This is an optimization exercise on Yosys and OpenROAD, whose aim is small area, a short achievable clock period and few clock cycles per item, not a production implementation. Where RTL was checked, it was by simulation tests only, not by an equivalence proof against the original. The series may have gaps, and a smaller design here may also do less where the tests do not look. The RTL of runs 2 to 13 was laid out without a check of its function. No activity file was given, so power comes from the tool's default toggle rates.

Fig. 1: run 1, placement by cell class
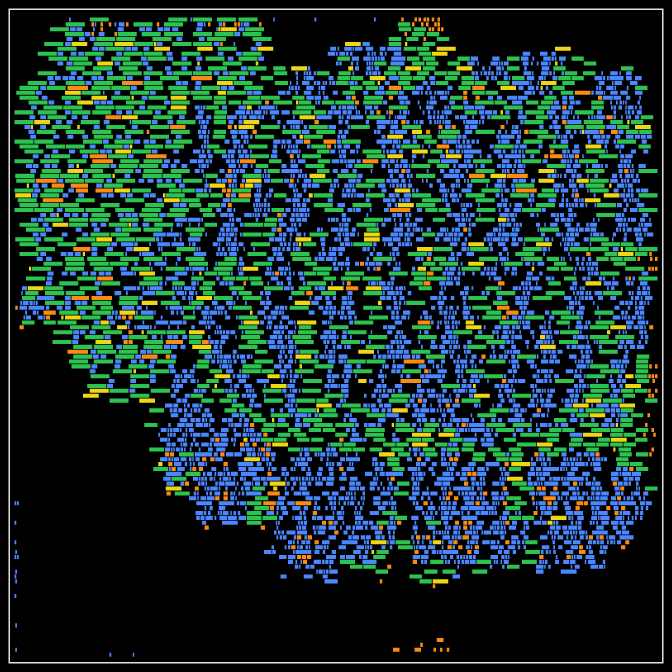
Fig. 2: run 1, top view of the die
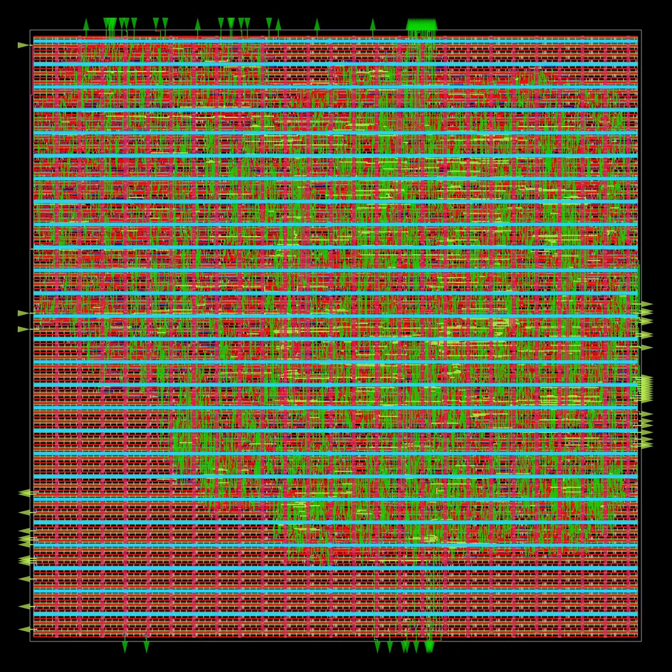
Fig. 3: run 1, flops by top-level scope
The bar under the picture is 100 um long.
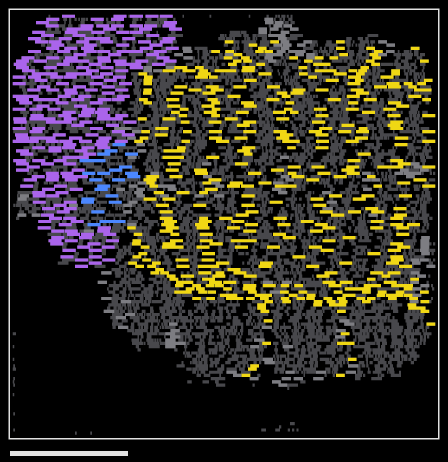
**flow/design.v**
```verilog
module tab0_0(input [3:0] a, output [13:0] c);
  localparam [15:0] Tc0 = 16'h0116;
  assign c[0] = Tc0[a];
  localparam [15:0] Tc1 = 16'h0116;
  assign c[1] = Tc1[a];
  localparam [15:0] Tc2 = 16'h6880;
  assign c[2] = Tc2[a];
  localparam [15:0] Tc3 = 16'h7ee8;
  assign c[3] = Tc3[a];
  localparam [15:0] Tc4 = 16'he996;
  assign c[4] = Tc4[a];
  localparam [15:0] Tc5 = 16'h7ee8;
  assign c[5] = Tc5[a];
  localparam [15:0] Tc6 = 16'he996;
  assign c[6] = Tc6[a];
  localparam [15:0] Tc7 = 16'h177e;
  assign c[7] = Tc7[a];
  localparam [15:0] Tc8 = 16'h9668;
  assign c[8] = Tc8[a];
  localparam [15:0] Tc9 = 16'h8116;
  assign c[9] = Tc9[a];
  localparam [15:0] Tc10 = 16'h1668;
  assign c[10] = Tc10[a];
  localparam [15:0] Tc11 = 16'he880;
  assign c[11] = Tc11[a];
  localparam [15:0] Tc12 = 16'h0000;
  assign c[12] = Tc12[a];
  localparam [15:0] Tc13 = 16'h0000;
  assign c[13] = Tc13[a];
endmodule
module tab0_1(input [3:0] a, output [13:0] c);
  localparam [15:0] Tc0 = 16'h381c;
  assign c[0] = Tc0[a];
  localparam [15:0] Tc1 = 16'h65ba;
  assign c[1] = Tc1[a];
  localparam [15:0] Tc2 = 16'h20ba;
  assign c[2] = Tc2[a];
  localparam [15:0] Tc3 = 16'h1c86;
  assign c[3] = Tc3[a];
  localparam [15:0] Tc4 = 16'h5924;
  assign c[4] = Tc4[a];
  localparam [15:0] Tc5 = 16'h5d04;
  assign c[5] = Tc5[a];
  localparam [15:0] Tc6 = 16'h08ae;
  assign c[6] = Tc6[a];
  localparam [15:0] Tc7 = 16'h6138;
  assign c[7] = Tc7[a];
  localparam [15:0] Tc8 = 16'h7130;
  assign c[8] = Tc8[a];
  localparam [15:0] Tc9 = 16'h4d0c;
  assign c[9] = Tc9[a];
  localparam [15:0] Tc10 = 16'h18a6;
  assign c[10] = Tc10[a];
  localparam [15:0] Tc11 = 16'h08ae;
  assign c[11] = Tc11[a];
  localparam [15:0] Tc12 = 16'h08ae;
  assign c[12] = Tc12[a];
  localparam [15:0] Tc13 = 16'h08ae;
  assign c[13] = Tc13[a];
endmodule
module tab0_2(input [3:0] a, output [13:0] c);
  localparam [15:0] Tc0 = 16'h6996;
  assign c[0] = Tc0[a];
  localparam [15:0] Tc1 = 16'h2902;
  assign c[1] = Tc1[a];
  localparam [15:0] Tc2 = 16'h4094;
  assign c[2] = Tc2[a];
  localparam [15:0] Tc3 = 16'h42d4;
  assign c[3] = Tc3[a];
  localparam [15:0] Tc4 = 16'h2942;
  assign c[4] = Tc4[a];
  localparam [15:0] Tc5 = 16'h4294;
  assign c[5] = Tc5[a];
  localparam [15:0] Tc6 = 16'h2942;
  assign c[6] = Tc6[a];
  localparam [15:0] Tc7 = 16'h2b02;
  assign c[7] = Tc7[a];
  localparam [15:0] Tc8 = 16'h4294;
  assign c[8] = Tc8[a];
  localparam [15:0] Tc9 = 16'h2942;
  assign c[9] = Tc9[a];
  localparam [15:0] Tc10 = 16'h4294;
  assign c[10] = Tc10[a];
  localparam [15:0] Tc11 = 16'h40d4;
  assign c[11] = Tc11[a];
  localparam [15:0] Tc12 = 16'h40d4;
  assign c[12] = Tc12[a];
  localparam [15:0] Tc13 = 16'h40d4;
  assign c[13] = Tc13[a];
endmodule
module tab0_3(input [3:0] a, output [13:0] c);
  localparam [15:0] Tc0 = 16'h45a2;
  assign c[0] = Tc0[a];
  localparam [15:0] Tc1 = 16'h793c;
  assign c[1] = Tc1[a];
  localparam [15:0] Tc2 = 16'h7130;
  assign c[2] = Tc2[a];
  localparam [15:0] Tc3 = 16'h249a;
  assign c[3] = Tc3[a];
  localparam [15:0] Tc4 = 16'h1c86;
  assign c[4] = Tc4[a];
  localparam [15:0] Tc5 = 16'h0c8e;
  assign c[5] = Tc5[a];
  localparam [15:0] Tc6 = 16'h30b2;
  assign c[6] = Tc6[a];
  localparam [15:0] Tc7 = 16'h5924;
  assign c[7] = Tc7[a];
  localparam [15:0] Tc8 = 16'h5d04;
  assign c[8] = Tc8[a];
  localparam [15:0] Tc9 = 16'h08ae;
  assign c[9] = Tc9[a];
  localparam [15:0] Tc10 = 16'h3492;
  assign c[10] = Tc10[a];
  localparam [15:0] Tc11 = 16'h30b2;
  assign c[11] = Tc11[a];
  localparam [15:0] Tc12 = 16'h30b2;
  assign c[12] = Tc12[a];
  localparam [15:0] Tc13 = 16'h30b2;
  assign c[13] = Tc13[a];
endmodule
module tab2_0(input [3:0] a, output [13:0] c);
  localparam [15:0] Tc0 = 16'h3432;
  assign c[0] = Tc0[a];
  localparam [15:0] Tc1 = 16'h3032;
  assign c[1] = Tc1[a];
  localparam [15:0] Tc2 = 16'h3fc2;
  assign c[2] = Tc2[a];
  localparam [15:0] Tc3 = 16'h5964;
  assign c[3] = Tc3[a];
  localparam [15:0] Tc4 = 16'h52b4;
  assign c[4] = Tc4[a];
  localparam [15:0] Tc5 = 16'h5f04;
  assign c[5] = Tc5[a];
  localparam [15:0] Tc6 = 16'hc992;
  assign c[6] = Tc6[a];
  localparam [15:0] Tc7 = 16'h0b42;
  assign c[7] = Tc7[a];
  localparam [15:0] Tc8 = 16'h5158;
  assign c[8] = Tc8[a];
  localparam [15:0] Tc9 = 16'h9d9c;
  assign c[9] = Tc9[a];
  localparam [15:0] Tc10 = 16'h1ee0;
  assign c[10] = Tc10[a];
  localparam [15:0] Tc11 = 16'he000;
  assign c[11] = Tc11[a];
  localparam [15:0] Tc12 = 16'h0000;
  assign c[12] = Tc12[a];
  localparam [15:0] Tc13 = 16'h0000;
  assign c[13] = Tc13[a];
endmodule
module tab2_1(input [3:0] a, output [13:0] c);
  localparam [15:0] Tc0 = 16'h0ff0;
  assign c[0] = Tc0[a];
  localparam [15:0] Tc1 = 16'h0f00;
  assign c[1] = Tc1[a];
  localparam [15:0] Tc2 = 16'h3ccc;
  assign c[2] = Tc2[a];
  localparam [15:0] Tc3 = 16'h9a5a;
  assign c[3] = Tc3[a];
  localparam [15:0] Tc4 = 16'h239c;
  assign c[4] = Tc4[a];
  localparam [15:0] Tc5 = 16'hcc10;
  assign c[5] = Tc5[a];
  localparam [15:0] Tc6 = 16'ha54a;
  assign c[6] = Tc6[a];
  localparam [15:0] Tc7 = 16'h500a;
  assign c[7] = Tc7[a];
  localparam [15:0] Tc8 = 16'h0ffa;
  assign c[8] = Tc8[a];
  localparam [15:0] Tc9 = 16'h5550;
  assign c[9] = Tc9[a];
  localparam [15:0] Tc10 = 16'hcc36;
  assign c[10] = Tc10[a];
  localparam [15:0] Tc11 = 16'hccfe;
  assign c[11] = Tc11[a];
  localparam [15:0] Tc12 = 16'hccfe;
  assign c[12] = Tc12[a];
  localparam [15:0] Tc13 = 16'hccfe;
  assign c[13] = Tc13[a];
endmodule
module tab2_2(input [3:0] a, output [13:0] c);
  localparam [15:0] Tc0 = 16'h6666;
  assign c[0] = Tc0[a];
  localparam [15:0] Tc1 = 16'heeee;
  assign c[1] = Tc1[a];
  localparam [15:0] Tc2 = 16'hb4b4;
  assign c[2] = Tc2[a];
  localparam [15:0] Tc3 = 16'h37c8;
  assign c[3] = Tc3[a];
  localparam [15:0] Tc4 = 16'h6d5a;
  assign c[4] = Tc4[a];
  localparam [15:0] Tc5 = 16'h85a0;
  assign c[5] = Tc5[a];
  localparam [15:0] Tc6 = 16'h9c66;
  assign c[6] = Tc6[a];
  localparam [15:0] Tc7 = 16'h2644;
  assign c[7] = Tc7[a];
  localparam [15:0] Tc8 = 16'h6222;
  assign c[8] = Tc8[a];
  localparam [15:0] Tc9 = 16'hdd22;
  assign c[9] = Tc9[a];
  localparam [15:0] Tc10 = 16'h5a78;
  assign c[10] = Tc10[a];
  localparam [15:0] Tc11 = 16'h5070;
  assign c[11] = Tc11[a];
  localparam [15:0] Tc12 = 16'h5070;
  assign c[12] = Tc12[a];
  localparam [15:0] Tc13 = 16'h5070;
  assign c[13] = Tc13[a];
endmodule
module tab2_3(input [3:0] a, output [13:0] c);
  localparam [15:0] Tc0 = 16'h33cc;
  assign c[0] = Tc0[a];
  localparam [15:0] Tc1 = 16'hffcc;
  assign c[1] = Tc1[a];
  localparam [15:0] Tc2 = 16'h99aa;
  assign c[2] = Tc2[a];
  localparam [15:0] Tc3 = 16'h1ef0;
  assign c[3] = Tc3[a];
  localparam [15:0] Tc4 = 16'h8666;
  assign c[4] = Tc4[a];
  localparam [15:0] Tc5 = 16'he888;
  assign c[5] = Tc5[a];
  localparam [15:0] Tc6 = 16'hc33c;
  assign c[6] = Tc6[a];
  localparam [15:0] Tc7 = 16'hf330;
  assign c[7] = Tc7[a];
  localparam [15:0] Tc8 = 16'hc0fc;
  assign c[8] = Tc8[a];
  localparam [15:0] Tc9 = 16'h300c;
  assign c[9] = Tc9[a];
  localparam [15:0] Tc10 = 16'h969a;
  assign c[10] = Tc10[a];
  localparam [15:0] Tc11 = 16'hb2ba;
  assign c[11] = Tc11[a];
  localparam [15:0] Tc12 = 16'hb2ba;
  assign c[12] = Tc12[a];
  localparam [15:0] Tc13 = 16'hb2ba;
  assign c[13] = Tc13[a];
endmodule
module tab1_0(input [7:0] a, output [13:0] h, output [13:0] l);
  localparam [15:0] Th0 = 16'h6996;
  assign h[0] = Th0[a[7:4]];
  localparam [15:0] Th1 = 16'h177e;
  assign h[1] = Th1[a[7:4]];
  localparam [15:0] Th2 = 16'hf00e;
  assign h[2] = Th2[a[7:4]];
  localparam [15:0] Th3 = 16'h9968;
  assign h[3] = Th3[a[7:4]];
  localparam [15:0] Th4 = 16'h4bda;
  assign h[4] = Th4[a[7:4]];
  localparam [15:0] Th5 = 16'ha1a0;
  assign h[5] = Th5[a[7:4]];
  localparam [15:0] Th6 = 16'hf1f0;
  assign h[6] = Th6[a[7:4]];
  localparam [15:0] Th7 = 16'h3d3c;
  assign h[7] = Th7[a[7:4]];
  localparam [15:0] Th8 = 16'h5756;
  assign h[8] = Th8[a[7:4]];
  localparam [15:0] Th9 = 16'hfffe;
  assign h[9] = Th9[a[7:4]];
  localparam [15:0] Th10 = 16'h9668;
  assign h[10] = Th10[a[7:4]];
  localparam [15:0] Th11 = 16'he880;
  assign h[11] = Th11[a[7:4]];
  localparam [15:0] Th12 = 16'h0000;
  assign h[12] = Th12[a[7:4]];
  localparam [15:0] Th13 = 16'h0000;
  assign h[13] = Th13[a[7:4]];
  localparam [15:0] Tl0 = 16'h33cc;
  assign l[0] = Tl0[a[3:0]];
  localparam [15:0] Tl1 = 16'h3cf0;
  assign l[1] = Tl1[a[3:0]];
  localparam [15:0] Tl2 = 16'h6aaa;
  assign l[2] = Tl2[a[3:0]];
  localparam [15:0] Tl3 = 16'hb3cc;
  assign l[3] = Tl3[a[3:0]];
  localparam [15:0] Tl4 = 16'hcc00;
  assign l[4] = Tl4[a[3:0]];
  localparam [15:0] Tl5 = 16'h9696;
  assign l[5] = Tl5[a[3:0]];
  localparam [15:0] Tl6 = 16'hb2b2;
  assign l[6] = Tl6[a[3:0]];
  localparam [15:0] Tl7 = 16'he718;
  assign l[7] = Tl7[a[3:0]];
  localparam [15:0] Tl8 = 16'hc4dc;
  assign l[8] = Tl8[a[3:0]];
  localparam [15:0] Tl9 = 16'h07e0;
  assign l[9] = Tl9[a[3:0]];
  localparam [15:0] Tl10 = 16'hf800;
  assign l[10] = Tl10[a[3:0]];
  localparam [15:0] Tl11 = 16'h0000;
  assign l[11] = Tl11[a[3:0]];
  localparam [15:0] Tl12 = 16'h0000;
  assign l[12] = Tl12[a[3:0]];
  localparam [15:0] Tl13 = 16'h0000;
  assign l[13] = Tl13[a[3:0]];
endmodule
module tab1_1(input [7:0] a, output [13:0] h, output [13:0] l);
  localparam [15:0] Th0 = 16'h9966;
  assign h[0] = Th0[a[7:4]];
  localparam [15:0] Th1 = 16'h1188;
  assign h[1] = Th1[a[7:4]];
  localparam [15:0] Th2 = 16'h4b5a;
  assign h[2] = Th2[a[7:4]];
  localparam [15:0] Th3 = 16'h38c6;
  assign h[3] = Th3[a[7:4]];
  localparam [15:0] Th4 = 16'h6ea8;
  assign h[4] = Th4[a[7:4]];
  localparam [15:0] Th5 = 16'h1696;
  assign h[5] = Th5[a[7:4]];
  localparam [15:0] Th6 = 16'h54d4;
  assign h[6] = Th6[a[7:4]];
  localparam [15:0] Th7 = 16'h5b24;
  assign h[7] = Th7[a[7:4]];
  localparam [15:0] Th8 = 16'h93c8;
  assign h[8] = Th8[a[7:4]];
  localparam [15:0] Th9 = 16'h1300;
  assign h[9] = Th9[a[7:4]];
  localparam [15:0] Th10 = 16'h8a66;
  assign h[10] = Th10[a[7:4]];
  localparam [15:0] Th11 = 16'h8aee;
  assign h[11] = Th11[a[7:4]];
  localparam [15:0] Th12 = 16'h8aee;
  assign h[12] = Th12[a[7:4]];
  localparam [15:0] Th13 = 16'h8aee;
  assign h[13] = Th13[a[7:4]];
  localparam [15:0] Tl0 = 16'hc33c;
  assign l[0] = Tl0[a[3:0]];
  localparam [15:0] Tl1 = 16'h65a6;
  assign l[1] = Tl1[a[3:0]];
  localparam [15:0] Tl2 = 16'h89c8;
  assign l[2] = Tl2[a[3:0]];
  localparam [15:0] Tl3 = 16'hc23c;
  assign l[3] = Tl3[a[3:0]];
  localparam [15:0] Tl4 = 16'hcf0c;
  assign l[4] = Tl4[a[3:0]];
  localparam [15:0] Tl5 = 16'h9aa6;
  assign l[5] = Tl5[a[3:0]];
  localparam [15:0] Tl6 = 16'h75ae;
  assign l[6] = Tl6[a[3:0]];
  localparam [15:0] Tl7 = 16'h0f5e;
  assign l[7] = Tl7[a[3:0]];
  localparam [15:0] Tl8 = 16'hf00e;
  assign l[8] = Tl8[a[3:0]];
  localparam [15:0] Tl9 = 16'ha554;
  assign l[9] = Tl9[a[3:0]];
  localparam [15:0] Tl10 = 16'hc968;
  assign l[10] = Tl10[a[3:0]];
  localparam [15:0] Tl11 = 16'h0180;
  assign l[11] = Tl11[a[3:0]];
  localparam [15:0] Tl12 = 16'h0100;
  assign l[12] = Tl12[a[3:0]];
  localparam [15:0] Tl13 = 16'h0100;
  assign l[13] = Tl13[a[3:0]];
endmodule
module tab1_2(input [7:0] a, output [13:0] h, output [13:0] l);
  localparam [15:0] Th0 = 16'h6996;
  assign h[0] = Th0[a[7:4]];
  localparam [15:0] Th1 = 16'h188e;
  assign h[1] = Th1[a[7:4]];
  localparam [15:0] Th2 = 16'ha224;
  assign h[2] = Th2[a[7:4]];
  localparam [15:0] Th3 = 16'h6992;
  assign h[3] = Th3[a[7:4]];
  localparam [15:0] Th4 = 16'he87e;
  assign h[4] = Th4[a[7:4]];
  localparam [15:0] Th5 = 16'h2432;
  assign h[5] = Th5[a[7:4]];
  localparam [15:0] Th6 = 16'hecfe;
  assign h[6] = Th6[a[7:4]];
  localparam [15:0] Th7 = 16'he30e;
  assign h[7] = Th7[a[7:4]];
  localparam [15:0] Th8 = 16'hdcc2;
  assign h[8] = Th8[a[7:4]];
  localparam [15:0] Th9 = 16'h33ce;
  assign h[9] = Th9[a[7:4]];
  localparam [15:0] Th10 = 16'h5a94;
  assign h[10] = Th10[a[7:4]];
  localparam [15:0] Th11 = 16'h50d4;
  assign h[11] = Th11[a[7:4]];
  localparam [15:0] Th12 = 16'h50d4;
  assign h[12] = Th12[a[7:4]];
  localparam [15:0] Th13 = 16'h50d4;
  assign h[13] = Th13[a[7:4]];
  localparam [15:0] Tl0 = 16'h5a5a;
  assign l[0] = Tl0[a[3:0]];
  localparam [15:0] Tl1 = 16'hc6c6;
  assign l[1] = Tl1[a[3:0]];
  localparam [15:0] Tl2 = 16'h0df2;
  assign l[2] = Tl2[a[3:0]];
  localparam [15:0] Tl3 = 16'h5558;
  assign l[3] = Tl3[a[3:0]];
  localparam [15:0] Tl4 = 16'h0f0a;
  assign l[4] = Tl4[a[3:0]];
  localparam [15:0] Tl5 = 16'h669c;
  assign l[5] = Tl5[a[3:0]];
  localparam [15:0] Tl6 = 16'hb42c;
  assign l[6] = Tl6[a[3:0]];
  localparam [15:0] Tl7 = 16'hfb0c;
  assign l[7] = Tl7[a[3:0]];
  localparam [15:0] Tl8 = 16'h55a6;
  assign l[8] = Tl8[a[3:0]];
  localparam [15:0] Tl9 = 16'h3362;
  assign l[9] = Tl9[a[3:0]];
  localparam [15:0] Tl10 = 16'h6978;
  assign l[10] = Tl10[a[3:0]];
  localparam [15:0] Tl11 = 16'h7170;
  assign l[11] = Tl11[a[3:0]];
  localparam [15:0] Tl12 = 16'h7170;
  assign l[12] = Tl12[a[3:0]];
  localparam [15:0] Tl13 = 16'h7170;
  assign l[13] = Tl13[a[3:0]];
endmodule
module tab1_3(input [7:0] a, output [13:0] h, output [13:0] l);
  localparam [15:0] Th0 = 16'h6996;
  assign h[0] = Th0[a[7:4]];
  localparam [15:0] Th1 = 16'hb224;
  assign h[1] = Th1[a[7:4]];
  localparam [15:0] Th2 = 16'hccc8;
  assign h[2] = Th2[a[7:4]];
  localparam [15:0] Th3 = 16'h6996;
  assign h[3] = Th3[a[7:4]];
  localparam [15:0] Th4 = 16'h188e;
  assign h[4] = Th4[a[7:4]];
  localparam [15:0] Th5 = 16'h077e;
  assign h[5] = Th5[a[7:4]];
  localparam [15:0] Th6 = 16'h00fe;
  assign h[6] = Th6[a[7:4]];
  localparam [15:0] Th7 = 16'haa54;
  assign h[7] = Th7[a[7:4]];
  localparam [15:0] Th8 = 16'h0fa4;
  assign h[8] = Th8[a[7:4]];
  localparam [15:0] Th9 = 16'hf004;
  assign h[9] = Th9[a[7:4]];
  localparam [15:0] Th10 = 16'h9692;
  assign h[10] = Th10[a[7:4]];
  localparam [15:0] Th11 = 16'hb2b2;
  assign h[11] = Th11[a[7:4]];
  localparam [15:0] Th12 = 16'hb2b2;
  assign h[12] = Th12[a[7:4]];
  localparam [15:0] Th13 = 16'hb2b2;
  assign h[13] = Th13[a[7:4]];
  localparam [15:0] Tl0 = 16'h6666;
  assign l[0] = Tl0[a[3:0]];
  localparam [15:0] Tl1 = 16'h11ee;
  assign l[1] = Tl1[a[3:0]];
  localparam [15:0] Tl2 = 16'h5ab4;
  assign l[2] = Tl2[a[3:0]];
  localparam [15:0] Tl3 = 16'h6cc8;
  assign l[3] = Tl3[a[3:0]];
  localparam [15:0] Tl4 = 16'he666;
  assign l[4] = Tl4[a[3:0]];
  localparam [15:0] Tl5 = 16'h4bb4;
  assign l[5] = Tl5[a[3:0]];
  localparam [15:0] Tl6 = 16'h155e;
  assign l[6] = Tl6[a[3:0]];
  localparam [15:0] Tl7 = 16'hc3c2;
  assign l[7] = Tl7[a[3:0]];
  localparam [15:0] Tl8 = 16'hcfce;
  assign l[8] = Tl8[a[3:0]];
  localparam [15:0] Tl9 = 16'hfc02;
  assign l[9] = Tl9[a[3:0]];
  localparam [15:0] Tl10 = 16'h6664;
  assign l[10] = Tl10[a[3:0]];
  localparam [15:0] Tl11 = 16'h4444;
  assign l[11] = Tl11[a[3:0]];
  localparam [15:0] Tl12 = 16'h4444;
  assign l[12] = Tl12[a[3:0]];
  localparam [15:0] Tl13 = 16'h4444;
  assign l[13] = Tl13[a[3:0]];
endmodule
module kfix1(input [3:0] sel, output [12:0] v);
  assign v = ({13{sel[0]}} & 13'd2971) | ({13{sel[1]}} & 13'd7105) | ({13{sel[2]}} & 13'd7529) | ({13{sel[3]}} & 13'd7657);
endmodule
module tab3_0(input [7:0] a, output [13:0] h, output [13:0] l);
  localparam [15:0] Th0 = 16'h0ff0;
  assign h[0] = Th0[a[7:4]];
  localparam [15:0] Th1 = 16'ha5aa;
  assign h[1] = Th1[a[7:4]];
  localparam [15:0] Th2 = 16'h9c66;
  assign h[2] = Th2[a[7:4]];
  localparam [15:0] Th3 = 16'hb0d2;
  assign h[3] = Th3[a[7:4]];
  localparam [15:0] Th4 = 16'hbf02;
  assign h[4] = Th4[a[7:4]];
  localparam [15:0] Th5 = 16'h2664;
  assign h[5] = Th5[a[7:4]];
  localparam [15:0] Th6 = 16'hfb44;
  assign h[6] = Th6[a[7:4]];
  localparam [15:0] Th7 = 16'hc378;
  assign h[7] = Th7[a[7:4]];
  localparam [15:0] Th8 = 16'h0380;
  assign h[8] = Th8[a[7:4]];
  localparam [15:0] Th9 = 16'h595a;
  assign h[9] = Th9[a[7:4]];
  localparam [15:0] Th10 = 16'hf40a;
  assign h[10] = Th10[a[7:4]];
  localparam [15:0] Th11 = 16'h000a;
  assign h[11] = Th11[a[7:4]];
  localparam [15:0] Th12 = 16'h000a;
  assign h[12] = Th12[a[7:4]];
  localparam [15:0] Th13 = 16'h000a;
  assign h[13] = Th13[a[7:4]];
  localparam [15:0] Tl0 = 16'h6996;
  assign l[0] = Tl0[a[3:0]];
  localparam [15:0] Tl1 = 16'hd442;
  assign l[1] = Tl1[a[3:0]];
  localparam [15:0] Tl2 = 16'hf0f2;
  assign l[2] = Tl2[a[3:0]];
  localparam [15:0] Tl3 = 16'h9964;
  assign l[3] = Tl3[a[3:0]];
  localparam [15:0] Tl4 = 16'hbb22;
  assign l[4] = Tl4[a[3:0]];
  localparam [15:0] Tl5 = 16'hdd44;
  assign l[5] = Tl5[a[3:0]];
  localparam [15:0] Tl6 = 16'h77ee;
  assign l[6] = Tl6[a[3:0]];
  localparam [15:0] Tl7 = 16'h00ee;
  assign l[7] = Tl7[a[3:0]];
  localparam [15:0] Tl8 = 16'h6688;
  assign l[8] = Tl8[a[3:0]];
  localparam [15:0] Tl9 = 16'h22aa;
  assign l[9] = Tl9[a[3:0]];
  localparam [15:0] Tl10 = 16'he196;
  assign l[10] = Tl10[a[3:0]];
  localparam [15:0] Tl11 = 16'h1f7e;
  assign l[11] = Tl11[a[3:0]];
  localparam [15:0] Tl12 = 16'hfffe;
  assign l[12] = Tl12[a[3:0]];
  localparam [15:0] Tl13 = 16'hfffe;
  assign l[13] = Tl13[a[3:0]];
endmodule
module tab3_1(input [7:0] a, output [13:0] h, output [13:0] l);
  localparam [15:0] Th0 = 16'h33cc;
  assign h[0] = Th0[a[7:4]];
  localparam [15:0] Th1 = 16'hc3f0;
  assign h[1] = Th1[a[7:4]];
  localparam [15:0] Th2 = 16'h9596;
  assign h[2] = Th2[a[7:4]];
  localparam [15:0] Th3 = 16'h2ad4;
  assign h[3] = Th3[a[7:4]];
  localparam [15:0] Th4 = 16'h3318;
  assign h[4] = Th4[a[7:4]];
  localparam [15:0] Th5 = 16'h5a86;
  assign h[5] = Th5[a[7:4]];
  localparam [15:0] Th6 = 16'hc642;
  assign h[6] = Th6[a[7:4]];
  localparam [15:0] Th7 = 16'ha8a8;
  assign h[7] = Th7[a[7:4]];
  localparam [15:0] Th8 = 16'hff00;
  assign h[8] = Th8[a[7:4]];
  localparam [15:0] Th9 = 16'h0ff0;
  assign h[9] = Th9[a[7:4]];
  localparam [15:0] Th10 = 16'hcc3c;
  assign h[10] = Th10[a[7:4]];
  localparam [15:0] Th11 = 16'hccfc;
  assign h[11] = Th11[a[7:4]];
  localparam [15:0] Th12 = 16'hccfc;
  assign h[12] = Th12[a[7:4]];
  localparam [15:0] Th13 = 16'hccfc;
  assign h[13] = Th13[a[7:4]];
  localparam [15:0] Tl0 = 16'h6996;
  assign l[0] = Tl0[a[3:0]];
  localparam [15:0] Tl1 = 16'h2b42;
  assign l[1] = Tl1[a[3:0]];
  localparam [15:0] Tl2 = 16'hd402;
  assign l[2] = Tl2[a[3:0]];
  localparam [15:0] Tl3 = 16'h6994;
  assign l[3] = Tl3[a[3:0]];
  localparam [15:0] Tl4 = 16'he78e;
  assign l[4] = Tl4[a[3:0]];
  localparam [15:0] Tl5 = 16'h1f7e;
  assign l[5] = Tl5[a[3:0]];
  localparam [15:0] Tl6 = 16'h0f0e;
  assign l[6] = Tl6[a[3:0]];
  localparam [15:0] Tl7 = 16'h6968;
  assign l[7] = Tl7[a[3:0]];
  localparam [15:0] Tl8 = 16'hdbda;
  assign l[8] = Tl8[a[3:0]];
  localparam [15:0] Tl9 = 16'ha1a0;
  assign l[9] = Tl9[a[3:0]];
  localparam [15:0] Tl10 = 16'h9866;
  assign l[10] = Tl10[a[3:0]];
  localparam [15:0] Tl11 = 16'h88ee;
  assign l[11] = Tl11[a[3:0]];
  localparam [15:0] Tl12 = 16'h88ee;
  assign l[12] = Tl12[a[3:0]];
  localparam [15:0] Tl13 = 16'h88ee;
  assign l[13] = Tl13[a[3:0]];
endmodule
module tab3_2(input [7:0] a, output [13:0] h, output [13:0] l);
  localparam [15:0] Th0 = 16'h9696;
  assign h[0] = Th0[a[7:4]];
  localparam [15:0] Th1 = 16'h17e8;
  assign h[1] = Th1[a[7:4]];
  localparam [15:0] Th2 = 16'h18f0;
  assign h[2] = Th2[a[7:4]];
  localparam [15:0] Th3 = 16'h8666;
  assign h[3] = Th3[a[7:4]];
  localparam [15:0] Th4 = 16'he888;
  assign h[4] = Th4[a[7:4]];
  localparam [15:0] Th5 = 16'h55aa;
  assign h[5] = Th5[a[7:4]];
  localparam [15:0] Th6 = 16'h5500;
  assign h[6] = Th6[a[7:4]];
  localparam [15:0] Th7 = 16'h99cc;
  assign h[7] = Th7[a[7:4]];
  localparam [15:0] Th8 = 16'hbbaa;
  assign h[8] = Th8[a[7:4]];
  localparam [15:0] Th9 = 16'h22cc;
  assign h[9] = Th9[a[7:4]];
  localparam [15:0] Th10 = 16'h3cf0;
  assign h[10] = Th10[a[7:4]];
  localparam [15:0] Th11 = 16'h30f0;
  assign h[11] = Th11[a[7:4]];
  localparam [15:0] Th12 = 16'h30f0;
  assign h[12] = Th12[a[7:4]];
  localparam [15:0] Th13 = 16'h30f0;
  assign h[13] = Th13[a[7:4]];
  localparam [15:0] Tl0 = 16'ha55a;
  assign l[0] = Tl0[a[3:0]];
  localparam [15:0] Tl1 = 16'h0a50;
  assign l[1] = Tl1[a[3:0]];
  localparam [15:0] Tl2 = 16'h339c;
  assign l[2] = Tl2[a[3:0]];
  localparam [15:0] Tl3 = 16'h694a;
  assign l[3] = Tl3[a[3:0]];
  localparam [15:0] Tl4 = 16'h24fa;
  assign l[4] = Tl4[a[3:0]];
  localparam [15:0] Tl5 = 16'he3c6;
  assign l[5] = Tl5[a[3:0]];
  localparam [15:0] Tl6 = 16'h10ce;
  assign l[6] = Tl6[a[3:0]];
  localparam [15:0] Tl7 = 16'h66a8;
  assign l[7] = Tl7[a[3:0]];
  localparam [15:0] Tl8 = 16'h78f0;
  assign l[8] = Tl8[a[3:0]];
  localparam [15:0] Tl9 = 16'h70f0;
  assign l[9] = Tl9[a[3:0]];
  localparam [15:0] Tl10 = 16'hd5aa;
  assign l[10] = Tl10[a[3:0]];
  localparam [15:0] Tl11 = 16'hffaa;
  assign l[11] = Tl11[a[3:0]];
  localparam [15:0] Tl12 = 16'hffaa;
  assign l[12] = Tl12[a[3:0]];
  localparam [15:0] Tl13 = 16'hffaa;
  assign l[13] = Tl13[a[3:0]];
endmodule
module tab3_3(input [7:0] a, output [13:0] h, output [13:0] l);
  localparam [15:0] Th0 = 16'h5a5a;
  assign h[0] = Th0[a[7:4]];
  localparam [15:0] Th1 = 16'h3636;
  assign h[1] = Th1[a[7:4]];
  localparam [15:0] Th2 = 16'hcd32;
  assign h[2] = Th2[a[7:4]];
  localparam [15:0] Th3 = 16'h5a68;
  assign h[3] = Th3[a[7:4]];
  localparam [15:0] Th4 = 16'hfada;
  assign h[4] = Th4[a[7:4]];
  localparam [15:0] Th5 = 16'h39c6;
  assign h[5] = Th5[a[7:4]];
  localparam [15:0] Th6 = 16'h073e;
  assign h[6] = Th6[a[7:4]];
  localparam [15:0] Th7 = 16'haa54;
  assign h[7] = Th7[a[7:4]];
  localparam [15:0] Th8 = 16'h5a0e;
  assign h[8] = Th8[a[7:4]];
  localparam [15:0] Th9 = 16'h9c98;
  assign h[9] = Th9[a[7:4]];
  localparam [15:0] Th10 = 16'hbaba;
  assign h[10] = Th10[a[7:4]];
  localparam [15:0] Th11 = 16'hbaba;
  assign h[11] = Th11[a[7:4]];
  localparam [15:0] Th12 = 16'hbaba;
  assign h[12] = Th12[a[7:4]];
  localparam [15:0] Th13 = 16'hbaba;
  assign h[13] = Th13[a[7:4]];
  localparam [15:0] Tl0 = 16'h6996;
  assign l[0] = Tl0[a[3:0]];
  localparam [15:0] Tl1 = 16'h4d24;
  assign l[1] = Tl1[a[3:0]];
  localparam [15:0] Tl2 = 16'h2b62;
  assign l[2] = Tl2[a[3:0]];
  localparam [15:0] Tl3 = 16'h8e78;
  assign l[3] = Tl3[a[3:0]];
  localparam [15:0] Tl4 = 16'h33bc;
  assign l[4] = Tl4[a[3:0]];
  localparam [15:0] Tl5 = 16'hcc30;
  assign l[5] = Tl5[a[3:0]];
  localparam [15:0] Tl6 = 16'hccfc;
  assign l[6] = Tl6[a[3:0]];
  localparam [15:0] Tl7 = 16'h3c0c;
  assign l[7] = Tl7[a[3:0]];
  localparam [15:0] Tl8 = 16'hf30c;
  assign l[8] = Tl8[a[3:0]];
  localparam [15:0] Tl9 = 16'hff0c;
  assign l[9] = Tl9[a[3:0]];
  localparam [15:0] Tl10 = 16'h969a;
  assign l[10] = Tl10[a[3:0]];
  localparam [15:0] Tl11 = 16'hb2ba;
  assign l[11] = Tl11[a[3:0]];
  localparam [15:0] Tl12 = 16'hb2ba;
  assign l[12] = Tl12[a[3:0]];
  localparam [15:0] Tl13 = 16'hb2ba;
  assign l[13] = Tl13[a[3:0]];
endmodule
module kfix3(input [3:0] sel, output [12:0] v);
  assign v = ({13{sel[0]}} & 13'd1763) | ({13{sel[1]}} & 13'd805) | ({13{sel[2]}} & 13'd581) | ({13{sel[3]}} & 13'd515);
endmodule
`timescale 1ns / 1ps
module add_up(
    input [14:0] in,
    output [17:0] out1,output [17:0] out2,
    output [17:0] out4,output [17:0] out3,
    input clk,
    input rst,
    input in_valid,
    output in_ready,
    output out_valid
    );
assign in_ready = 1'b1;
reg  [3:0]  cnt;         
reg         dir;         
reg         pact;        
reg  [3:0]  pj;          
wire        take  = in_valid & ~rst;
wire        shift = take | (pact & (cnt == 4'd0));    
wire        pv    = shift & pact;                     
always @(posedge clk) begin
    if (rst) begin
        cnt <= 4'd0; pj <= 4'd0; dir <= 1'b0; pact <= 1'b0;
    end else begin
        if (pv) begin
            pj <= pj + 4'd1;
            if (pj == 4'd15) pact <= 1'b0;
        end
        if (take) begin
            cnt <= cnt + 4'd1;
            if (cnt == 4'd15) begin
                dir <= ~dir; pact <= 1'b1; pj <= 4'd0;
            end
        end
    end
end
wire [15:0] p;           
dct_array ua(.clk(clk), .shift(shift), .dir(dir), .smp(in), .p(p));
wire [3:0] x0b, x2b;     
wire [7:0] db;           
dct_serial us(.clk(clk), .pv(pv), .first(pj == 4'd0), .p(p), .x0b(x0b), .x2b(x2b), .db(db));
wire [3:0] a0 = {x0b[0], x0b[1], x0b[2], x0b[3]};      
wire [3:0] a2 = {x2b[0], x2b[1], x2b[2], x2b[3]};
wire [7:0] a1 = {db[0], db[1], db[2], db[3], db[4], db[5], db[6], db[7]};
reg  [7:0] XO [0:3];     
reg  [7:0] XE [0:3];     
reg  [4:0] V;            
reg  [3:0] J [0:4];      
integer i;
always @(posedge clk) begin
    XO[0] <= (pj == 4'd15) ? ~a1 : a1; XE[0] <= {a0, a2}; J[0] <= pj;
    for (i = 1; i < 4; i = i + 1) begin XO[i] <= XO[i - 1]; XE[i] <= XE[i - 1]; end
    for (i = 1; i < 5; i = i + 1) J[i] <= J[i - 1];
    if (rst) V <= 5'd0;
    else     V <= {V[3:0], pv};
end
wire [12:0] res [0:15];  
reg  [3:0]  fin;         
genvar k;
generate
    for (k = 0; k < 4; k = k + 1) begin : grp
        wire [13:0] c0w, c2w, h1, l1, h3, l3;
        reg  [13:0] c0, c1, c2, c3;
        reg         first, ns, last;
        wire [14:0] mask;
        if (k == 0) begin : t0
            tab0_0 u0(XE[0][7:4], c0w); tab1_0 u1(XO[0], h1, l1);
            tab2_0 u2(XE[0][3:0], c2w); tab3_0 u3(XO[0], h3, l3);
        end else if (k == 1) begin : t1
            tab0_1 u0(XE[1][7:4], c0w); tab1_1 u1(XO[1], h1, l1);
            tab2_1 u2(XE[1][3:0], c2w); tab3_1 u3(XO[1], h3, l3);
        end else if (k == 2) begin : t2
            tab0_2 u0(XE[2][7:4], c0w); tab1_2 u1(XO[2], h1, l1);
            tab2_2 u2(XE[2][3:0], c2w); tab3_2 u3(XO[2], h3, l3);
        end else begin : t3
            tab0_3 u0(XE[3][7:4], c0w); tab1_3 u1(XO[3], h1, l1);
            tab2_3 u2(XE[3][3:0], c2w); tab3_3 u3(XO[3], h3, l3);
        end
        genvar b;
        for (b = 0; b < 13; b = b + 1) begin : mk
            assign mask[b] = (J[k + 1] >= 15 - b);
        end
        assign mask[13] = 1'b1;
        assign mask[14] = (J[k + 1] != 4'd0);
        always @(posedge clk) begin
            c0    <= c0w;
            c1    <= h1 + l1;
            c2    <= c2w;
            c3    <= h3 + l3;
            first <= (J[k] == 4'd0);
            ns    <= (J[k] == 4'd1) | (J[k] == 4'd2);
            last  <= (J[k] == 4'd15);
            if (rst) fin[k] <= 1'b0;
            else     fin[k] <= V[k + 1] & last;
        end
        dct_acc r0(.clk(clk), .v(V[k + 1]), .first(first), .ns(ns), .neg(last), .mask(mask), .c(c0),  .res(res[4 * k + 0]));
        dct_acc r1(.clk(clk), .v(V[k + 1]), .first(first), .ns(ns), .neg(1'b0), .mask(mask), .c(c1),  .res(res[4 * k + 1]));
        dct_acc r2(.clk(clk), .v(V[k + 1]), .first(first), .ns(ns), .neg(last), .mask(mask), .c(c2),  .res(res[4 * k + 2]));
        dct_acc r3(.clk(clk), .v(V[k + 1]), .first(first), .ns(ns), .neg(1'b0), .mask(mask), .c(c3),  .res(res[4 * k + 3]));
    end
endgenerate
wire [12:0] kf1, kf3;
kfix1 uk1(fin, kf1);
kfix3 uk3(fin, kf3);
wire [12:0] r0 = ({13{fin[0]}} & res[0])  | ({13{fin[1]}} & res[4])  | ({13{fin[2]}} & res[8])  | ({13{fin[3]}} & res[12]);
wire [12:0] r1 = ({13{fin[0]}} & res[1])  | ({13{fin[1]}} & res[5])  | ({13{fin[2]}} & res[9])  | ({13{fin[3]}} & res[13]);
wire [12:0] r2 = ({13{fin[0]}} & res[2])  | ({13{fin[1]}} & res[6])  | ({13{fin[2]}} & res[10]) | ({13{fin[3]}} & res[14]);
wire [12:0] r3 = ({13{fin[0]}} & res[3])  | ({13{fin[1]}} & res[7])  | ({13{fin[2]}} & res[11]) | ({13{fin[3]}} & res[15]);
reg [12:0] o1, o2, o3, o4;
reg        ov;
always @(posedge clk) begin
    if (rst) ov <= 1'b0;
    else     ov <= |fin;
    o1 <= r0;
    o2 <= r1 + kf1;
    o3 <= r2;
    o4 <= r3 + kf3;
end
assign out_valid = ov;
assign out1 = {o1, 5'd0};
assign out2 = {o2, 5'd0};
assign out3 = {o3, 5'd0};
assign out4 = {o4, 5'd0};
endmodule
module dct_array(
    input clk, input shift, input dir, input [14:0] smp,
    output [15:0] p
    );
reg  [15:0] M [0:15];
wire [15:0] inb;
genvar r, c;
generate
    for (c = 0; c < 16; c = c + 1) begin : ib
        if (c == 0) begin : z
            assign inb[c] = 1'b0;
        end else begin : b
            assign inb[c] = smp[15 - c];
        end
    end
    for (r = 0; r < 16; r = r + 1) begin : row
        for (c = 0; c < 16; c = c + 1) begin : col
            localparam P = (r + c) % 2;
            wire dn = (r == 0) ? inb[c] ^ P : ~M[(r == 0) ? 0 : r - 1][c];
            wire rt = (c == 0) ? inb[r] ^ P : ~M[r][(c == 0) ? 0 : c - 1];
            always @(posedge clk)
                if (shift) M[r][c] <= dir ? rt : dn;
        end
    end
    for (c = 0; c < 16; c = c + 1) begin : pl
        localparam P = c % 2;            
        assign p[c] = (dir ? M[15 - c][15] : M[15][15 - c]) ^ P;
    end
endgenerate
endmodule
module dct_serial(
    input clk, input pv, input first, input [15:0] p,
    output [3:0] x0b, output [3:0] x2b, output [7:0] db
    );
reg  [7:0] cs, cd;
reg  [3:0] c0, c2;
wire [7:0] sb;
wire [7:0] cs_in = first ? 8'h00 : cs;
wire [7:0] cd_in = first ? 8'hff : cd;
wire [3:0] c0_in = first ? 4'h0 : c0;
wire [3:0] c2_in = first ? 4'hf : c2;
wire [7:0] ncs, ncd;
wire [3:0] nc0, nc2;
genvar m;
generate
    for (m = 0; m < 8; m = m + 1) begin : sa
        wire a = p[m], b = p[15 - m];
        assign sb[m]  = a ^ b ^ cs_in[m];
        assign ncs[m] = (a & b) | (a & cs_in[m]) | (b & cs_in[m]);
        assign db[m]  = a ^ ~b ^ cd_in[m];
        assign ncd[m] = (a & ~b) | (a & cd_in[m]) | (~b & cd_in[m]);
    end
    for (m = 0; m < 4; m = m + 1) begin : sb2
        wire a = sb[m], b = sb[7 - m];
        assign x0b[m] = a ^ b ^ c0_in[m];
        assign nc0[m] = (a & b) | (a & c0_in[m]) | (b & c0_in[m]);
        assign x2b[m] = a ^ ~b ^ c2_in[m];
        assign nc2[m] = (a & ~b) | (a & c2_in[m]) | (~b & c2_in[m]);
    end
endgenerate
always @(posedge clk)
    if (pv) begin
        cs <= ncs; cd <= ncd; c0 <= nc0; c2 <= nc2;
    end
endmodule
module dct_base(input [14:0] R, input ns, output [14:0] base);
assign base = {ns & R[14], ns ? R[13] : R[14], ~ns & R[13], R[12:1]};
endmodule
module dct_acc(
    input clk, input v, input first, input ns, input neg, input [14:0] mask,
    input [13:0] c, output [12:0] res
    );
reg  [14:0] R;
wire [14:0] base, sum;
dct_base bs(R, ns, base);
wire [14:0] op = {1'b0, ~c[13], c[12:0] ^ {13{neg}}};
dct_add15 ad(.a(base), .b(op), .s(sum));
always @(posedge clk)
    if (v) R <= {sum[14] & mask[14], first ? ~c[13] : sum[13], sum[12:0] & mask[12:0]};
assign res = R[12:0];
endmodule
module dct_add15(input [14:0] a, input [14:0] b, output [14:0] s);
assign s = a + b;
endmodule
```
**flow/flow/run.sh**
```bash
#!/bin/bash
# Standard layout, repair of the worst paths aiming at a 2.5 ns period, plain buffers on the ports.
set -o pipefail
bash standard.sh SETUP_SLACK_MARGIN=6.5 TNS_END_PERCENT=5 "BUFFER_PORTS_ARGS=-buffer_cell sky130_fd_sc_hd__buf_2" finish > standard.log 2>&1
```
**flow/constraint.sdc**
```tcl
create_clock -name core_clock -period 9.0 [get_ports {clk}]
set_input_delay 1.8000 -clock core_clock [delete_from_list [all_inputs] [get_ports {clk}]]
set_output_delay 1.8000 -clock core_clock [all_outputs]
set_load 0.01 [all_outputs]
```
**flow/standard.sh**
```bash
#!/bin/bash
# synth_recipe.tcl (not shown) runs the flow's synth.tcl, then flattens the netlist and writes it again
# the make line also repeats each setting of config.mk as NAME=value (left out here)
make -C /OpenROAD-flow-scripts/flow DESIGN_CONFIG=/design/flow/config.mk WORK_HOME=/design/flow/orfs CLKGATE_MAP_FILE= SYNTH_SCRIPT=/design/flow/synth_recipe.tcl "${@:-finish}"
```
**flow/config.mk**
```make
export PLATFORM = sky130hd
export DESIGN_NAME = add_up
export DESIGN_NICKNAME = add_up
export VERILOG_FILES = /design/flow/design.v
export SDC_FILE = /design/flow/constraint.sdc
export NUM_CORES = 8
export LEC_CHECK = 0
export ABC_CLOCK_PERIOD_IN_PS = 3500
export CAP_MARGIN = 50
export CORE_MARGIN = 2
export CORE_UTILIZATION = 40
export SETUP_SLACK_MARGIN = 5
export SLEW_MARGIN = 50
```
==> run_results.csv, run 1 <==
group,metric,value,unit
finish,top_register,"ua.M",
critical_path,rr_startpoint,"XO[0][1]",
critical_path,critPathTopFamily,"flip-flops",
power,power_density,226,mW/mm^2
finish,largest_class,"multi-input gates",
finish,seq_share,37.9,%
synthesis,ys_seq_area_share,44.3,%
finish,design.seq.count,880,
finish,drive_above_1_share,16.0,%
synthesis,netlist_area,0.0515,sq mm
cts,clock_latency,0.73,ns
finish,buf_share,4.78,%
routing,drtPass1Iterations,7,
global_routing,use_met1,26.1,%
cts,clock_sinks,880,
sta,fin_ws,5.99,ns
finish,multi_input_area,0.0285,sq mm
finish,nFillCells,11569,
min_path,hold_start,"J[0][3]",
sta,worst_pin_slew,0.767,ns
routing,vias,37726,
cts,cts_buffer_depth,3,
sta,slew_viol_final,0,
global_routing,overflow,0,
synthesis,synth_xor_area_share,6.10,%
synthesis,synth_top_cell_area_share,30.2,%
finish,clock_buffers,127,
run_status,status,"timing/DRC/antenna clean",
power,p_leak,23.8,nW
critical_path,worstSetupStartpointType,"flip-flop",
global_routing,antenna_found_initial,2,
sta,hold_viol,0,
floorplanning,start_util,40.4,%
finish,regArea,0.0230,sq mm
min_path,hp-class,"reg -> reg",
global_routing,use_met2,32.5,%
power,net-switching-power,4.61,mW
power,power.total,13.7,mW
place,place_area,0.0537,sq mm
critical_path,max_stage_delay,0.37,ns
power,p_comb,4.60,mW
critical_path,startpoint,"o2[12]",
power,p_int,9.10,mW
global_routing,use_met3,2.20,%
synthesis,ys_warn_count,11,
routing,wl_met1,59400,um
cts,hold_buffers,0,
cts,cts_tree,"yes",
global_routing,grt_pass1_vias,35302,
power,switching_share,33.7,%
flow_run,maxCapViolations,0,
cts,clk_pin_slew,0.06,ns
synthesis,yosys.area_share.simple,10.8,%
synthesis,synth_cell_type_count,78,
critical_path,crit_end,"out2[17]",
routing,drtIter0Drc,3007,
critical_path,cp_cell_sequence,"buf_6",
finish,final_common_cell,"edfxtp_1",
power,comb_power_share,33.6,%
global_routing,grt_pass1_wl,201000,um
floorplanning,tap-cell-count,1662,
synthesis,synth_edf_count,519,
sta,setup_viol,0,
routing,postRouteAntennaNets,0,
routing,wl_per_cell,19.3,um
power,pg_seq,5.06,mW
Testbench counts for the RTL of run 1, summed over its fixed seeds: cycles 5,304, blocks 320.
Notes on Fig. 1 above:
color	class	cells
yellow	clock drivers and dummy loads	178
green	registers	880
blue	remaining logic cells	3898
orange	remaining buffers and delay cells	291

Notes on Fig. 2 above:
height of the die: 363 um
Placement Rows: 131
fin area: 0.0607 sq mm
die extent in x: 363 um

Notes on Fig. 3 above:
color	scope	placed flops
blue	us	24
purple	ua	255
yellow	grp	445

==> run 2: changes to the inputs <==
--- a/flow/design.v
+++ b/flow/design.v
@@ -914,4 +914,26 @@
 endmodule
 module dct_add15(input [14:0] a, input [14:0] b, output [14:0] s);
-assign s = a + b;
+reg [14:0] g, pp, g1, p1;
+wire [14:0] p = a ^ b;
+integer i, d;
+always @(*) begin
+    g  = a & b;
+    pp = p;
+    for (i = 1; i < 15; i = i + 2) begin
+        g[i]  = g[i] | (pp[i] & g[i - 1]);
+        pp[i] = pp[i] & pp[i - 1];
+    end
+    for (d = 2; d < 15; d = d * 2) begin
+        g1 = g; p1 = pp;
+        for (i = 1; i < 15; i = i + 2)
+            if (i >= d + 1) begin
+                g1[i] = g[i] | (pp[i] & g[i - d]);
+                p1[i] = pp[i] & pp[i - d];
+            end
+        g = g1; pp = p1;
+    end
+    for (i = 2; i < 15; i = i + 2)
+        g[i] = g[i] | (pp[i] & g[i - 1]);
+end
+assign s = p ^ {g[13:0], 1'b0};
 endmodule
==> flow/flow/run.sh (replaced) <==
#!/bin/bash
# Standard layout, repair of the worst paths aiming at a 3 ns period, plain buffers on the ports.
set -o pipefail
bash standard.sh SETUP_SLACK_MARGIN=6 TNS_END_PERCENT=5 "BUFFER_PORTS_ARGS=-buffer_cell sky130_fd_sc_hd__buf_2" finish > standard.log 2>&1
--- a/flow/config.mk
+++ b/flow/config.mk
@@ -7,7 +7,7 @@
 export LEC_CHECK = 0
 export ABC_CLOCK_PERIOD_IN_PS = 3500
-export CAP_MARGIN = 50
+export CAP_MARGIN = 20
 export CORE_MARGIN = 2
 export CORE_UTILIZATION = 40
 export SETUP_SLACK_MARGIN = 5
-export SLEW_MARGIN = 50
+export SLEW_MARGIN = 20
==> run 2 against run 1 <==
Still clean on timing, DRC and antenna; register-to-register slack lost 0.24 ns; cell count down 6.5%; global-route usage down 1.4 points; clock skew up 0.012 ns; first-iteration DRC count decreased by 22%; utilization fell by 1.3 points; count of clock-buffer cells in the layout increased by 2; hold slack better by 0.0015 ns; area after synthesis fell by 2.3%; critical path depth grew 11; non-clock buffer count decreased by 86; critical path type is now reg -> reg.
==> run_results.csv, run 2 <==
group,metric,value,unit
run_status,status,"timing/DRC/antenna clean",
cts,clockRootBuffer,"clkbuf_16",
power,net-switching-power,4.13,mW
critical_path,startpoint,"grp[1].last",
power,power.total,13.1,mW
global_routing,overflow,0,
routing,drtPass1Iterations,6,
power,p_seq_share,39.0,%
synthesis,synth_xor_area_share,5.86,%
floorplanning,die_x,359,um
power,switching_share,31.6,%
critical_path,max_stage_delay,0.58,ns
finish,nFillCells,11557,
cts,numCtsBuffers,96,
power,p_int,8.93,mW
synthesis,synth_cell_type_count,75,
routing,drc,0,
flow_run,maxCapViolations,0,
routing,wl_per_cell,18.5,um
synthesis,ys_warn_count,12,
synthesis,netlist_area,0.0504,sq mm
finish,seq_share,39.6,%
critical_path,path_max_fanout,6,
synthesis,ys_seq_area_share,45.3,%
finish,final_area,0.0580,sq mm
synthesis,syn_avg_cell_area,11.0,sq um
power,p_leak,23.0,nW
place,gp_congestion,0.868,
finish,area.growth.synth_to_final,15.1,%
critical_path,rr_startpoint,"grp[1].last",
min_path,hold_start,"J[0][2]",
global_routing,use_met1,23.8,%
critical_path,cp_cell_sequence,"buf_12 -> xor2_2 -> ha_1 -> or4_1 -> o21ai_1 -> nand2_1 -> a21o_1 -> a21o_1 -> fa_1 -> xor2_1 -> nor2_1 -> a21oi_1",
critical_path,reg2reg_depth,12,
global_routing,antenna_found_initial,0,
finish,design.seq.count,880,
routing,drtIter0Drc,2338,
finish,top_register,"ua.M",
sta,timing.fmax,309,MHz
power,p_comb,3.72,mW
sta,fin_ws,5.76,ns
finish,buf_share,2.96,%
routing,wl_met2,57400,um
critical_path,critPathTopFamily,"simple AND/OR/NAND/NOR gates",
critical_path,crit_type,"reg -> reg",
routing,wirelength,119000,um
finish,utilization,46.3,%
global_routing,use_met2,30.3,%
global_routing,use_met3,2.21,%
sta,worst_pin_slew,1.03,ns
finish,regArea,0.0229,sq mm
cts,clock_latency,0.72,ns
finish,drive_above_1_share,13.5,%
routing,postRouteAntennaNets,0,
cts,clock_sinks,880,
sta,fin_crit_sh,36.0,%
global_routing,grt_pass1_wl,183000,um
min_path,hp-class,"reg -> reg",
routing,wl_met1,52400,um
finish,largest_class,"multi-input gates",
power,pg_seq,5.09,mW
place,place_area,0.0524,sq mm
power,top_power_group,"sequential cells",
synthesis,synth_top_cell_area_share,30.9,%
synthesis,yosys.area_share.simple,9.56,%
synthesis,synth_compound_area_share,11.4,%
sta,slew_viol_final,0,
floorplanning,die_h,359,um
place,hpwl,86400,um
sta,hold_viol,0,
power,comb_power_share,28.5,%
power,peakVddDrop,0.000169,V
finish,multi_input_area,0.0266,sq mm
power,power_density,225,mW/mm^2
cts,cts_tree,"yes",
synthesis,synth_edf_count,519,
critical_path,worstSetupStartpointType,"flip-flop",
cts,clk_pin_slew,0.06,ns
floorplanning,row_count,130,
routing,met3_length,5420,um
cts,hold_buffers,0,
global_routing,grt_pass1_vias,32490,
finish,final_common_cell,"edfxtp_1",
routing,vias,33619,
floorplanning,start_util,40.2,%
sta,max_slew_margin,30.3,%
sta,setup_viol,0,
sta,hold_slack,0.373,ns
finish,clock_buffers,129,
cts,cts_resized,163,
cts,post_cts_buffers,37,
sta,skew,0.0361,ns
critical_path,crit_end,"grp[1].r0.R[13]",
floorplanning,tap-cell-count,1650,
cts,cts_buffer_depth,3,
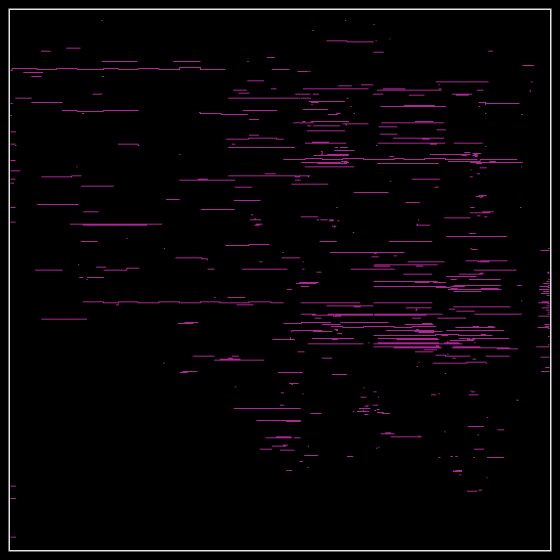
Fig. 4. M3 wires (run 2).
nets with wire on the layer	267
share of all routed wire	4.5%
longest straight run	61.2 um

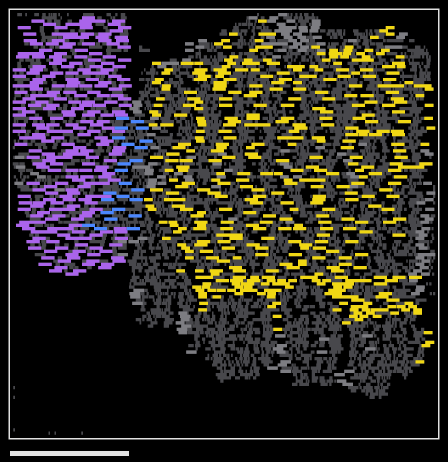
Fig. 5. Flops by top-level scope (run 2).
The bar under the picture is 100 um long.
color	scope	placed flops
yellow	grp	445
purple	ua	255
blue	us	24
not colored	156

Fig. 6: run 2, close-up of the layout
The bar under the picture is 20 um long. Region (65, 65) to (115, 115) um. Cells in gray, sequential cells in the stronger gray; small squares are vias.
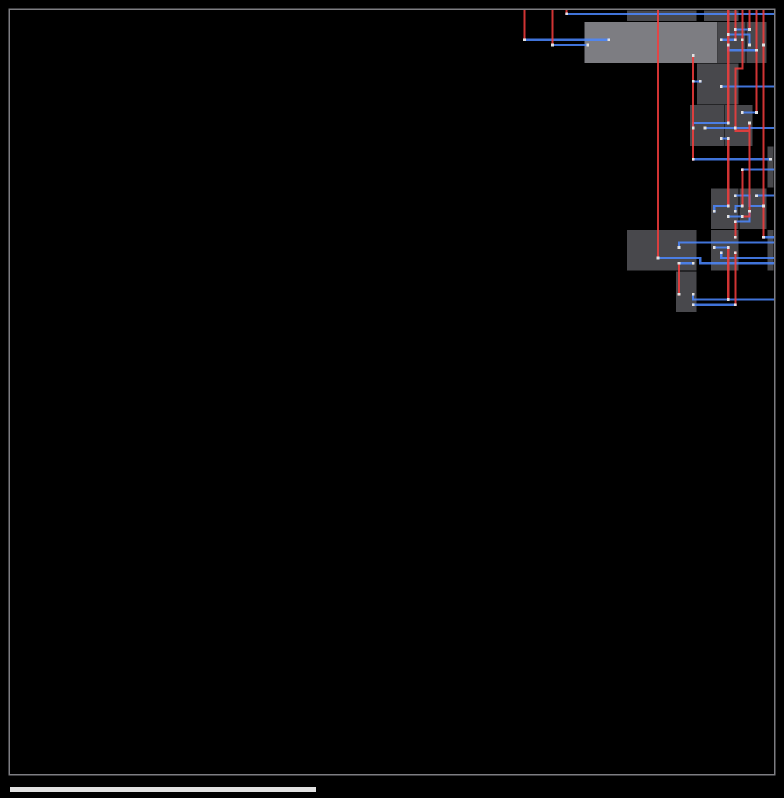

==> run 3: changes to the inputs <==
--- a/flow/design.v
+++ b/flow/design.v
@@ -753,5 +753,5 @@
 wire [7:0] a1 = {db[0], db[1], db[2], db[3], db[4], db[5], db[6], db[7]};
 reg  [7:0] XO [0:3];     
-reg  [7:0] XE [0:3];     
+reg  [7:0] XE [0:4];     
 reg  [4:0] V;            
 reg  [3:0] J [0:4];      
@@ -759,6 +759,6 @@
 always @(posedge clk) begin
     XO[0] <= (pj == 4'd15) ? ~a1 : a1; XE[0] <= {a0, a2}; J[0] <= pj;
-    for (i = 1; i < 4; i = i + 1) begin XO[i] <= XO[i - 1]; XE[i] <= XE[i - 1]; end
-    for (i = 1; i < 5; i = i + 1) J[i] <= J[i - 1];
+    for (i = 1; i < 4; i = i + 1) XO[i] <= XO[i - 1];
+    for (i = 1; i < 5; i = i + 1) begin XE[i] <= XE[i - 1]; J[i] <= J[i - 1]; end
     if (rst) V <= 5'd0;
     else     V <= {V[3:0], pv};
@@ -770,19 +770,19 @@
     for (k = 0; k < 4; k = k + 1) begin : grp
         wire [13:0] c0w, c2w, h1, l1, h3, l3;
-        reg  [13:0] c0, c1, c2, c3;
+        reg  [13:0] c1, c3;
         reg         first, ns, last;
         wire [14:0] mask;
         if (k == 0) begin : t0
-            tab0_0 u0(XE[0][7:4], c0w); tab1_0 u1(XO[0], h1, l1);
-            tab2_0 u2(XE[0][3:0], c2w); tab3_0 u3(XO[0], h3, l3);
+            tab0_0 u0(XE[1][7:4], c0w); tab1_0 u1(XO[0], h1, l1);
+            tab2_0 u2(XE[1][3:0], c2w); tab3_0 u3(XO[0], h3, l3);
         end else if (k == 1) begin : t1
-            tab0_1 u0(XE[1][7:4], c0w); tab1_1 u1(XO[1], h1, l1);
-            tab2_1 u2(XE[1][3:0], c2w); tab3_1 u3(XO[1], h3, l3);
+            tab0_1 u0(XE[2][7:4], c0w); tab1_1 u1(XO[1], h1, l1);
+            tab2_1 u2(XE[2][3:0], c2w); tab3_1 u3(XO[1], h3, l3);
         end else if (k == 2) begin : t2
-            tab0_2 u0(XE[2][7:4], c0w); tab1_2 u1(XO[2], h1, l1);
-            tab2_2 u2(XE[2][3:0], c2w); tab3_2 u3(XO[2], h3, l3);
+            tab0_2 u0(XE[3][7:4], c0w); tab1_2 u1(XO[2], h1, l1);
+            tab2_2 u2(XE[3][3:0], c2w); tab3_2 u3(XO[2], h3, l3);
         end else begin : t3
-            tab0_3 u0(XE[3][7:4], c0w); tab1_3 u1(XO[3], h1, l1);
-            tab2_3 u2(XE[3][3:0], c2w); tab3_3 u3(XO[3], h3, l3);
+            tab0_3 u0(XE[4][7:4], c0w); tab1_3 u1(XO[3], h1, l1);
+            tab2_3 u2(XE[4][3:0], c2w); tab3_3 u3(XO[3], h3, l3);
         end
         genvar b;
@@ -793,7 +793,5 @@
         assign mask[14] = (J[k + 1] != 4'd0);
         always @(posedge clk) begin
-            c0    <= c0w;
             c1    <= h1 + l1;
-            c2    <= c2w;
             c3    <= h3 + l3;
             first <= (J[k] == 4'd0);
@@ -803,7 +801,7 @@
             else     fin[k] <= V[k + 1] & last;
         end
-        dct_acc r0(.clk(clk), .v(V[k + 1]), .first(first), .ns(ns), .neg(last), .mask(mask), .c(c0),  .res(res[4 * k + 0]));
+        dct_acc r0(.clk(clk), .v(V[k + 1]), .first(first), .ns(ns), .neg(last), .mask(mask), .c(c0w), .res(res[4 * k + 0]));
         dct_acc r1(.clk(clk), .v(V[k + 1]), .first(first), .ns(ns), .neg(1'b0), .mask(mask), .c(c1),  .res(res[4 * k + 1]));
-        dct_acc r2(.clk(clk), .v(V[k + 1]), .first(first), .ns(ns), .neg(last), .mask(mask), .c(c2),  .res(res[4 * k + 2]));
+        dct_acc r2(.clk(clk), .v(V[k + 1]), .first(first), .ns(ns), .neg(last), .mask(mask), .c(c2w), .res(res[4 * k + 2]));
         dct_acc r3(.clk(clk), .v(V[k + 1]), .first(first), .ns(ns), .neg(1'b0), .mask(mask), .c(c3),  .res(res[4 * k + 3]));
     end
@@ -914,5 +912,5 @@
 endmodule
 module dct_add15(input [14:0] a, input [14:0] b, output [14:0] s);
-reg [14:0] g, pp, g1, p1;
+reg [14:0] g, pp;
 wire [14:0] p = a ^ b;
 integer i, d;
@@ -920,19 +918,14 @@
     g  = a & b;
     pp = p;
-    for (i = 1; i < 15; i = i + 2) begin
-        g[i]  = g[i] | (pp[i] & g[i - 1]);
-        pp[i] = pp[i] & pp[i - 1];
-    end
-    for (d = 2; d < 15; d = d * 2) begin
-        g1 = g; p1 = pp;
-        for (i = 1; i < 15; i = i + 2)
-            if (i >= d + 1) begin
-                g1[i] = g[i] | (pp[i] & g[i - d]);
-                p1[i] = pp[i] & pp[i - d];
-            end
-        g = g1; pp = p1;
-    end
-    for (i = 2; i < 15; i = i + 2)
-        g[i] = g[i] | (pp[i] & g[i - 1]);
+    for (d = 1; d < 15; d = d * 2)
+        for (i = 2 * d - 1; i < 15; i = i + 2 * d) begin
+            g[i]  = g[i] | (pp[i] & g[i - d]);
+            pp[i] = pp[i] & pp[i - d];
+        end
+    for (d = 4; d >= 1; d = d / 2)
+        for (i = 3 * d - 1; i < 15; i = i + 2 * d) begin
+            g[i]  = g[i] | (pp[i] & g[i - d]);
+            pp[i] = pp[i] & pp[i - d];
+        end
 end
 assign s = p ^ {g[13:0], 1'b0};
==> flow/run.sh (new file) <==
#!/bin/bash
# synth_recipe.tcl (not shown) runs the flow's synth.tcl, then flattens the netlist and writes it again
# the make line also repeats each setting of config.mk as NAME=value (left out here)
make -C /OpenROAD-flow-scripts/flow DESIGN_CONFIG=/design/flow/config.mk WORK_HOME=/design/flow/orfs CLKGATE_MAP_FILE= SYNTH_SCRIPT=/design/flow/synth_recipe.tcl finish
--- a/flow/config.mk
+++ b/flow/config.mk
@@ -7,7 +7,7 @@
 export LEC_CHECK = 0
 export ABC_CLOCK_PERIOD_IN_PS = 3500
-export CAP_MARGIN = 20
+export CAP_MARGIN = 50
 export CORE_MARGIN = 2
 export CORE_UTILIZATION = 40
 export SETUP_SLACK_MARGIN = 5
-export SLEW_MARGIN = 20
+export SLEW_MARGIN = 50
removed: flow/flow/run.sh
removed: flow/standard.sh
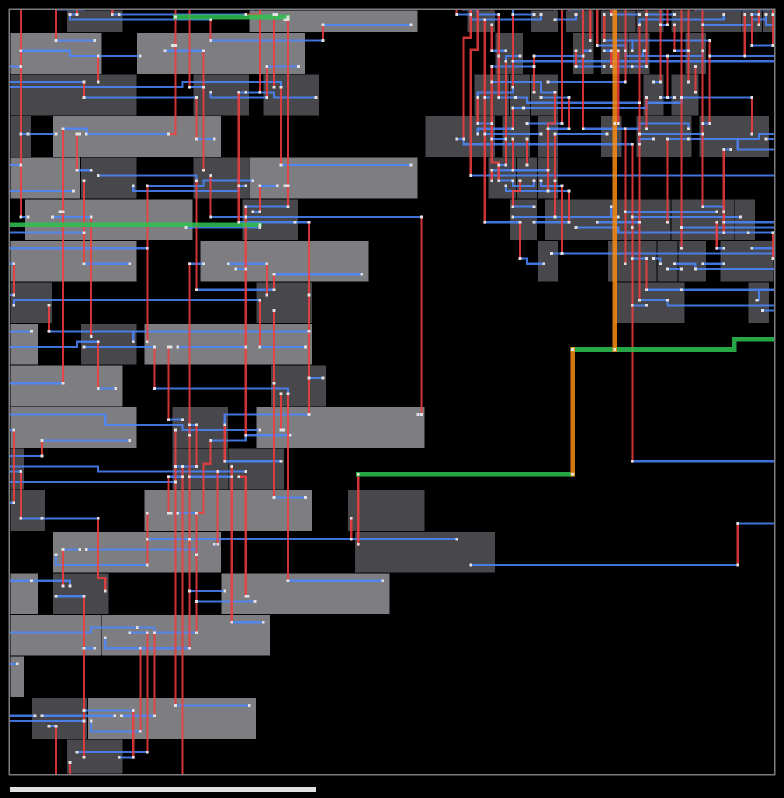
Fig. 7. Close-up of the layout (run 3).
The bar under the picture is 20 um long. Region (63, 63) to (113, 113) um. Cells in gray, sequential cells in the stronger gray; small squares are vias.
color	layer
green	M3
orange	M4
blue	M1
red	M2
netlist names of flops here include	ua.M (18)
most frequent	mux2i_1 (19), edfxtp_1 (18), o21ai_0 (9)
sequential cells in the window	18
cells with their middle in the window	77

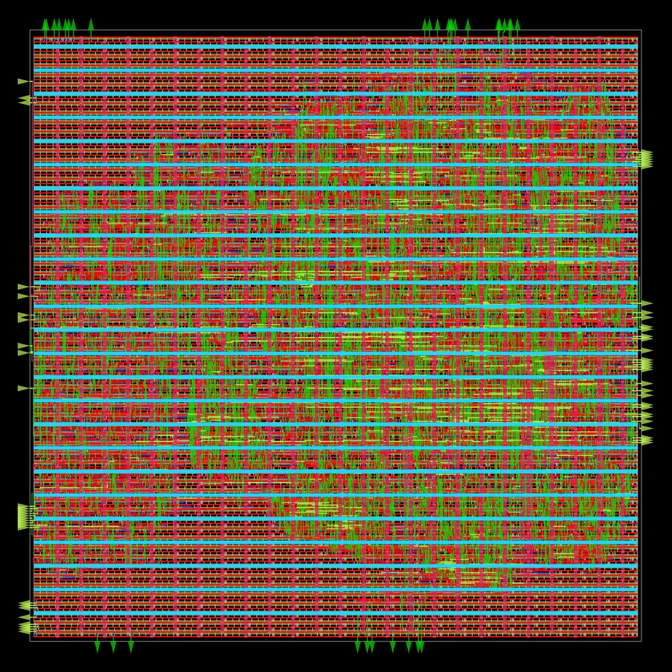
Fig. 8. Top view of the die (run 3).
Final Util: 45.5%
Die ar.: 0.124 sq mm
die extent in x: 352 um

==> run 3 against run 2 <==
Highest routed layer unchanged; area after synthesis fell by 3.6%; hold slack got worse by 0.048 ns; sequential cell count fell by 79; synthesized cell count fell by 3.5%; critical endpoint is now grp[1].r0.R[12]; power fell by 7.4%; maximum frequency fell by 16%; non-clock buffer count fell by 75; setup slack got worse by 0.62 ns; sequential power fell by about 10%.
==> run_results.csv, run 3 <==
group,metric,value,unit
sta,setup_viol,0,
critical_path,crit_type,"reg -> reg",
global_routing,antenna_found_initial,4,
sta,max_slew_margin,50.6,%
synthesis,synth_top_cell_area_share,32.1,%
power,peakVddDrop,0.000154,V
place,hpwl,86800,um
routing,drc,0,
power,p_comb,3.62,mW
finish,final_common_cell,"edfxtp_1",
synthesis,yosys.area_share.simple,10.1,%
routing,wl_met1,51800,um
routing,vias,32456,
finish,nFillCells,11134,
power,p_seq_share,37.8,%
synthesis,synth_xor_area_share,6.08,%
critical_path,startpoint,"XE[2][4]",
cts,post_cts_buffers,5,
finish,drive_above_1_share,7.97,%
finish,clock_buffers,125,
place,gp_congestion,0.907,
cts,clockRootBuffer,"clkbuf_16",
power,pg_seq,4.57,mW
sta,skew,0.0271,ns
floorplanning,row_count,127,
critical_path,worstSetupStartpointType,"flip-flop",
routing,drtPass1Iterations,8,
finish,design.seq.count,801,
finish,buf_share,2.42,%
routing,wl_met2,53800,um
power,power.total,12.1,mW
critical_path,rr_startpoint,"XE[2][4]",
flow_run,maxCapViolations,0,
sta,slew_viol_final,0,
critical_path,cp_cell_sequence,"inv_1 -> ha_4 -> mux2i_1 -> a21oi_1 -> xnor2_1 -> ha_1 -> a21o_1 -> a22o_1 -> o41a_1 -> a31o_2 -> a21o_1 -> a21oi_1 -> fa_2 -> nor2_1",
run_status,status,"timing/DRC/antenna clean",
power,p_int,8.24,mW
power,net-switching-power,3.85,mW
global_routing,grt_pass1_vias,31668,
global_routing,use_met2,30.0,%
finish,top_register,"ua.M",
cts,clock_sinks,801,
finish,multi_input_area,0.0259,sq mm
Fig. 9: run 3, congestion heat map
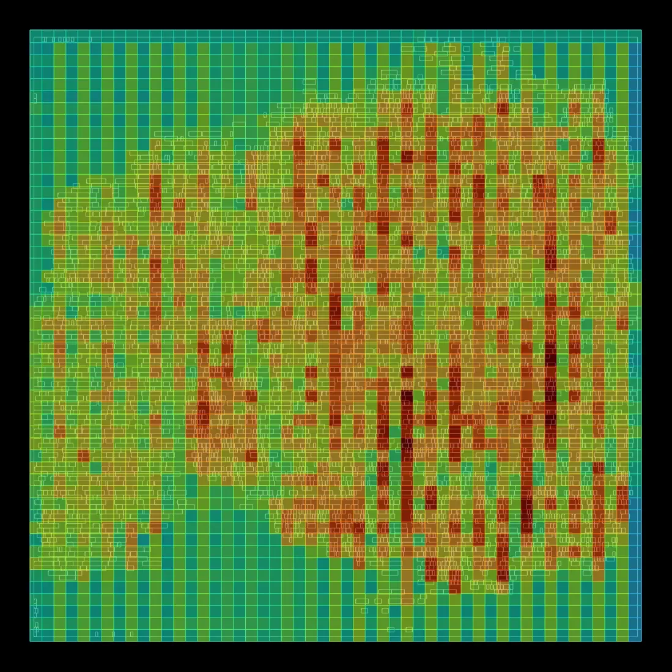

==> run 4: changes to the inputs <==
==> flow/flow/run.sh (new file) <==
#!/bin/bash
# Standard layout, with plain buffers on the ports.
set -o pipefail
bash standard.sh "BUFFER_PORTS_ARGS=-buffer_cell sky130_fd_sc_hd__buf_2" finish > standard.log 2>&1
==> flow/standard.sh (new file) <==
#!/bin/bash
# synth_recipe.tcl (not shown) runs the flow's synth.tcl, then flattens the netlist and writes it again
# the make line also repeats each setting of config.mk as NAME=value (left out here)
make -C /OpenROAD-flow-scripts/flow DESIGN_CONFIG=/design/flow/config.mk WORK_HOME=/design/flow/orfs CLKGATE_MAP_FILE= SYNTH_SCRIPT=/design/flow/synth_recipe.tcl "${@:-finish}"
removed: flow/run.sh
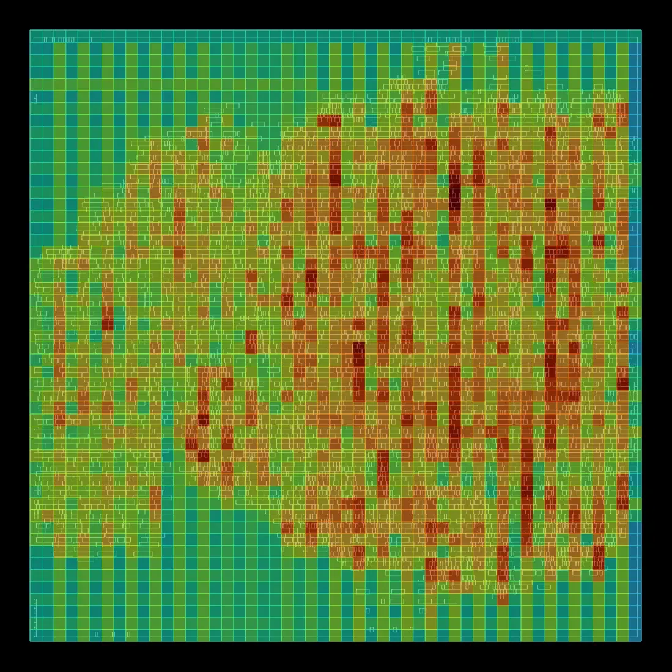
Fig. 10. Congestion heat map (run 4).
Top Usage Layer GRT: met2
GRT Overall Usage: 18.5%
Final Util: 45.1%
met3 usage: 2.20%

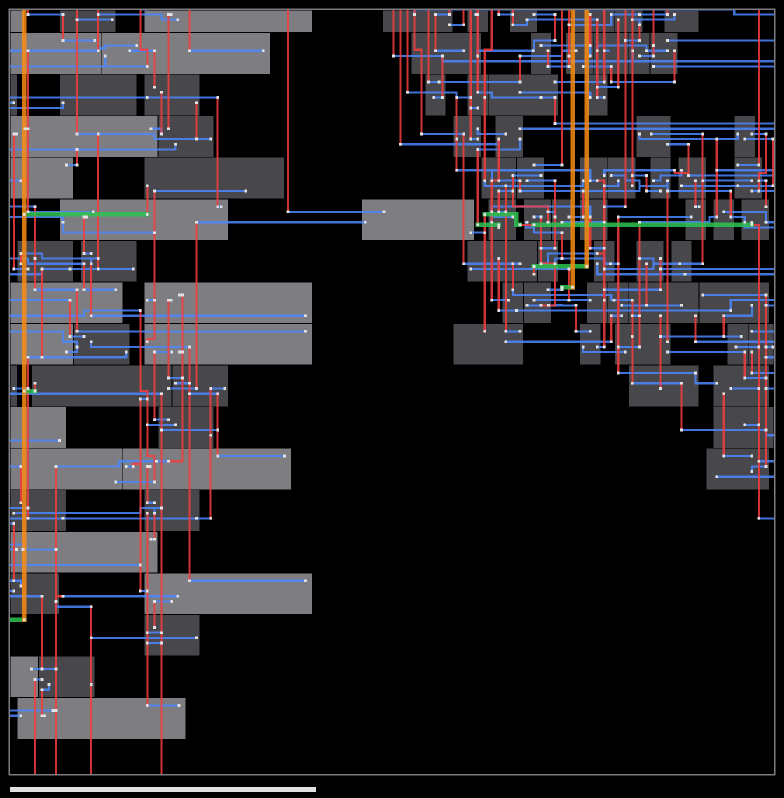
Fig. 11. Close-up of the layout (run 4).
The bar under the picture is 20 um long. Region (63, 63) to (113, 113) um. Cells in gray, sequential cells in the stronger gray; small squares are vias.
color	layer
red	M2
blue	M1
orange	M4
green	M3
sequential cells in the window	14
most frequent	mux2i_1 (15), edfxtp_1 (13), o21ai_0 (11)
cells with their middle in the window	84
netlist names of flops here include	ua.M (13), XO (1)

==> run 4 against run 3 <==
Still clean on timing, DRC and antenna; die area did not move; synthesized cell count did not move; global-route usage barely moved; count of clock-buffer cells in the layout rose by 8; hold slack got worse by 0.0051 ns; design area fell by 0.78%; clock skew rose by 0.0082 ns; largest cell class unchanged; highest routed layer unchanged.
==> run_results.csv, run 4 <==
group,metric,value,unit
finish,buf_share,1.58,%
power,top_power_group,"sequential cells",
finish,drive_above_1_share,9.36,%
routing,wl_met2,54300,um
critical_path,critPathTopFamily,"compound AO/OA/AOI/OAI gates",
critical_path,crit_end,"grp[3].r0.R[12]",
cts,clk_pin_slew,0.06,ns
synthesis,ys_seq_area_share,43.7,%
routing,met3_length,5480,um
synthesis,ys_warn_count,12,
power,switching_share,32.2,%
finish,final_area,0.0542,sq mm
routing,vias,32326,
critical_path,cp_cell_sequence,"inv_2 -> ha_2 -> nor2b_1 -> nor3_1 -> a31oi_1 -> xor2_1 -> ha_1 -> fa_1 -> a21o_1 -> a41oi_2 -> a21oi_2 -> a31o_2 -> a21o_1 -> a21oi_1 -> fa_1 -> nor2_1",
power,net-switching-power,3.89,mW
floorplanning,tap-cell-count,1612,
sta,max_slew_margin,50.7,%
power,peakVddDrop,0.000172,V
finish,largest_class,"multi-input gates",
run_status,status,"timing/DRC/antenna clean",
cts,cts_buffer_depth,3,
cts,cts_resized,22,
finish,clock_buffers,133,
critical_path,max_stage_delay,0.45,ns
cts,post_cts_buffers,3,
floorplanning,die_area,0.124,sq mm
cts,clock_sinks,801,
power,power_density,223,mW/mm^2
flow_run,maxCapViolations,0,
global_routing,grt_pass1_wl,181000,um
sta,fin_crit_sh,42.6,%
power,p_comb,3.63,mW
floorplanning,die_x,352,um
global_routing,use_met2,30.7,%
power,p_leak,20.6,nW
cts,cts_tree,"yes",
critical_path,worstSetupStartpointType,"flip-flop",
place,gp_congestion,0.885,
synthesis,synth_xor_area_share,6.08,%
place,hpwl,86800,um
routing,drtIter0Drc,2269,
synthesis,yosys.area_share.simple,10.1,%
sta,worst_pin_slew,0.731,ns
critical_path,rr_startpoint,"XE[4][5]",
finish,top_register,"ua.M",
power,p_seq_share,37.9,%
routing,wirelength,116000,um
synthesis,synth_edf_count,519,
floorplanning,start_util,40.4,%
finish,regArea,0.0213,sq mm
place,place_area,0.0506,sq mm
min_path,hp-class,"reg -> reg",
synthesis,synth_compound_area_share,11.8,%
critical_path,crit_type,"reg -> reg",
routing,wl_met1,52100,um
global_routing,grt_pass1_vias,31622,
==> run 5: changes to the inputs <==
--- a/flow/design.v
+++ b/flow/design.v
@@ -471,7 +471,4 @@
   assign l[13] = Tl13[a[3:0]];
 endmodule
-module kfix1(input [3:0] sel, output [12:0] v);
-  assign v = ({13{sel[0]}} & 13'd2971) | ({13{sel[1]}} & 13'd7105) | ({13{sel[2]}} & 13'd7529) | ({13{sel[3]}} & 13'd7657);
-endmodule
 module tab3_0(input [7:0] a, output [13:0] h, output [13:0] l);
   localparam [15:0] Th0 = 16'h0ff0;
@@ -706,7 +703,4 @@
   assign l[13] = Tl13[a[3:0]];
 endmodule
-module kfix3(input [3:0] sel, output [12:0] v);
-  assign v = ({13{sel[0]}} & 13'd1763) | ({13{sel[1]}} & 13'd805) | ({13{sel[2]}} & 13'd581) | ({13{sel[3]}} & 13'd515);
-endmodule
 `timescale 1ns / 1ps
 module add_up(
@@ -721,29 +715,41 @@
     );
 assign in_ready = 1'b1;
+reg  [14:0] in_r;
+reg         v_r;         
 reg  [3:0]  cnt;         
 reg         dir;         
 reg         pact;        
 reg  [3:0]  pj;          
-wire        take  = in_valid & ~rst;
-wire        shift = take | (pact & (cnt == 4'd0));    
-wire        pv    = shift & pact;                     
-always @(posedge clk) begin
-    if (rst) begin
-        cnt <= 4'd0; pj <= 4'd0; dir <= 1'b0; pact <= 1'b0;
-    end else begin
-        if (pv) begin
-            pj <= pj + 4'd1;
-            if (pj == 4'd15) pact <= 1'b0;
-        end
-        if (take) begin
-            cnt <= cnt + 4'd1;
-            if (cnt == 4'd15) begin
-                dir <= ~dir; pact <= 1'b1; pj <= 4'd0;
-            end
+reg         shift;       
+reg         pv;          
+reg  [3:0]  cnt_n, pj_n;
+reg         dir_n, pact_n, v_n;
+always @(*) begin
+    cnt_n = cnt; pj_n = pj; dir_n = dir; pact_n = pact;
+    v_n = in_valid & ~rst;
+    if (pv) begin
+        pj_n = pj + 4'd1;
+        if (pj == 4'd15) pact_n = 1'b0;
+    end
+    if (v_r) begin
+        cnt_n = cnt + 4'd1;
+        if (cnt == 4'd15) begin
+            dir_n = ~dir; pact_n = 1'b1; pj_n = 4'd0;
         end
     end
+    if (rst) begin
+        cnt_n = 4'd0; pj_n = 4'd0; dir_n = 1'b0; pact_n = 1'b0;
+    end
+end
+wire shift_n = v_n | (pact_n & (cnt_n == 4'd0));
+always @(posedge clk) begin
+    in_r  <= in;
+    v_r   <= v_n;
+    cnt   <= cnt_n; pj <= pj_n; dir <= dir_n; pact <= pact_n;
+    shift <= shift_n;
+    pv    <= shift_n & pact_n;
 end
 wire [15:0] p;           
-dct_array ua(.clk(clk), .shift(shift), .dir(dir), .smp(in), .p(p));
+dct_array ua(.clk(clk), .shift(shift), .dir(dir), .smp(in_r), .p(p));
 wire [3:0] x0b, x2b;     
 wire [7:0] db;           
@@ -753,14 +759,13 @@
 wire [7:0] a1 = {db[0], db[1], db[2], db[3], db[4], db[5], db[6], db[7]};
 reg  [7:0] XO [0:3];     
-reg  [7:0] XE [0:4];     
-reg  [4:0] V;            
-reg  [3:0] J [0:4];      
+reg  [7:0] XE [0:3];     
+reg  [3:0] V;            
+reg  [3:0] J [0:3];      
 integer i;
 always @(posedge clk) begin
-    XO[0] <= (pj == 4'd15) ? ~a1 : a1; XE[0] <= {a0, a2}; J[0] <= pj;
-    for (i = 1; i < 4; i = i + 1) XO[i] <= XO[i - 1];
-    for (i = 1; i < 5; i = i + 1) begin XE[i] <= XE[i - 1]; J[i] <= J[i - 1]; end
-    if (rst) V <= 5'd0;
-    else     V <= {V[3:0], pv};
+    XO[0] <= a1; XE[0] <= {a0, a2}; J[0] <= pj;
+    for (i = 1; i < 4; i = i + 1) begin XO[i] <= XO[i - 1]; XE[i] <= XE[i - 1]; J[i] <= J[i - 1]; end
+    if (rst) V <= 4'd0;
+    else     V <= {V[2:0], pv};
 end
 wire [12:0] res [0:15];  
@@ -770,48 +775,36 @@
     for (k = 0; k < 4; k = k + 1) begin : grp
         wire [13:0] c0w, c2w, h1, l1, h3, l3;
-        reg  [13:0] c1, c3;
-        reg         first, ns, last;
-        wire [14:0] mask;
+        reg         first, last;
+        reg  [15:0] mask;                    
+        wire [3:0]  jp = (k == 0) ? pj : J[(k == 0) ? 0 : k - 1];
         if (k == 0) begin : t0
-            tab0_0 u0(XE[1][7:4], c0w); tab1_0 u1(XO[0], h1, l1);
-            tab2_0 u2(XE[1][3:0], c2w); tab3_0 u3(XO[0], h3, l3);
+            tab0_0 u0(XE[0][7:4], c0w); tab1_0 u1(XO[0], h1, l1);
+            tab2_0 u2(XE[0][3:0], c2w); tab3_0 u3(XO[0], h3, l3);
         end else if (k == 1) begin : t1
-            tab0_1 u0(XE[2][7:4], c0w); tab1_1 u1(XO[1], h1, l1);
-            tab2_1 u2(XE[2][3:0], c2w); tab3_1 u3(XO[1], h3, l3);
+            tab0_1 u0(XE[1][7:4], c0w); tab1_1 u1(XO[1], h1, l1);
+            tab2_1 u2(XE[1][3:0], c2w); tab3_1 u3(XO[1], h3, l3);
         end else if (k == 2) begin : t2
-            tab0_2 u0(XE[3][7:4], c0w); tab1_2 u1(XO[2], h1, l1);
-            tab2_2 u2(XE[3][3:0], c2w); tab3_2 u3(XO[2], h3, l3);
+            tab0_2 u0(XE[2][7:4], c0w); tab1_2 u1(XO[2], h1, l1);
+            tab2_2 u2(XE[2][3:0], c2w); tab3_2 u3(XO[2], h3, l3);
         end else begin : t3
-            tab0_3 u0(XE[4][7:4], c0w); tab1_3 u1(XO[3], h1, l1);
-            tab2_3 u2(XE[4][3:0], c2w); tab3_3 u3(XO[3], h3, l3);
+            tab0_3 u0(XE[3][7:4], c0w); tab1_3 u1(XO[3], h1, l1);
+            tab2_3 u2(XE[3][3:0], c2w); tab3_3 u3(XO[3], h3, l3);
         end
         genvar b;
-        for (b = 0; b < 13; b = b + 1) begin : mk
-            assign mask[b] = (J[k + 1] >= 15 - b);
+        for (b = 0; b < 16; b = b + 1) begin : mk
+            always @(posedge clk) mask[b] <= (jp >= 15 - b);
         end
-        assign mask[13] = 1'b1;
-        assign mask[14] = (J[k + 1] != 4'd0);
         always @(posedge clk) begin
-            c1    <= h1 + l1;
-            c3    <= h3 + l3;
-            first <= (J[k] == 4'd0);
-            ns    <= (J[k] == 4'd1) | (J[k] == 4'd2);
-            last  <= (J[k] == 4'd15);
+            first <= (jp == 4'd0);
+            last  <= (jp == 4'd15);
             if (rst) fin[k] <= 1'b0;
-            else     fin[k] <= V[k + 1] & last;
+            else     fin[k] <= V[k] & last;
         end
-        dct_acc r0(.clk(clk), .v(V[k + 1]), .first(first), .ns(ns), .neg(last), .mask(mask), .c(c0w), .res(res[4 * k + 0]));
-        dct_acc r1(.clk(clk), .v(V[k + 1]), .first(first), .ns(ns), .neg(1'b0), .mask(mask), .c(c1),  .res(res[4 * k + 1]));
-        dct_acc r2(.clk(clk), .v(V[k + 1]), .first(first), .ns(ns), .neg(last), .mask(mask), .c(c2w), .res(res[4 * k + 2]));
-        dct_acc r3(.clk(clk), .v(V[k + 1]), .first(first), .ns(ns), .neg(1'b0), .mask(mask), .c(c3),  .res(res[4 * k + 3]));
+        dct_acc1 r0(.clk(clk), .v(V[k]), .first(first), .last(last), .mask(mask), .c(c0w), .res(res[4 * k + 0]));
+        dct_acc2 r1(.clk(clk), .v(V[k]), .first(first), .last(last), .mask(mask), .h(h1), .l(l1), .res(res[4 * k + 1]));
+        dct_acc1 r2(.clk(clk), .v(V[k]), .first(first), .last(last), .mask(mask), .c(c2w), .res(res[4 * k + 2]));
+        dct_acc2 r3(.clk(clk), .v(V[k]), .first(first), .last(last), .mask(mask), .h(h3), .l(l3), .res(res[4 * k + 3]));
     end
 endgenerate
-wire [12:0] kf1, kf3;
-kfix1 uk1(fin, kf1);
-kfix3 uk3(fin, kf3);
-wire [12:0] r0 = ({13{fin[0]}} & res[0])  | ({13{fin[1]}} & res[4])  | ({13{fin[2]}} & res[8])  | ({13{fin[3]}} & res[12]);
-wire [12:0] r1 = ({13{fin[0]}} & res[1])  | ({13{fin[1]}} & res[5])  | ({13{fin[2]}} & res[9])  | ({13{fin[3]}} & res[13]);
-wire [12:0] r2 = ({13{fin[0]}} & res[2])  | ({13{fin[1]}} & res[6])  | ({13{fin[2]}} & res[10]) | ({13{fin[3]}} & res[14]);
-wire [12:0] r3 = ({13{fin[0]}} & res[3])  | ({13{fin[1]}} & res[7])  | ({13{fin[2]}} & res[11]) | ({13{fin[3]}} & res[15]);
 reg [12:0] o1, o2, o3, o4;
 reg        ov;
@@ -819,8 +812,8 @@
     if (rst) ov <= 1'b0;
     else     ov <= |fin;
-    o1 <= r0;
-    o2 <= r1 + kf1;
-    o3 <= r2;
-    o4 <= r3 + kf3;
+    o1 <= ({13{fin[0]}} & res[0])  | ({13{fin[1]}} & res[4])  | ({13{fin[2]}} & res[8])  | ({13{fin[3]}} & res[12]);
+    o2 <= ({13{fin[0]}} & res[1])  | ({13{fin[1]}} & res[5])  | ({13{fin[2]}} & res[9])  | ({13{fin[3]}} & res[13]);
+    o3 <= ({13{fin[0]}} & res[2])  | ({13{fin[1]}} & res[6])  | ({13{fin[2]}} & res[10]) | ({13{fin[3]}} & res[14]);
+    o4 <= ({13{fin[0]}} & res[3])  | ({13{fin[1]}} & res[7])  | ({13{fin[2]}} & res[11]) | ({13{fin[3]}} & res[15]);
 end
 assign out_valid = ov;
@@ -847,7 +840,6 @@
     for (r = 0; r < 16; r = r + 1) begin : row
         for (c = 0; c < 16; c = c + 1) begin : col
-            localparam P = (r + c) % 2;
-            wire dn = (r == 0) ? inb[c] ^ P : ~M[(r == 0) ? 0 : r - 1][c];
-            wire rt = (c == 0) ? inb[r] ^ P : ~M[r][(c == 0) ? 0 : c - 1];
+            wire dn = (r == 0) ? inb[c] : M[(r == 0) ? 0 : r - 1][c];
+            wire rt = (c == 0) ? inb[r] : M[r][(c == 0) ? 0 : c - 1];
             always @(posedge clk)
                 if (shift) M[r][c] <= dir ? rt : dn;
@@ -855,6 +847,5 @@
     end
     for (c = 0; c < 16; c = c + 1) begin : pl
-        localparam P = c % 2;            
-        assign p[c] = (dir ? M[15 - c][15] : M[15][15 - c]) ^ P;
+        assign p[c] = dir ? M[15 - c][15] : M[15][15 - c];
     end
 endgenerate
@@ -895,38 +886,51 @@
     end
 endmodule
-module dct_base(input [14:0] R, input ns, output [14:0] base);
-assign base = {ns & R[14], ns ? R[13] : R[14], ~ns & R[13], R[12:1]};
-endmodule
-module dct_acc(
-    input clk, input v, input first, input ns, input neg, input [14:0] mask,
+module dct_acc1(
+    input clk, input v, input first, input last, input [15:0] mask,
     input [13:0] c, output [12:0] res
     );
-reg  [14:0] R;
-wire [14:0] base, sum;
-dct_base bs(R, ns, base);
-wire [14:0] op = {1'b0, ~c[13], c[12:0] ^ {13{neg}}};
-dct_add15 ad(.a(base), .b(op), .s(sum));
+reg  [15:0] R;
+wire [15:0] cx   = {{2{c[13]}}, c} ^ {16{last}};
+wire [15:0] sum;
+dct_add16 ad(.a({R[15], R[15:1]}), .b(cx), .cin(last), .s(sum));
+always @(posedge clk)
+    if (v) R <= {first ? c[13] : sum[15], sum[14:0] & mask[14:0]};
+assign res = R[12:0];
+endmodule
+module dct_acc2(
+    input clk, input v, input first, input last, input [15:0] mask,
+    input [13:0] h, input [13:0] l, output [12:0] res
+    );
+reg  [15:0] R;
+wire [15:0] hx   = {{2{h[13]}}, h} ^ {16{last}};
+wire [15:0] lx   = {{2{l[13]}}, l} ^ {16{last}};
+wire [15:0] base = first ? 16'd0 : {R[15], R[15:1]};
+wire [15:0] s1   = base ^ hx ^ lx;
+wire [15:0] c1   = (base & hx) | (base & lx) | (hx & lx);
+wire [15:0] sum;
+dct_add16 ad(.a(s1), .b({c1[14:0], last}), .cin(last), .s(sum));    
 always @(posedge clk)
-    if (v) R <= {sum[14] & mask[14], first ? ~c[13] : sum[13], sum[12:0] & mask[12:0]};
+    if (v) R <= sum & mask;
 assign res = R[12:0];
 endmodule
-module dct_add15(input [14:0] a, input [14:0] b, output [14:0] s);
-reg [14:0] g, pp;
-wire [14:0] p = a ^ b;
+module dct_add16(input [15:0] a, input [15:0] b, input cin, output [15:0] s);
+reg [15:0] g, pp;
+wire [15:0] p = a ^ b;
 integer i, d;
 always @(*) begin
     g  = a & b;
+    g[0] = g[0] | (p[0] & cin);
     pp = p;
-    for (d = 1; d < 15; d = d * 2)
-        for (i = 2 * d - 1; i < 15; i = i + 2 * d) begin
+    for (d = 1; d < 16; d = d * 2)
+        for (i = 2 * d - 1; i < 16; i = i + 2 * d) begin
             g[i]  = g[i] | (pp[i] & g[i - d]);
             pp[i] = pp[i] & pp[i - d];
         end
     for (d = 4; d >= 1; d = d / 2)
-        for (i = 3 * d - 1; i < 15; i = i + 2 * d) begin
+        for (i = 3 * d - 1; i < 16; i = i + 2 * d) begin
             g[i]  = g[i] | (pp[i] & g[i - d]);
             pp[i] = pp[i] & pp[i - d];
         end
 end
-assign s = p ^ {g[13:0], 1'b0};
+assign s = p ^ {g[14:0], cin};
 endmodule
==> flow/run.sh (new file) <==
#!/bin/bash
# synth_recipe.tcl (not shown) runs the flow's synth.tcl, then flattens the netlist and writes it again
# the make line also repeats each setting of config.mk as NAME=value (left out here)
make -C /OpenROAD-flow-scripts/flow DESIGN_CONFIG=/design/flow/config.mk WORK_HOME=/design/flow/orfs CLKGATE_MAP_FILE= SYNTH_SCRIPT=/design/flow/synth_recipe.tcl finish
--- a/flow/config.mk
+++ b/flow/config.mk
@@ -6,8 +6,6 @@
 export NUM_CORES = 8
 export LEC_CHECK = 0
-export ABC_CLOCK_PERIOD_IN_PS = 3500
 export CAP_MARGIN = 50
 export CORE_MARGIN = 2
-export CORE_UTILIZATION = 40
-export SETUP_SLACK_MARGIN = 5
+export CORE_UTILIZATION = 25
 export SLEW_MARGIN = 50
removed: flow/flow/run.sh
removed: flow/standard.sh
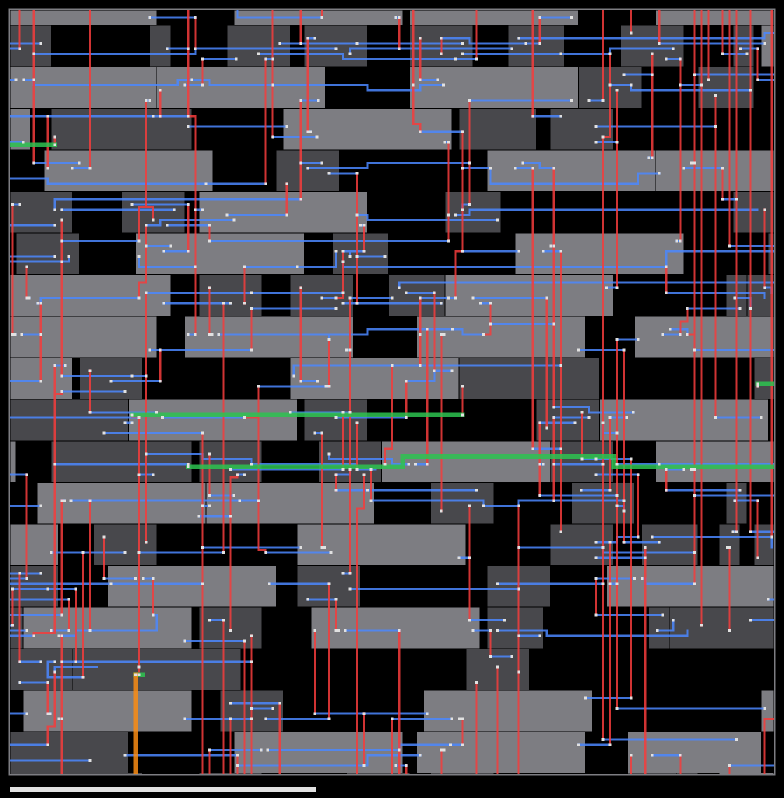
Fig. 12. Close-up of the layout (run 5).
The bar under the picture is 20 um long. Region (87, 87) to (137, 137) um. Cells in gray, sequential cells in the stronger gray; small squares are vias.
color	layer
red	M2
orange	M4
green	M3
blue	M1
netlist names of flops here include	ua.M (28), us.cs (3)
most frequent	edfxtp_1 (32), mux2_2 (29), mux2i_1 (7)
cells with their middle in the window	84
sequential cells in the window	33

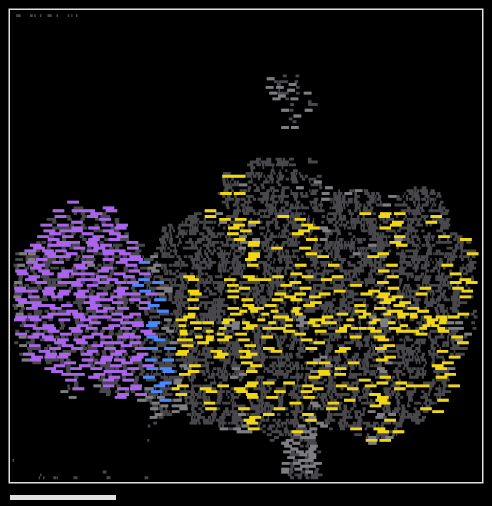
Fig. 13. Flops by top-level scope (run 5).
The bar under the picture is 100 um long.
color	scope	placed flops
purple	ua	255
yellow	grp	320
blue	us	24
not colored	165

==> run 5 against run 4 <==
Still clean on timing, DRC and antenna; sequential share of layout area is 2.1 points lower; combinational power is 28% lower; cell count is 13% higher; hold slack better by 0.093 ns; clock power is 6.2% lower; critical path depth stayed put; maximum frequency is 23% lower; sequential power is 13% lower; clock skew is 0.0069 ns higher; highest routed layer unchanged.
==> run_results.csv, run 5 <==
group,metric,value,unit
place,gp_congestion,0.884,
power,p_leak,20.6,nW
finish,top_register,"ua.M",
power,p_comb,2.62,mW
global_routing,antenna_found_initial,4,
finish,area.growth.synth_to_final,13.1,%
sta,worst_pin_slew,0.741,ns
cts,clk_pin_slew,0.06,ns
cts,cts_resized,0,
cts,cts_tree,"yes",
cts,clock_latency,0.72,ns
critical_path,critPathTopFamily,"adder cells",
floorplanning,row_count,162,
critical_path,reg2reg_depth,16,
power,power_density,184,mW/mm^2
finish,clock_buffers,119,
routing,drtIter0Drc,2280,
finish,drive_above_1_share,11.7,%
sta,skew,0.0421,ns
global_routing,grt-busiest-layer,"met2",
routing,wl_per_cell,17.2,um
cts,numCtsBuffers,88,
floorplanning,die_x,447,um
place,place_area,0.0525,sq mm
critical_path,worstSetupStartpointType,"flip-flop",
finish,final_common_cell,"edfxtp_1",
synthesis,netlist_area,0.0491,sq mm
routing,wirelength,120000,um
power,p_int,7.09,mW
power,power.total,10.2,mW
global_routing,grt_use_total,11.9,%
finish,largest_class,"multi-input gates",
synthesis,ys_seq_area_share,42.0,%
sta,setup_viol,0,
sta,hold_slack,0.413,ns
routing,drtPass1Iterations,6,
critical_path,crit_type,"reg -> reg",
finish,buf_share,1.94,%
floorplanning,die_area,0.200,sq mm
routing,postRouteAntennaNets,0,
finish,multi_input_area,0.0264,sq mm
power,net-switching-power,3.15,mW
routing,vias,30539,
power,pg_seq,3.98,mW
min_path,hp-class,"reg -> reg",
power,p_seq_share,38.9,%
sta,timing.fmax,200,MHz
synthesis,synth_cell_type_count,63,
cts,clockRootBuffer,"clkbuf_16",
sta,fin_ws,3.99,ns
place,hpwl,90100,um
global_routing,grt_pass1_wl,184000,um
synthesis,synth_edf_count,535,
critical_path,crit_end,"grp[1].r1.R[13]",
power,peakVddDrop,0.000149,V
critical_path,path_max_fanout,11,
floorplanning,die_h,447,um
cts,cts_buffer_depth,3,
sta,fin_crit_sh,55.7,%
synthesis,synth_top_cell_area_share,32.7,%
power,top_power_group,"sequential cells",
run_status,status,"timing/DRC/antenna clean",
synthesis,synth_xor_area_share,7.64,%
floorplanning,start_util,25.2,%
finish,final_area,0.0555,sq mm
global_routing,use_met1,15.2,%
synthesis,synth_compound_area_share,8.41,%
sta,max_slew_margin,50.6,%
cts,clock_sinks,764,
critical_path,max_stage_delay,0.66,ns
critical_path,rr_startpoint,"XO[1][5]",
flow_run,maxCapViolations,0,
cts,hold_buffers,0,
power,switching_share,30.8,%
cts,post_cts_buffers,0,
global_routing,use_met2,19.9,%
finish,seq_share,37.2,%
global_routing,grt_pass1_vias,31070,
min_path,hold_start,"XE[0][4]",
sta,slew_viol_final,0,
routing,met3_length,4610,um
==> run 6: changes to the inputs <==
--- a/flow/config.mk
+++ b/flow/config.mk
@@ -6,6 +6,8 @@
 export NUM_CORES = 8
 export LEC_CHECK = 0
+export ABC_CLOCK_PERIOD_IN_PS = 3500
 export CAP_MARGIN = 50
 export CORE_MARGIN = 2
-export CORE_UTILIZATION = 25
+export CORE_UTILIZATION = 40
+export SETUP_SLACK_MARGIN = 5
 export SLEW_MARGIN = 50
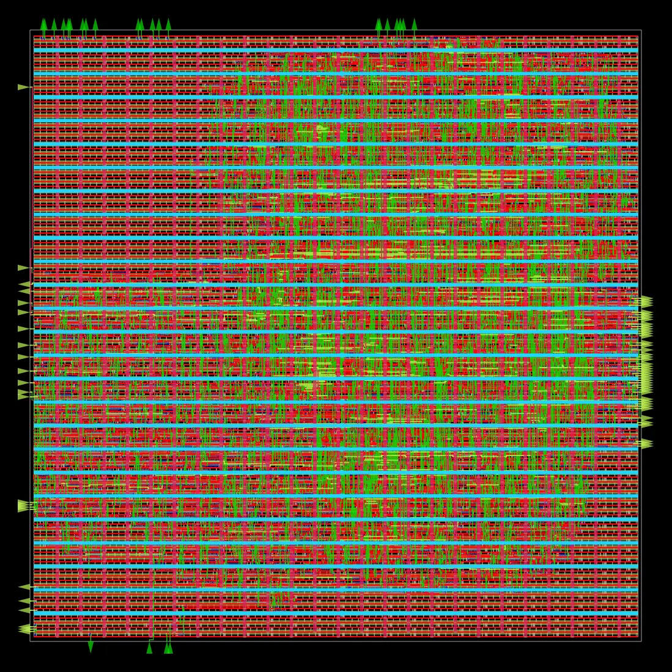
Fig. 14. Top view of the die (run 6).
Placement Rows: 128
height of the die: 354 um

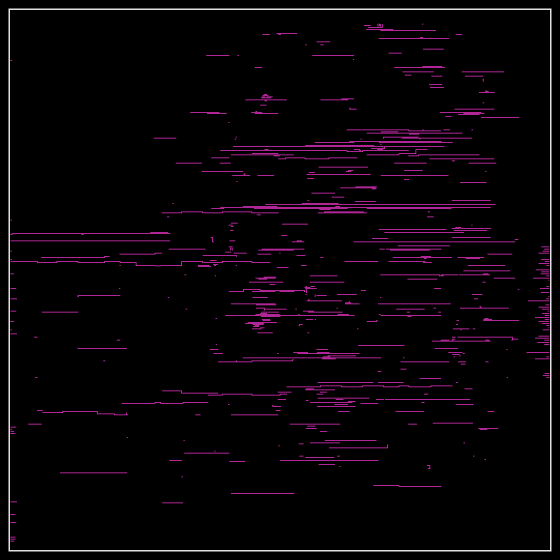
Fig. 15. M3 wires (run 6).
nets with wire on the layer	326
longest straight run	177 um
wire length on this layer	6800 um

==> run 6 against run 5 <==
Count of clock-buffer cells in the layout decreased by 4; cell count down 13%; largest cell class unchanged; critical path type unchanged; sequential power is essentially flat; design area rose by 2.4%; area after synthesis unchanged; register-to-register slack better by 0.97 ns; combinational power increased by 13%.
==> run_results.csv, run 6 <==
group,metric,value,unit
sta,hold_viol,0,
finish,largest_class,"multi-input gates",
routing,wirelength,122000,um
synthesis,synth_top_cell_area_share,32.7,%
power,p_seq_share,37.2,%
finish,drive_above_1_share,19.1,%
synthesis,synth_edf_count,535,
critical_path,path_max_fanout,4,
floorplanning,start_util,40.3,%
finish,final_area,0.0569,sq mm
power,p_leak,21.4,nW
cts,numCtsBuffers,88,
place,hpwl,88100,um
routing,vias,31410,
routing,postRouteAntennaNets,0,
sta,skew,0.0368,ns
critical_path,max_stage_delay,0.57,ns
flow_run,maxCapViolations,0,
synthesis,syn_avg_cell_area,11.5,sq um
critical_path,crit_type,"reg -> reg",
critical_path,startpoint,"XO[1][0]",
sta,hold_slack,0.412,ns
floorplanning,tap-cell-count,1625,
power,peakVddDrop,0.000150,V
min_path,hp-class,"reg -> reg",
cts,cts_resized,177,
synthesis,yosys.area_share.simple,9.96,%
critical_path,critPathTopFamily,"adder cells",
power,p_comb,2.97,mW
cts,cts_tree,"yes",
sta,setup_viol,0,
global_routing,grt-busiest-layer,"met2",
power,pg_seq,3.98,mW
power,p_int,7.32,mW
power,comb_power_share,27.8,%
critical_path,reg2reg_depth,17,
cts,clock_latency,0.69,ns
power,power.total,10.7,mW
sta,fin_crit_sh,44.9,%
global_routing,grt_pass1_wl,187000,um
global_routing,use_met1,27.5,%
global_routing,grt_use_total,19.3,%
global_routing,use_met2,30.3,%
synthesis,synth_xor_area_share,7.64,%
finish,final_common_cell,"edfxtp_1",
min_path,hold_start,"XE[0][5]",
synthesis,ys_warn_count,13,
synthesis,synth_compound_area_share,8.41,%
routing,wl_per_cell,20.1,um
sta,slew_viol_final,0,
place,gp_congestion,0.859,
routing,met3_length,6800,um
global_routing,antenna_found_initial,6,
global_routing,grt_pass1_vias,31012,
floorplanning,die_area,0.126,sq mm
power,net-switching-power,3.36,mW
global_routing,use_met3,3.08,%
synthesis,synth_cell_type_count,63,
sta,fin_ws,4.96,ns
finish,seq_share,36.6,%
global_routing,overflow,0,
routing,wl_met2,55700,um
sta,max_slew_margin,48.9,%
cts,clockRootBuffer,"clkbuf_16",
finish,area.growth.synth_to_final,15.8,%
critical_path,cp_cell_sequence,"clkinvlp_4 -> ha_4 -> buf_6 -> buf_6 -> nor3_4 -> a21oi_2 -> xnor2_2 -> fa_1 -> inv_2 -> ha_4 -> nand2_4 -> a21oi_4 -> a31oi_4 -> o31a_1 -> fa_1 -> xor2_1 -> xnor2_1",
global_routing,grt_max_degree,96,
sta,worst_pin_slew,0.766,ns
cts,clk_pin_slew,0.07,ns
power,power_density,188,mW/mm^2
finish,utilization,46.7,%
cts,cts_buffer_depth,3,
run_status,status,"timing/DRC/antenna clean",
cts,post_cts_buffers,58,
power,top_power_group,"sequential cells",
place,place_area,0.0514,sq mm
critical_path,worstSetupStartpointType,"flip-flop",
critical_path,crit_end,"grp[1].r1.R[15]",
routing,wl_met1,56300,um
finish,multi_input_area,0.0277,sq mm
cts,clock_sinks,764,
floorplanning,die_x,354,um
==> run 7: changes to the inputs <==
--- a/flow/config.mk
+++ b/flow/config.mk
@@ -6,5 +6,5 @@
 export NUM_CORES = 8
 export LEC_CHECK = 0
-export ABC_CLOCK_PERIOD_IN_PS = 3500
+export ABC_CLOCK_PERIOD_IN_PS = 2500
 export CAP_MARGIN = 50
 export CORE_MARGIN = 2
==> run 7 against run 6 <==
Non-clock buffer count is the same; critical path depth is the same; cell count is the same.
==> run_results.csv, run 7 <==
group,metric,value,unit
run_status,status,"timing/DRC/antenna clean",
routing,vias,31410,
synthesis,syn_avg_cell_area,11.5,sq um
cts,clock_sinks,764,
power,top_power_group,"sequential cells",
power,comb_power_share,27.8,%
finish,nFillCells,10963,
cts,clk_pin_slew,0.07,ns
sta,max_slew_margin,48.9,%
cts,clockRootBuffer,"clkbuf_16",
floorplanning,start_util,40.3,%
synthesis,ys_seq_area_share,42.0,%
power,power_density,188,mW/mm^2
synthesis,synth_compound_area_share,8.41,%
cts,hold_buffers,0,
power,power.total,10.7,mW
synthesis,synth_edf_count,535,
synthesis,yosys.area_share.simple,9.96,%
critical_path,worstSetupStartpointType,"flip-flop",
sta,setup_viol,0,
global_routing,overflow,0,
global_routing,use_met3,3.08,%
place,place_area,0.0514,sq mm
finish,area.growth.synth_to_final,15.8,%
floorplanning,die_h,354,um
critical_path,crit_end,"grp[1].r1.R[15]",
finish,largest_class,"multi-input gates",
global_routing,grt_pass1_vias,31012,
critical_path,path_max_fanout,4,
power,net-switching-power,3.36,mW
floorplanning,row_count,128,
finish,seq_share,36.6,%
cts,cts_resized,177,
finish,drive_above_1_share,19.1,%
global_routing,grt_pass1_wl,187000,um
synthesis,synth_xor_area_share,7.64,%
finish,multi_input_area,0.0277,sq mm
sta,slew_viol_final,0,
sta,hold_slack,0.412,ns
cts,cts_buffer_depth,3,
sta,fin_ws,4.96,ns
sta,timing.fmax,248,MHz
floorplanning,die_area,0.126,sq mm
finish,top_register,"ua.M",
critical_path,reg2reg_depth,17,
finish,final_common_cell,"edfxtp_1",
critical_path,startpoint,"XO[1][0]",
cts,clock_latency,0.69,ns
finish,regArea,0.0208,sq mm
place,gp_congestion,0.859,
routing,drc,0,
global_routing,grt-busiest-layer,"met2",
cts,post_cts_buffers,58,
power,p_leak,21.4,nW
critical_path,rr_startpoint,"XO[1][0]",
min_path,hold_start,"XE[0][5]",
finish,buf_share,3.76,%
flow_run,maxCapViolations,0,
finish,final_area,0.0569,sq mm
finish,design.seq.count,764,
floorplanning,die_x,354,um
min_path,hp-class,"reg -> reg",
global_routing,use_met2,30.3,%
sta,worst_pin_slew,0.766,ns
power,p_seq_share,37.2,%
cts,cts_tree,"yes",
sta,skew,0.0368,ns
synthesis,netlist_area,0.0491,sq mm
finish,utilization,46.7,%
routing,wirelength,122000,um
sta,fin_crit_sh,44.9,%
critical_path,max_stage_delay,0.57,ns
floorplanning,tap-cell-count,1625,
place,hpwl,88100,um
critical_path,critPathTopFamily,"adder cells",
power,p_comb,2.97,mW
routing,wl_met2,55700,um
critical_path,cp_cell_sequence,"clkinvlp_4 -> ha_4 -> buf_6 -> buf_6 -> nor3_4 -> a21oi_2 -> xnor2_2 -> fa_1 -> inv_2 -> ha_4 -> nand2_4 -> a21oi_4 -> a31oi_4 -> o31a_1 -> fa_1 -> xor2_1 -> xnor2_1",
global_routing,grt_max_degree,96,
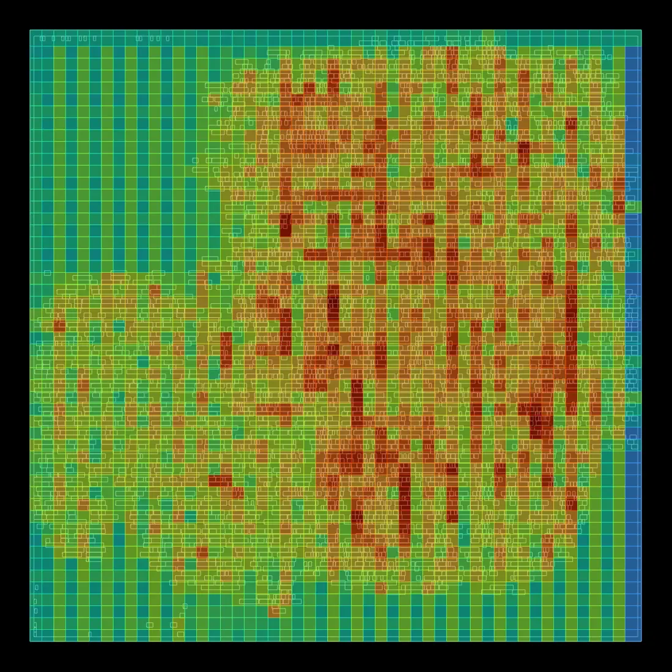
Fig. 16. Congestion heat map (run 7).
GR Util met1: 27.5%
GRT Overall Usage: 19.3%

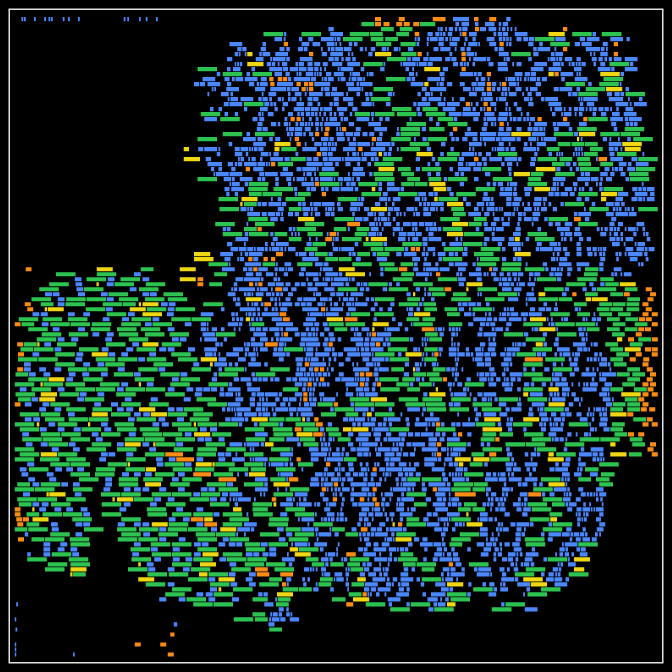
Fig. 17. Placement by cell class (run 7).
color	class	cells
orange	remaining buffers and delay cells	214
green	registers	764
blue	remaining logic cells	3312
yellow	clock drivers and dummy loads	164

==> run 8: changes to the inputs <==
--- a/flow/design.v
+++ b/flow/design.v
@@ -915,22 +915,5 @@
 endmodule
 module dct_add16(input [15:0] a, input [15:0] b, input cin, output [15:0] s);
-reg [15:0] g, pp;
-wire [15:0] p = a ^ b;
-integer i, d;
-always @(*) begin
-    g  = a & b;
-    g[0] = g[0] | (p[0] & cin);
-    pp = p;
-    for (d = 1; d < 16; d = d * 2)
-        for (i = 2 * d - 1; i < 16; i = i + 2 * d) begin
-            g[i]  = g[i] | (pp[i] & g[i - d]);
-            pp[i] = pp[i] & pp[i - d];
-        end
-    for (d = 4; d >= 1; d = d / 2)
-        for (i = 3 * d - 1; i < 16; i = i + 2 * d) begin
-            g[i]  = g[i] | (pp[i] & g[i - d]);
-            pp[i] = pp[i] & pp[i - d];
-        end
-end
-assign s = p ^ {g[14:0], cin};
+wire [16:0] t = {a, cin} + {b, cin};
+assign s = t[16:1];
 endmodule
--- a/flow/config.mk
+++ b/flow/config.mk
@@ -6,5 +6,5 @@
 export NUM_CORES = 8
 export LEC_CHECK = 0
-export ABC_CLOCK_PERIOD_IN_PS = 2500
+export ABC_CLOCK_PERIOD_IN_PS = 3500
 export CAP_MARGIN = 50
 export CORE_MARGIN = 2
==> run 8 against run 7 <==
Synthesized cell count rose by 15%; register-to-register slack better by 0.07 ns; sequential power hardly changed; setup slack better by 0.068 ns; sequential share of layout area is 1.3 points lower; clock skew increased by 0.0092 ns; count of clock-buffer cells in the layout up 2; area after synthesis is 4.5% higher; critical path type unchanged.
==> run_results.csv, run 8 <==
group,metric,value,unit
run_status,status,"timing/DRC/antenna clean",
routing,wl_met1,60500,um
cts,clockRootBuffer,"clkbuf_16",
sta,setup_viol,0,
global_routing,grt_use_total,19.7,%
global_routing,use_met3,3.00,%
power,switching_share,32.9,%
place,gp_congestion,0.930,
min_path,hp-class,"reg -> reg",
floorplanning,die_x,362,um
floorplanning,tap-cell-count,1662,
global_routing,overflow,0,
cts,clk_pin_slew,0.07,ns
critical_path,cp_cell_sequence,"clkinvlp_4 -> buf_4 -> ha_2 -> mux2i_1 -> mux2i_1 -> xnor2_1 -> fa_1 -> inv_1 -> ha_1 -> or3_4 -> a211oi_4 -> o31ai_2 -> a21o_1 -> o41ai_2 -> xnor2_1 -> and2_1",
cts,clock_latency,0.70,ns
sta,hold_slack,0.393,ns
power,p_seq_share,35.3,%
routing,drtPass1Iterations,7,
sta,fin_crit_sh,44.1,%
synthesis,synth_compound_area_share,13.1,%
finish,utilization,46.2,%
routing,wirelength,133000,um
power,p_leak,23.5,nW
min_path,hold_start,"XE[2][5]",
critical_path,crit_type,"reg -> reg",
power,peakVddDrop,0.000152,V
critical_path,max_stage_delay,0.50,ns
sta,max_slew_margin,48.3,%
finish,final_area,0.0589,sq mm
critical_path,worstSetupStartpointType,"flip-flop",
finish,nFillCells,11725,
synthesis,ys_seq_area_share,40.2,%
critical_path,startpoint,"XO[2][1]",
synthesis,ys_warn_count,12,
critical_path,path_max_fanout,5,
cts,clock_sinks,764,
cts,cts_resized,132,
sta,timing.fmax,252,MHz
finish,buf_share,3.40,%
finish,top_register,"ua.M",
finish,final_common_cell,"edfxtp_1",
global_routing,grt_max_degree,93,
place,hpwl,96500,um
routing,wl_per_cell,19.8,um
routing,met3_length,7720,um
global_routing,grt_pass1_wl,200000,um
cts,cts_tree,"yes",
synthesis,synth_xor_area_share,7.92,%
sta,worst_pin_slew,0.775,ns
synthesis,yosys.area_share.simple,11.4,%
power,net-switching-power,3.70,mW
floorplanning,row_count,131,
synthesis,synth_edf_count,535,
routing,vias,35979,
synthesis,synth_cell_type_count,81,
finish,clock_buffers,117,
routing,wl_met2,60700,um
synthesis,netlist_area,0.0513,sq mm
cts,hold_buffers,0,
floorplanning,die_area,0.131,sq mm
power,p_comb,3.54,mW
place,place_area,0.0537,sq mm
power,power_density,191,mW/mm^2
synthesis,synth_top_cell_area_share,31.3,%
sta,fin_ws,5.03,ns
routing,drc,0,
finish,multi_input_area,0.0296,sq mm
synthesis,syn_avg_cell_area,10.5,sq um
global_routing,antenna_found_initial,1,
global_routing,use_met1,27.5,%
sta,skew,0.0460,ns
finish,regArea,0.0208,sq mm
finish,design.seq.count,764,
global_routing,use_met2,31.1,%
floorplanning,die_h,362,um
routing,postRouteAntennaNets,0,
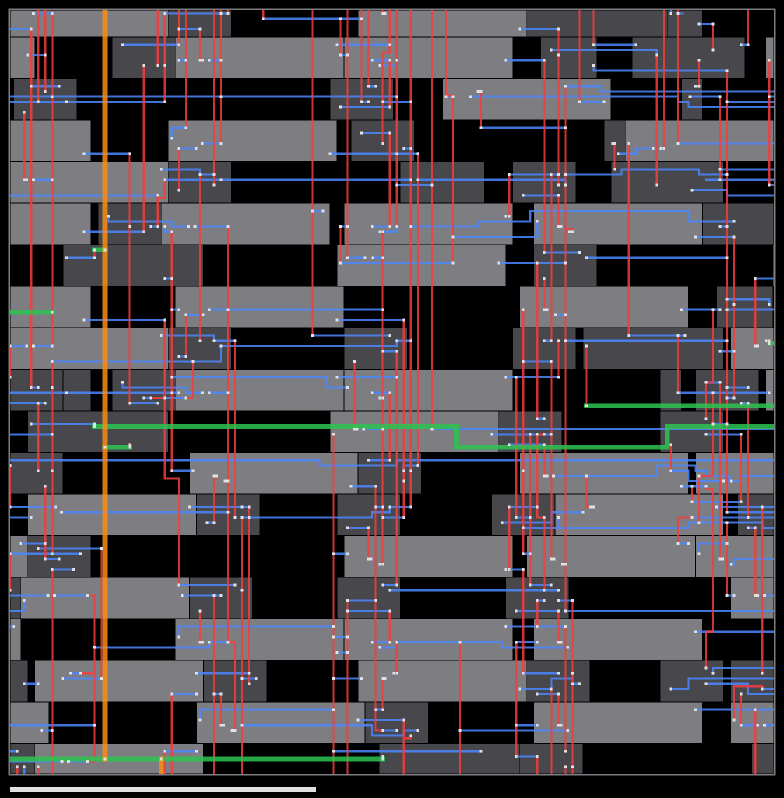
Fig. 18. Close-up of the layout (run 8).
The bar under the picture is 20 um long. Region (66, 66) to (116, 116) um. Cells in gray, sequential cells in the stronger gray; small squares are vias.
color	layer
green	M3
blue	M1
orange	M4
red	M2
cells with their middle in the window	82
netlist names of flops here include	ua.M (32), us.cs (1)
most frequent	mux2_2 (33), edfxtp_1 (33), clkbuf_16 (5)
sequential cells in the window	33

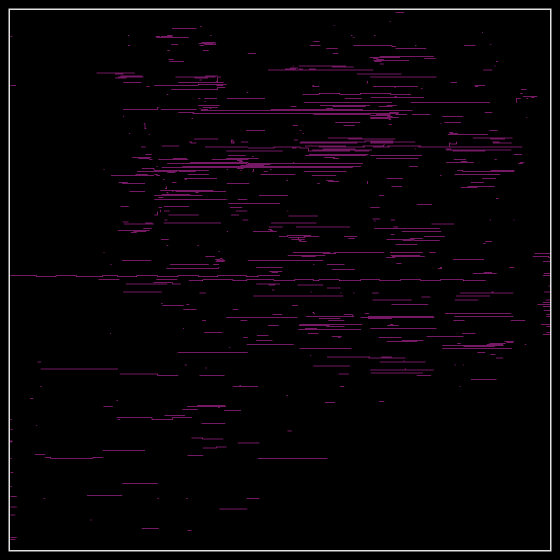
Fig. 19. M3 wires (run 8).
longest straight run	142 um
nets with wire on the layer	367
wire length on this layer	7720 um
main direction	horizontal
share of all routed wire	5.8%

==> run 9: changes to the inputs <==
--- a/flow/design.v
+++ b/flow/design.v
@@ -760,12 +760,13 @@
 reg  [7:0] XO [0:3];     
 reg  [7:0] XE [0:3];     
-reg  [3:0] V;            
-reg  [3:0] J [0:3];      
+reg  [4:0] V;            
+reg  [3:0] J [0:4];      
 integer i;
 always @(posedge clk) begin
     XO[0] <= a1; XE[0] <= {a0, a2}; J[0] <= pj;
-    for (i = 1; i < 4; i = i + 1) begin XO[i] <= XO[i - 1]; XE[i] <= XE[i - 1]; J[i] <= J[i - 1]; end
-    if (rst) V <= 4'd0;
-    else     V <= {V[2:0], pv};
+    for (i = 1; i < 4; i = i + 1) begin XO[i] <= XO[i - 1]; XE[i] <= XE[i - 1]; end
+    for (i = 1; i < 5; i = i + 1) J[i] <= J[i - 1];
+    if (rst) V <= 5'd0;
+    else     V <= {V[3:0], pv};
 end
 wire [12:0] res [0:15];  
@@ -775,7 +776,7 @@
     for (k = 0; k < 4; k = k + 1) begin : grp
         wire [13:0] c0w, c2w, h1, l1, h3, l3;
-        reg         first, last;
-        reg  [15:0] mask;                    
-        wire [3:0]  jp = (k == 0) ? pj : J[(k == 0) ? 0 : k - 1];
+        reg  [13:0] c0, c1, c2, c3;
+        reg         first, ns, last;
+        wire [14:0] mask;
         if (k == 0) begin : t0
             tab0_0 u0(XE[0][7:4], c0w); tab1_0 u1(XO[0], h1, l1);
@@ -792,17 +793,24 @@
         end
         genvar b;
-        for (b = 0; b < 16; b = b + 1) begin : mk
-            always @(posedge clk) mask[b] <= (jp >= 15 - b);
+        for (b = 0; b < 13; b = b + 1) begin : mk
+            assign mask[b] = (J[k + 1] >= 15 - b);
         end
+        assign mask[13] = 1'b1;
+        assign mask[14] = (J[k + 1] != 4'd0);
         always @(posedge clk) begin
-            first <= (jp == 4'd0);
-            last  <= (jp == 4'd15);
+            c0    <= c0w;
+            c1    <= h1 + l1;
+            c2    <= c2w;
+            c3    <= h3 + l3;
+            first <= (J[k] == 4'd0);
+            ns    <= (J[k] == 4'd1) | (J[k] == 4'd2);
+            last  <= (J[k] == 4'd15);
             if (rst) fin[k] <= 1'b0;
-            else     fin[k] <= V[k] & last;
+            else     fin[k] <= V[k + 1] & last;
         end
-        dct_acc1 r0(.clk(clk), .v(V[k]), .first(first), .last(last), .mask(mask), .c(c0w), .res(res[4 * k + 0]));
-        dct_acc2 r1(.clk(clk), .v(V[k]), .first(first), .last(last), .mask(mask), .h(h1), .l(l1), .res(res[4 * k + 1]));
-        dct_acc1 r2(.clk(clk), .v(V[k]), .first(first), .last(last), .mask(mask), .c(c2w), .res(res[4 * k + 2]));
-        dct_acc2 r3(.clk(clk), .v(V[k]), .first(first), .last(last), .mask(mask), .h(h3), .l(l3), .res(res[4 * k + 3]));
+        dct_acc r0(.clk(clk), .v(V[k + 1]), .first(first), .ns(ns), .neg(last), .mask(mask), .c(c0),  .res(res[4 * k + 0]));
+        dct_acc r1(.clk(clk), .v(V[k + 1]), .first(first), .ns(ns), .neg(last), .mask(mask), .c(c1),  .res(res[4 * k + 1]));
+        dct_acc r2(.clk(clk), .v(V[k + 1]), .first(first), .ns(ns), .neg(last), .mask(mask), .c(c2),  .res(res[4 * k + 2]));
+        dct_acc r3(.clk(clk), .v(V[k + 1]), .first(first), .ns(ns), .neg(last), .mask(mask), .c(c3),  .res(res[4 * k + 3]));
     end
 endgenerate
@@ -840,6 +848,7 @@
     for (r = 0; r < 16; r = r + 1) begin : row
         for (c = 0; c < 16; c = c + 1) begin : col
-            wire dn = (r == 0) ? inb[c] : M[(r == 0) ? 0 : r - 1][c];
-            wire rt = (c == 0) ? inb[r] : M[r][(c == 0) ? 0 : c - 1];
+            localparam P = (r + c) % 2;
+            wire dn = (r == 0) ? inb[c] ^ P : ~M[(r == 0) ? 0 : r - 1][c];
+            wire rt = (c == 0) ? inb[r] ^ P : ~M[r][(c == 0) ? 0 : c - 1];
             always @(posedge clk)
                 if (shift) M[r][c] <= dir ? rt : dn;
@@ -847,5 +856,6 @@
     end
     for (c = 0; c < 16; c = c + 1) begin : pl
-        assign p[c] = dir ? M[15 - c][15] : M[15][15 - c];
+        localparam P = c % 2;            
+        assign p[c] = (dir ? M[15 - c][15] : M[15][15 - c]) ^ P;
     end
 endgenerate
@@ -886,34 +896,21 @@
     end
 endmodule
-module dct_acc1(
-    input clk, input v, input first, input last, input [15:0] mask,
-    input [13:0] c, output [12:0] res
-    );
-reg  [15:0] R;
-wire [15:0] cx   = {{2{c[13]}}, c} ^ {16{last}};
-wire [15:0] sum;
-dct_add16 ad(.a({R[15], R[15:1]}), .b(cx), .cin(last), .s(sum));
-always @(posedge clk)
-    if (v) R <= {first ? c[13] : sum[15], sum[14:0] & mask[14:0]};
-assign res = R[12:0];
+module dct_base(input [14:0] R, input ns, output [14:0] base);
+assign base = {ns & R[14], ns ? R[13] : R[14], ~ns & R[13], R[12:1]};
 endmodule
-module dct_acc2(
-    input clk, input v, input first, input last, input [15:0] mask,
-    input [13:0] h, input [13:0] l, output [12:0] res
+module dct_acc(
+    input clk, input v, input first, input ns, input neg, input [14:0] mask,
+    input [13:0] c, output [12:0] res
     );
-reg  [15:0] R;
-wire [15:0] hx   = {{2{h[13]}}, h} ^ {16{last}};
-wire [15:0] lx   = {{2{l[13]}}, l} ^ {16{last}};
-wire [15:0] base = first ? 16'd0 : {R[15], R[15:1]};
-wire [15:0] s1   = base ^ hx ^ lx;
-wire [15:0] c1   = (base & hx) | (base & lx) | (hx & lx);
-wire [15:0] sum;
-dct_add16 ad(.a(s1), .b({c1[14:0], last}), .cin(last), .s(sum));    
+reg  [14:0] R;
+wire [14:0] base, sum;
+dct_base bs(R, ns, base);
+wire [14:0] op = {1'b0, ~c[13], c[12:0] ^ {13{neg}}};
+dct_add15 ad(.a(base), .b(op), .s(sum));
 always @(posedge clk)
-    if (v) R <= sum & mask;
+    if (v) R <= {sum[14] & mask[14], first ? ~c[13] : sum[13], sum[12:0] & mask[12:0]};
 assign res = R[12:0];
 endmodule
-module dct_add16(input [15:0] a, input [15:0] b, input cin, output [15:0] s);
-wire [16:0] t = {a, cin} + {b, cin};
-assign s = t[16:1];
+module dct_add15(input [14:0] a, input [14:0] b, output [14:0] s);
+assign s = a + b;
 endmodule
==> flow/flow/run.sh (new file) <==
#!/bin/bash
# Standard layout, repair of the worst paths aiming at a 3 ns period, plain buffers on the ports.
set -o pipefail
bash standard.sh SETUP_SLACK_MARGIN=6 TNS_END_PERCENT=5 "BUFFER_PORTS_ARGS=-buffer_cell sky130_fd_sc_hd__buf_2" finish > standard.log 2>&1
==> flow/standard.sh (new file) <==
#!/bin/bash
# synth_recipe.tcl (not shown) runs the flow's synth.tcl, then flattens the netlist and writes it again
# the make line also repeats each setting of config.mk as NAME=value (left out here)
make -C /OpenROAD-flow-scripts/flow DESIGN_CONFIG=/design/flow/config.mk WORK_HOME=/design/flow/orfs CLKGATE_MAP_FILE= SYNTH_SCRIPT=/design/flow/synth_recipe.tcl "${@:-finish}"
removed: flow/run.sh
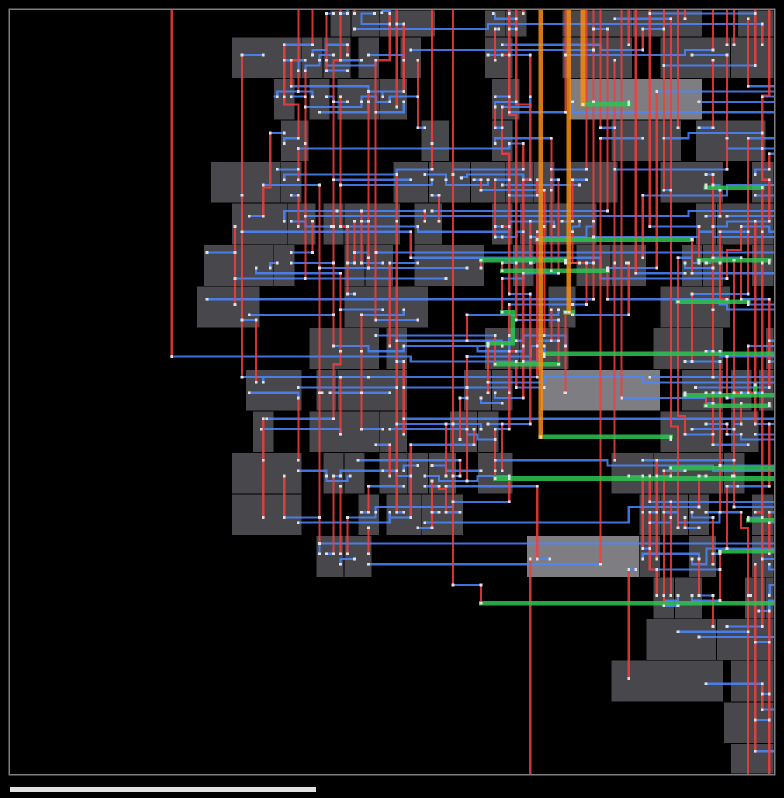
Fig. 20. Close-up of the layout (run 9).
The bar under the picture is 20 um long. Region (66, 66) to (116, 116) um. Cells in gray, sequential cells in the stronger gray; small squares are vias.
color	layer
orange	M4
red	M2
green	M3
blue	M1
most frequent	ha_1 (23), nand2_1 (20), o21ai_0 (15)
cells with their middle in the window	118
sequential cells in the window	3
netlist names of flops here include	XO (3)

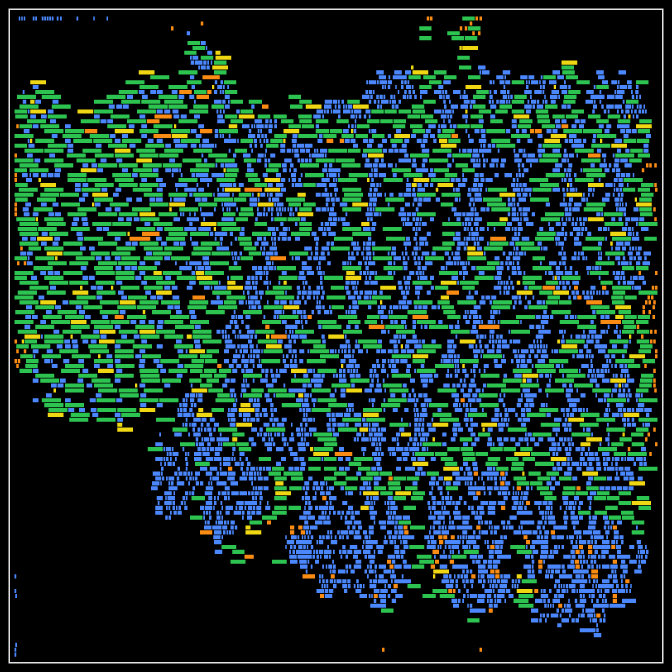
Fig. 21. Placement by cell class (run 9).
color	class	cells
green	registers	898
yellow	clock drivers and dummy loads	186
orange	remaining buffers and delay cells	176
blue	remaining logic cells	3796

==> run 9 against run 8 <==
Critical endpoint unchanged; routed wire length decreased by 2.6%; sequential power increased by 29%; critical path type unchanged; clock power increased by 8.3%; maximum frequency increased by 26%; non-clock buffer count decreased by 32; sequential share of layout area increased by 4.5 points; via count increased by 0.61%; clock skew decreased by 0.018 ns.
==> run_results.csv, run 9 <==
group,metric,value,unit
finish,area.growth.synth_to_final,13.9,%
finish,utilization,45.9,%
critical_path,crit_end,"grp[2].r3.R[12]",
power,p_leak,23.6,nW
critical_path,max_stage_delay,0.43,ns
cts,cts_buffer_depth,3,
routing,drc,0,
cts,cts_tree,"yes",
sta,fin_ws,5.86,ns
finish,buf_share,2.78,%
sta,max_slew_margin,47.9,%
routing,wl_met2,63200,um
critical_path,worstPathRequired,9.46,ns
critical_path,critPathTopFamily,"compound AO/OA/AOI/OAI gates",
cts,clockRootBuffer,"clkbuf_16",
synthesis,synth_top_family_by_area,"compound AO/OA/AOI/OAI gates",
global_routing,use_met1,24.2,%
global_routing,overflow,0,
critical_path,reg2reg_depth,11,
synthesis,syn_avg_cell_area,10.6,sq um
finish,drive_above_1_share,12.1,%
finish,final_area,0.0585,sq mm
power,peakVddDrop,0.000165,V
min_path,hp-class,"reg -> reg",
power,top_power_group,"sequential cells",
floorplanning,die_area,0.131,sq mm
routing,met3_length,6390,um
routing,vias,36197,
routing,drtIter0Drc,2642,
power,comb_power_share,30.7,%
min_path,hold_start,"J[0][3]",
global_routing,grt-busiest-layer,"met2",
synthesis,yosys.area_share.simple,10.5,%
global_routing,use_met3,2.66,%
place,hpwl,93500,um
run_status,status,"timing/DRC/antenna clean",
finish,multi_input_area,0.0274,sq mm
power,power_density,225,mW/mm^2
global_routing,grt_max_degree,95,
sta,skew,0.0277,ns
power,power.total,13.2,mW
sta,rsz0062_at_grt,"yes",
power,p_seq_share,38.7,%
cts,hold_buffers,0,
floorplanning,die_x,362,um
finish,design.seq.count,898,
floorplanning,die_h,362,um
finish,regArea,0.0233,sq mm
critical_path,cp_cell_sequence,"buf_12 -> xor2_1 -> ha_1 -> fa_1 -> a21o_1 -> a41oi_1 -> o21ai_2 -> o31ai_2 -> o21bai_1 -> a31oi_1 -> mux2_2",
synthesis,netlist_area,0.0514,sq mm
sta,slew_viol_final,0,
sta,timing.fmax,318,MHz
sta,worst_pin_slew,0.782,ns
global_routing,grt_pass1_vias,34819,
routing,wirelength,130000,um
global_routing,grt_pass1_wl,196000,um
synthesis,ys_warn_count,11,
finish,top_register,"ua.M",
floorplanning,row_count,131,
critical_path,startpoint,"grp[2].last",
synthesis,synth_top_cell_area_share,30.3,%
critical_path,crit_type,"reg -> reg",
finish,nMultiInputCombCells,3579,
synthesis,synth_xor_area_share,7.65,%
cts,clock_latency,0.73,ns
cts,numCtsBuffers,99,
finish,final_common_cell,"edfxtp_1",
finish,seq_share,39.8,%
critical_path,worstSetupStartpointType,"flip-flop",
sta,fin_crit_sh,34.9,%
cts,cts_resized,92,
sta,setup_viol,0,
power,net-switching-power,4.31,mW
finish,clock_buffers,147,
global_routing,antenna_found_initial,2,
sta,hold_slack,0.394,ns
routing,drtPass1Iterations,6,
min_path,hold_end,"J[1][3]",
power,pg_seq,5.10,mW
power,switching_share,32.7,%
routing,postRouteAntennaNets,0,
synthesis,ys_seq_area_share,45.1,%
synthesis,synth_compound_area_share,13.6,%
cts,post_cts_buffers,28,
critical_path,path_max_fanout,12,
global_routing,grt_use_total,19.1,%
global_routing,use_met2,32.7,%
synthesis,netlist_top_cells_count,"edfxtp_1 (519), ha_1 (455), dfxtp_1 (379)",
floorplanning,start_util,40.3,%
flow_run,maxCapViolations,0,
place,place_area,0.0536,sq mm
power,p_int,8.88,mW
critical_path,crit_path_end_kind,"flip-flop",
routing,top_layer,"met4",
floorplanning,tap-cell-count,1662,
place,gp_congestion,0.898,
finish,largest_class,"multi-input gates",
critical_path,rr_startpoint,"grp[2].last",
synthesis,synth_edf_count,519,
synthesis,synth_cell_type_count,86,
finish,nFillCells,11833,
routing,wl_met1,55000,um
==> run 10: changes to the inputs <==
--- a/flow/design.v
+++ b/flow/design.v
@@ -471,4 +471,7 @@
   assign l[13] = Tl13[a[3:0]];
 endmodule
+module kfix1(input [3:0] sel, output [12:0] v);
+  assign v = ({13{sel[0]}} & 13'd2971) | ({13{sel[1]}} & 13'd7105) | ({13{sel[2]}} & 13'd7529) | ({13{sel[3]}} & 13'd7657);
+endmodule
 module tab3_0(input [7:0] a, output [13:0] h, output [13:0] l);
   localparam [15:0] Th0 = 16'h0ff0;
@@ -703,4 +706,7 @@
   assign l[13] = Tl13[a[3:0]];
 endmodule
+module kfix3(input [3:0] sel, output [12:0] v);
+  assign v = ({13{sel[0]}} & 13'd1763) | ({13{sel[1]}} & 13'd805) | ({13{sel[2]}} & 13'd581) | ({13{sel[3]}} & 13'd515);
+endmodule
 `timescale 1ns / 1ps
 module add_up(
@@ -715,41 +721,29 @@
     );
 assign in_ready = 1'b1;
-reg  [14:0] in_r;
-reg         v_r;         
 reg  [3:0]  cnt;         
 reg         dir;         
 reg         pact;        
 reg  [3:0]  pj;          
-reg         shift;       
-reg         pv;          
-reg  [3:0]  cnt_n, pj_n;
-reg         dir_n, pact_n, v_n;
-always @(*) begin
-    cnt_n = cnt; pj_n = pj; dir_n = dir; pact_n = pact;
-    v_n = in_valid & ~rst;
-    if (pv) begin
-        pj_n = pj + 4'd1;
-        if (pj == 4'd15) pact_n = 1'b0;
-    end
-    if (v_r) begin
-        cnt_n = cnt + 4'd1;
-        if (cnt == 4'd15) begin
-            dir_n = ~dir; pact_n = 1'b1; pj_n = 4'd0;
-        end
-    end
+wire        take  = in_valid & ~rst;
+wire        shift = take | (pact & (cnt == 4'd0));    
+wire        pv    = shift & pact;                     
+always @(posedge clk) begin
     if (rst) begin
-        cnt_n = 4'd0; pj_n = 4'd0; dir_n = 1'b0; pact_n = 1'b0;
+        cnt <= 4'd0; pj <= 4'd0; dir <= 1'b0; pact <= 1'b0;
+    end else begin
+        if (pv) begin
+            pj <= pj + 4'd1;
+            if (pj == 4'd15) pact <= 1'b0;
+        end
+        if (take) begin
+            cnt <= cnt + 4'd1;
+            if (cnt == 4'd15) begin
+                dir <= ~dir; pact <= 1'b1; pj <= 4'd0;
+            end
+        end
     end
 end
-wire shift_n = v_n | (pact_n & (cnt_n == 4'd0));
-always @(posedge clk) begin
-    in_r  <= in;
-    v_r   <= v_n;
-    cnt   <= cnt_n; pj <= pj_n; dir <= dir_n; pact <= pact_n;
-    shift <= shift_n;
-    pv    <= shift_n & pact_n;
-end
 wire [15:0] p;           
-dct_array ua(.clk(clk), .shift(shift), .dir(dir), .smp(in_r), .p(p));
+dct_array ua(.clk(clk), .shift(shift), .dir(dir), .smp(in), .p(p));
 wire [3:0] x0b, x2b;     
 wire [7:0] db;           
@@ -758,61 +752,68 @@
 wire [3:0] a2 = {x2b[0], x2b[1], x2b[2], x2b[3]};
 wire [7:0] a1 = {db[0], db[1], db[2], db[3], db[4], db[5], db[6], db[7]};
-reg  [7:0] XO [0:3];     
-reg  [7:0] XE [0:3];     
-reg  [4:0] V;            
-reg  [3:0] J [0:4];      
-integer i;
+reg  [7:0] XO;           
+reg  [7:0] XE, XE1;      
+reg  [1:0] V;            
+reg  [3:0] J [0:1];      
+reg        first, ns, last, stale;
 always @(posedge clk) begin
-    XO[0] <= a1; XE[0] <= {a0, a2}; J[0] <= pj;
-    for (i = 1; i < 4; i = i + 1) begin XO[i] <= XO[i - 1]; XE[i] <= XE[i - 1]; end
-    for (i = 1; i < 5; i = i + 1) J[i] <= J[i - 1];
-    if (rst) V <= 5'd0;
-    else     V <= {V[3:0], pv};
+    XO <= (pj == 4'd15) ? ~a1 : a1; XE <= {a0, a2}; XE1 <= XE; J[0] <= pj; J[1] <= J[0];
+    if (rst) V <= 2'd0;
+    else     V <= {V[0], pv};
+    first <= (J[0] == 4'd0);
+    ns    <= (J[0] == 4'd1) | (J[0] == 4'd2);
+    stale <= (J[0] == 4'd1) | (J[0] == 4'd2) | (J[0] == 4'd3);
+    last  <= (J[0] == 4'd15);
 end
+wire [14:0] mask;
+genvar b;
+generate
+    for (b = 0; b < 13; b = b + 1) begin : mk
+        assign mask[b] = (J[1] >= 15 - b);
+    end
+endgenerate
+assign mask[13] = 1'b1;
+assign mask[14] = (J[1] != 4'd0);
+wire vl = V[1] & (J[1] > 4'd2);      
 wire [12:0] res [0:15];  
 reg  [3:0]  fin;         
+always @(posedge clk)
+    if (rst) fin <= 4'd0;
+    else     fin <= {fin[2:0], V[1] & last};
 genvar k;
 generate
     for (k = 0; k < 4; k = k + 1) begin : grp
         wire [13:0] c0w, c2w, h1, l1, h3, l3;
-        reg  [13:0] c0, c1, c2, c3;
-        reg         first, ns, last;
-        wire [14:0] mask;
+        reg  [13:0] c1, c3;
         if (k == 0) begin : t0
-            tab0_0 u0(XE[0][7:4], c0w); tab1_0 u1(XO[0], h1, l1);
-            tab2_0 u2(XE[0][3:0], c2w); tab3_0 u3(XO[0], h3, l3);
+            tab0_0 u0(XE1[7:4], c0w); tab1_0 u1(XO, h1, l1);
+            tab2_0 u2(XE1[3:0], c2w); tab3_0 u3(XO, h3, l3);
         end else if (k == 1) begin : t1
-            tab0_1 u0(XE[1][7:4], c0w); tab1_1 u1(XO[1], h1, l1);
-            tab2_1 u2(XE[1][3:0], c2w); tab3_1 u3(XO[1], h3, l3);
+            tab0_1 u0(XE1[7:4], c0w); tab1_1 u1(XO, h1, l1);
+            tab2_1 u2(XE1[3:0], c2w); tab3_1 u3(XO, h3, l3);
         end else if (k == 2) begin : t2
-            tab0_2 u0(XE[2][7:4], c0w); tab1_2 u1(XO[2], h1, l1);
-            tab2_2 u2(XE[2][3:0], c2w); tab3_2 u3(XO[2], h3, l3);
+            tab0_2 u0(XE1[7:4], c0w); tab1_2 u1(XO, h1, l1);
+            tab2_2 u2(XE1[3:0], c2w); tab3_2 u3(XO, h3, l3);
         end else begin : t3
-            tab0_3 u0(XE[3][7:4], c0w); tab1_3 u1(XO[3], h1, l1);
-            tab2_3 u2(XE[3][3:0], c2w); tab3_3 u3(XO[3], h3, l3);
+            tab0_3 u0(XE1[7:4], c0w); tab1_3 u1(XO, h1, l1);
+            tab2_3 u2(XE1[3:0], c2w); tab3_3 u3(XO, h3, l3);
         end
-        genvar b;
-        for (b = 0; b < 13; b = b + 1) begin : mk
-            assign mask[b] = (J[k + 1] >= 15 - b);
-        end
-        assign mask[13] = 1'b1;
-        assign mask[14] = (J[k + 1] != 4'd0);
         always @(posedge clk) begin
-            c0    <= c0w;
-            c1    <= h1 + l1;
-            c2    <= c2w;
-            c3    <= h3 + l3;
-            first <= (J[k] == 4'd0);
-            ns    <= (J[k] == 4'd1) | (J[k] == 4'd2);
-            last  <= (J[k] == 4'd15);
-            if (rst) fin[k] <= 1'b0;
-            else     fin[k] <= V[k + 1] & last;
+            c1 <= h1 + l1;
+            c3 <= h3 + l3;
         end
-        dct_acc r0(.clk(clk), .v(V[k + 1]), .first(first), .ns(ns), .neg(last), .mask(mask), .c(c0),  .res(res[4 * k + 0]));
-        dct_acc r1(.clk(clk), .v(V[k + 1]), .first(first), .ns(ns), .neg(last), .mask(mask), .c(c1),  .res(res[4 * k + 1]));
-        dct_acc r2(.clk(clk), .v(V[k + 1]), .first(first), .ns(ns), .neg(last), .mask(mask), .c(c2),  .res(res[4 * k + 2]));
-        dct_acc r3(.clk(clk), .v(V[k + 1]), .first(first), .ns(ns), .neg(last), .mask(mask), .c(c3),  .res(res[4 * k + 3]));
+        dct_acc r0(.clk(clk), .v(V[1]), .vl(vl), .first(first), .ns(ns), .stale(stale), .neg(last), .mask(mask), .c(c0w), .res(res[4 * k + 0]));
+        dct_acc r1(.clk(clk), .v(V[1]), .vl(vl), .first(first), .ns(ns), .stale(stale), .neg(1'b0), .mask(mask), .c(c1), .res(res[4 * k + 1]));
+        dct_acc r2(.clk(clk), .v(V[1]), .vl(vl), .first(first), .ns(ns), .stale(stale), .neg(last), .mask(mask), .c(c2w), .res(res[4 * k + 2]));
+        dct_acc r3(.clk(clk), .v(V[1]), .vl(vl), .first(first), .ns(ns), .stale(stale), .neg(1'b0), .mask(mask), .c(c3), .res(res[4 * k + 3]));
     end
 endgenerate
+wire [12:0] kf1, kf3;
+kfix1 uk1(fin, kf1);
+kfix3 uk3(fin, kf3);
+wire [12:0] r0 = ({13{fin[0]}} & res[0])  | ({13{fin[1]}} & res[4])  | ({13{fin[2]}} & res[8])  | ({13{fin[3]}} & res[12]);
+wire [12:0] r1 = ({13{fin[0]}} & res[1])  | ({13{fin[1]}} & res[5])  | ({13{fin[2]}} & res[9])  | ({13{fin[3]}} & res[13]);
+wire [12:0] r2 = ({13{fin[0]}} & res[2])  | ({13{fin[1]}} & res[6])  | ({13{fin[2]}} & res[10]) | ({13{fin[3]}} & res[14]);
+wire [12:0] r3 = ({13{fin[0]}} & res[3])  | ({13{fin[1]}} & res[7])  | ({13{fin[2]}} & res[11]) | ({13{fin[3]}} & res[15]);
 reg [12:0] o1, o2, o3, o4;
 reg        ov;
@@ -820,8 +821,8 @@
     if (rst) ov <= 1'b0;
     else     ov <= |fin;
-    o1 <= ({13{fin[0]}} & res[0])  | ({13{fin[1]}} & res[4])  | ({13{fin[2]}} & res[8])  | ({13{fin[3]}} & res[12]);
-    o2 <= ({13{fin[0]}} & res[1])  | ({13{fin[1]}} & res[5])  | ({13{fin[2]}} & res[9])  | ({13{fin[3]}} & res[13]);
-    o3 <= ({13{fin[0]}} & res[2])  | ({13{fin[1]}} & res[6])  | ({13{fin[2]}} & res[10]) | ({13{fin[3]}} & res[14]);
-    o4 <= ({13{fin[0]}} & res[3])  | ({13{fin[1]}} & res[7])  | ({13{fin[2]}} & res[11]) | ({13{fin[3]}} & res[15]);
+    o1 <= r0;
+    o2 <= r1 + kf1;
+    o3 <= r2;
+    o4 <= r3 + kf3;
 end
 assign out_valid = ov;
@@ -896,18 +897,20 @@
     end
 endmodule
-module dct_base(input [14:0] R, input ns, output [14:0] base);
-assign base = {ns & R[14], ns ? R[13] : R[14], ~ns & R[13], R[12:1]};
+module dct_base(input [14:0] R, input ns, input stale, output [14:0] base);
+assign base = {ns & R[14], ns ? R[13] : R[14], ~ns & R[13], R[12:1] & {12{~stale}}};
 endmodule
 module dct_acc(
-    input clk, input v, input first, input ns, input neg, input [14:0] mask,
+    input clk, input v, input vl, input first, input ns, input stale, input neg, input [14:0] mask,
     input [13:0] c, output [12:0] res
     );
 reg  [14:0] R;
 wire [14:0] base, sum;
-dct_base bs(R, ns, base);
+dct_base bs(R, ns, stale, base);
 wire [14:0] op = {1'b0, ~c[13], c[12:0] ^ {13{neg}}};
 dct_add15 ad(.a(base), .b(op), .s(sum));
-always @(posedge clk)
-    if (v) R <= {sum[14] & mask[14], first ? ~c[13] : sum[13], sum[12:0] & mask[12:0]};
+always @(posedge clk) begin
+    if (v)  R[14:13] <= {sum[14] & mask[14], first ? ~c[13] : sum[13]};
+    if (vl) R[12:0]  <= sum[12:0] & mask[12:0];
+end
 assign res = R[12:0];
 endmodule
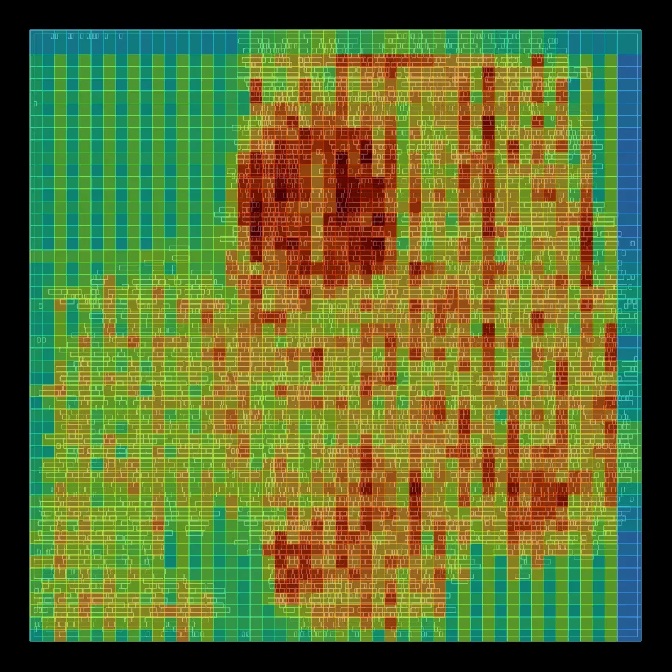
Fig. 22. Congestion heat map (run 10).
GR Util met2: 34.4%
met3 usage: 3.90%
DR WL/cell: 21.5 um

==> run 10 against run 9 <==
Still clean on timing, DRC and antenna; setup slack got worse by 0.73 ns; maximum frequency fell by 19%; routed wire length rose by 6.5%; critical path depth rose by 5; synthesized cell count fell by 6.7%; area after synthesis fell by 9.6%.
==> run_results.csv, run 10 <==
group,metric,value,unit
run_status,status,"timing/DRC/antenna clean",
finish,nMultiInputCombCells,3402,
cts,cts_tree,"yes",
cts,cts_resized,313,
flow_run,maxCapViolations,0,
cts,numCtsBuffers,86,
routing,vias,35712,
cts,clock_latency,0.69,ns
power,p_int,7.35,mW
sta,rsz0062_at_grt,"yes",
place,place_area,0.0487,sq mm
power,power_density,192,mW/mm^2
synthesis,yosys.area_share.simple,12.9,%
routing,met3_length,9120,um
synthesis,synth_compound_area_share,13.4,%
global_routing,antenna_found_initial,4,
sta,skew,0.0498,ns
synthesis,synth_cell_type_count,87,
floorplanning,die_h,345,um
finish,area.growth.synth_to_final,21.3,%
routing,top_layer,"met5",
global_routing,grt-busiest-layer,"met2",
synthesis,netlist_area,0.0465,sq mm
power,power.total,10.8,mW
sta,max_slew_margin,36.4,%
finish,design.seq.count,730,
power,comb_power_share,29.0,%
finish,regArea,0.0199,sq mm
synthesis,netlist_top_cells_count,"edfxtp_1 (519), ha_1 (397), nor2_1 (374)",
synthesis,ys_seq_area_share,42.6,%
cts,cts_buffer_depth,3,
place,gp_congestion,0.982,
min_path,hp-class,"reg -> reg",
routing,wl_met1,63300,um
critical_path,path_max_fanout,5,
power,net-switching-power,3.48,mW
critical_path,crit_path_end_kind,"flip-flop",
place,hpwl,94100,um
floorplanning,row_count,125,
sta,fin_crit_sh,43.0,%
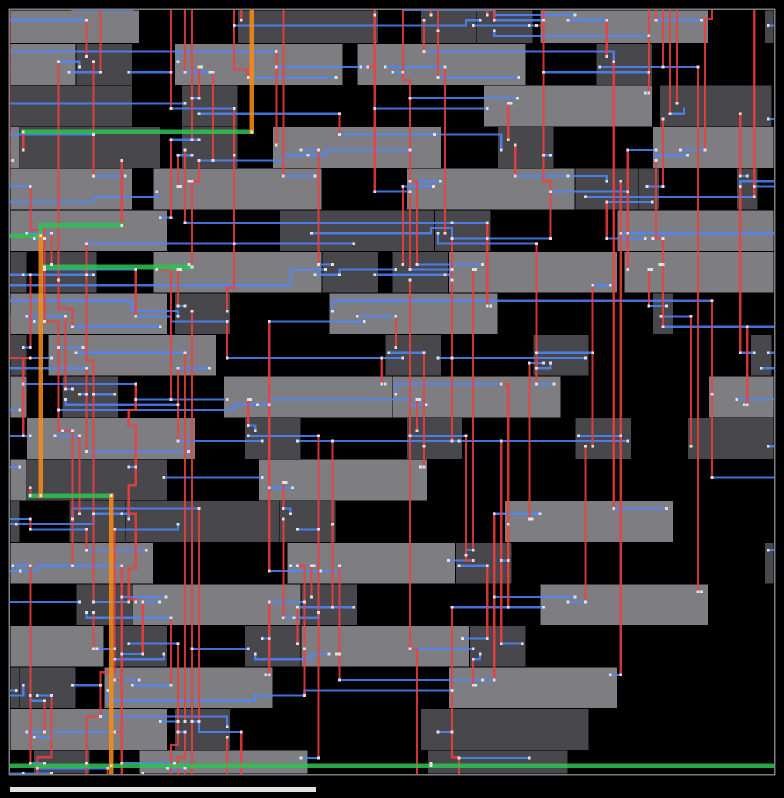
Fig. 23. Close-up of the layout (run 10).
The bar under the picture is 20 um long. Region (61, 61) to (111, 111) um. Cells in gray, sequential cells in the stronger gray; small squares are vias.
color	layer
blue	M1
red	M2
orange	M4
green	M3
netlist names of flops here include	ua.M (30), us.cs (2)
cells with their middle in the window	77
most frequent	edfxtp_1 (33), mux2i_1 (29), clkbuf_16 (4)
sequential cells in the window	33

==> run 11: changes to the inputs <==
==> flow/config.mk (replaced) <==
export PLATFORM = sky130hd
export DESIGN_NAME = add_up
export DESIGN_NICKNAME = add_up
export VERILOG_FILES = /design/flow/design.v
export SDC_FILE = /design/flow/constraint.sdc
export NUM_CORES = 8
export LEC_CHECK = 0
export CAP_MARGIN = 20
export CORE_MARGIN = 2
export CORE_UTILIZATION = 50
export SETUP_SLACK_MARGIN = 5
export SLEW_MARGIN = 20
==> run 11 against run 10 <==
Critical path depth shrank 2; clock skew shrank 0.013 ns; sequential share of layout area shrank 0.59 points; critical path type unchanged; combinational power grew 6%; still clean; setup slack gained 0.15 ns; area after synthesis is the same; design area grew 1.7%; maximum frequency grew 4.0%; count of clock-buffer cells in the layout grew 1.
==> run_results.csv, run 11 <==
group,metric,value,unit
run_status,status,"timing/DRC/antenna clean",
synthesis,synth_top_family_by_area,"compound AO/OA/AOI/OAI gates",
critical_path,crit_type,"reg -> reg",
flow_run,maxCapViolations,0,
sta,fin_ws,5.28,ns
finish,largest_class,"multi-input gates",
synthesis,yosys.area_share.simple,12.9,%
cts,clock_sinks,730,
synthesis,synth_compound_area_share,13.4,%
critical_path,path_max_fanout,4,
power,switching_share,32.2,%
routing,wl_met2,61400,um
cts,cts_buffer_depth,3,
critical_path,rr_startpoint,"XE1[5]",
place,hpwl,90400,um
sta,skew,0.0368,ns
routing,met3_length,11100,um
cts,cts_resized,366,
power,p_comb,3.32,mW
cts,hold_buffers,0,
routing,wl_met1,63300,um
sta,worst_pin_slew,1.14,ns
min_path,hp-class,"reg -> reg",
critical_path,reg2reg_depth,14,
synthesis,ys_seq_area_share,42.6,%
sta,max_slew_margin,23.5,%
finish,top_register,"ua.M",
cts,clock_latency,0.68,ns
synthesis,synth_cell_type_count,87,
power,p_seq_share,37.9,%
critical_path,cp_cell_sequence,"buf_4 -> buf_4 -> ha_4 -> mux4_2 -> xnor2_4 -> buf_4 -> xnor2_1 -> a21oi_2 -> buf_4 -> o32ai_2 -> o21ai_1 -> a211oi_2 -> a21oi_1 -> mux2_1",
synthesis,synth_edf_count,519,
critical_path,startpoint,"XE1[5]",
global_routing,overflow,0,
critical_path,worstPathRequired,9.39,ns
finish,nFillCells,7553,
finish,buf_share,8.22,%
routing,drtIter0Drc,3663,
power,top_power_group,"sequential cells",
floorplanning,die_x,309,um
cts,clk_pin_slew,0.07,ns
routing,drc,0,
critical_path,worstSetupStartpointType,"flip-flop",
min_path,hold_end,"XE1[1]",
power,comb_power_share,30.5,%
finish,seq_share,34.7,%
global_routing,grt_use_total,28.3,%
critical_path,crit_end,"grp[1].r0.R[12]",
sta,slew_viol_final,0,
critical_path,critPathTopFamily,"compound AO/OA/AOI/OAI gates",
sta,setup_viol,0,
power,power.total,10.9,mW
power,net-switching-power,3.50,mW
place,place_area,0.0479,sq mm
critical_path,crit_path_end_kind,"flip-flop",
routing,wirelength,142000,um
finish,drive_above_1_share,23.5,%
finish,final_area,0.0574,sq mm
sta,rsz0062_at_grt,"yes",
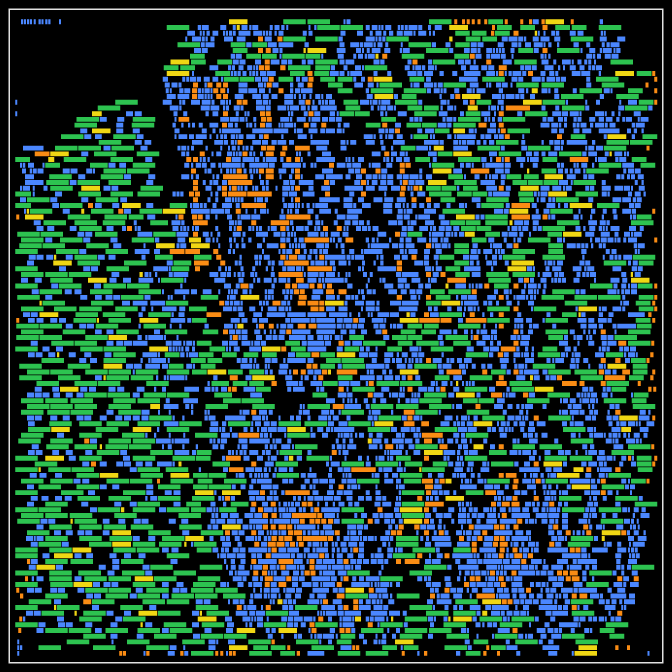
Fig. 24. Placement by cell class (run 11).
color	class	cells
orange	remaining buffers and delay cells	512
blue	remaining logic cells	3619
green	registers	730
yellow	clock drivers and dummy loads	150

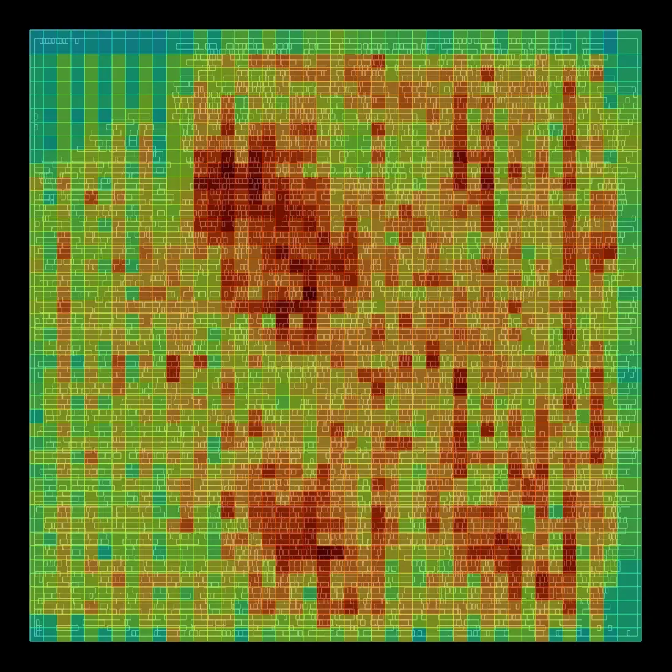
Fig. 25. Congestion heat map (run 11).
GR Util met2: 42.1%
DR WL/cell: 22.6 um
met3 usage: 4.04%
GR Util met1: 41.6%

Fig. 26: run 11, flops by top-level scope
The bar under the picture is 100 um long.
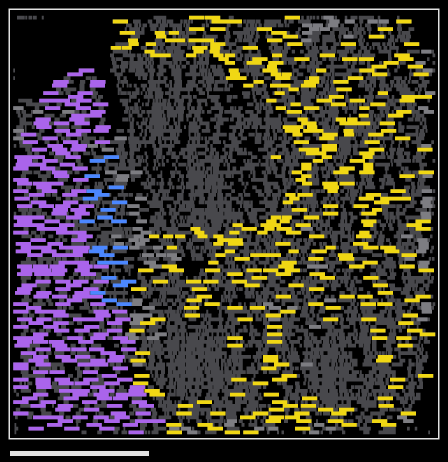

==> run 12: changes to the inputs <==
--- a/flow/design.v
+++ b/flow/design.v
@@ -753,10 +753,10 @@
 wire [7:0] a1 = {db[0], db[1], db[2], db[3], db[4], db[5], db[6], db[7]};
 reg  [7:0] XO;           
-reg  [7:0] XE, XE1;      
+reg  [7:0] XE;           
 reg  [1:0] V;            
 reg  [3:0] J [0:1];      
 reg        first, ns, last, stale;
 always @(posedge clk) begin
-    XO <= (pj == 4'd15) ? ~a1 : a1; XE <= {a0, a2}; XE1 <= XE; J[0] <= pj; J[1] <= J[0];
+    XO <= (pj == 4'd15) ? ~a1 : a1; XE <= {a0, a2}; J[0] <= pj; J[1] <= J[0];
     if (rst) V <= 2'd0;
     else     V <= {V[0], pv};
@@ -785,25 +785,27 @@
     for (k = 0; k < 4; k = k + 1) begin : grp
         wire [13:0] c0w, c2w, h1, l1, h3, l3;
-        reg  [13:0] c1, c3;
+        reg  [13:0] c0, c1, c2, c3;
         if (k == 0) begin : t0
-            tab0_0 u0(XE1[7:4], c0w); tab1_0 u1(XO, h1, l1);
-            tab2_0 u2(XE1[3:0], c2w); tab3_0 u3(XO, h3, l3);
+            tab0_0 u0(XE[7:4], c0w); tab1_0 u1(XO, h1, l1);
+            tab2_0 u2(XE[3:0], c2w); tab3_0 u3(XO, h3, l3);
         end else if (k == 1) begin : t1
-            tab0_1 u0(XE1[7:4], c0w); tab1_1 u1(XO, h1, l1);
-            tab2_1 u2(XE1[3:0], c2w); tab3_1 u3(XO, h3, l3);
+            tab0_1 u0(XE[7:4], c0w); tab1_1 u1(XO, h1, l1);
+            tab2_1 u2(XE[3:0], c2w); tab3_1 u3(XO, h3, l3);
         end else if (k == 2) begin : t2
-            tab0_2 u0(XE1[7:4], c0w); tab1_2 u1(XO, h1, l1);
-            tab2_2 u2(XE1[3:0], c2w); tab3_2 u3(XO, h3, l3);
+            tab0_2 u0(XE[7:4], c0w); tab1_2 u1(XO, h1, l1);
+            tab2_2 u2(XE[3:0], c2w); tab3_2 u3(XO, h3, l3);
         end else begin : t3
-            tab0_3 u0(XE1[7:4], c0w); tab1_3 u1(XO, h1, l1);
-            tab2_3 u2(XE1[3:0], c2w); tab3_3 u3(XO, h3, l3);
+            tab0_3 u0(XE[7:4], c0w); tab1_3 u1(XO, h1, l1);
+            tab2_3 u2(XE[3:0], c2w); tab3_3 u3(XO, h3, l3);
         end
         always @(posedge clk) begin
+            c0 <= c0w;
             c1 <= h1 + l1;
+            c2 <= c2w;
             c3 <= h3 + l3;
         end
-        dct_acc r0(.clk(clk), .v(V[1]), .vl(vl), .first(first), .ns(ns), .stale(stale), .neg(last), .mask(mask), .c(c0w), .res(res[4 * k + 0]));
+        dct_acc r0(.clk(clk), .v(V[1]), .vl(vl), .first(first), .ns(ns), .stale(stale), .neg(last), .mask(mask), .c(c0), .res(res[4 * k + 0]));
         dct_acc r1(.clk(clk), .v(V[1]), .vl(vl), .first(first), .ns(ns), .stale(stale), .neg(1'b0), .mask(mask), .c(c1), .res(res[4 * k + 1]));
-        dct_acc r2(.clk(clk), .v(V[1]), .vl(vl), .first(first), .ns(ns), .stale(stale), .neg(last), .mask(mask), .c(c2w), .res(res[4 * k + 2]));
+        dct_acc r2(.clk(clk), .v(V[1]), .vl(vl), .first(first), .ns(ns), .stale(stale), .neg(last), .mask(mask), .c(c2), .res(res[4 * k + 2]));
         dct_acc r3(.clk(clk), .v(V[1]), .vl(vl), .first(first), .ns(ns), .stale(stale), .neg(1'b0), .mask(mask), .c(c3), .res(res[4 * k + 3]));
     end
--- a/flow/config.mk
+++ b/flow/config.mk
@@ -6,7 +6,8 @@
 export NUM_CORES = 8
 export LEC_CHECK = 0
-export CAP_MARGIN = 20
+export ABC_CLOCK_PERIOD_IN_PS = 3500
+export CAP_MARGIN = 50
 export CORE_MARGIN = 2
-export CORE_UTILIZATION = 50
+export CORE_UTILIZATION = 40
 export SETUP_SLACK_MARGIN = 5
-export SLEW_MARGIN = 20
+export SLEW_MARGIN = 50
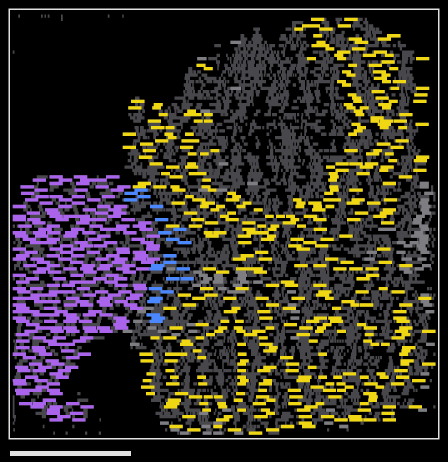
Fig. 27. Flops by top-level scope (run 12).
The bar under the picture is 100 um long.
color	scope	placed flops
blue	us	24
yellow	grp	428
purple	ua	255

==> run 12 against run 11 <==
Still clean on timing, DRC and antenna; area after synthesis up 5.8%; maximum frequency increased by 10%; routed wire length is 0.51% lower; non-clock buffer count down 245; sequential power up about 10%; utilization is 15 points lower; power grew 2.2%; global-route usage fell by 6.8 points; via count up 1.8%.
==> run_results.csv, run 12 <==
group,metric,value,unit
run_status,status,"timing/DRC/antenna clean",
sta,max_slew_margin,51.9,%
synthesis,synth_top_family_by_area,"compound AO/OA/AOI/OAI gates",
power,power_density,195,mW/mm^2
finish,multi_input_area,0.0274,sq mm
routing,drtPass1Iterations,6,
finish,area.growth.synth_to_final,16.4,%
routing,wl_met2,64500,um
cts,cts_resized,178,
routing,drtIter0Drc,3195,
finish,final_area,0.0572,sq mm
global_routing,use_met1,29.5,%
power,peakVddDrop,0.000167,V
power,p_leak,23.6,nW
routing,wl_met1,63500,um
min_path,hp-class,"reg -> reg",
power,pg_seq,4.54,mW
synthesis,ys_seq_area_share,43.3,%
global_routing,grt_use_total,21.4,%
finish,top_register,"ua.M",
routing,postRouteAntennaNets,0,
synthesis,synth_cell_type_count,87,
global_routing,use_met3,2.62,%
finish,utilization,46.9,%
critical_path,reg2reg_depth,14,
finish,nMultiInputCombCells,3575,
global_routing,use_met2,34.8,%
global_routing,overflow,0,
cts,clock_latency,0.68,ns
critical_path,crit_path_end_kind,"flip-flop",
cts,post_cts_buffers,79,
synthesis,netlist_area,0.0491,sq mm
global_routing,grt_max_degree,87,
cts,clk_pin_slew,0.06,ns
routing,top_layer,"met5",
cts,clock_sinks,804,
floorplanning,die_x,355,um
min_path,hold_end,"J[1][3]",
min_path,hold_start,"J[0][3]",
critical_path,cp_cell_sequence,"clkinvlp_4 -> ha_4 -> xor2_4 -> xnor2_2 -> ha_2 -> inv_1 -> fa_2 -> nor2b_2 -> o21ai_2 -> a21boi_2 -> o221ai_4 -> a2111oi_4 -> o21ai_2 -> a31o_1",
power,comb_power_share,26.3,%
routing,wirelength,141000,um
power,net-switching-power,3.50,mW
critical_path,crit_type,"reg -> reg",
finish,drive_above_1_share,14.2,%
critical_path,worstSetupStartpointType,"flip-flop",
sta,fin_crit_sh,37.6,%
synthesis,ys_warn_count,7,
place,gp_congestion,0.947,
cts,hold_buffers,0,
power,p_seq_share,40.8,%
power,p_int,7.64,mW
finish,regArea,0.0213,sq mm
finish,buf_share,4.66,%
cts,cts_tree,"yes",
sta,timing.fmax,296,MHz
critical_path,critPathTopFamily,"compound AO/OA/AOI/OAI gates",
critical_path,max_stage_delay,0.38,ns
sta,hold_slack,0.402,ns
critical_path,crit_end,"grp[2].c1[12]",
cts,clockRootBuffer,"clkbuf_16",
flow_run,maxCapViolations,0,
finish,clock_buffers,116,
power,top_power_group,"sequential cells",
floorplanning,start_util,40.3,%
power,switching_share,31.4,%
floorplanning,die_h,355,um
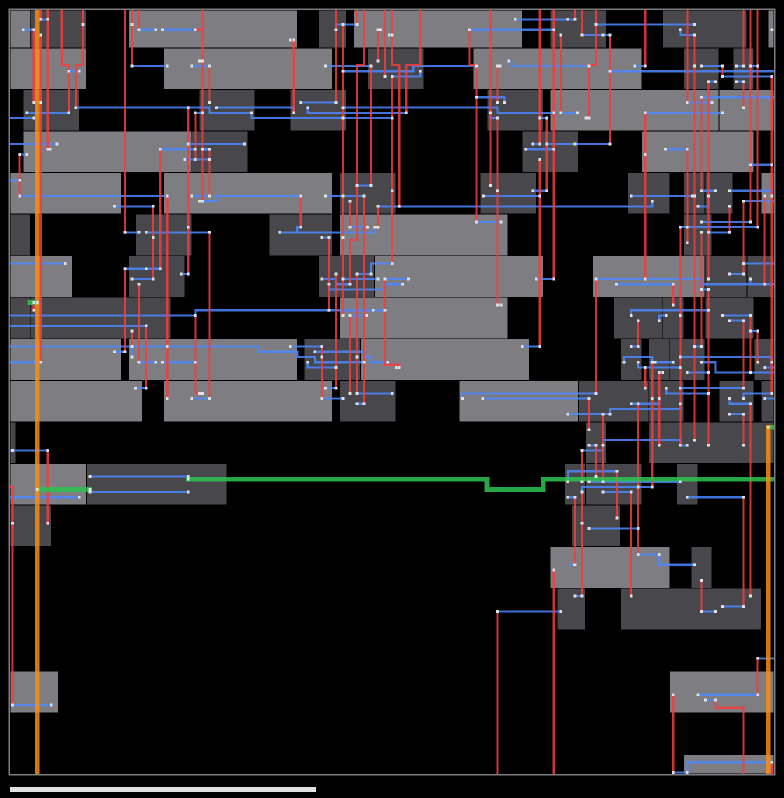
Fig. 28. Close-up of the layout (run 12).
The bar under the picture is 20 um long. Region (64, 64) to (114, 114) um. Cells in gray, sequential cells in the stronger gray; small squares are vias.
color	layer
orange	M4
red	M2
blue	M1
green	M3
most frequent	mux2i_1 (18), edfxtp_1 (17), nor2_1 (5)
cells with their middle in the window	70
netlist names of flops here include	ua.M (16), cnt (3)
sequential cells in the window	21

==> run 13: changes to the inputs <==
--- a/flow/design.v
+++ b/flow/design.v
@@ -239,5 +239,6 @@
   assign c[13] = Tc13[a];
 endmodule
-module tab1_0(input [7:0] a, output [13:0] h, output [13:0] l);
+module tab1_0(input [7:0] a, output [13:0] c);
+  wire [13:0] h, l;
   localparam [15:0] Th0 = 16'h6996;
   assign h[0] = Th0[a[7:4]];
@@ -296,6 +297,8 @@
   localparam [15:0] Tl13 = 16'h0000;
   assign l[13] = Tl13[a[3:0]];
+  assign c = h + l;
 endmodule
-module tab1_1(input [7:0] a, output [13:0] h, output [13:0] l);
+module tab1_1(input [7:0] a, output [13:0] c);
+  wire [13:0] h, l;
   localparam [15:0] Th0 = 16'h9966;
   assign h[0] = Th0[a[7:4]];
@@ -354,6 +357,8 @@
   localparam [15:0] Tl13 = 16'h0100;
   assign l[13] = Tl13[a[3:0]];
+  assign c = h + l;
 endmodule
-module tab1_2(input [7:0] a, output [13:0] h, output [13:0] l);
+module tab1_2(input [7:0] a, output [13:0] c);
+  wire [13:0] h, l;
   localparam [15:0] Th0 = 16'h6996;
   assign h[0] = Th0[a[7:4]];
@@ -412,6 +417,8 @@
   localparam [15:0] Tl13 = 16'h7170;
   assign l[13] = Tl13[a[3:0]];
+  assign c = h + l;
 endmodule
-module tab1_3(input [7:0] a, output [13:0] h, output [13:0] l);
+module tab1_3(input [7:0] a, output [13:0] c);
+  wire [13:0] h, l;
   localparam [15:0] Th0 = 16'h6996;
   assign h[0] = Th0[a[7:4]];
@@ -470,9 +477,8 @@
   localparam [15:0] Tl13 = 16'h4444;
   assign l[13] = Tl13[a[3:0]];
+  assign c = h + l;
 endmodule
-module kfix1(input [3:0] sel, output [12:0] v);
-  assign v = ({13{sel[0]}} & 13'd2971) | ({13{sel[1]}} & 13'd7105) | ({13{sel[2]}} & 13'd7529) | ({13{sel[3]}} & 13'd7657);
-endmodule
-module tab3_0(input [7:0] a, output [13:0] h, output [13:0] l);
+module tab3_0(input [7:0] a, output [13:0] c);
+  wire [13:0] h, l;
   localparam [15:0] Th0 = 16'h0ff0;
   assign h[0] = Th0[a[7:4]];
@@ -531,6 +537,8 @@
   localparam [15:0] Tl13 = 16'hfffe;
   assign l[13] = Tl13[a[3:0]];
+  assign c = h + l;
 endmodule
-module tab3_1(input [7:0] a, output [13:0] h, output [13:0] l);
+module tab3_1(input [7:0] a, output [13:0] c);
+  wire [13:0] h, l;
   localparam [15:0] Th0 = 16'h33cc;
   assign h[0] = Th0[a[7:4]];
@@ -589,6 +597,8 @@
   localparam [15:0] Tl13 = 16'h88ee;
   assign l[13] = Tl13[a[3:0]];
+  assign c = h + l;
 endmodule
-module tab3_2(input [7:0] a, output [13:0] h, output [13:0] l);
+module tab3_2(input [7:0] a, output [13:0] c);
+  wire [13:0] h, l;
   localparam [15:0] Th0 = 16'h9696;
   assign h[0] = Th0[a[7:4]];
@@ -647,6 +657,8 @@
   localparam [15:0] Tl13 = 16'hffaa;
   assign l[13] = Tl13[a[3:0]];
+  assign c = h + l;
 endmodule
-module tab3_3(input [7:0] a, output [13:0] h, output [13:0] l);
+module tab3_3(input [7:0] a, output [13:0] c);
+  wire [13:0] h, l;
   localparam [15:0] Th0 = 16'h5a5a;
   assign h[0] = Th0[a[7:4]];
@@ -705,7 +717,5 @@
   localparam [15:0] Tl13 = 16'hb2ba;
   assign l[13] = Tl13[a[3:0]];
-endmodule
-module kfix3(input [3:0] sel, output [12:0] v);
-  assign v = ({13{sel[0]}} & 13'd1763) | ({13{sel[1]}} & 13'd805) | ({13{sel[2]}} & 13'd581) | ({13{sel[3]}} & 13'd515);
+  assign c = h + l;
 endmodule
 `timescale 1ns / 1ps
@@ -721,14 +731,19 @@
     );
 assign in_ready = 1'b1;
-reg  [3:0]  cnt;         
-reg         dir;         
-reg         pact;        
-reg  [3:0]  pj;          
-wire        take  = in_valid & ~rst;
-wire        shift = take | (pact & (cnt == 4'd0));    
-wire        pv    = shift & pact;                     
+reg [14:0] in_r;
+reg        v_r;
+always @(posedge clk) begin
+    in_r <= in;
+    v_r  <= in_valid & ~rst;
+end
+reg  [3:0] cnt;      
+reg        dir;      
+reg        pact;     
+reg  [3:0] pj;       
+wire       shift = v_r | (pact & (cnt == 4'd0));
+wire       pv    = shift & pact;
 always @(posedge clk) begin
     if (rst) begin
-        cnt <= 4'd0; pj <= 4'd0; dir <= 1'b0; pact <= 1'b0;
+        cnt <= 4'd0; dir <= 1'b0; pact <= 1'b0; pj <= 4'd0;
     end else begin
         if (pv) begin
@@ -736,5 +751,5 @@
             if (pj == 4'd15) pact <= 1'b0;
         end
-        if (take) begin
+        if (v_r) begin
             cnt <= cnt + 4'd1;
             if (cnt == 4'd15) begin
@@ -744,100 +759,6 @@
     end
 end
-wire [15:0] p;           
-dct_array ua(.clk(clk), .shift(shift), .dir(dir), .smp(in), .p(p));
-wire [3:0] x0b, x2b;     
-wire [7:0] db;           
-dct_serial us(.clk(clk), .pv(pv), .first(pj == 4'd0), .p(p), .x0b(x0b), .x2b(x2b), .db(db));
-wire [3:0] a0 = {x0b[0], x0b[1], x0b[2], x0b[3]};      
-wire [3:0] a2 = {x2b[0], x2b[1], x2b[2], x2b[3]};
-wire [7:0] a1 = {db[0], db[1], db[2], db[3], db[4], db[5], db[6], db[7]};
-reg  [7:0] XO;           
-reg  [7:0] XE;           
-reg  [1:0] V;            
-reg  [3:0] J [0:1];      
-reg        first, ns, last, stale;
-always @(posedge clk) begin
-    XO <= (pj == 4'd15) ? ~a1 : a1; XE <= {a0, a2}; J[0] <= pj; J[1] <= J[0];
-    if (rst) V <= 2'd0;
-    else     V <= {V[0], pv};
-    first <= (J[0] == 4'd0);
-    ns    <= (J[0] == 4'd1) | (J[0] == 4'd2);
-    stale <= (J[0] == 4'd1) | (J[0] == 4'd2) | (J[0] == 4'd3);
-    last  <= (J[0] == 4'd15);
-end
-wire [14:0] mask;
-genvar b;
-generate
-    for (b = 0; b < 13; b = b + 1) begin : mk
-        assign mask[b] = (J[1] >= 15 - b);
-    end
-endgenerate
-assign mask[13] = 1'b1;
-assign mask[14] = (J[1] != 4'd0);
-wire vl = V[1] & (J[1] > 4'd2);      
-wire [12:0] res [0:15];  
-reg  [3:0]  fin;         
-always @(posedge clk)
-    if (rst) fin <= 4'd0;
-    else     fin <= {fin[2:0], V[1] & last};
-genvar k;
-generate
-    for (k = 0; k < 4; k = k + 1) begin : grp
-        wire [13:0] c0w, c2w, h1, l1, h3, l3;
-        reg  [13:0] c0, c1, c2, c3;
-        if (k == 0) begin : t0
-            tab0_0 u0(XE[7:4], c0w); tab1_0 u1(XO, h1, l1);
-            tab2_0 u2(XE[3:0], c2w); tab3_0 u3(XO, h3, l3);
-        end else if (k == 1) begin : t1
-            tab0_1 u0(XE[7:4], c0w); tab1_1 u1(XO, h1, l1);
-            tab2_1 u2(XE[3:0], c2w); tab3_1 u3(XO, h3, l3);
-        end else if (k == 2) begin : t2
-            tab0_2 u0(XE[7:4], c0w); tab1_2 u1(XO, h1, l1);
-            tab2_2 u2(XE[3:0], c2w); tab3_2 u3(XO, h3, l3);
-        end else begin : t3
-            tab0_3 u0(XE[7:4], c0w); tab1_3 u1(XO, h1, l1);
-            tab2_3 u2(XE[3:0], c2w); tab3_3 u3(XO, h3, l3);
-        end
-        always @(posedge clk) begin
-            c0 <= c0w;
-            c1 <= h1 + l1;
-            c2 <= c2w;
-            c3 <= h3 + l3;
-        end
-        dct_acc r0(.clk(clk), .v(V[1]), .vl(vl), .first(first), .ns(ns), .stale(stale), .neg(last), .mask(mask), .c(c0), .res(res[4 * k + 0]));
-        dct_acc r1(.clk(clk), .v(V[1]), .vl(vl), .first(first), .ns(ns), .stale(stale), .neg(1'b0), .mask(mask), .c(c1), .res(res[4 * k + 1]));
-        dct_acc r2(.clk(clk), .v(V[1]), .vl(vl), .first(first), .ns(ns), .stale(stale), .neg(last), .mask(mask), .c(c2), .res(res[4 * k + 2]));
-        dct_acc r3(.clk(clk), .v(V[1]), .vl(vl), .first(first), .ns(ns), .stale(stale), .neg(1'b0), .mask(mask), .c(c3), .res(res[4 * k + 3]));
-    end
-endgenerate
-wire [12:0] kf1, kf3;
-kfix1 uk1(fin, kf1);
-kfix3 uk3(fin, kf3);
-wire [12:0] r0 = ({13{fin[0]}} & res[0])  | ({13{fin[1]}} & res[4])  | ({13{fin[2]}} & res[8])  | ({13{fin[3]}} & res[12]);
-wire [12:0] r1 = ({13{fin[0]}} & res[1])  | ({13{fin[1]}} & res[5])  | ({13{fin[2]}} & res[9])  | ({13{fin[3]}} & res[13]);
-wire [12:0] r2 = ({13{fin[0]}} & res[2])  | ({13{fin[1]}} & res[6])  | ({13{fin[2]}} & res[10]) | ({13{fin[3]}} & res[14]);
-wire [12:0] r3 = ({13{fin[0]}} & res[3])  | ({13{fin[1]}} & res[7])  | ({13{fin[2]}} & res[11]) | ({13{fin[3]}} & res[15]);
-reg [12:0] o1, o2, o3, o4;
-reg        ov;
-always @(posedge clk) begin
-    if (rst) ov <= 1'b0;
-    else     ov <= |fin;
-    o1 <= r0;
-    o2 <= r1 + kf1;
-    o3 <= r2;
-    o4 <= r3 + kf3;
-end
-assign out_valid = ov;
-assign out1 = {o1, 5'd0};
-assign out2 = {o2, 5'd0};
-assign out3 = {o3, 5'd0};
-assign out4 = {o4, 5'd0};
-endmodule
-module dct_array(
-    input clk, input shift, input dir, input [14:0] smp,
-    output [15:0] p
-    );
 reg  [15:0] M [0:15];
-wire [15:0] inb;
+wire [15:0] inb;                   
 genvar r, c;
 generate
@@ -846,50 +767,47 @@
             assign inb[c] = 1'b0;
         end else begin : b
-            assign inb[c] = smp[15 - c];
+            assign inb[c] = in_r[15 - c];
         end
     end
     for (r = 0; r < 16; r = r + 1) begin : row
         for (c = 0; c < 16; c = c + 1) begin : col
-            localparam P = (r + c) % 2;
-            wire dn = (r == 0) ? inb[c] ^ P : ~M[(r == 0) ? 0 : r - 1][c];
-            wire rt = (c == 0) ? inb[r] ^ P : ~M[r][(c == 0) ? 0 : c - 1];
+            wire dn = (r == 0) ? inb[c] : M[(r == 0) ? 0 : r - 1][c];
+            wire rt = (c == 0) ? inb[r] : M[r][(c == 0) ? 0 : c - 1];
             always @(posedge clk)
                 if (shift) M[r][c] <= dir ? rt : dn;
         end
     end
+endgenerate
+wire [15:0] p;
+generate
     for (c = 0; c < 16; c = c + 1) begin : pl
-        localparam P = c % 2;            
-        assign p[c] = (dir ? M[15 - c][15] : M[15][15 - c]) ^ P;
+        assign p[c] = dir ? M[15 - c][15] : M[15][15 - c];
     end
 endgenerate
-endmodule
-module dct_serial(
-    input clk, input pv, input first, input [15:0] p,
-    output [3:0] x0b, output [3:0] x2b, output [7:0] db
-    );
-reg  [7:0] cs, cd;
-reg  [3:0] c0, c2;
-wire [7:0] sb;
-wire [7:0] cs_in = first ? 8'h00 : cs;
-wire [7:0] cd_in = first ? 8'hff : cd;
-wire [3:0] c0_in = first ? 4'h0 : c0;
-wire [3:0] c2_in = first ? 4'hf : c2;
+wire first_p = (pj == 4'd0);
+reg  [7:0] cs, cd;           
+reg  [3:0] c0, c2;           
+wire [7:0] sb, db;
+wire [7:0] cs_in = first_p ? 8'h00 : cs;
+wire [7:0] cd_in = first_p ? 8'hff : cd;
+wire [3:0] c0_in = first_p ? 4'h0 : c0;
+wire [3:0] c2_in = first_p ? 4'hf : c2;
+wire [3:0] x0b, x2b;
 wire [7:0] ncs, ncd;
 wire [3:0] nc0, nc2;
-genvar m;
 generate
-    for (m = 0; m < 8; m = m + 1) begin : sa
-        wire a = p[m], b = p[15 - m];
-        assign sb[m]  = a ^ b ^ cs_in[m];
-        assign ncs[m] = (a & b) | (a & cs_in[m]) | (b & cs_in[m]);
-        assign db[m]  = a ^ ~b ^ cd_in[m];
-        assign ncd[m] = (a & ~b) | (a & cd_in[m]) | (~b & cd_in[m]);
+    for (c = 0; c < 8; c = c + 1) begin : sa
+        wire a = p[c], b = p[15 - c];
+        assign sb[c]  = a ^ b ^ cs_in[c];
+        assign ncs[c] = (a & b) | (a & cs_in[c]) | (b & cs_in[c]);
+        assign db[c]  = a ^ ~b ^ cd_in[c];
+        assign ncd[c] = (a & ~b) | (a & cd_in[c]) | (~b & cd_in[c]);
     end
-    for (m = 0; m < 4; m = m + 1) begin : sb2
-        wire a = sb[m], b = sb[7 - m];
-        assign x0b[m] = a ^ b ^ c0_in[m];
-        assign nc0[m] = (a & b) | (a & c0_in[m]) | (b & c0_in[m]);
-        assign x2b[m] = a ^ ~b ^ c2_in[m];
-        assign nc2[m] = (a & ~b) | (a & c2_in[m]) | (~b & c2_in[m]);
+    for (c = 0; c < 4; c = c + 1) begin : sb2
+        wire a = sb[c], b = sb[7 - c];
+        assign x0b[c] = a ^ b ^ c0_in[c];
+        assign nc0[c] = (a & b) | (a & c0_in[c]) | (b & c0_in[c]);
+        assign x2b[c] = a ^ ~b ^ c2_in[c];
+        assign nc2[c] = (a & ~b) | (a & c2_in[c]) | (~b & c2_in[c]);
     end
 endgenerate
@@ -898,24 +816,77 @@
         cs <= ncs; cd <= ncd; c0 <= nc0; c2 <= nc2;
     end
-endmodule
-module dct_base(input [14:0] R, input ns, input stale, output [14:0] base);
-assign base = {ns & R[14], ns ? R[13] : R[14], ~ns & R[13], R[12:1] & {12{~stale}}};
-endmodule
-module dct_acc(
-    input clk, input v, input vl, input first, input ns, input stale, input neg, input [14:0] mask,
-    input [13:0] c, output [12:0] res
-    );
-reg  [14:0] R;
-wire [14:0] base, sum;
-dct_base bs(R, ns, stale, base);
-wire [14:0] op = {1'b0, ~c[13], c[12:0] ^ {13{neg}}};
-dct_add15 ad(.a(base), .b(op), .s(sum));
+wire [3:0] a0 = {x0b[0], x0b[1], x0b[2], x0b[3]};
+wire [3:0] a2 = {x2b[0], x2b[1], x2b[2], x2b[3]};
+wire [7:0] a1 = {db[0], db[1], db[2], db[3], db[4], db[5], db[6], db[7]};
+reg  [7:0] XO [0:3];         
+reg  [7:0] XE [0:4];         
+reg  [4:0] V;                
+reg  [3:0] J [0:4];          
+integer i;
 always @(posedge clk) begin
-    if (v)  R[14:13] <= {sum[14] & mask[14], first ? ~c[13] : sum[13]};
-    if (vl) R[12:0]  <= sum[12:0] & mask[12:0];
+    XO[0] <= a1; XE[0] <= {a0, a2}; J[0] <= pj;
+    for (i = 1; i < 4; i = i + 1) XO[i] <= XO[i - 1];
+    for (i = 1; i < 5; i = i + 1) begin XE[i] <= XE[i - 1]; J[i] <= J[i - 1]; end
+    if (rst) V <= 5'd0;
+    else     V <= {V[3:0], pv};
 end
-assign res = R[12:0];
-endmodule
-module dct_add15(input [14:0] a, input [14:0] b, output [14:0] s);
-assign s = a + b;
+wire [12:0] res [0:15];      
+reg  [3:0]  fin;             
+genvar k;
+generate
+    for (k = 0; k < 4; k = k + 1) begin : grp
+        wire [13:0] c0w, c1w, c2w, c3w;
+        reg  [13:0] c1r, c3r;
+        if (k == 0) begin : t0
+            tab0_0 u0(XE[1][7:4], c0w); tab1_0 u1(XO[0], c1w);
+            tab2_0 u2(XE[1][3:0], c2w); tab3_0 u3(XO[0], c3w);
+        end else if (k == 1) begin : t1
+            tab0_1 u0(XE[2][7:4], c0w); tab1_1 u1(XO[1], c1w);
+            tab2_1 u2(XE[2][3:0], c2w); tab3_1 u3(XO[1], c3w);
+        end else if (k == 2) begin : t2
+            tab0_2 u0(XE[3][7:4], c0w); tab1_2 u1(XO[2], c1w);
+            tab2_2 u2(XE[3][3:0], c2w); tab3_2 u3(XO[2], c3w);
+        end else begin : t3
+            tab0_3 u0(XE[4][7:4], c0w); tab1_3 u1(XO[3], c1w);
+            tab2_3 u2(XE[4][3:0], c2w); tab3_3 u3(XO[3], c3w);
+        end
+        always @(posedge clk) begin c1r <= c1w; c3r <= c3w; end
+        wire        v     = V[k + 1];
+        wire [3:0]  j     = J[k + 1];
+        wire        first = (j == 4'd0);
+        wire        last  = (j == 4'd15);
+        wire [15:0] mask  = ~((16'd1 << (4'd15 - j)) - 16'd1);
+        wire [13:0] cv [0:3];
+        assign cv[0] = c0w; assign cv[1] = c1r; assign cv[2] = c2w; assign cv[3] = c3r;
+        genvar l;
+        for (l = 0; l < 4; l = l + 1) begin : ln
+            reg  [15:0] R;
+            wire [15:0] cx   = {{2{cv[l][13]}}, cv[l]};
+            wire [15:0] opnd = last ? ~cx : (cx & mask);
+            wire [15:0] base = first ? 16'd0 : {R[15], R[15:1]};
+            wire [16:0] sum  = {base, last} + {opnd, last};    
+            always @(posedge clk)
+                if (v) R <= sum[16:1];
+            assign res[4 * k + l] = R[12:0];
+        end
+        always @(posedge clk)
+            if (rst) fin[k] <= 1'b0;
+            else     fin[k] <= v & last;
+    end
+endgenerate
+reg [12:0] o1, o2, o3, o4;
+reg        ov;
+always @(posedge clk) begin
+    if (rst) ov <= 1'b0;
+    else     ov <= |fin;
+    o1 <= ({13{fin[0]}} & res[0])  | ({13{fin[1]}} & res[4])  | ({13{fin[2]}} & res[8])  | ({13{fin[3]}} & res[12]);
+    o2 <= ({13{fin[0]}} & res[1])  | ({13{fin[1]}} & res[5])  | ({13{fin[2]}} & res[9])  | ({13{fin[3]}} & res[13]);
+    o3 <= ({13{fin[0]}} & res[2])  | ({13{fin[1]}} & res[6])  | ({13{fin[2]}} & res[10]) | ({13{fin[3]}} & res[14]);
+    o4 <= ({13{fin[0]}} & res[3])  | ({13{fin[1]}} & res[7])  | ({13{fin[2]}} & res[11]) | ({13{fin[3]}} & res[15]);
+end
+assign out_valid = ov;
+assign out1 = {o1, 5'd0};
+assign out2 = {o2, 5'd0};
+assign out3 = {o3, 5'd0};
+assign out4 = {o4, 5'd0};
 endmodule
==> flow/run.sh (new file) <==
#!/bin/bash
# synth_recipe.tcl (not shown) runs the flow's synth.tcl, then flattens the netlist and writes it again
# the make line also repeats each setting of config.mk as NAME=value (left out here)
make -C /OpenROAD-flow-scripts/flow DESIGN_CONFIG=/design/flow/config.mk WORK_HOME=/design/flow/orfs CLKGATE_MAP_FILE= SYNTH_SCRIPT=/design/flow/synth_recipe.tcl finish
--- a/flow/config.mk
+++ b/flow/config.mk
@@ -6,8 +6,6 @@
 export NUM_CORES = 8
 export LEC_CHECK = 0
-export ABC_CLOCK_PERIOD_IN_PS = 3500
 export CAP_MARGIN = 50
 export CORE_MARGIN = 2
-export CORE_UTILIZATION = 40
-export SETUP_SLACK_MARGIN = 5
+export CORE_UTILIZATION = 25
 export SLEW_MARGIN = 50
removed: flow/flow/run.sh
removed: flow/standard.sh
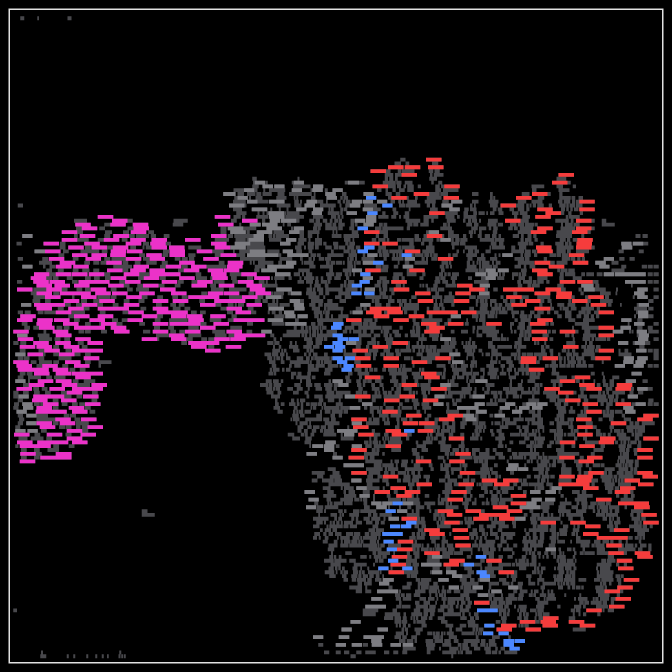
Fig. 29. Register map, names as in the netlist (run 13).
color	netlist name	placed flops
blue	grp.c1r	53
magenta	M	255
red	grp.ln.R	256

==> run 13 against run 12 <==
Still clean on timing, DRC and antenna; clock skew increased by 0.0053 ns; first-iteration DRC count down 2.3%; non-clock buffer count is 151 lower; cell count rose by 22%; setup slack got worse by 2.3 ns; design area is 4.3% higher; largest cell class unchanged; largest power group unchanged; highest routed layer is now met4.
==> run_results.csv, run 13 <==
group,metric,value,unit
floorplanning,tap-cell-count,2805,
global_routing,grt_pass1_wl,214000,um
routing,wirelength,138000,um
finish,regArea,0.0218,sq mm
global_routing,grt-busiest-layer,"met2",
global_routing,grt_use_total,12.4,%
routing,drc,0,
min_path,hold_end,"XE[1][0]",
finish,multi_input_area,0.0293,sq mm
run_status,status,"timing/DRC/antenna clean",
cts,cts_tree,"yes",
finish,top_register,"grp.ln.R",
floorplanning,die_area,0.215,sq mm
routing,met3_length,6260,um
cts,clock_latency,0.72,ns
critical_path,worstPathRequired,9.45,ns
critical_path,max_stage_delay,0.71,ns
global_routing,use_met2,20.1,%
place,gp_congestion,0.875,
finish,seq_share,36.6,%
finish,largest_class,"multi-input gates",
sta,rsz0062_at_grt,"no",
sta,hold_slack,0.331,ns
min_path,hold_start,"XE[0][0]",
critical_path,critPathTopFamily,"compound AO/OA/AOI/OAI gates",
critical_path,startpoint,"J[3][0]",
finish,design.seq.count,821,
sta,fin_crit_sh,62.8,%
place,place_area,0.0567,sq mm
power,top_power_group,"sequential cells",
finish,area.growth.synth_to_final,12.7,%
cts,clk_pin_slew,0.07,ns
global_routing,grt_max_degree,94,
sta,setup_viol,0,
finish,final_common_cell,"edfxtp_1",
global_routing,use_met3,1.65,%
cts,clock_sinks,821,
synthesis,synth_compound_area_share,15.6,%
finish,utilization,28.4,%
critical_path,cp_cell_sequence,"and4_4 -> clkinv_1 -> ha_1 -> a211o_1 -> a31oi_1 -> a21oi_1 -> ha_1 -> and2_1 -> a221o_1 -> a21oi_1 -> o21ai_0 -> a221o_1 -> a21oi_1 -> xnor2_1",
synthesis,synth_edf_count,535,
finish,nFillCells,21704,
routing,wl_met1,64200,um
flow_run,maxCapViolations,0,
synthesis,netlist_top_cells_count,"edfxtp_1 (535), ha_1 (447), a21oi_1 (385)",
floorplanning,row_count,168,
power,net-switching-power,2.92,mW
critical_path,reg2reg_depth,14,
routing,wl_met2,62900,um
synthesis,synth_xor_area_share,6.78,%
sta,skew,0.0436,ns
cts,hold_buffers,0,
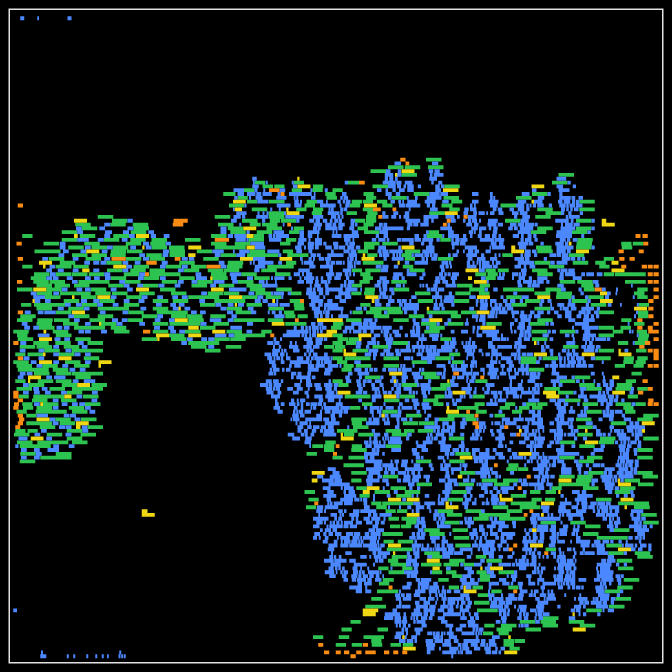
Fig. 30. Placement by cell class (run 13).
color	class	cells
orange	remaining buffers and delay cells	116
blue	remaining logic cells	4228
yellow	clock drivers and dummy loads	167
green	registers	821

re-timing with driven ports:
The flow's constraints put no driver on any port. The routed layouts listed below were extracted and timed again, unchanged, in two steps.
Step 1 assumes that a clkbuf_16 drives the clock port and a buf_2 every other input.
Step 2 times the ports against the registers' clock, not the clock port: input delays grow and output delays shrink by t, the midpoint of the rising clock arrivals with the driver on.
Three values: ideal, step 1, step 2; two values: the first two.
run | shift t [ns] | setup WS [ns] | worst data-port slew with drivers (ns) | cell pins on the clock port's net
run 1 | 0.786 | 5.989 / 5.918 / 5.545 | 0.07 | 1
run 2 | 0.775 | 5.763 / 5.763 / 5.115 | 0.03 | 1
run 3 | 0.736 | 5.139 / 5.139 / 4.582 | 0.04 | 1
run 4 | 0.742 | 5.166 / 5.166 / 5.166 | 0.05 | 1
run 5 | 0.764 | 3.991 / 3.991 / 3.991 | 0.05 | 1
run 6 | 0.742 | 4.961 / 4.961 / 4.961 | 0.07 | 1
run 7 | 0.742 | 4.961 / 4.961 / 4.961 | 0.07 | 1
run 8 | 0.748 | 5.029 / 5.029 / 5.029 | 0.05 | 1
run 9 | 0.780 | 5.857 / 5.857 / 5.857 | 0.04 | 1
run 10 | 0.736 | 5.129 / 5.129 / 4.664 | 0.05 | 1
run 11 | 0.720 | 5.276 / 5.276 / 4.666 | 0.08 | 1
run 12 | 0.740 | 5.619 / 5.619 / 5.281 | 0.06 | 1
run 13 | 0.776 | 3.350 / 3.350 / 3.350 | 0.07 | 1
After both steps setup and hold are still met in every run listed. For run 2, which loses most, drivers alone change the setup slack by 0.000 ns; drivers and shift together by -0.648 ns.
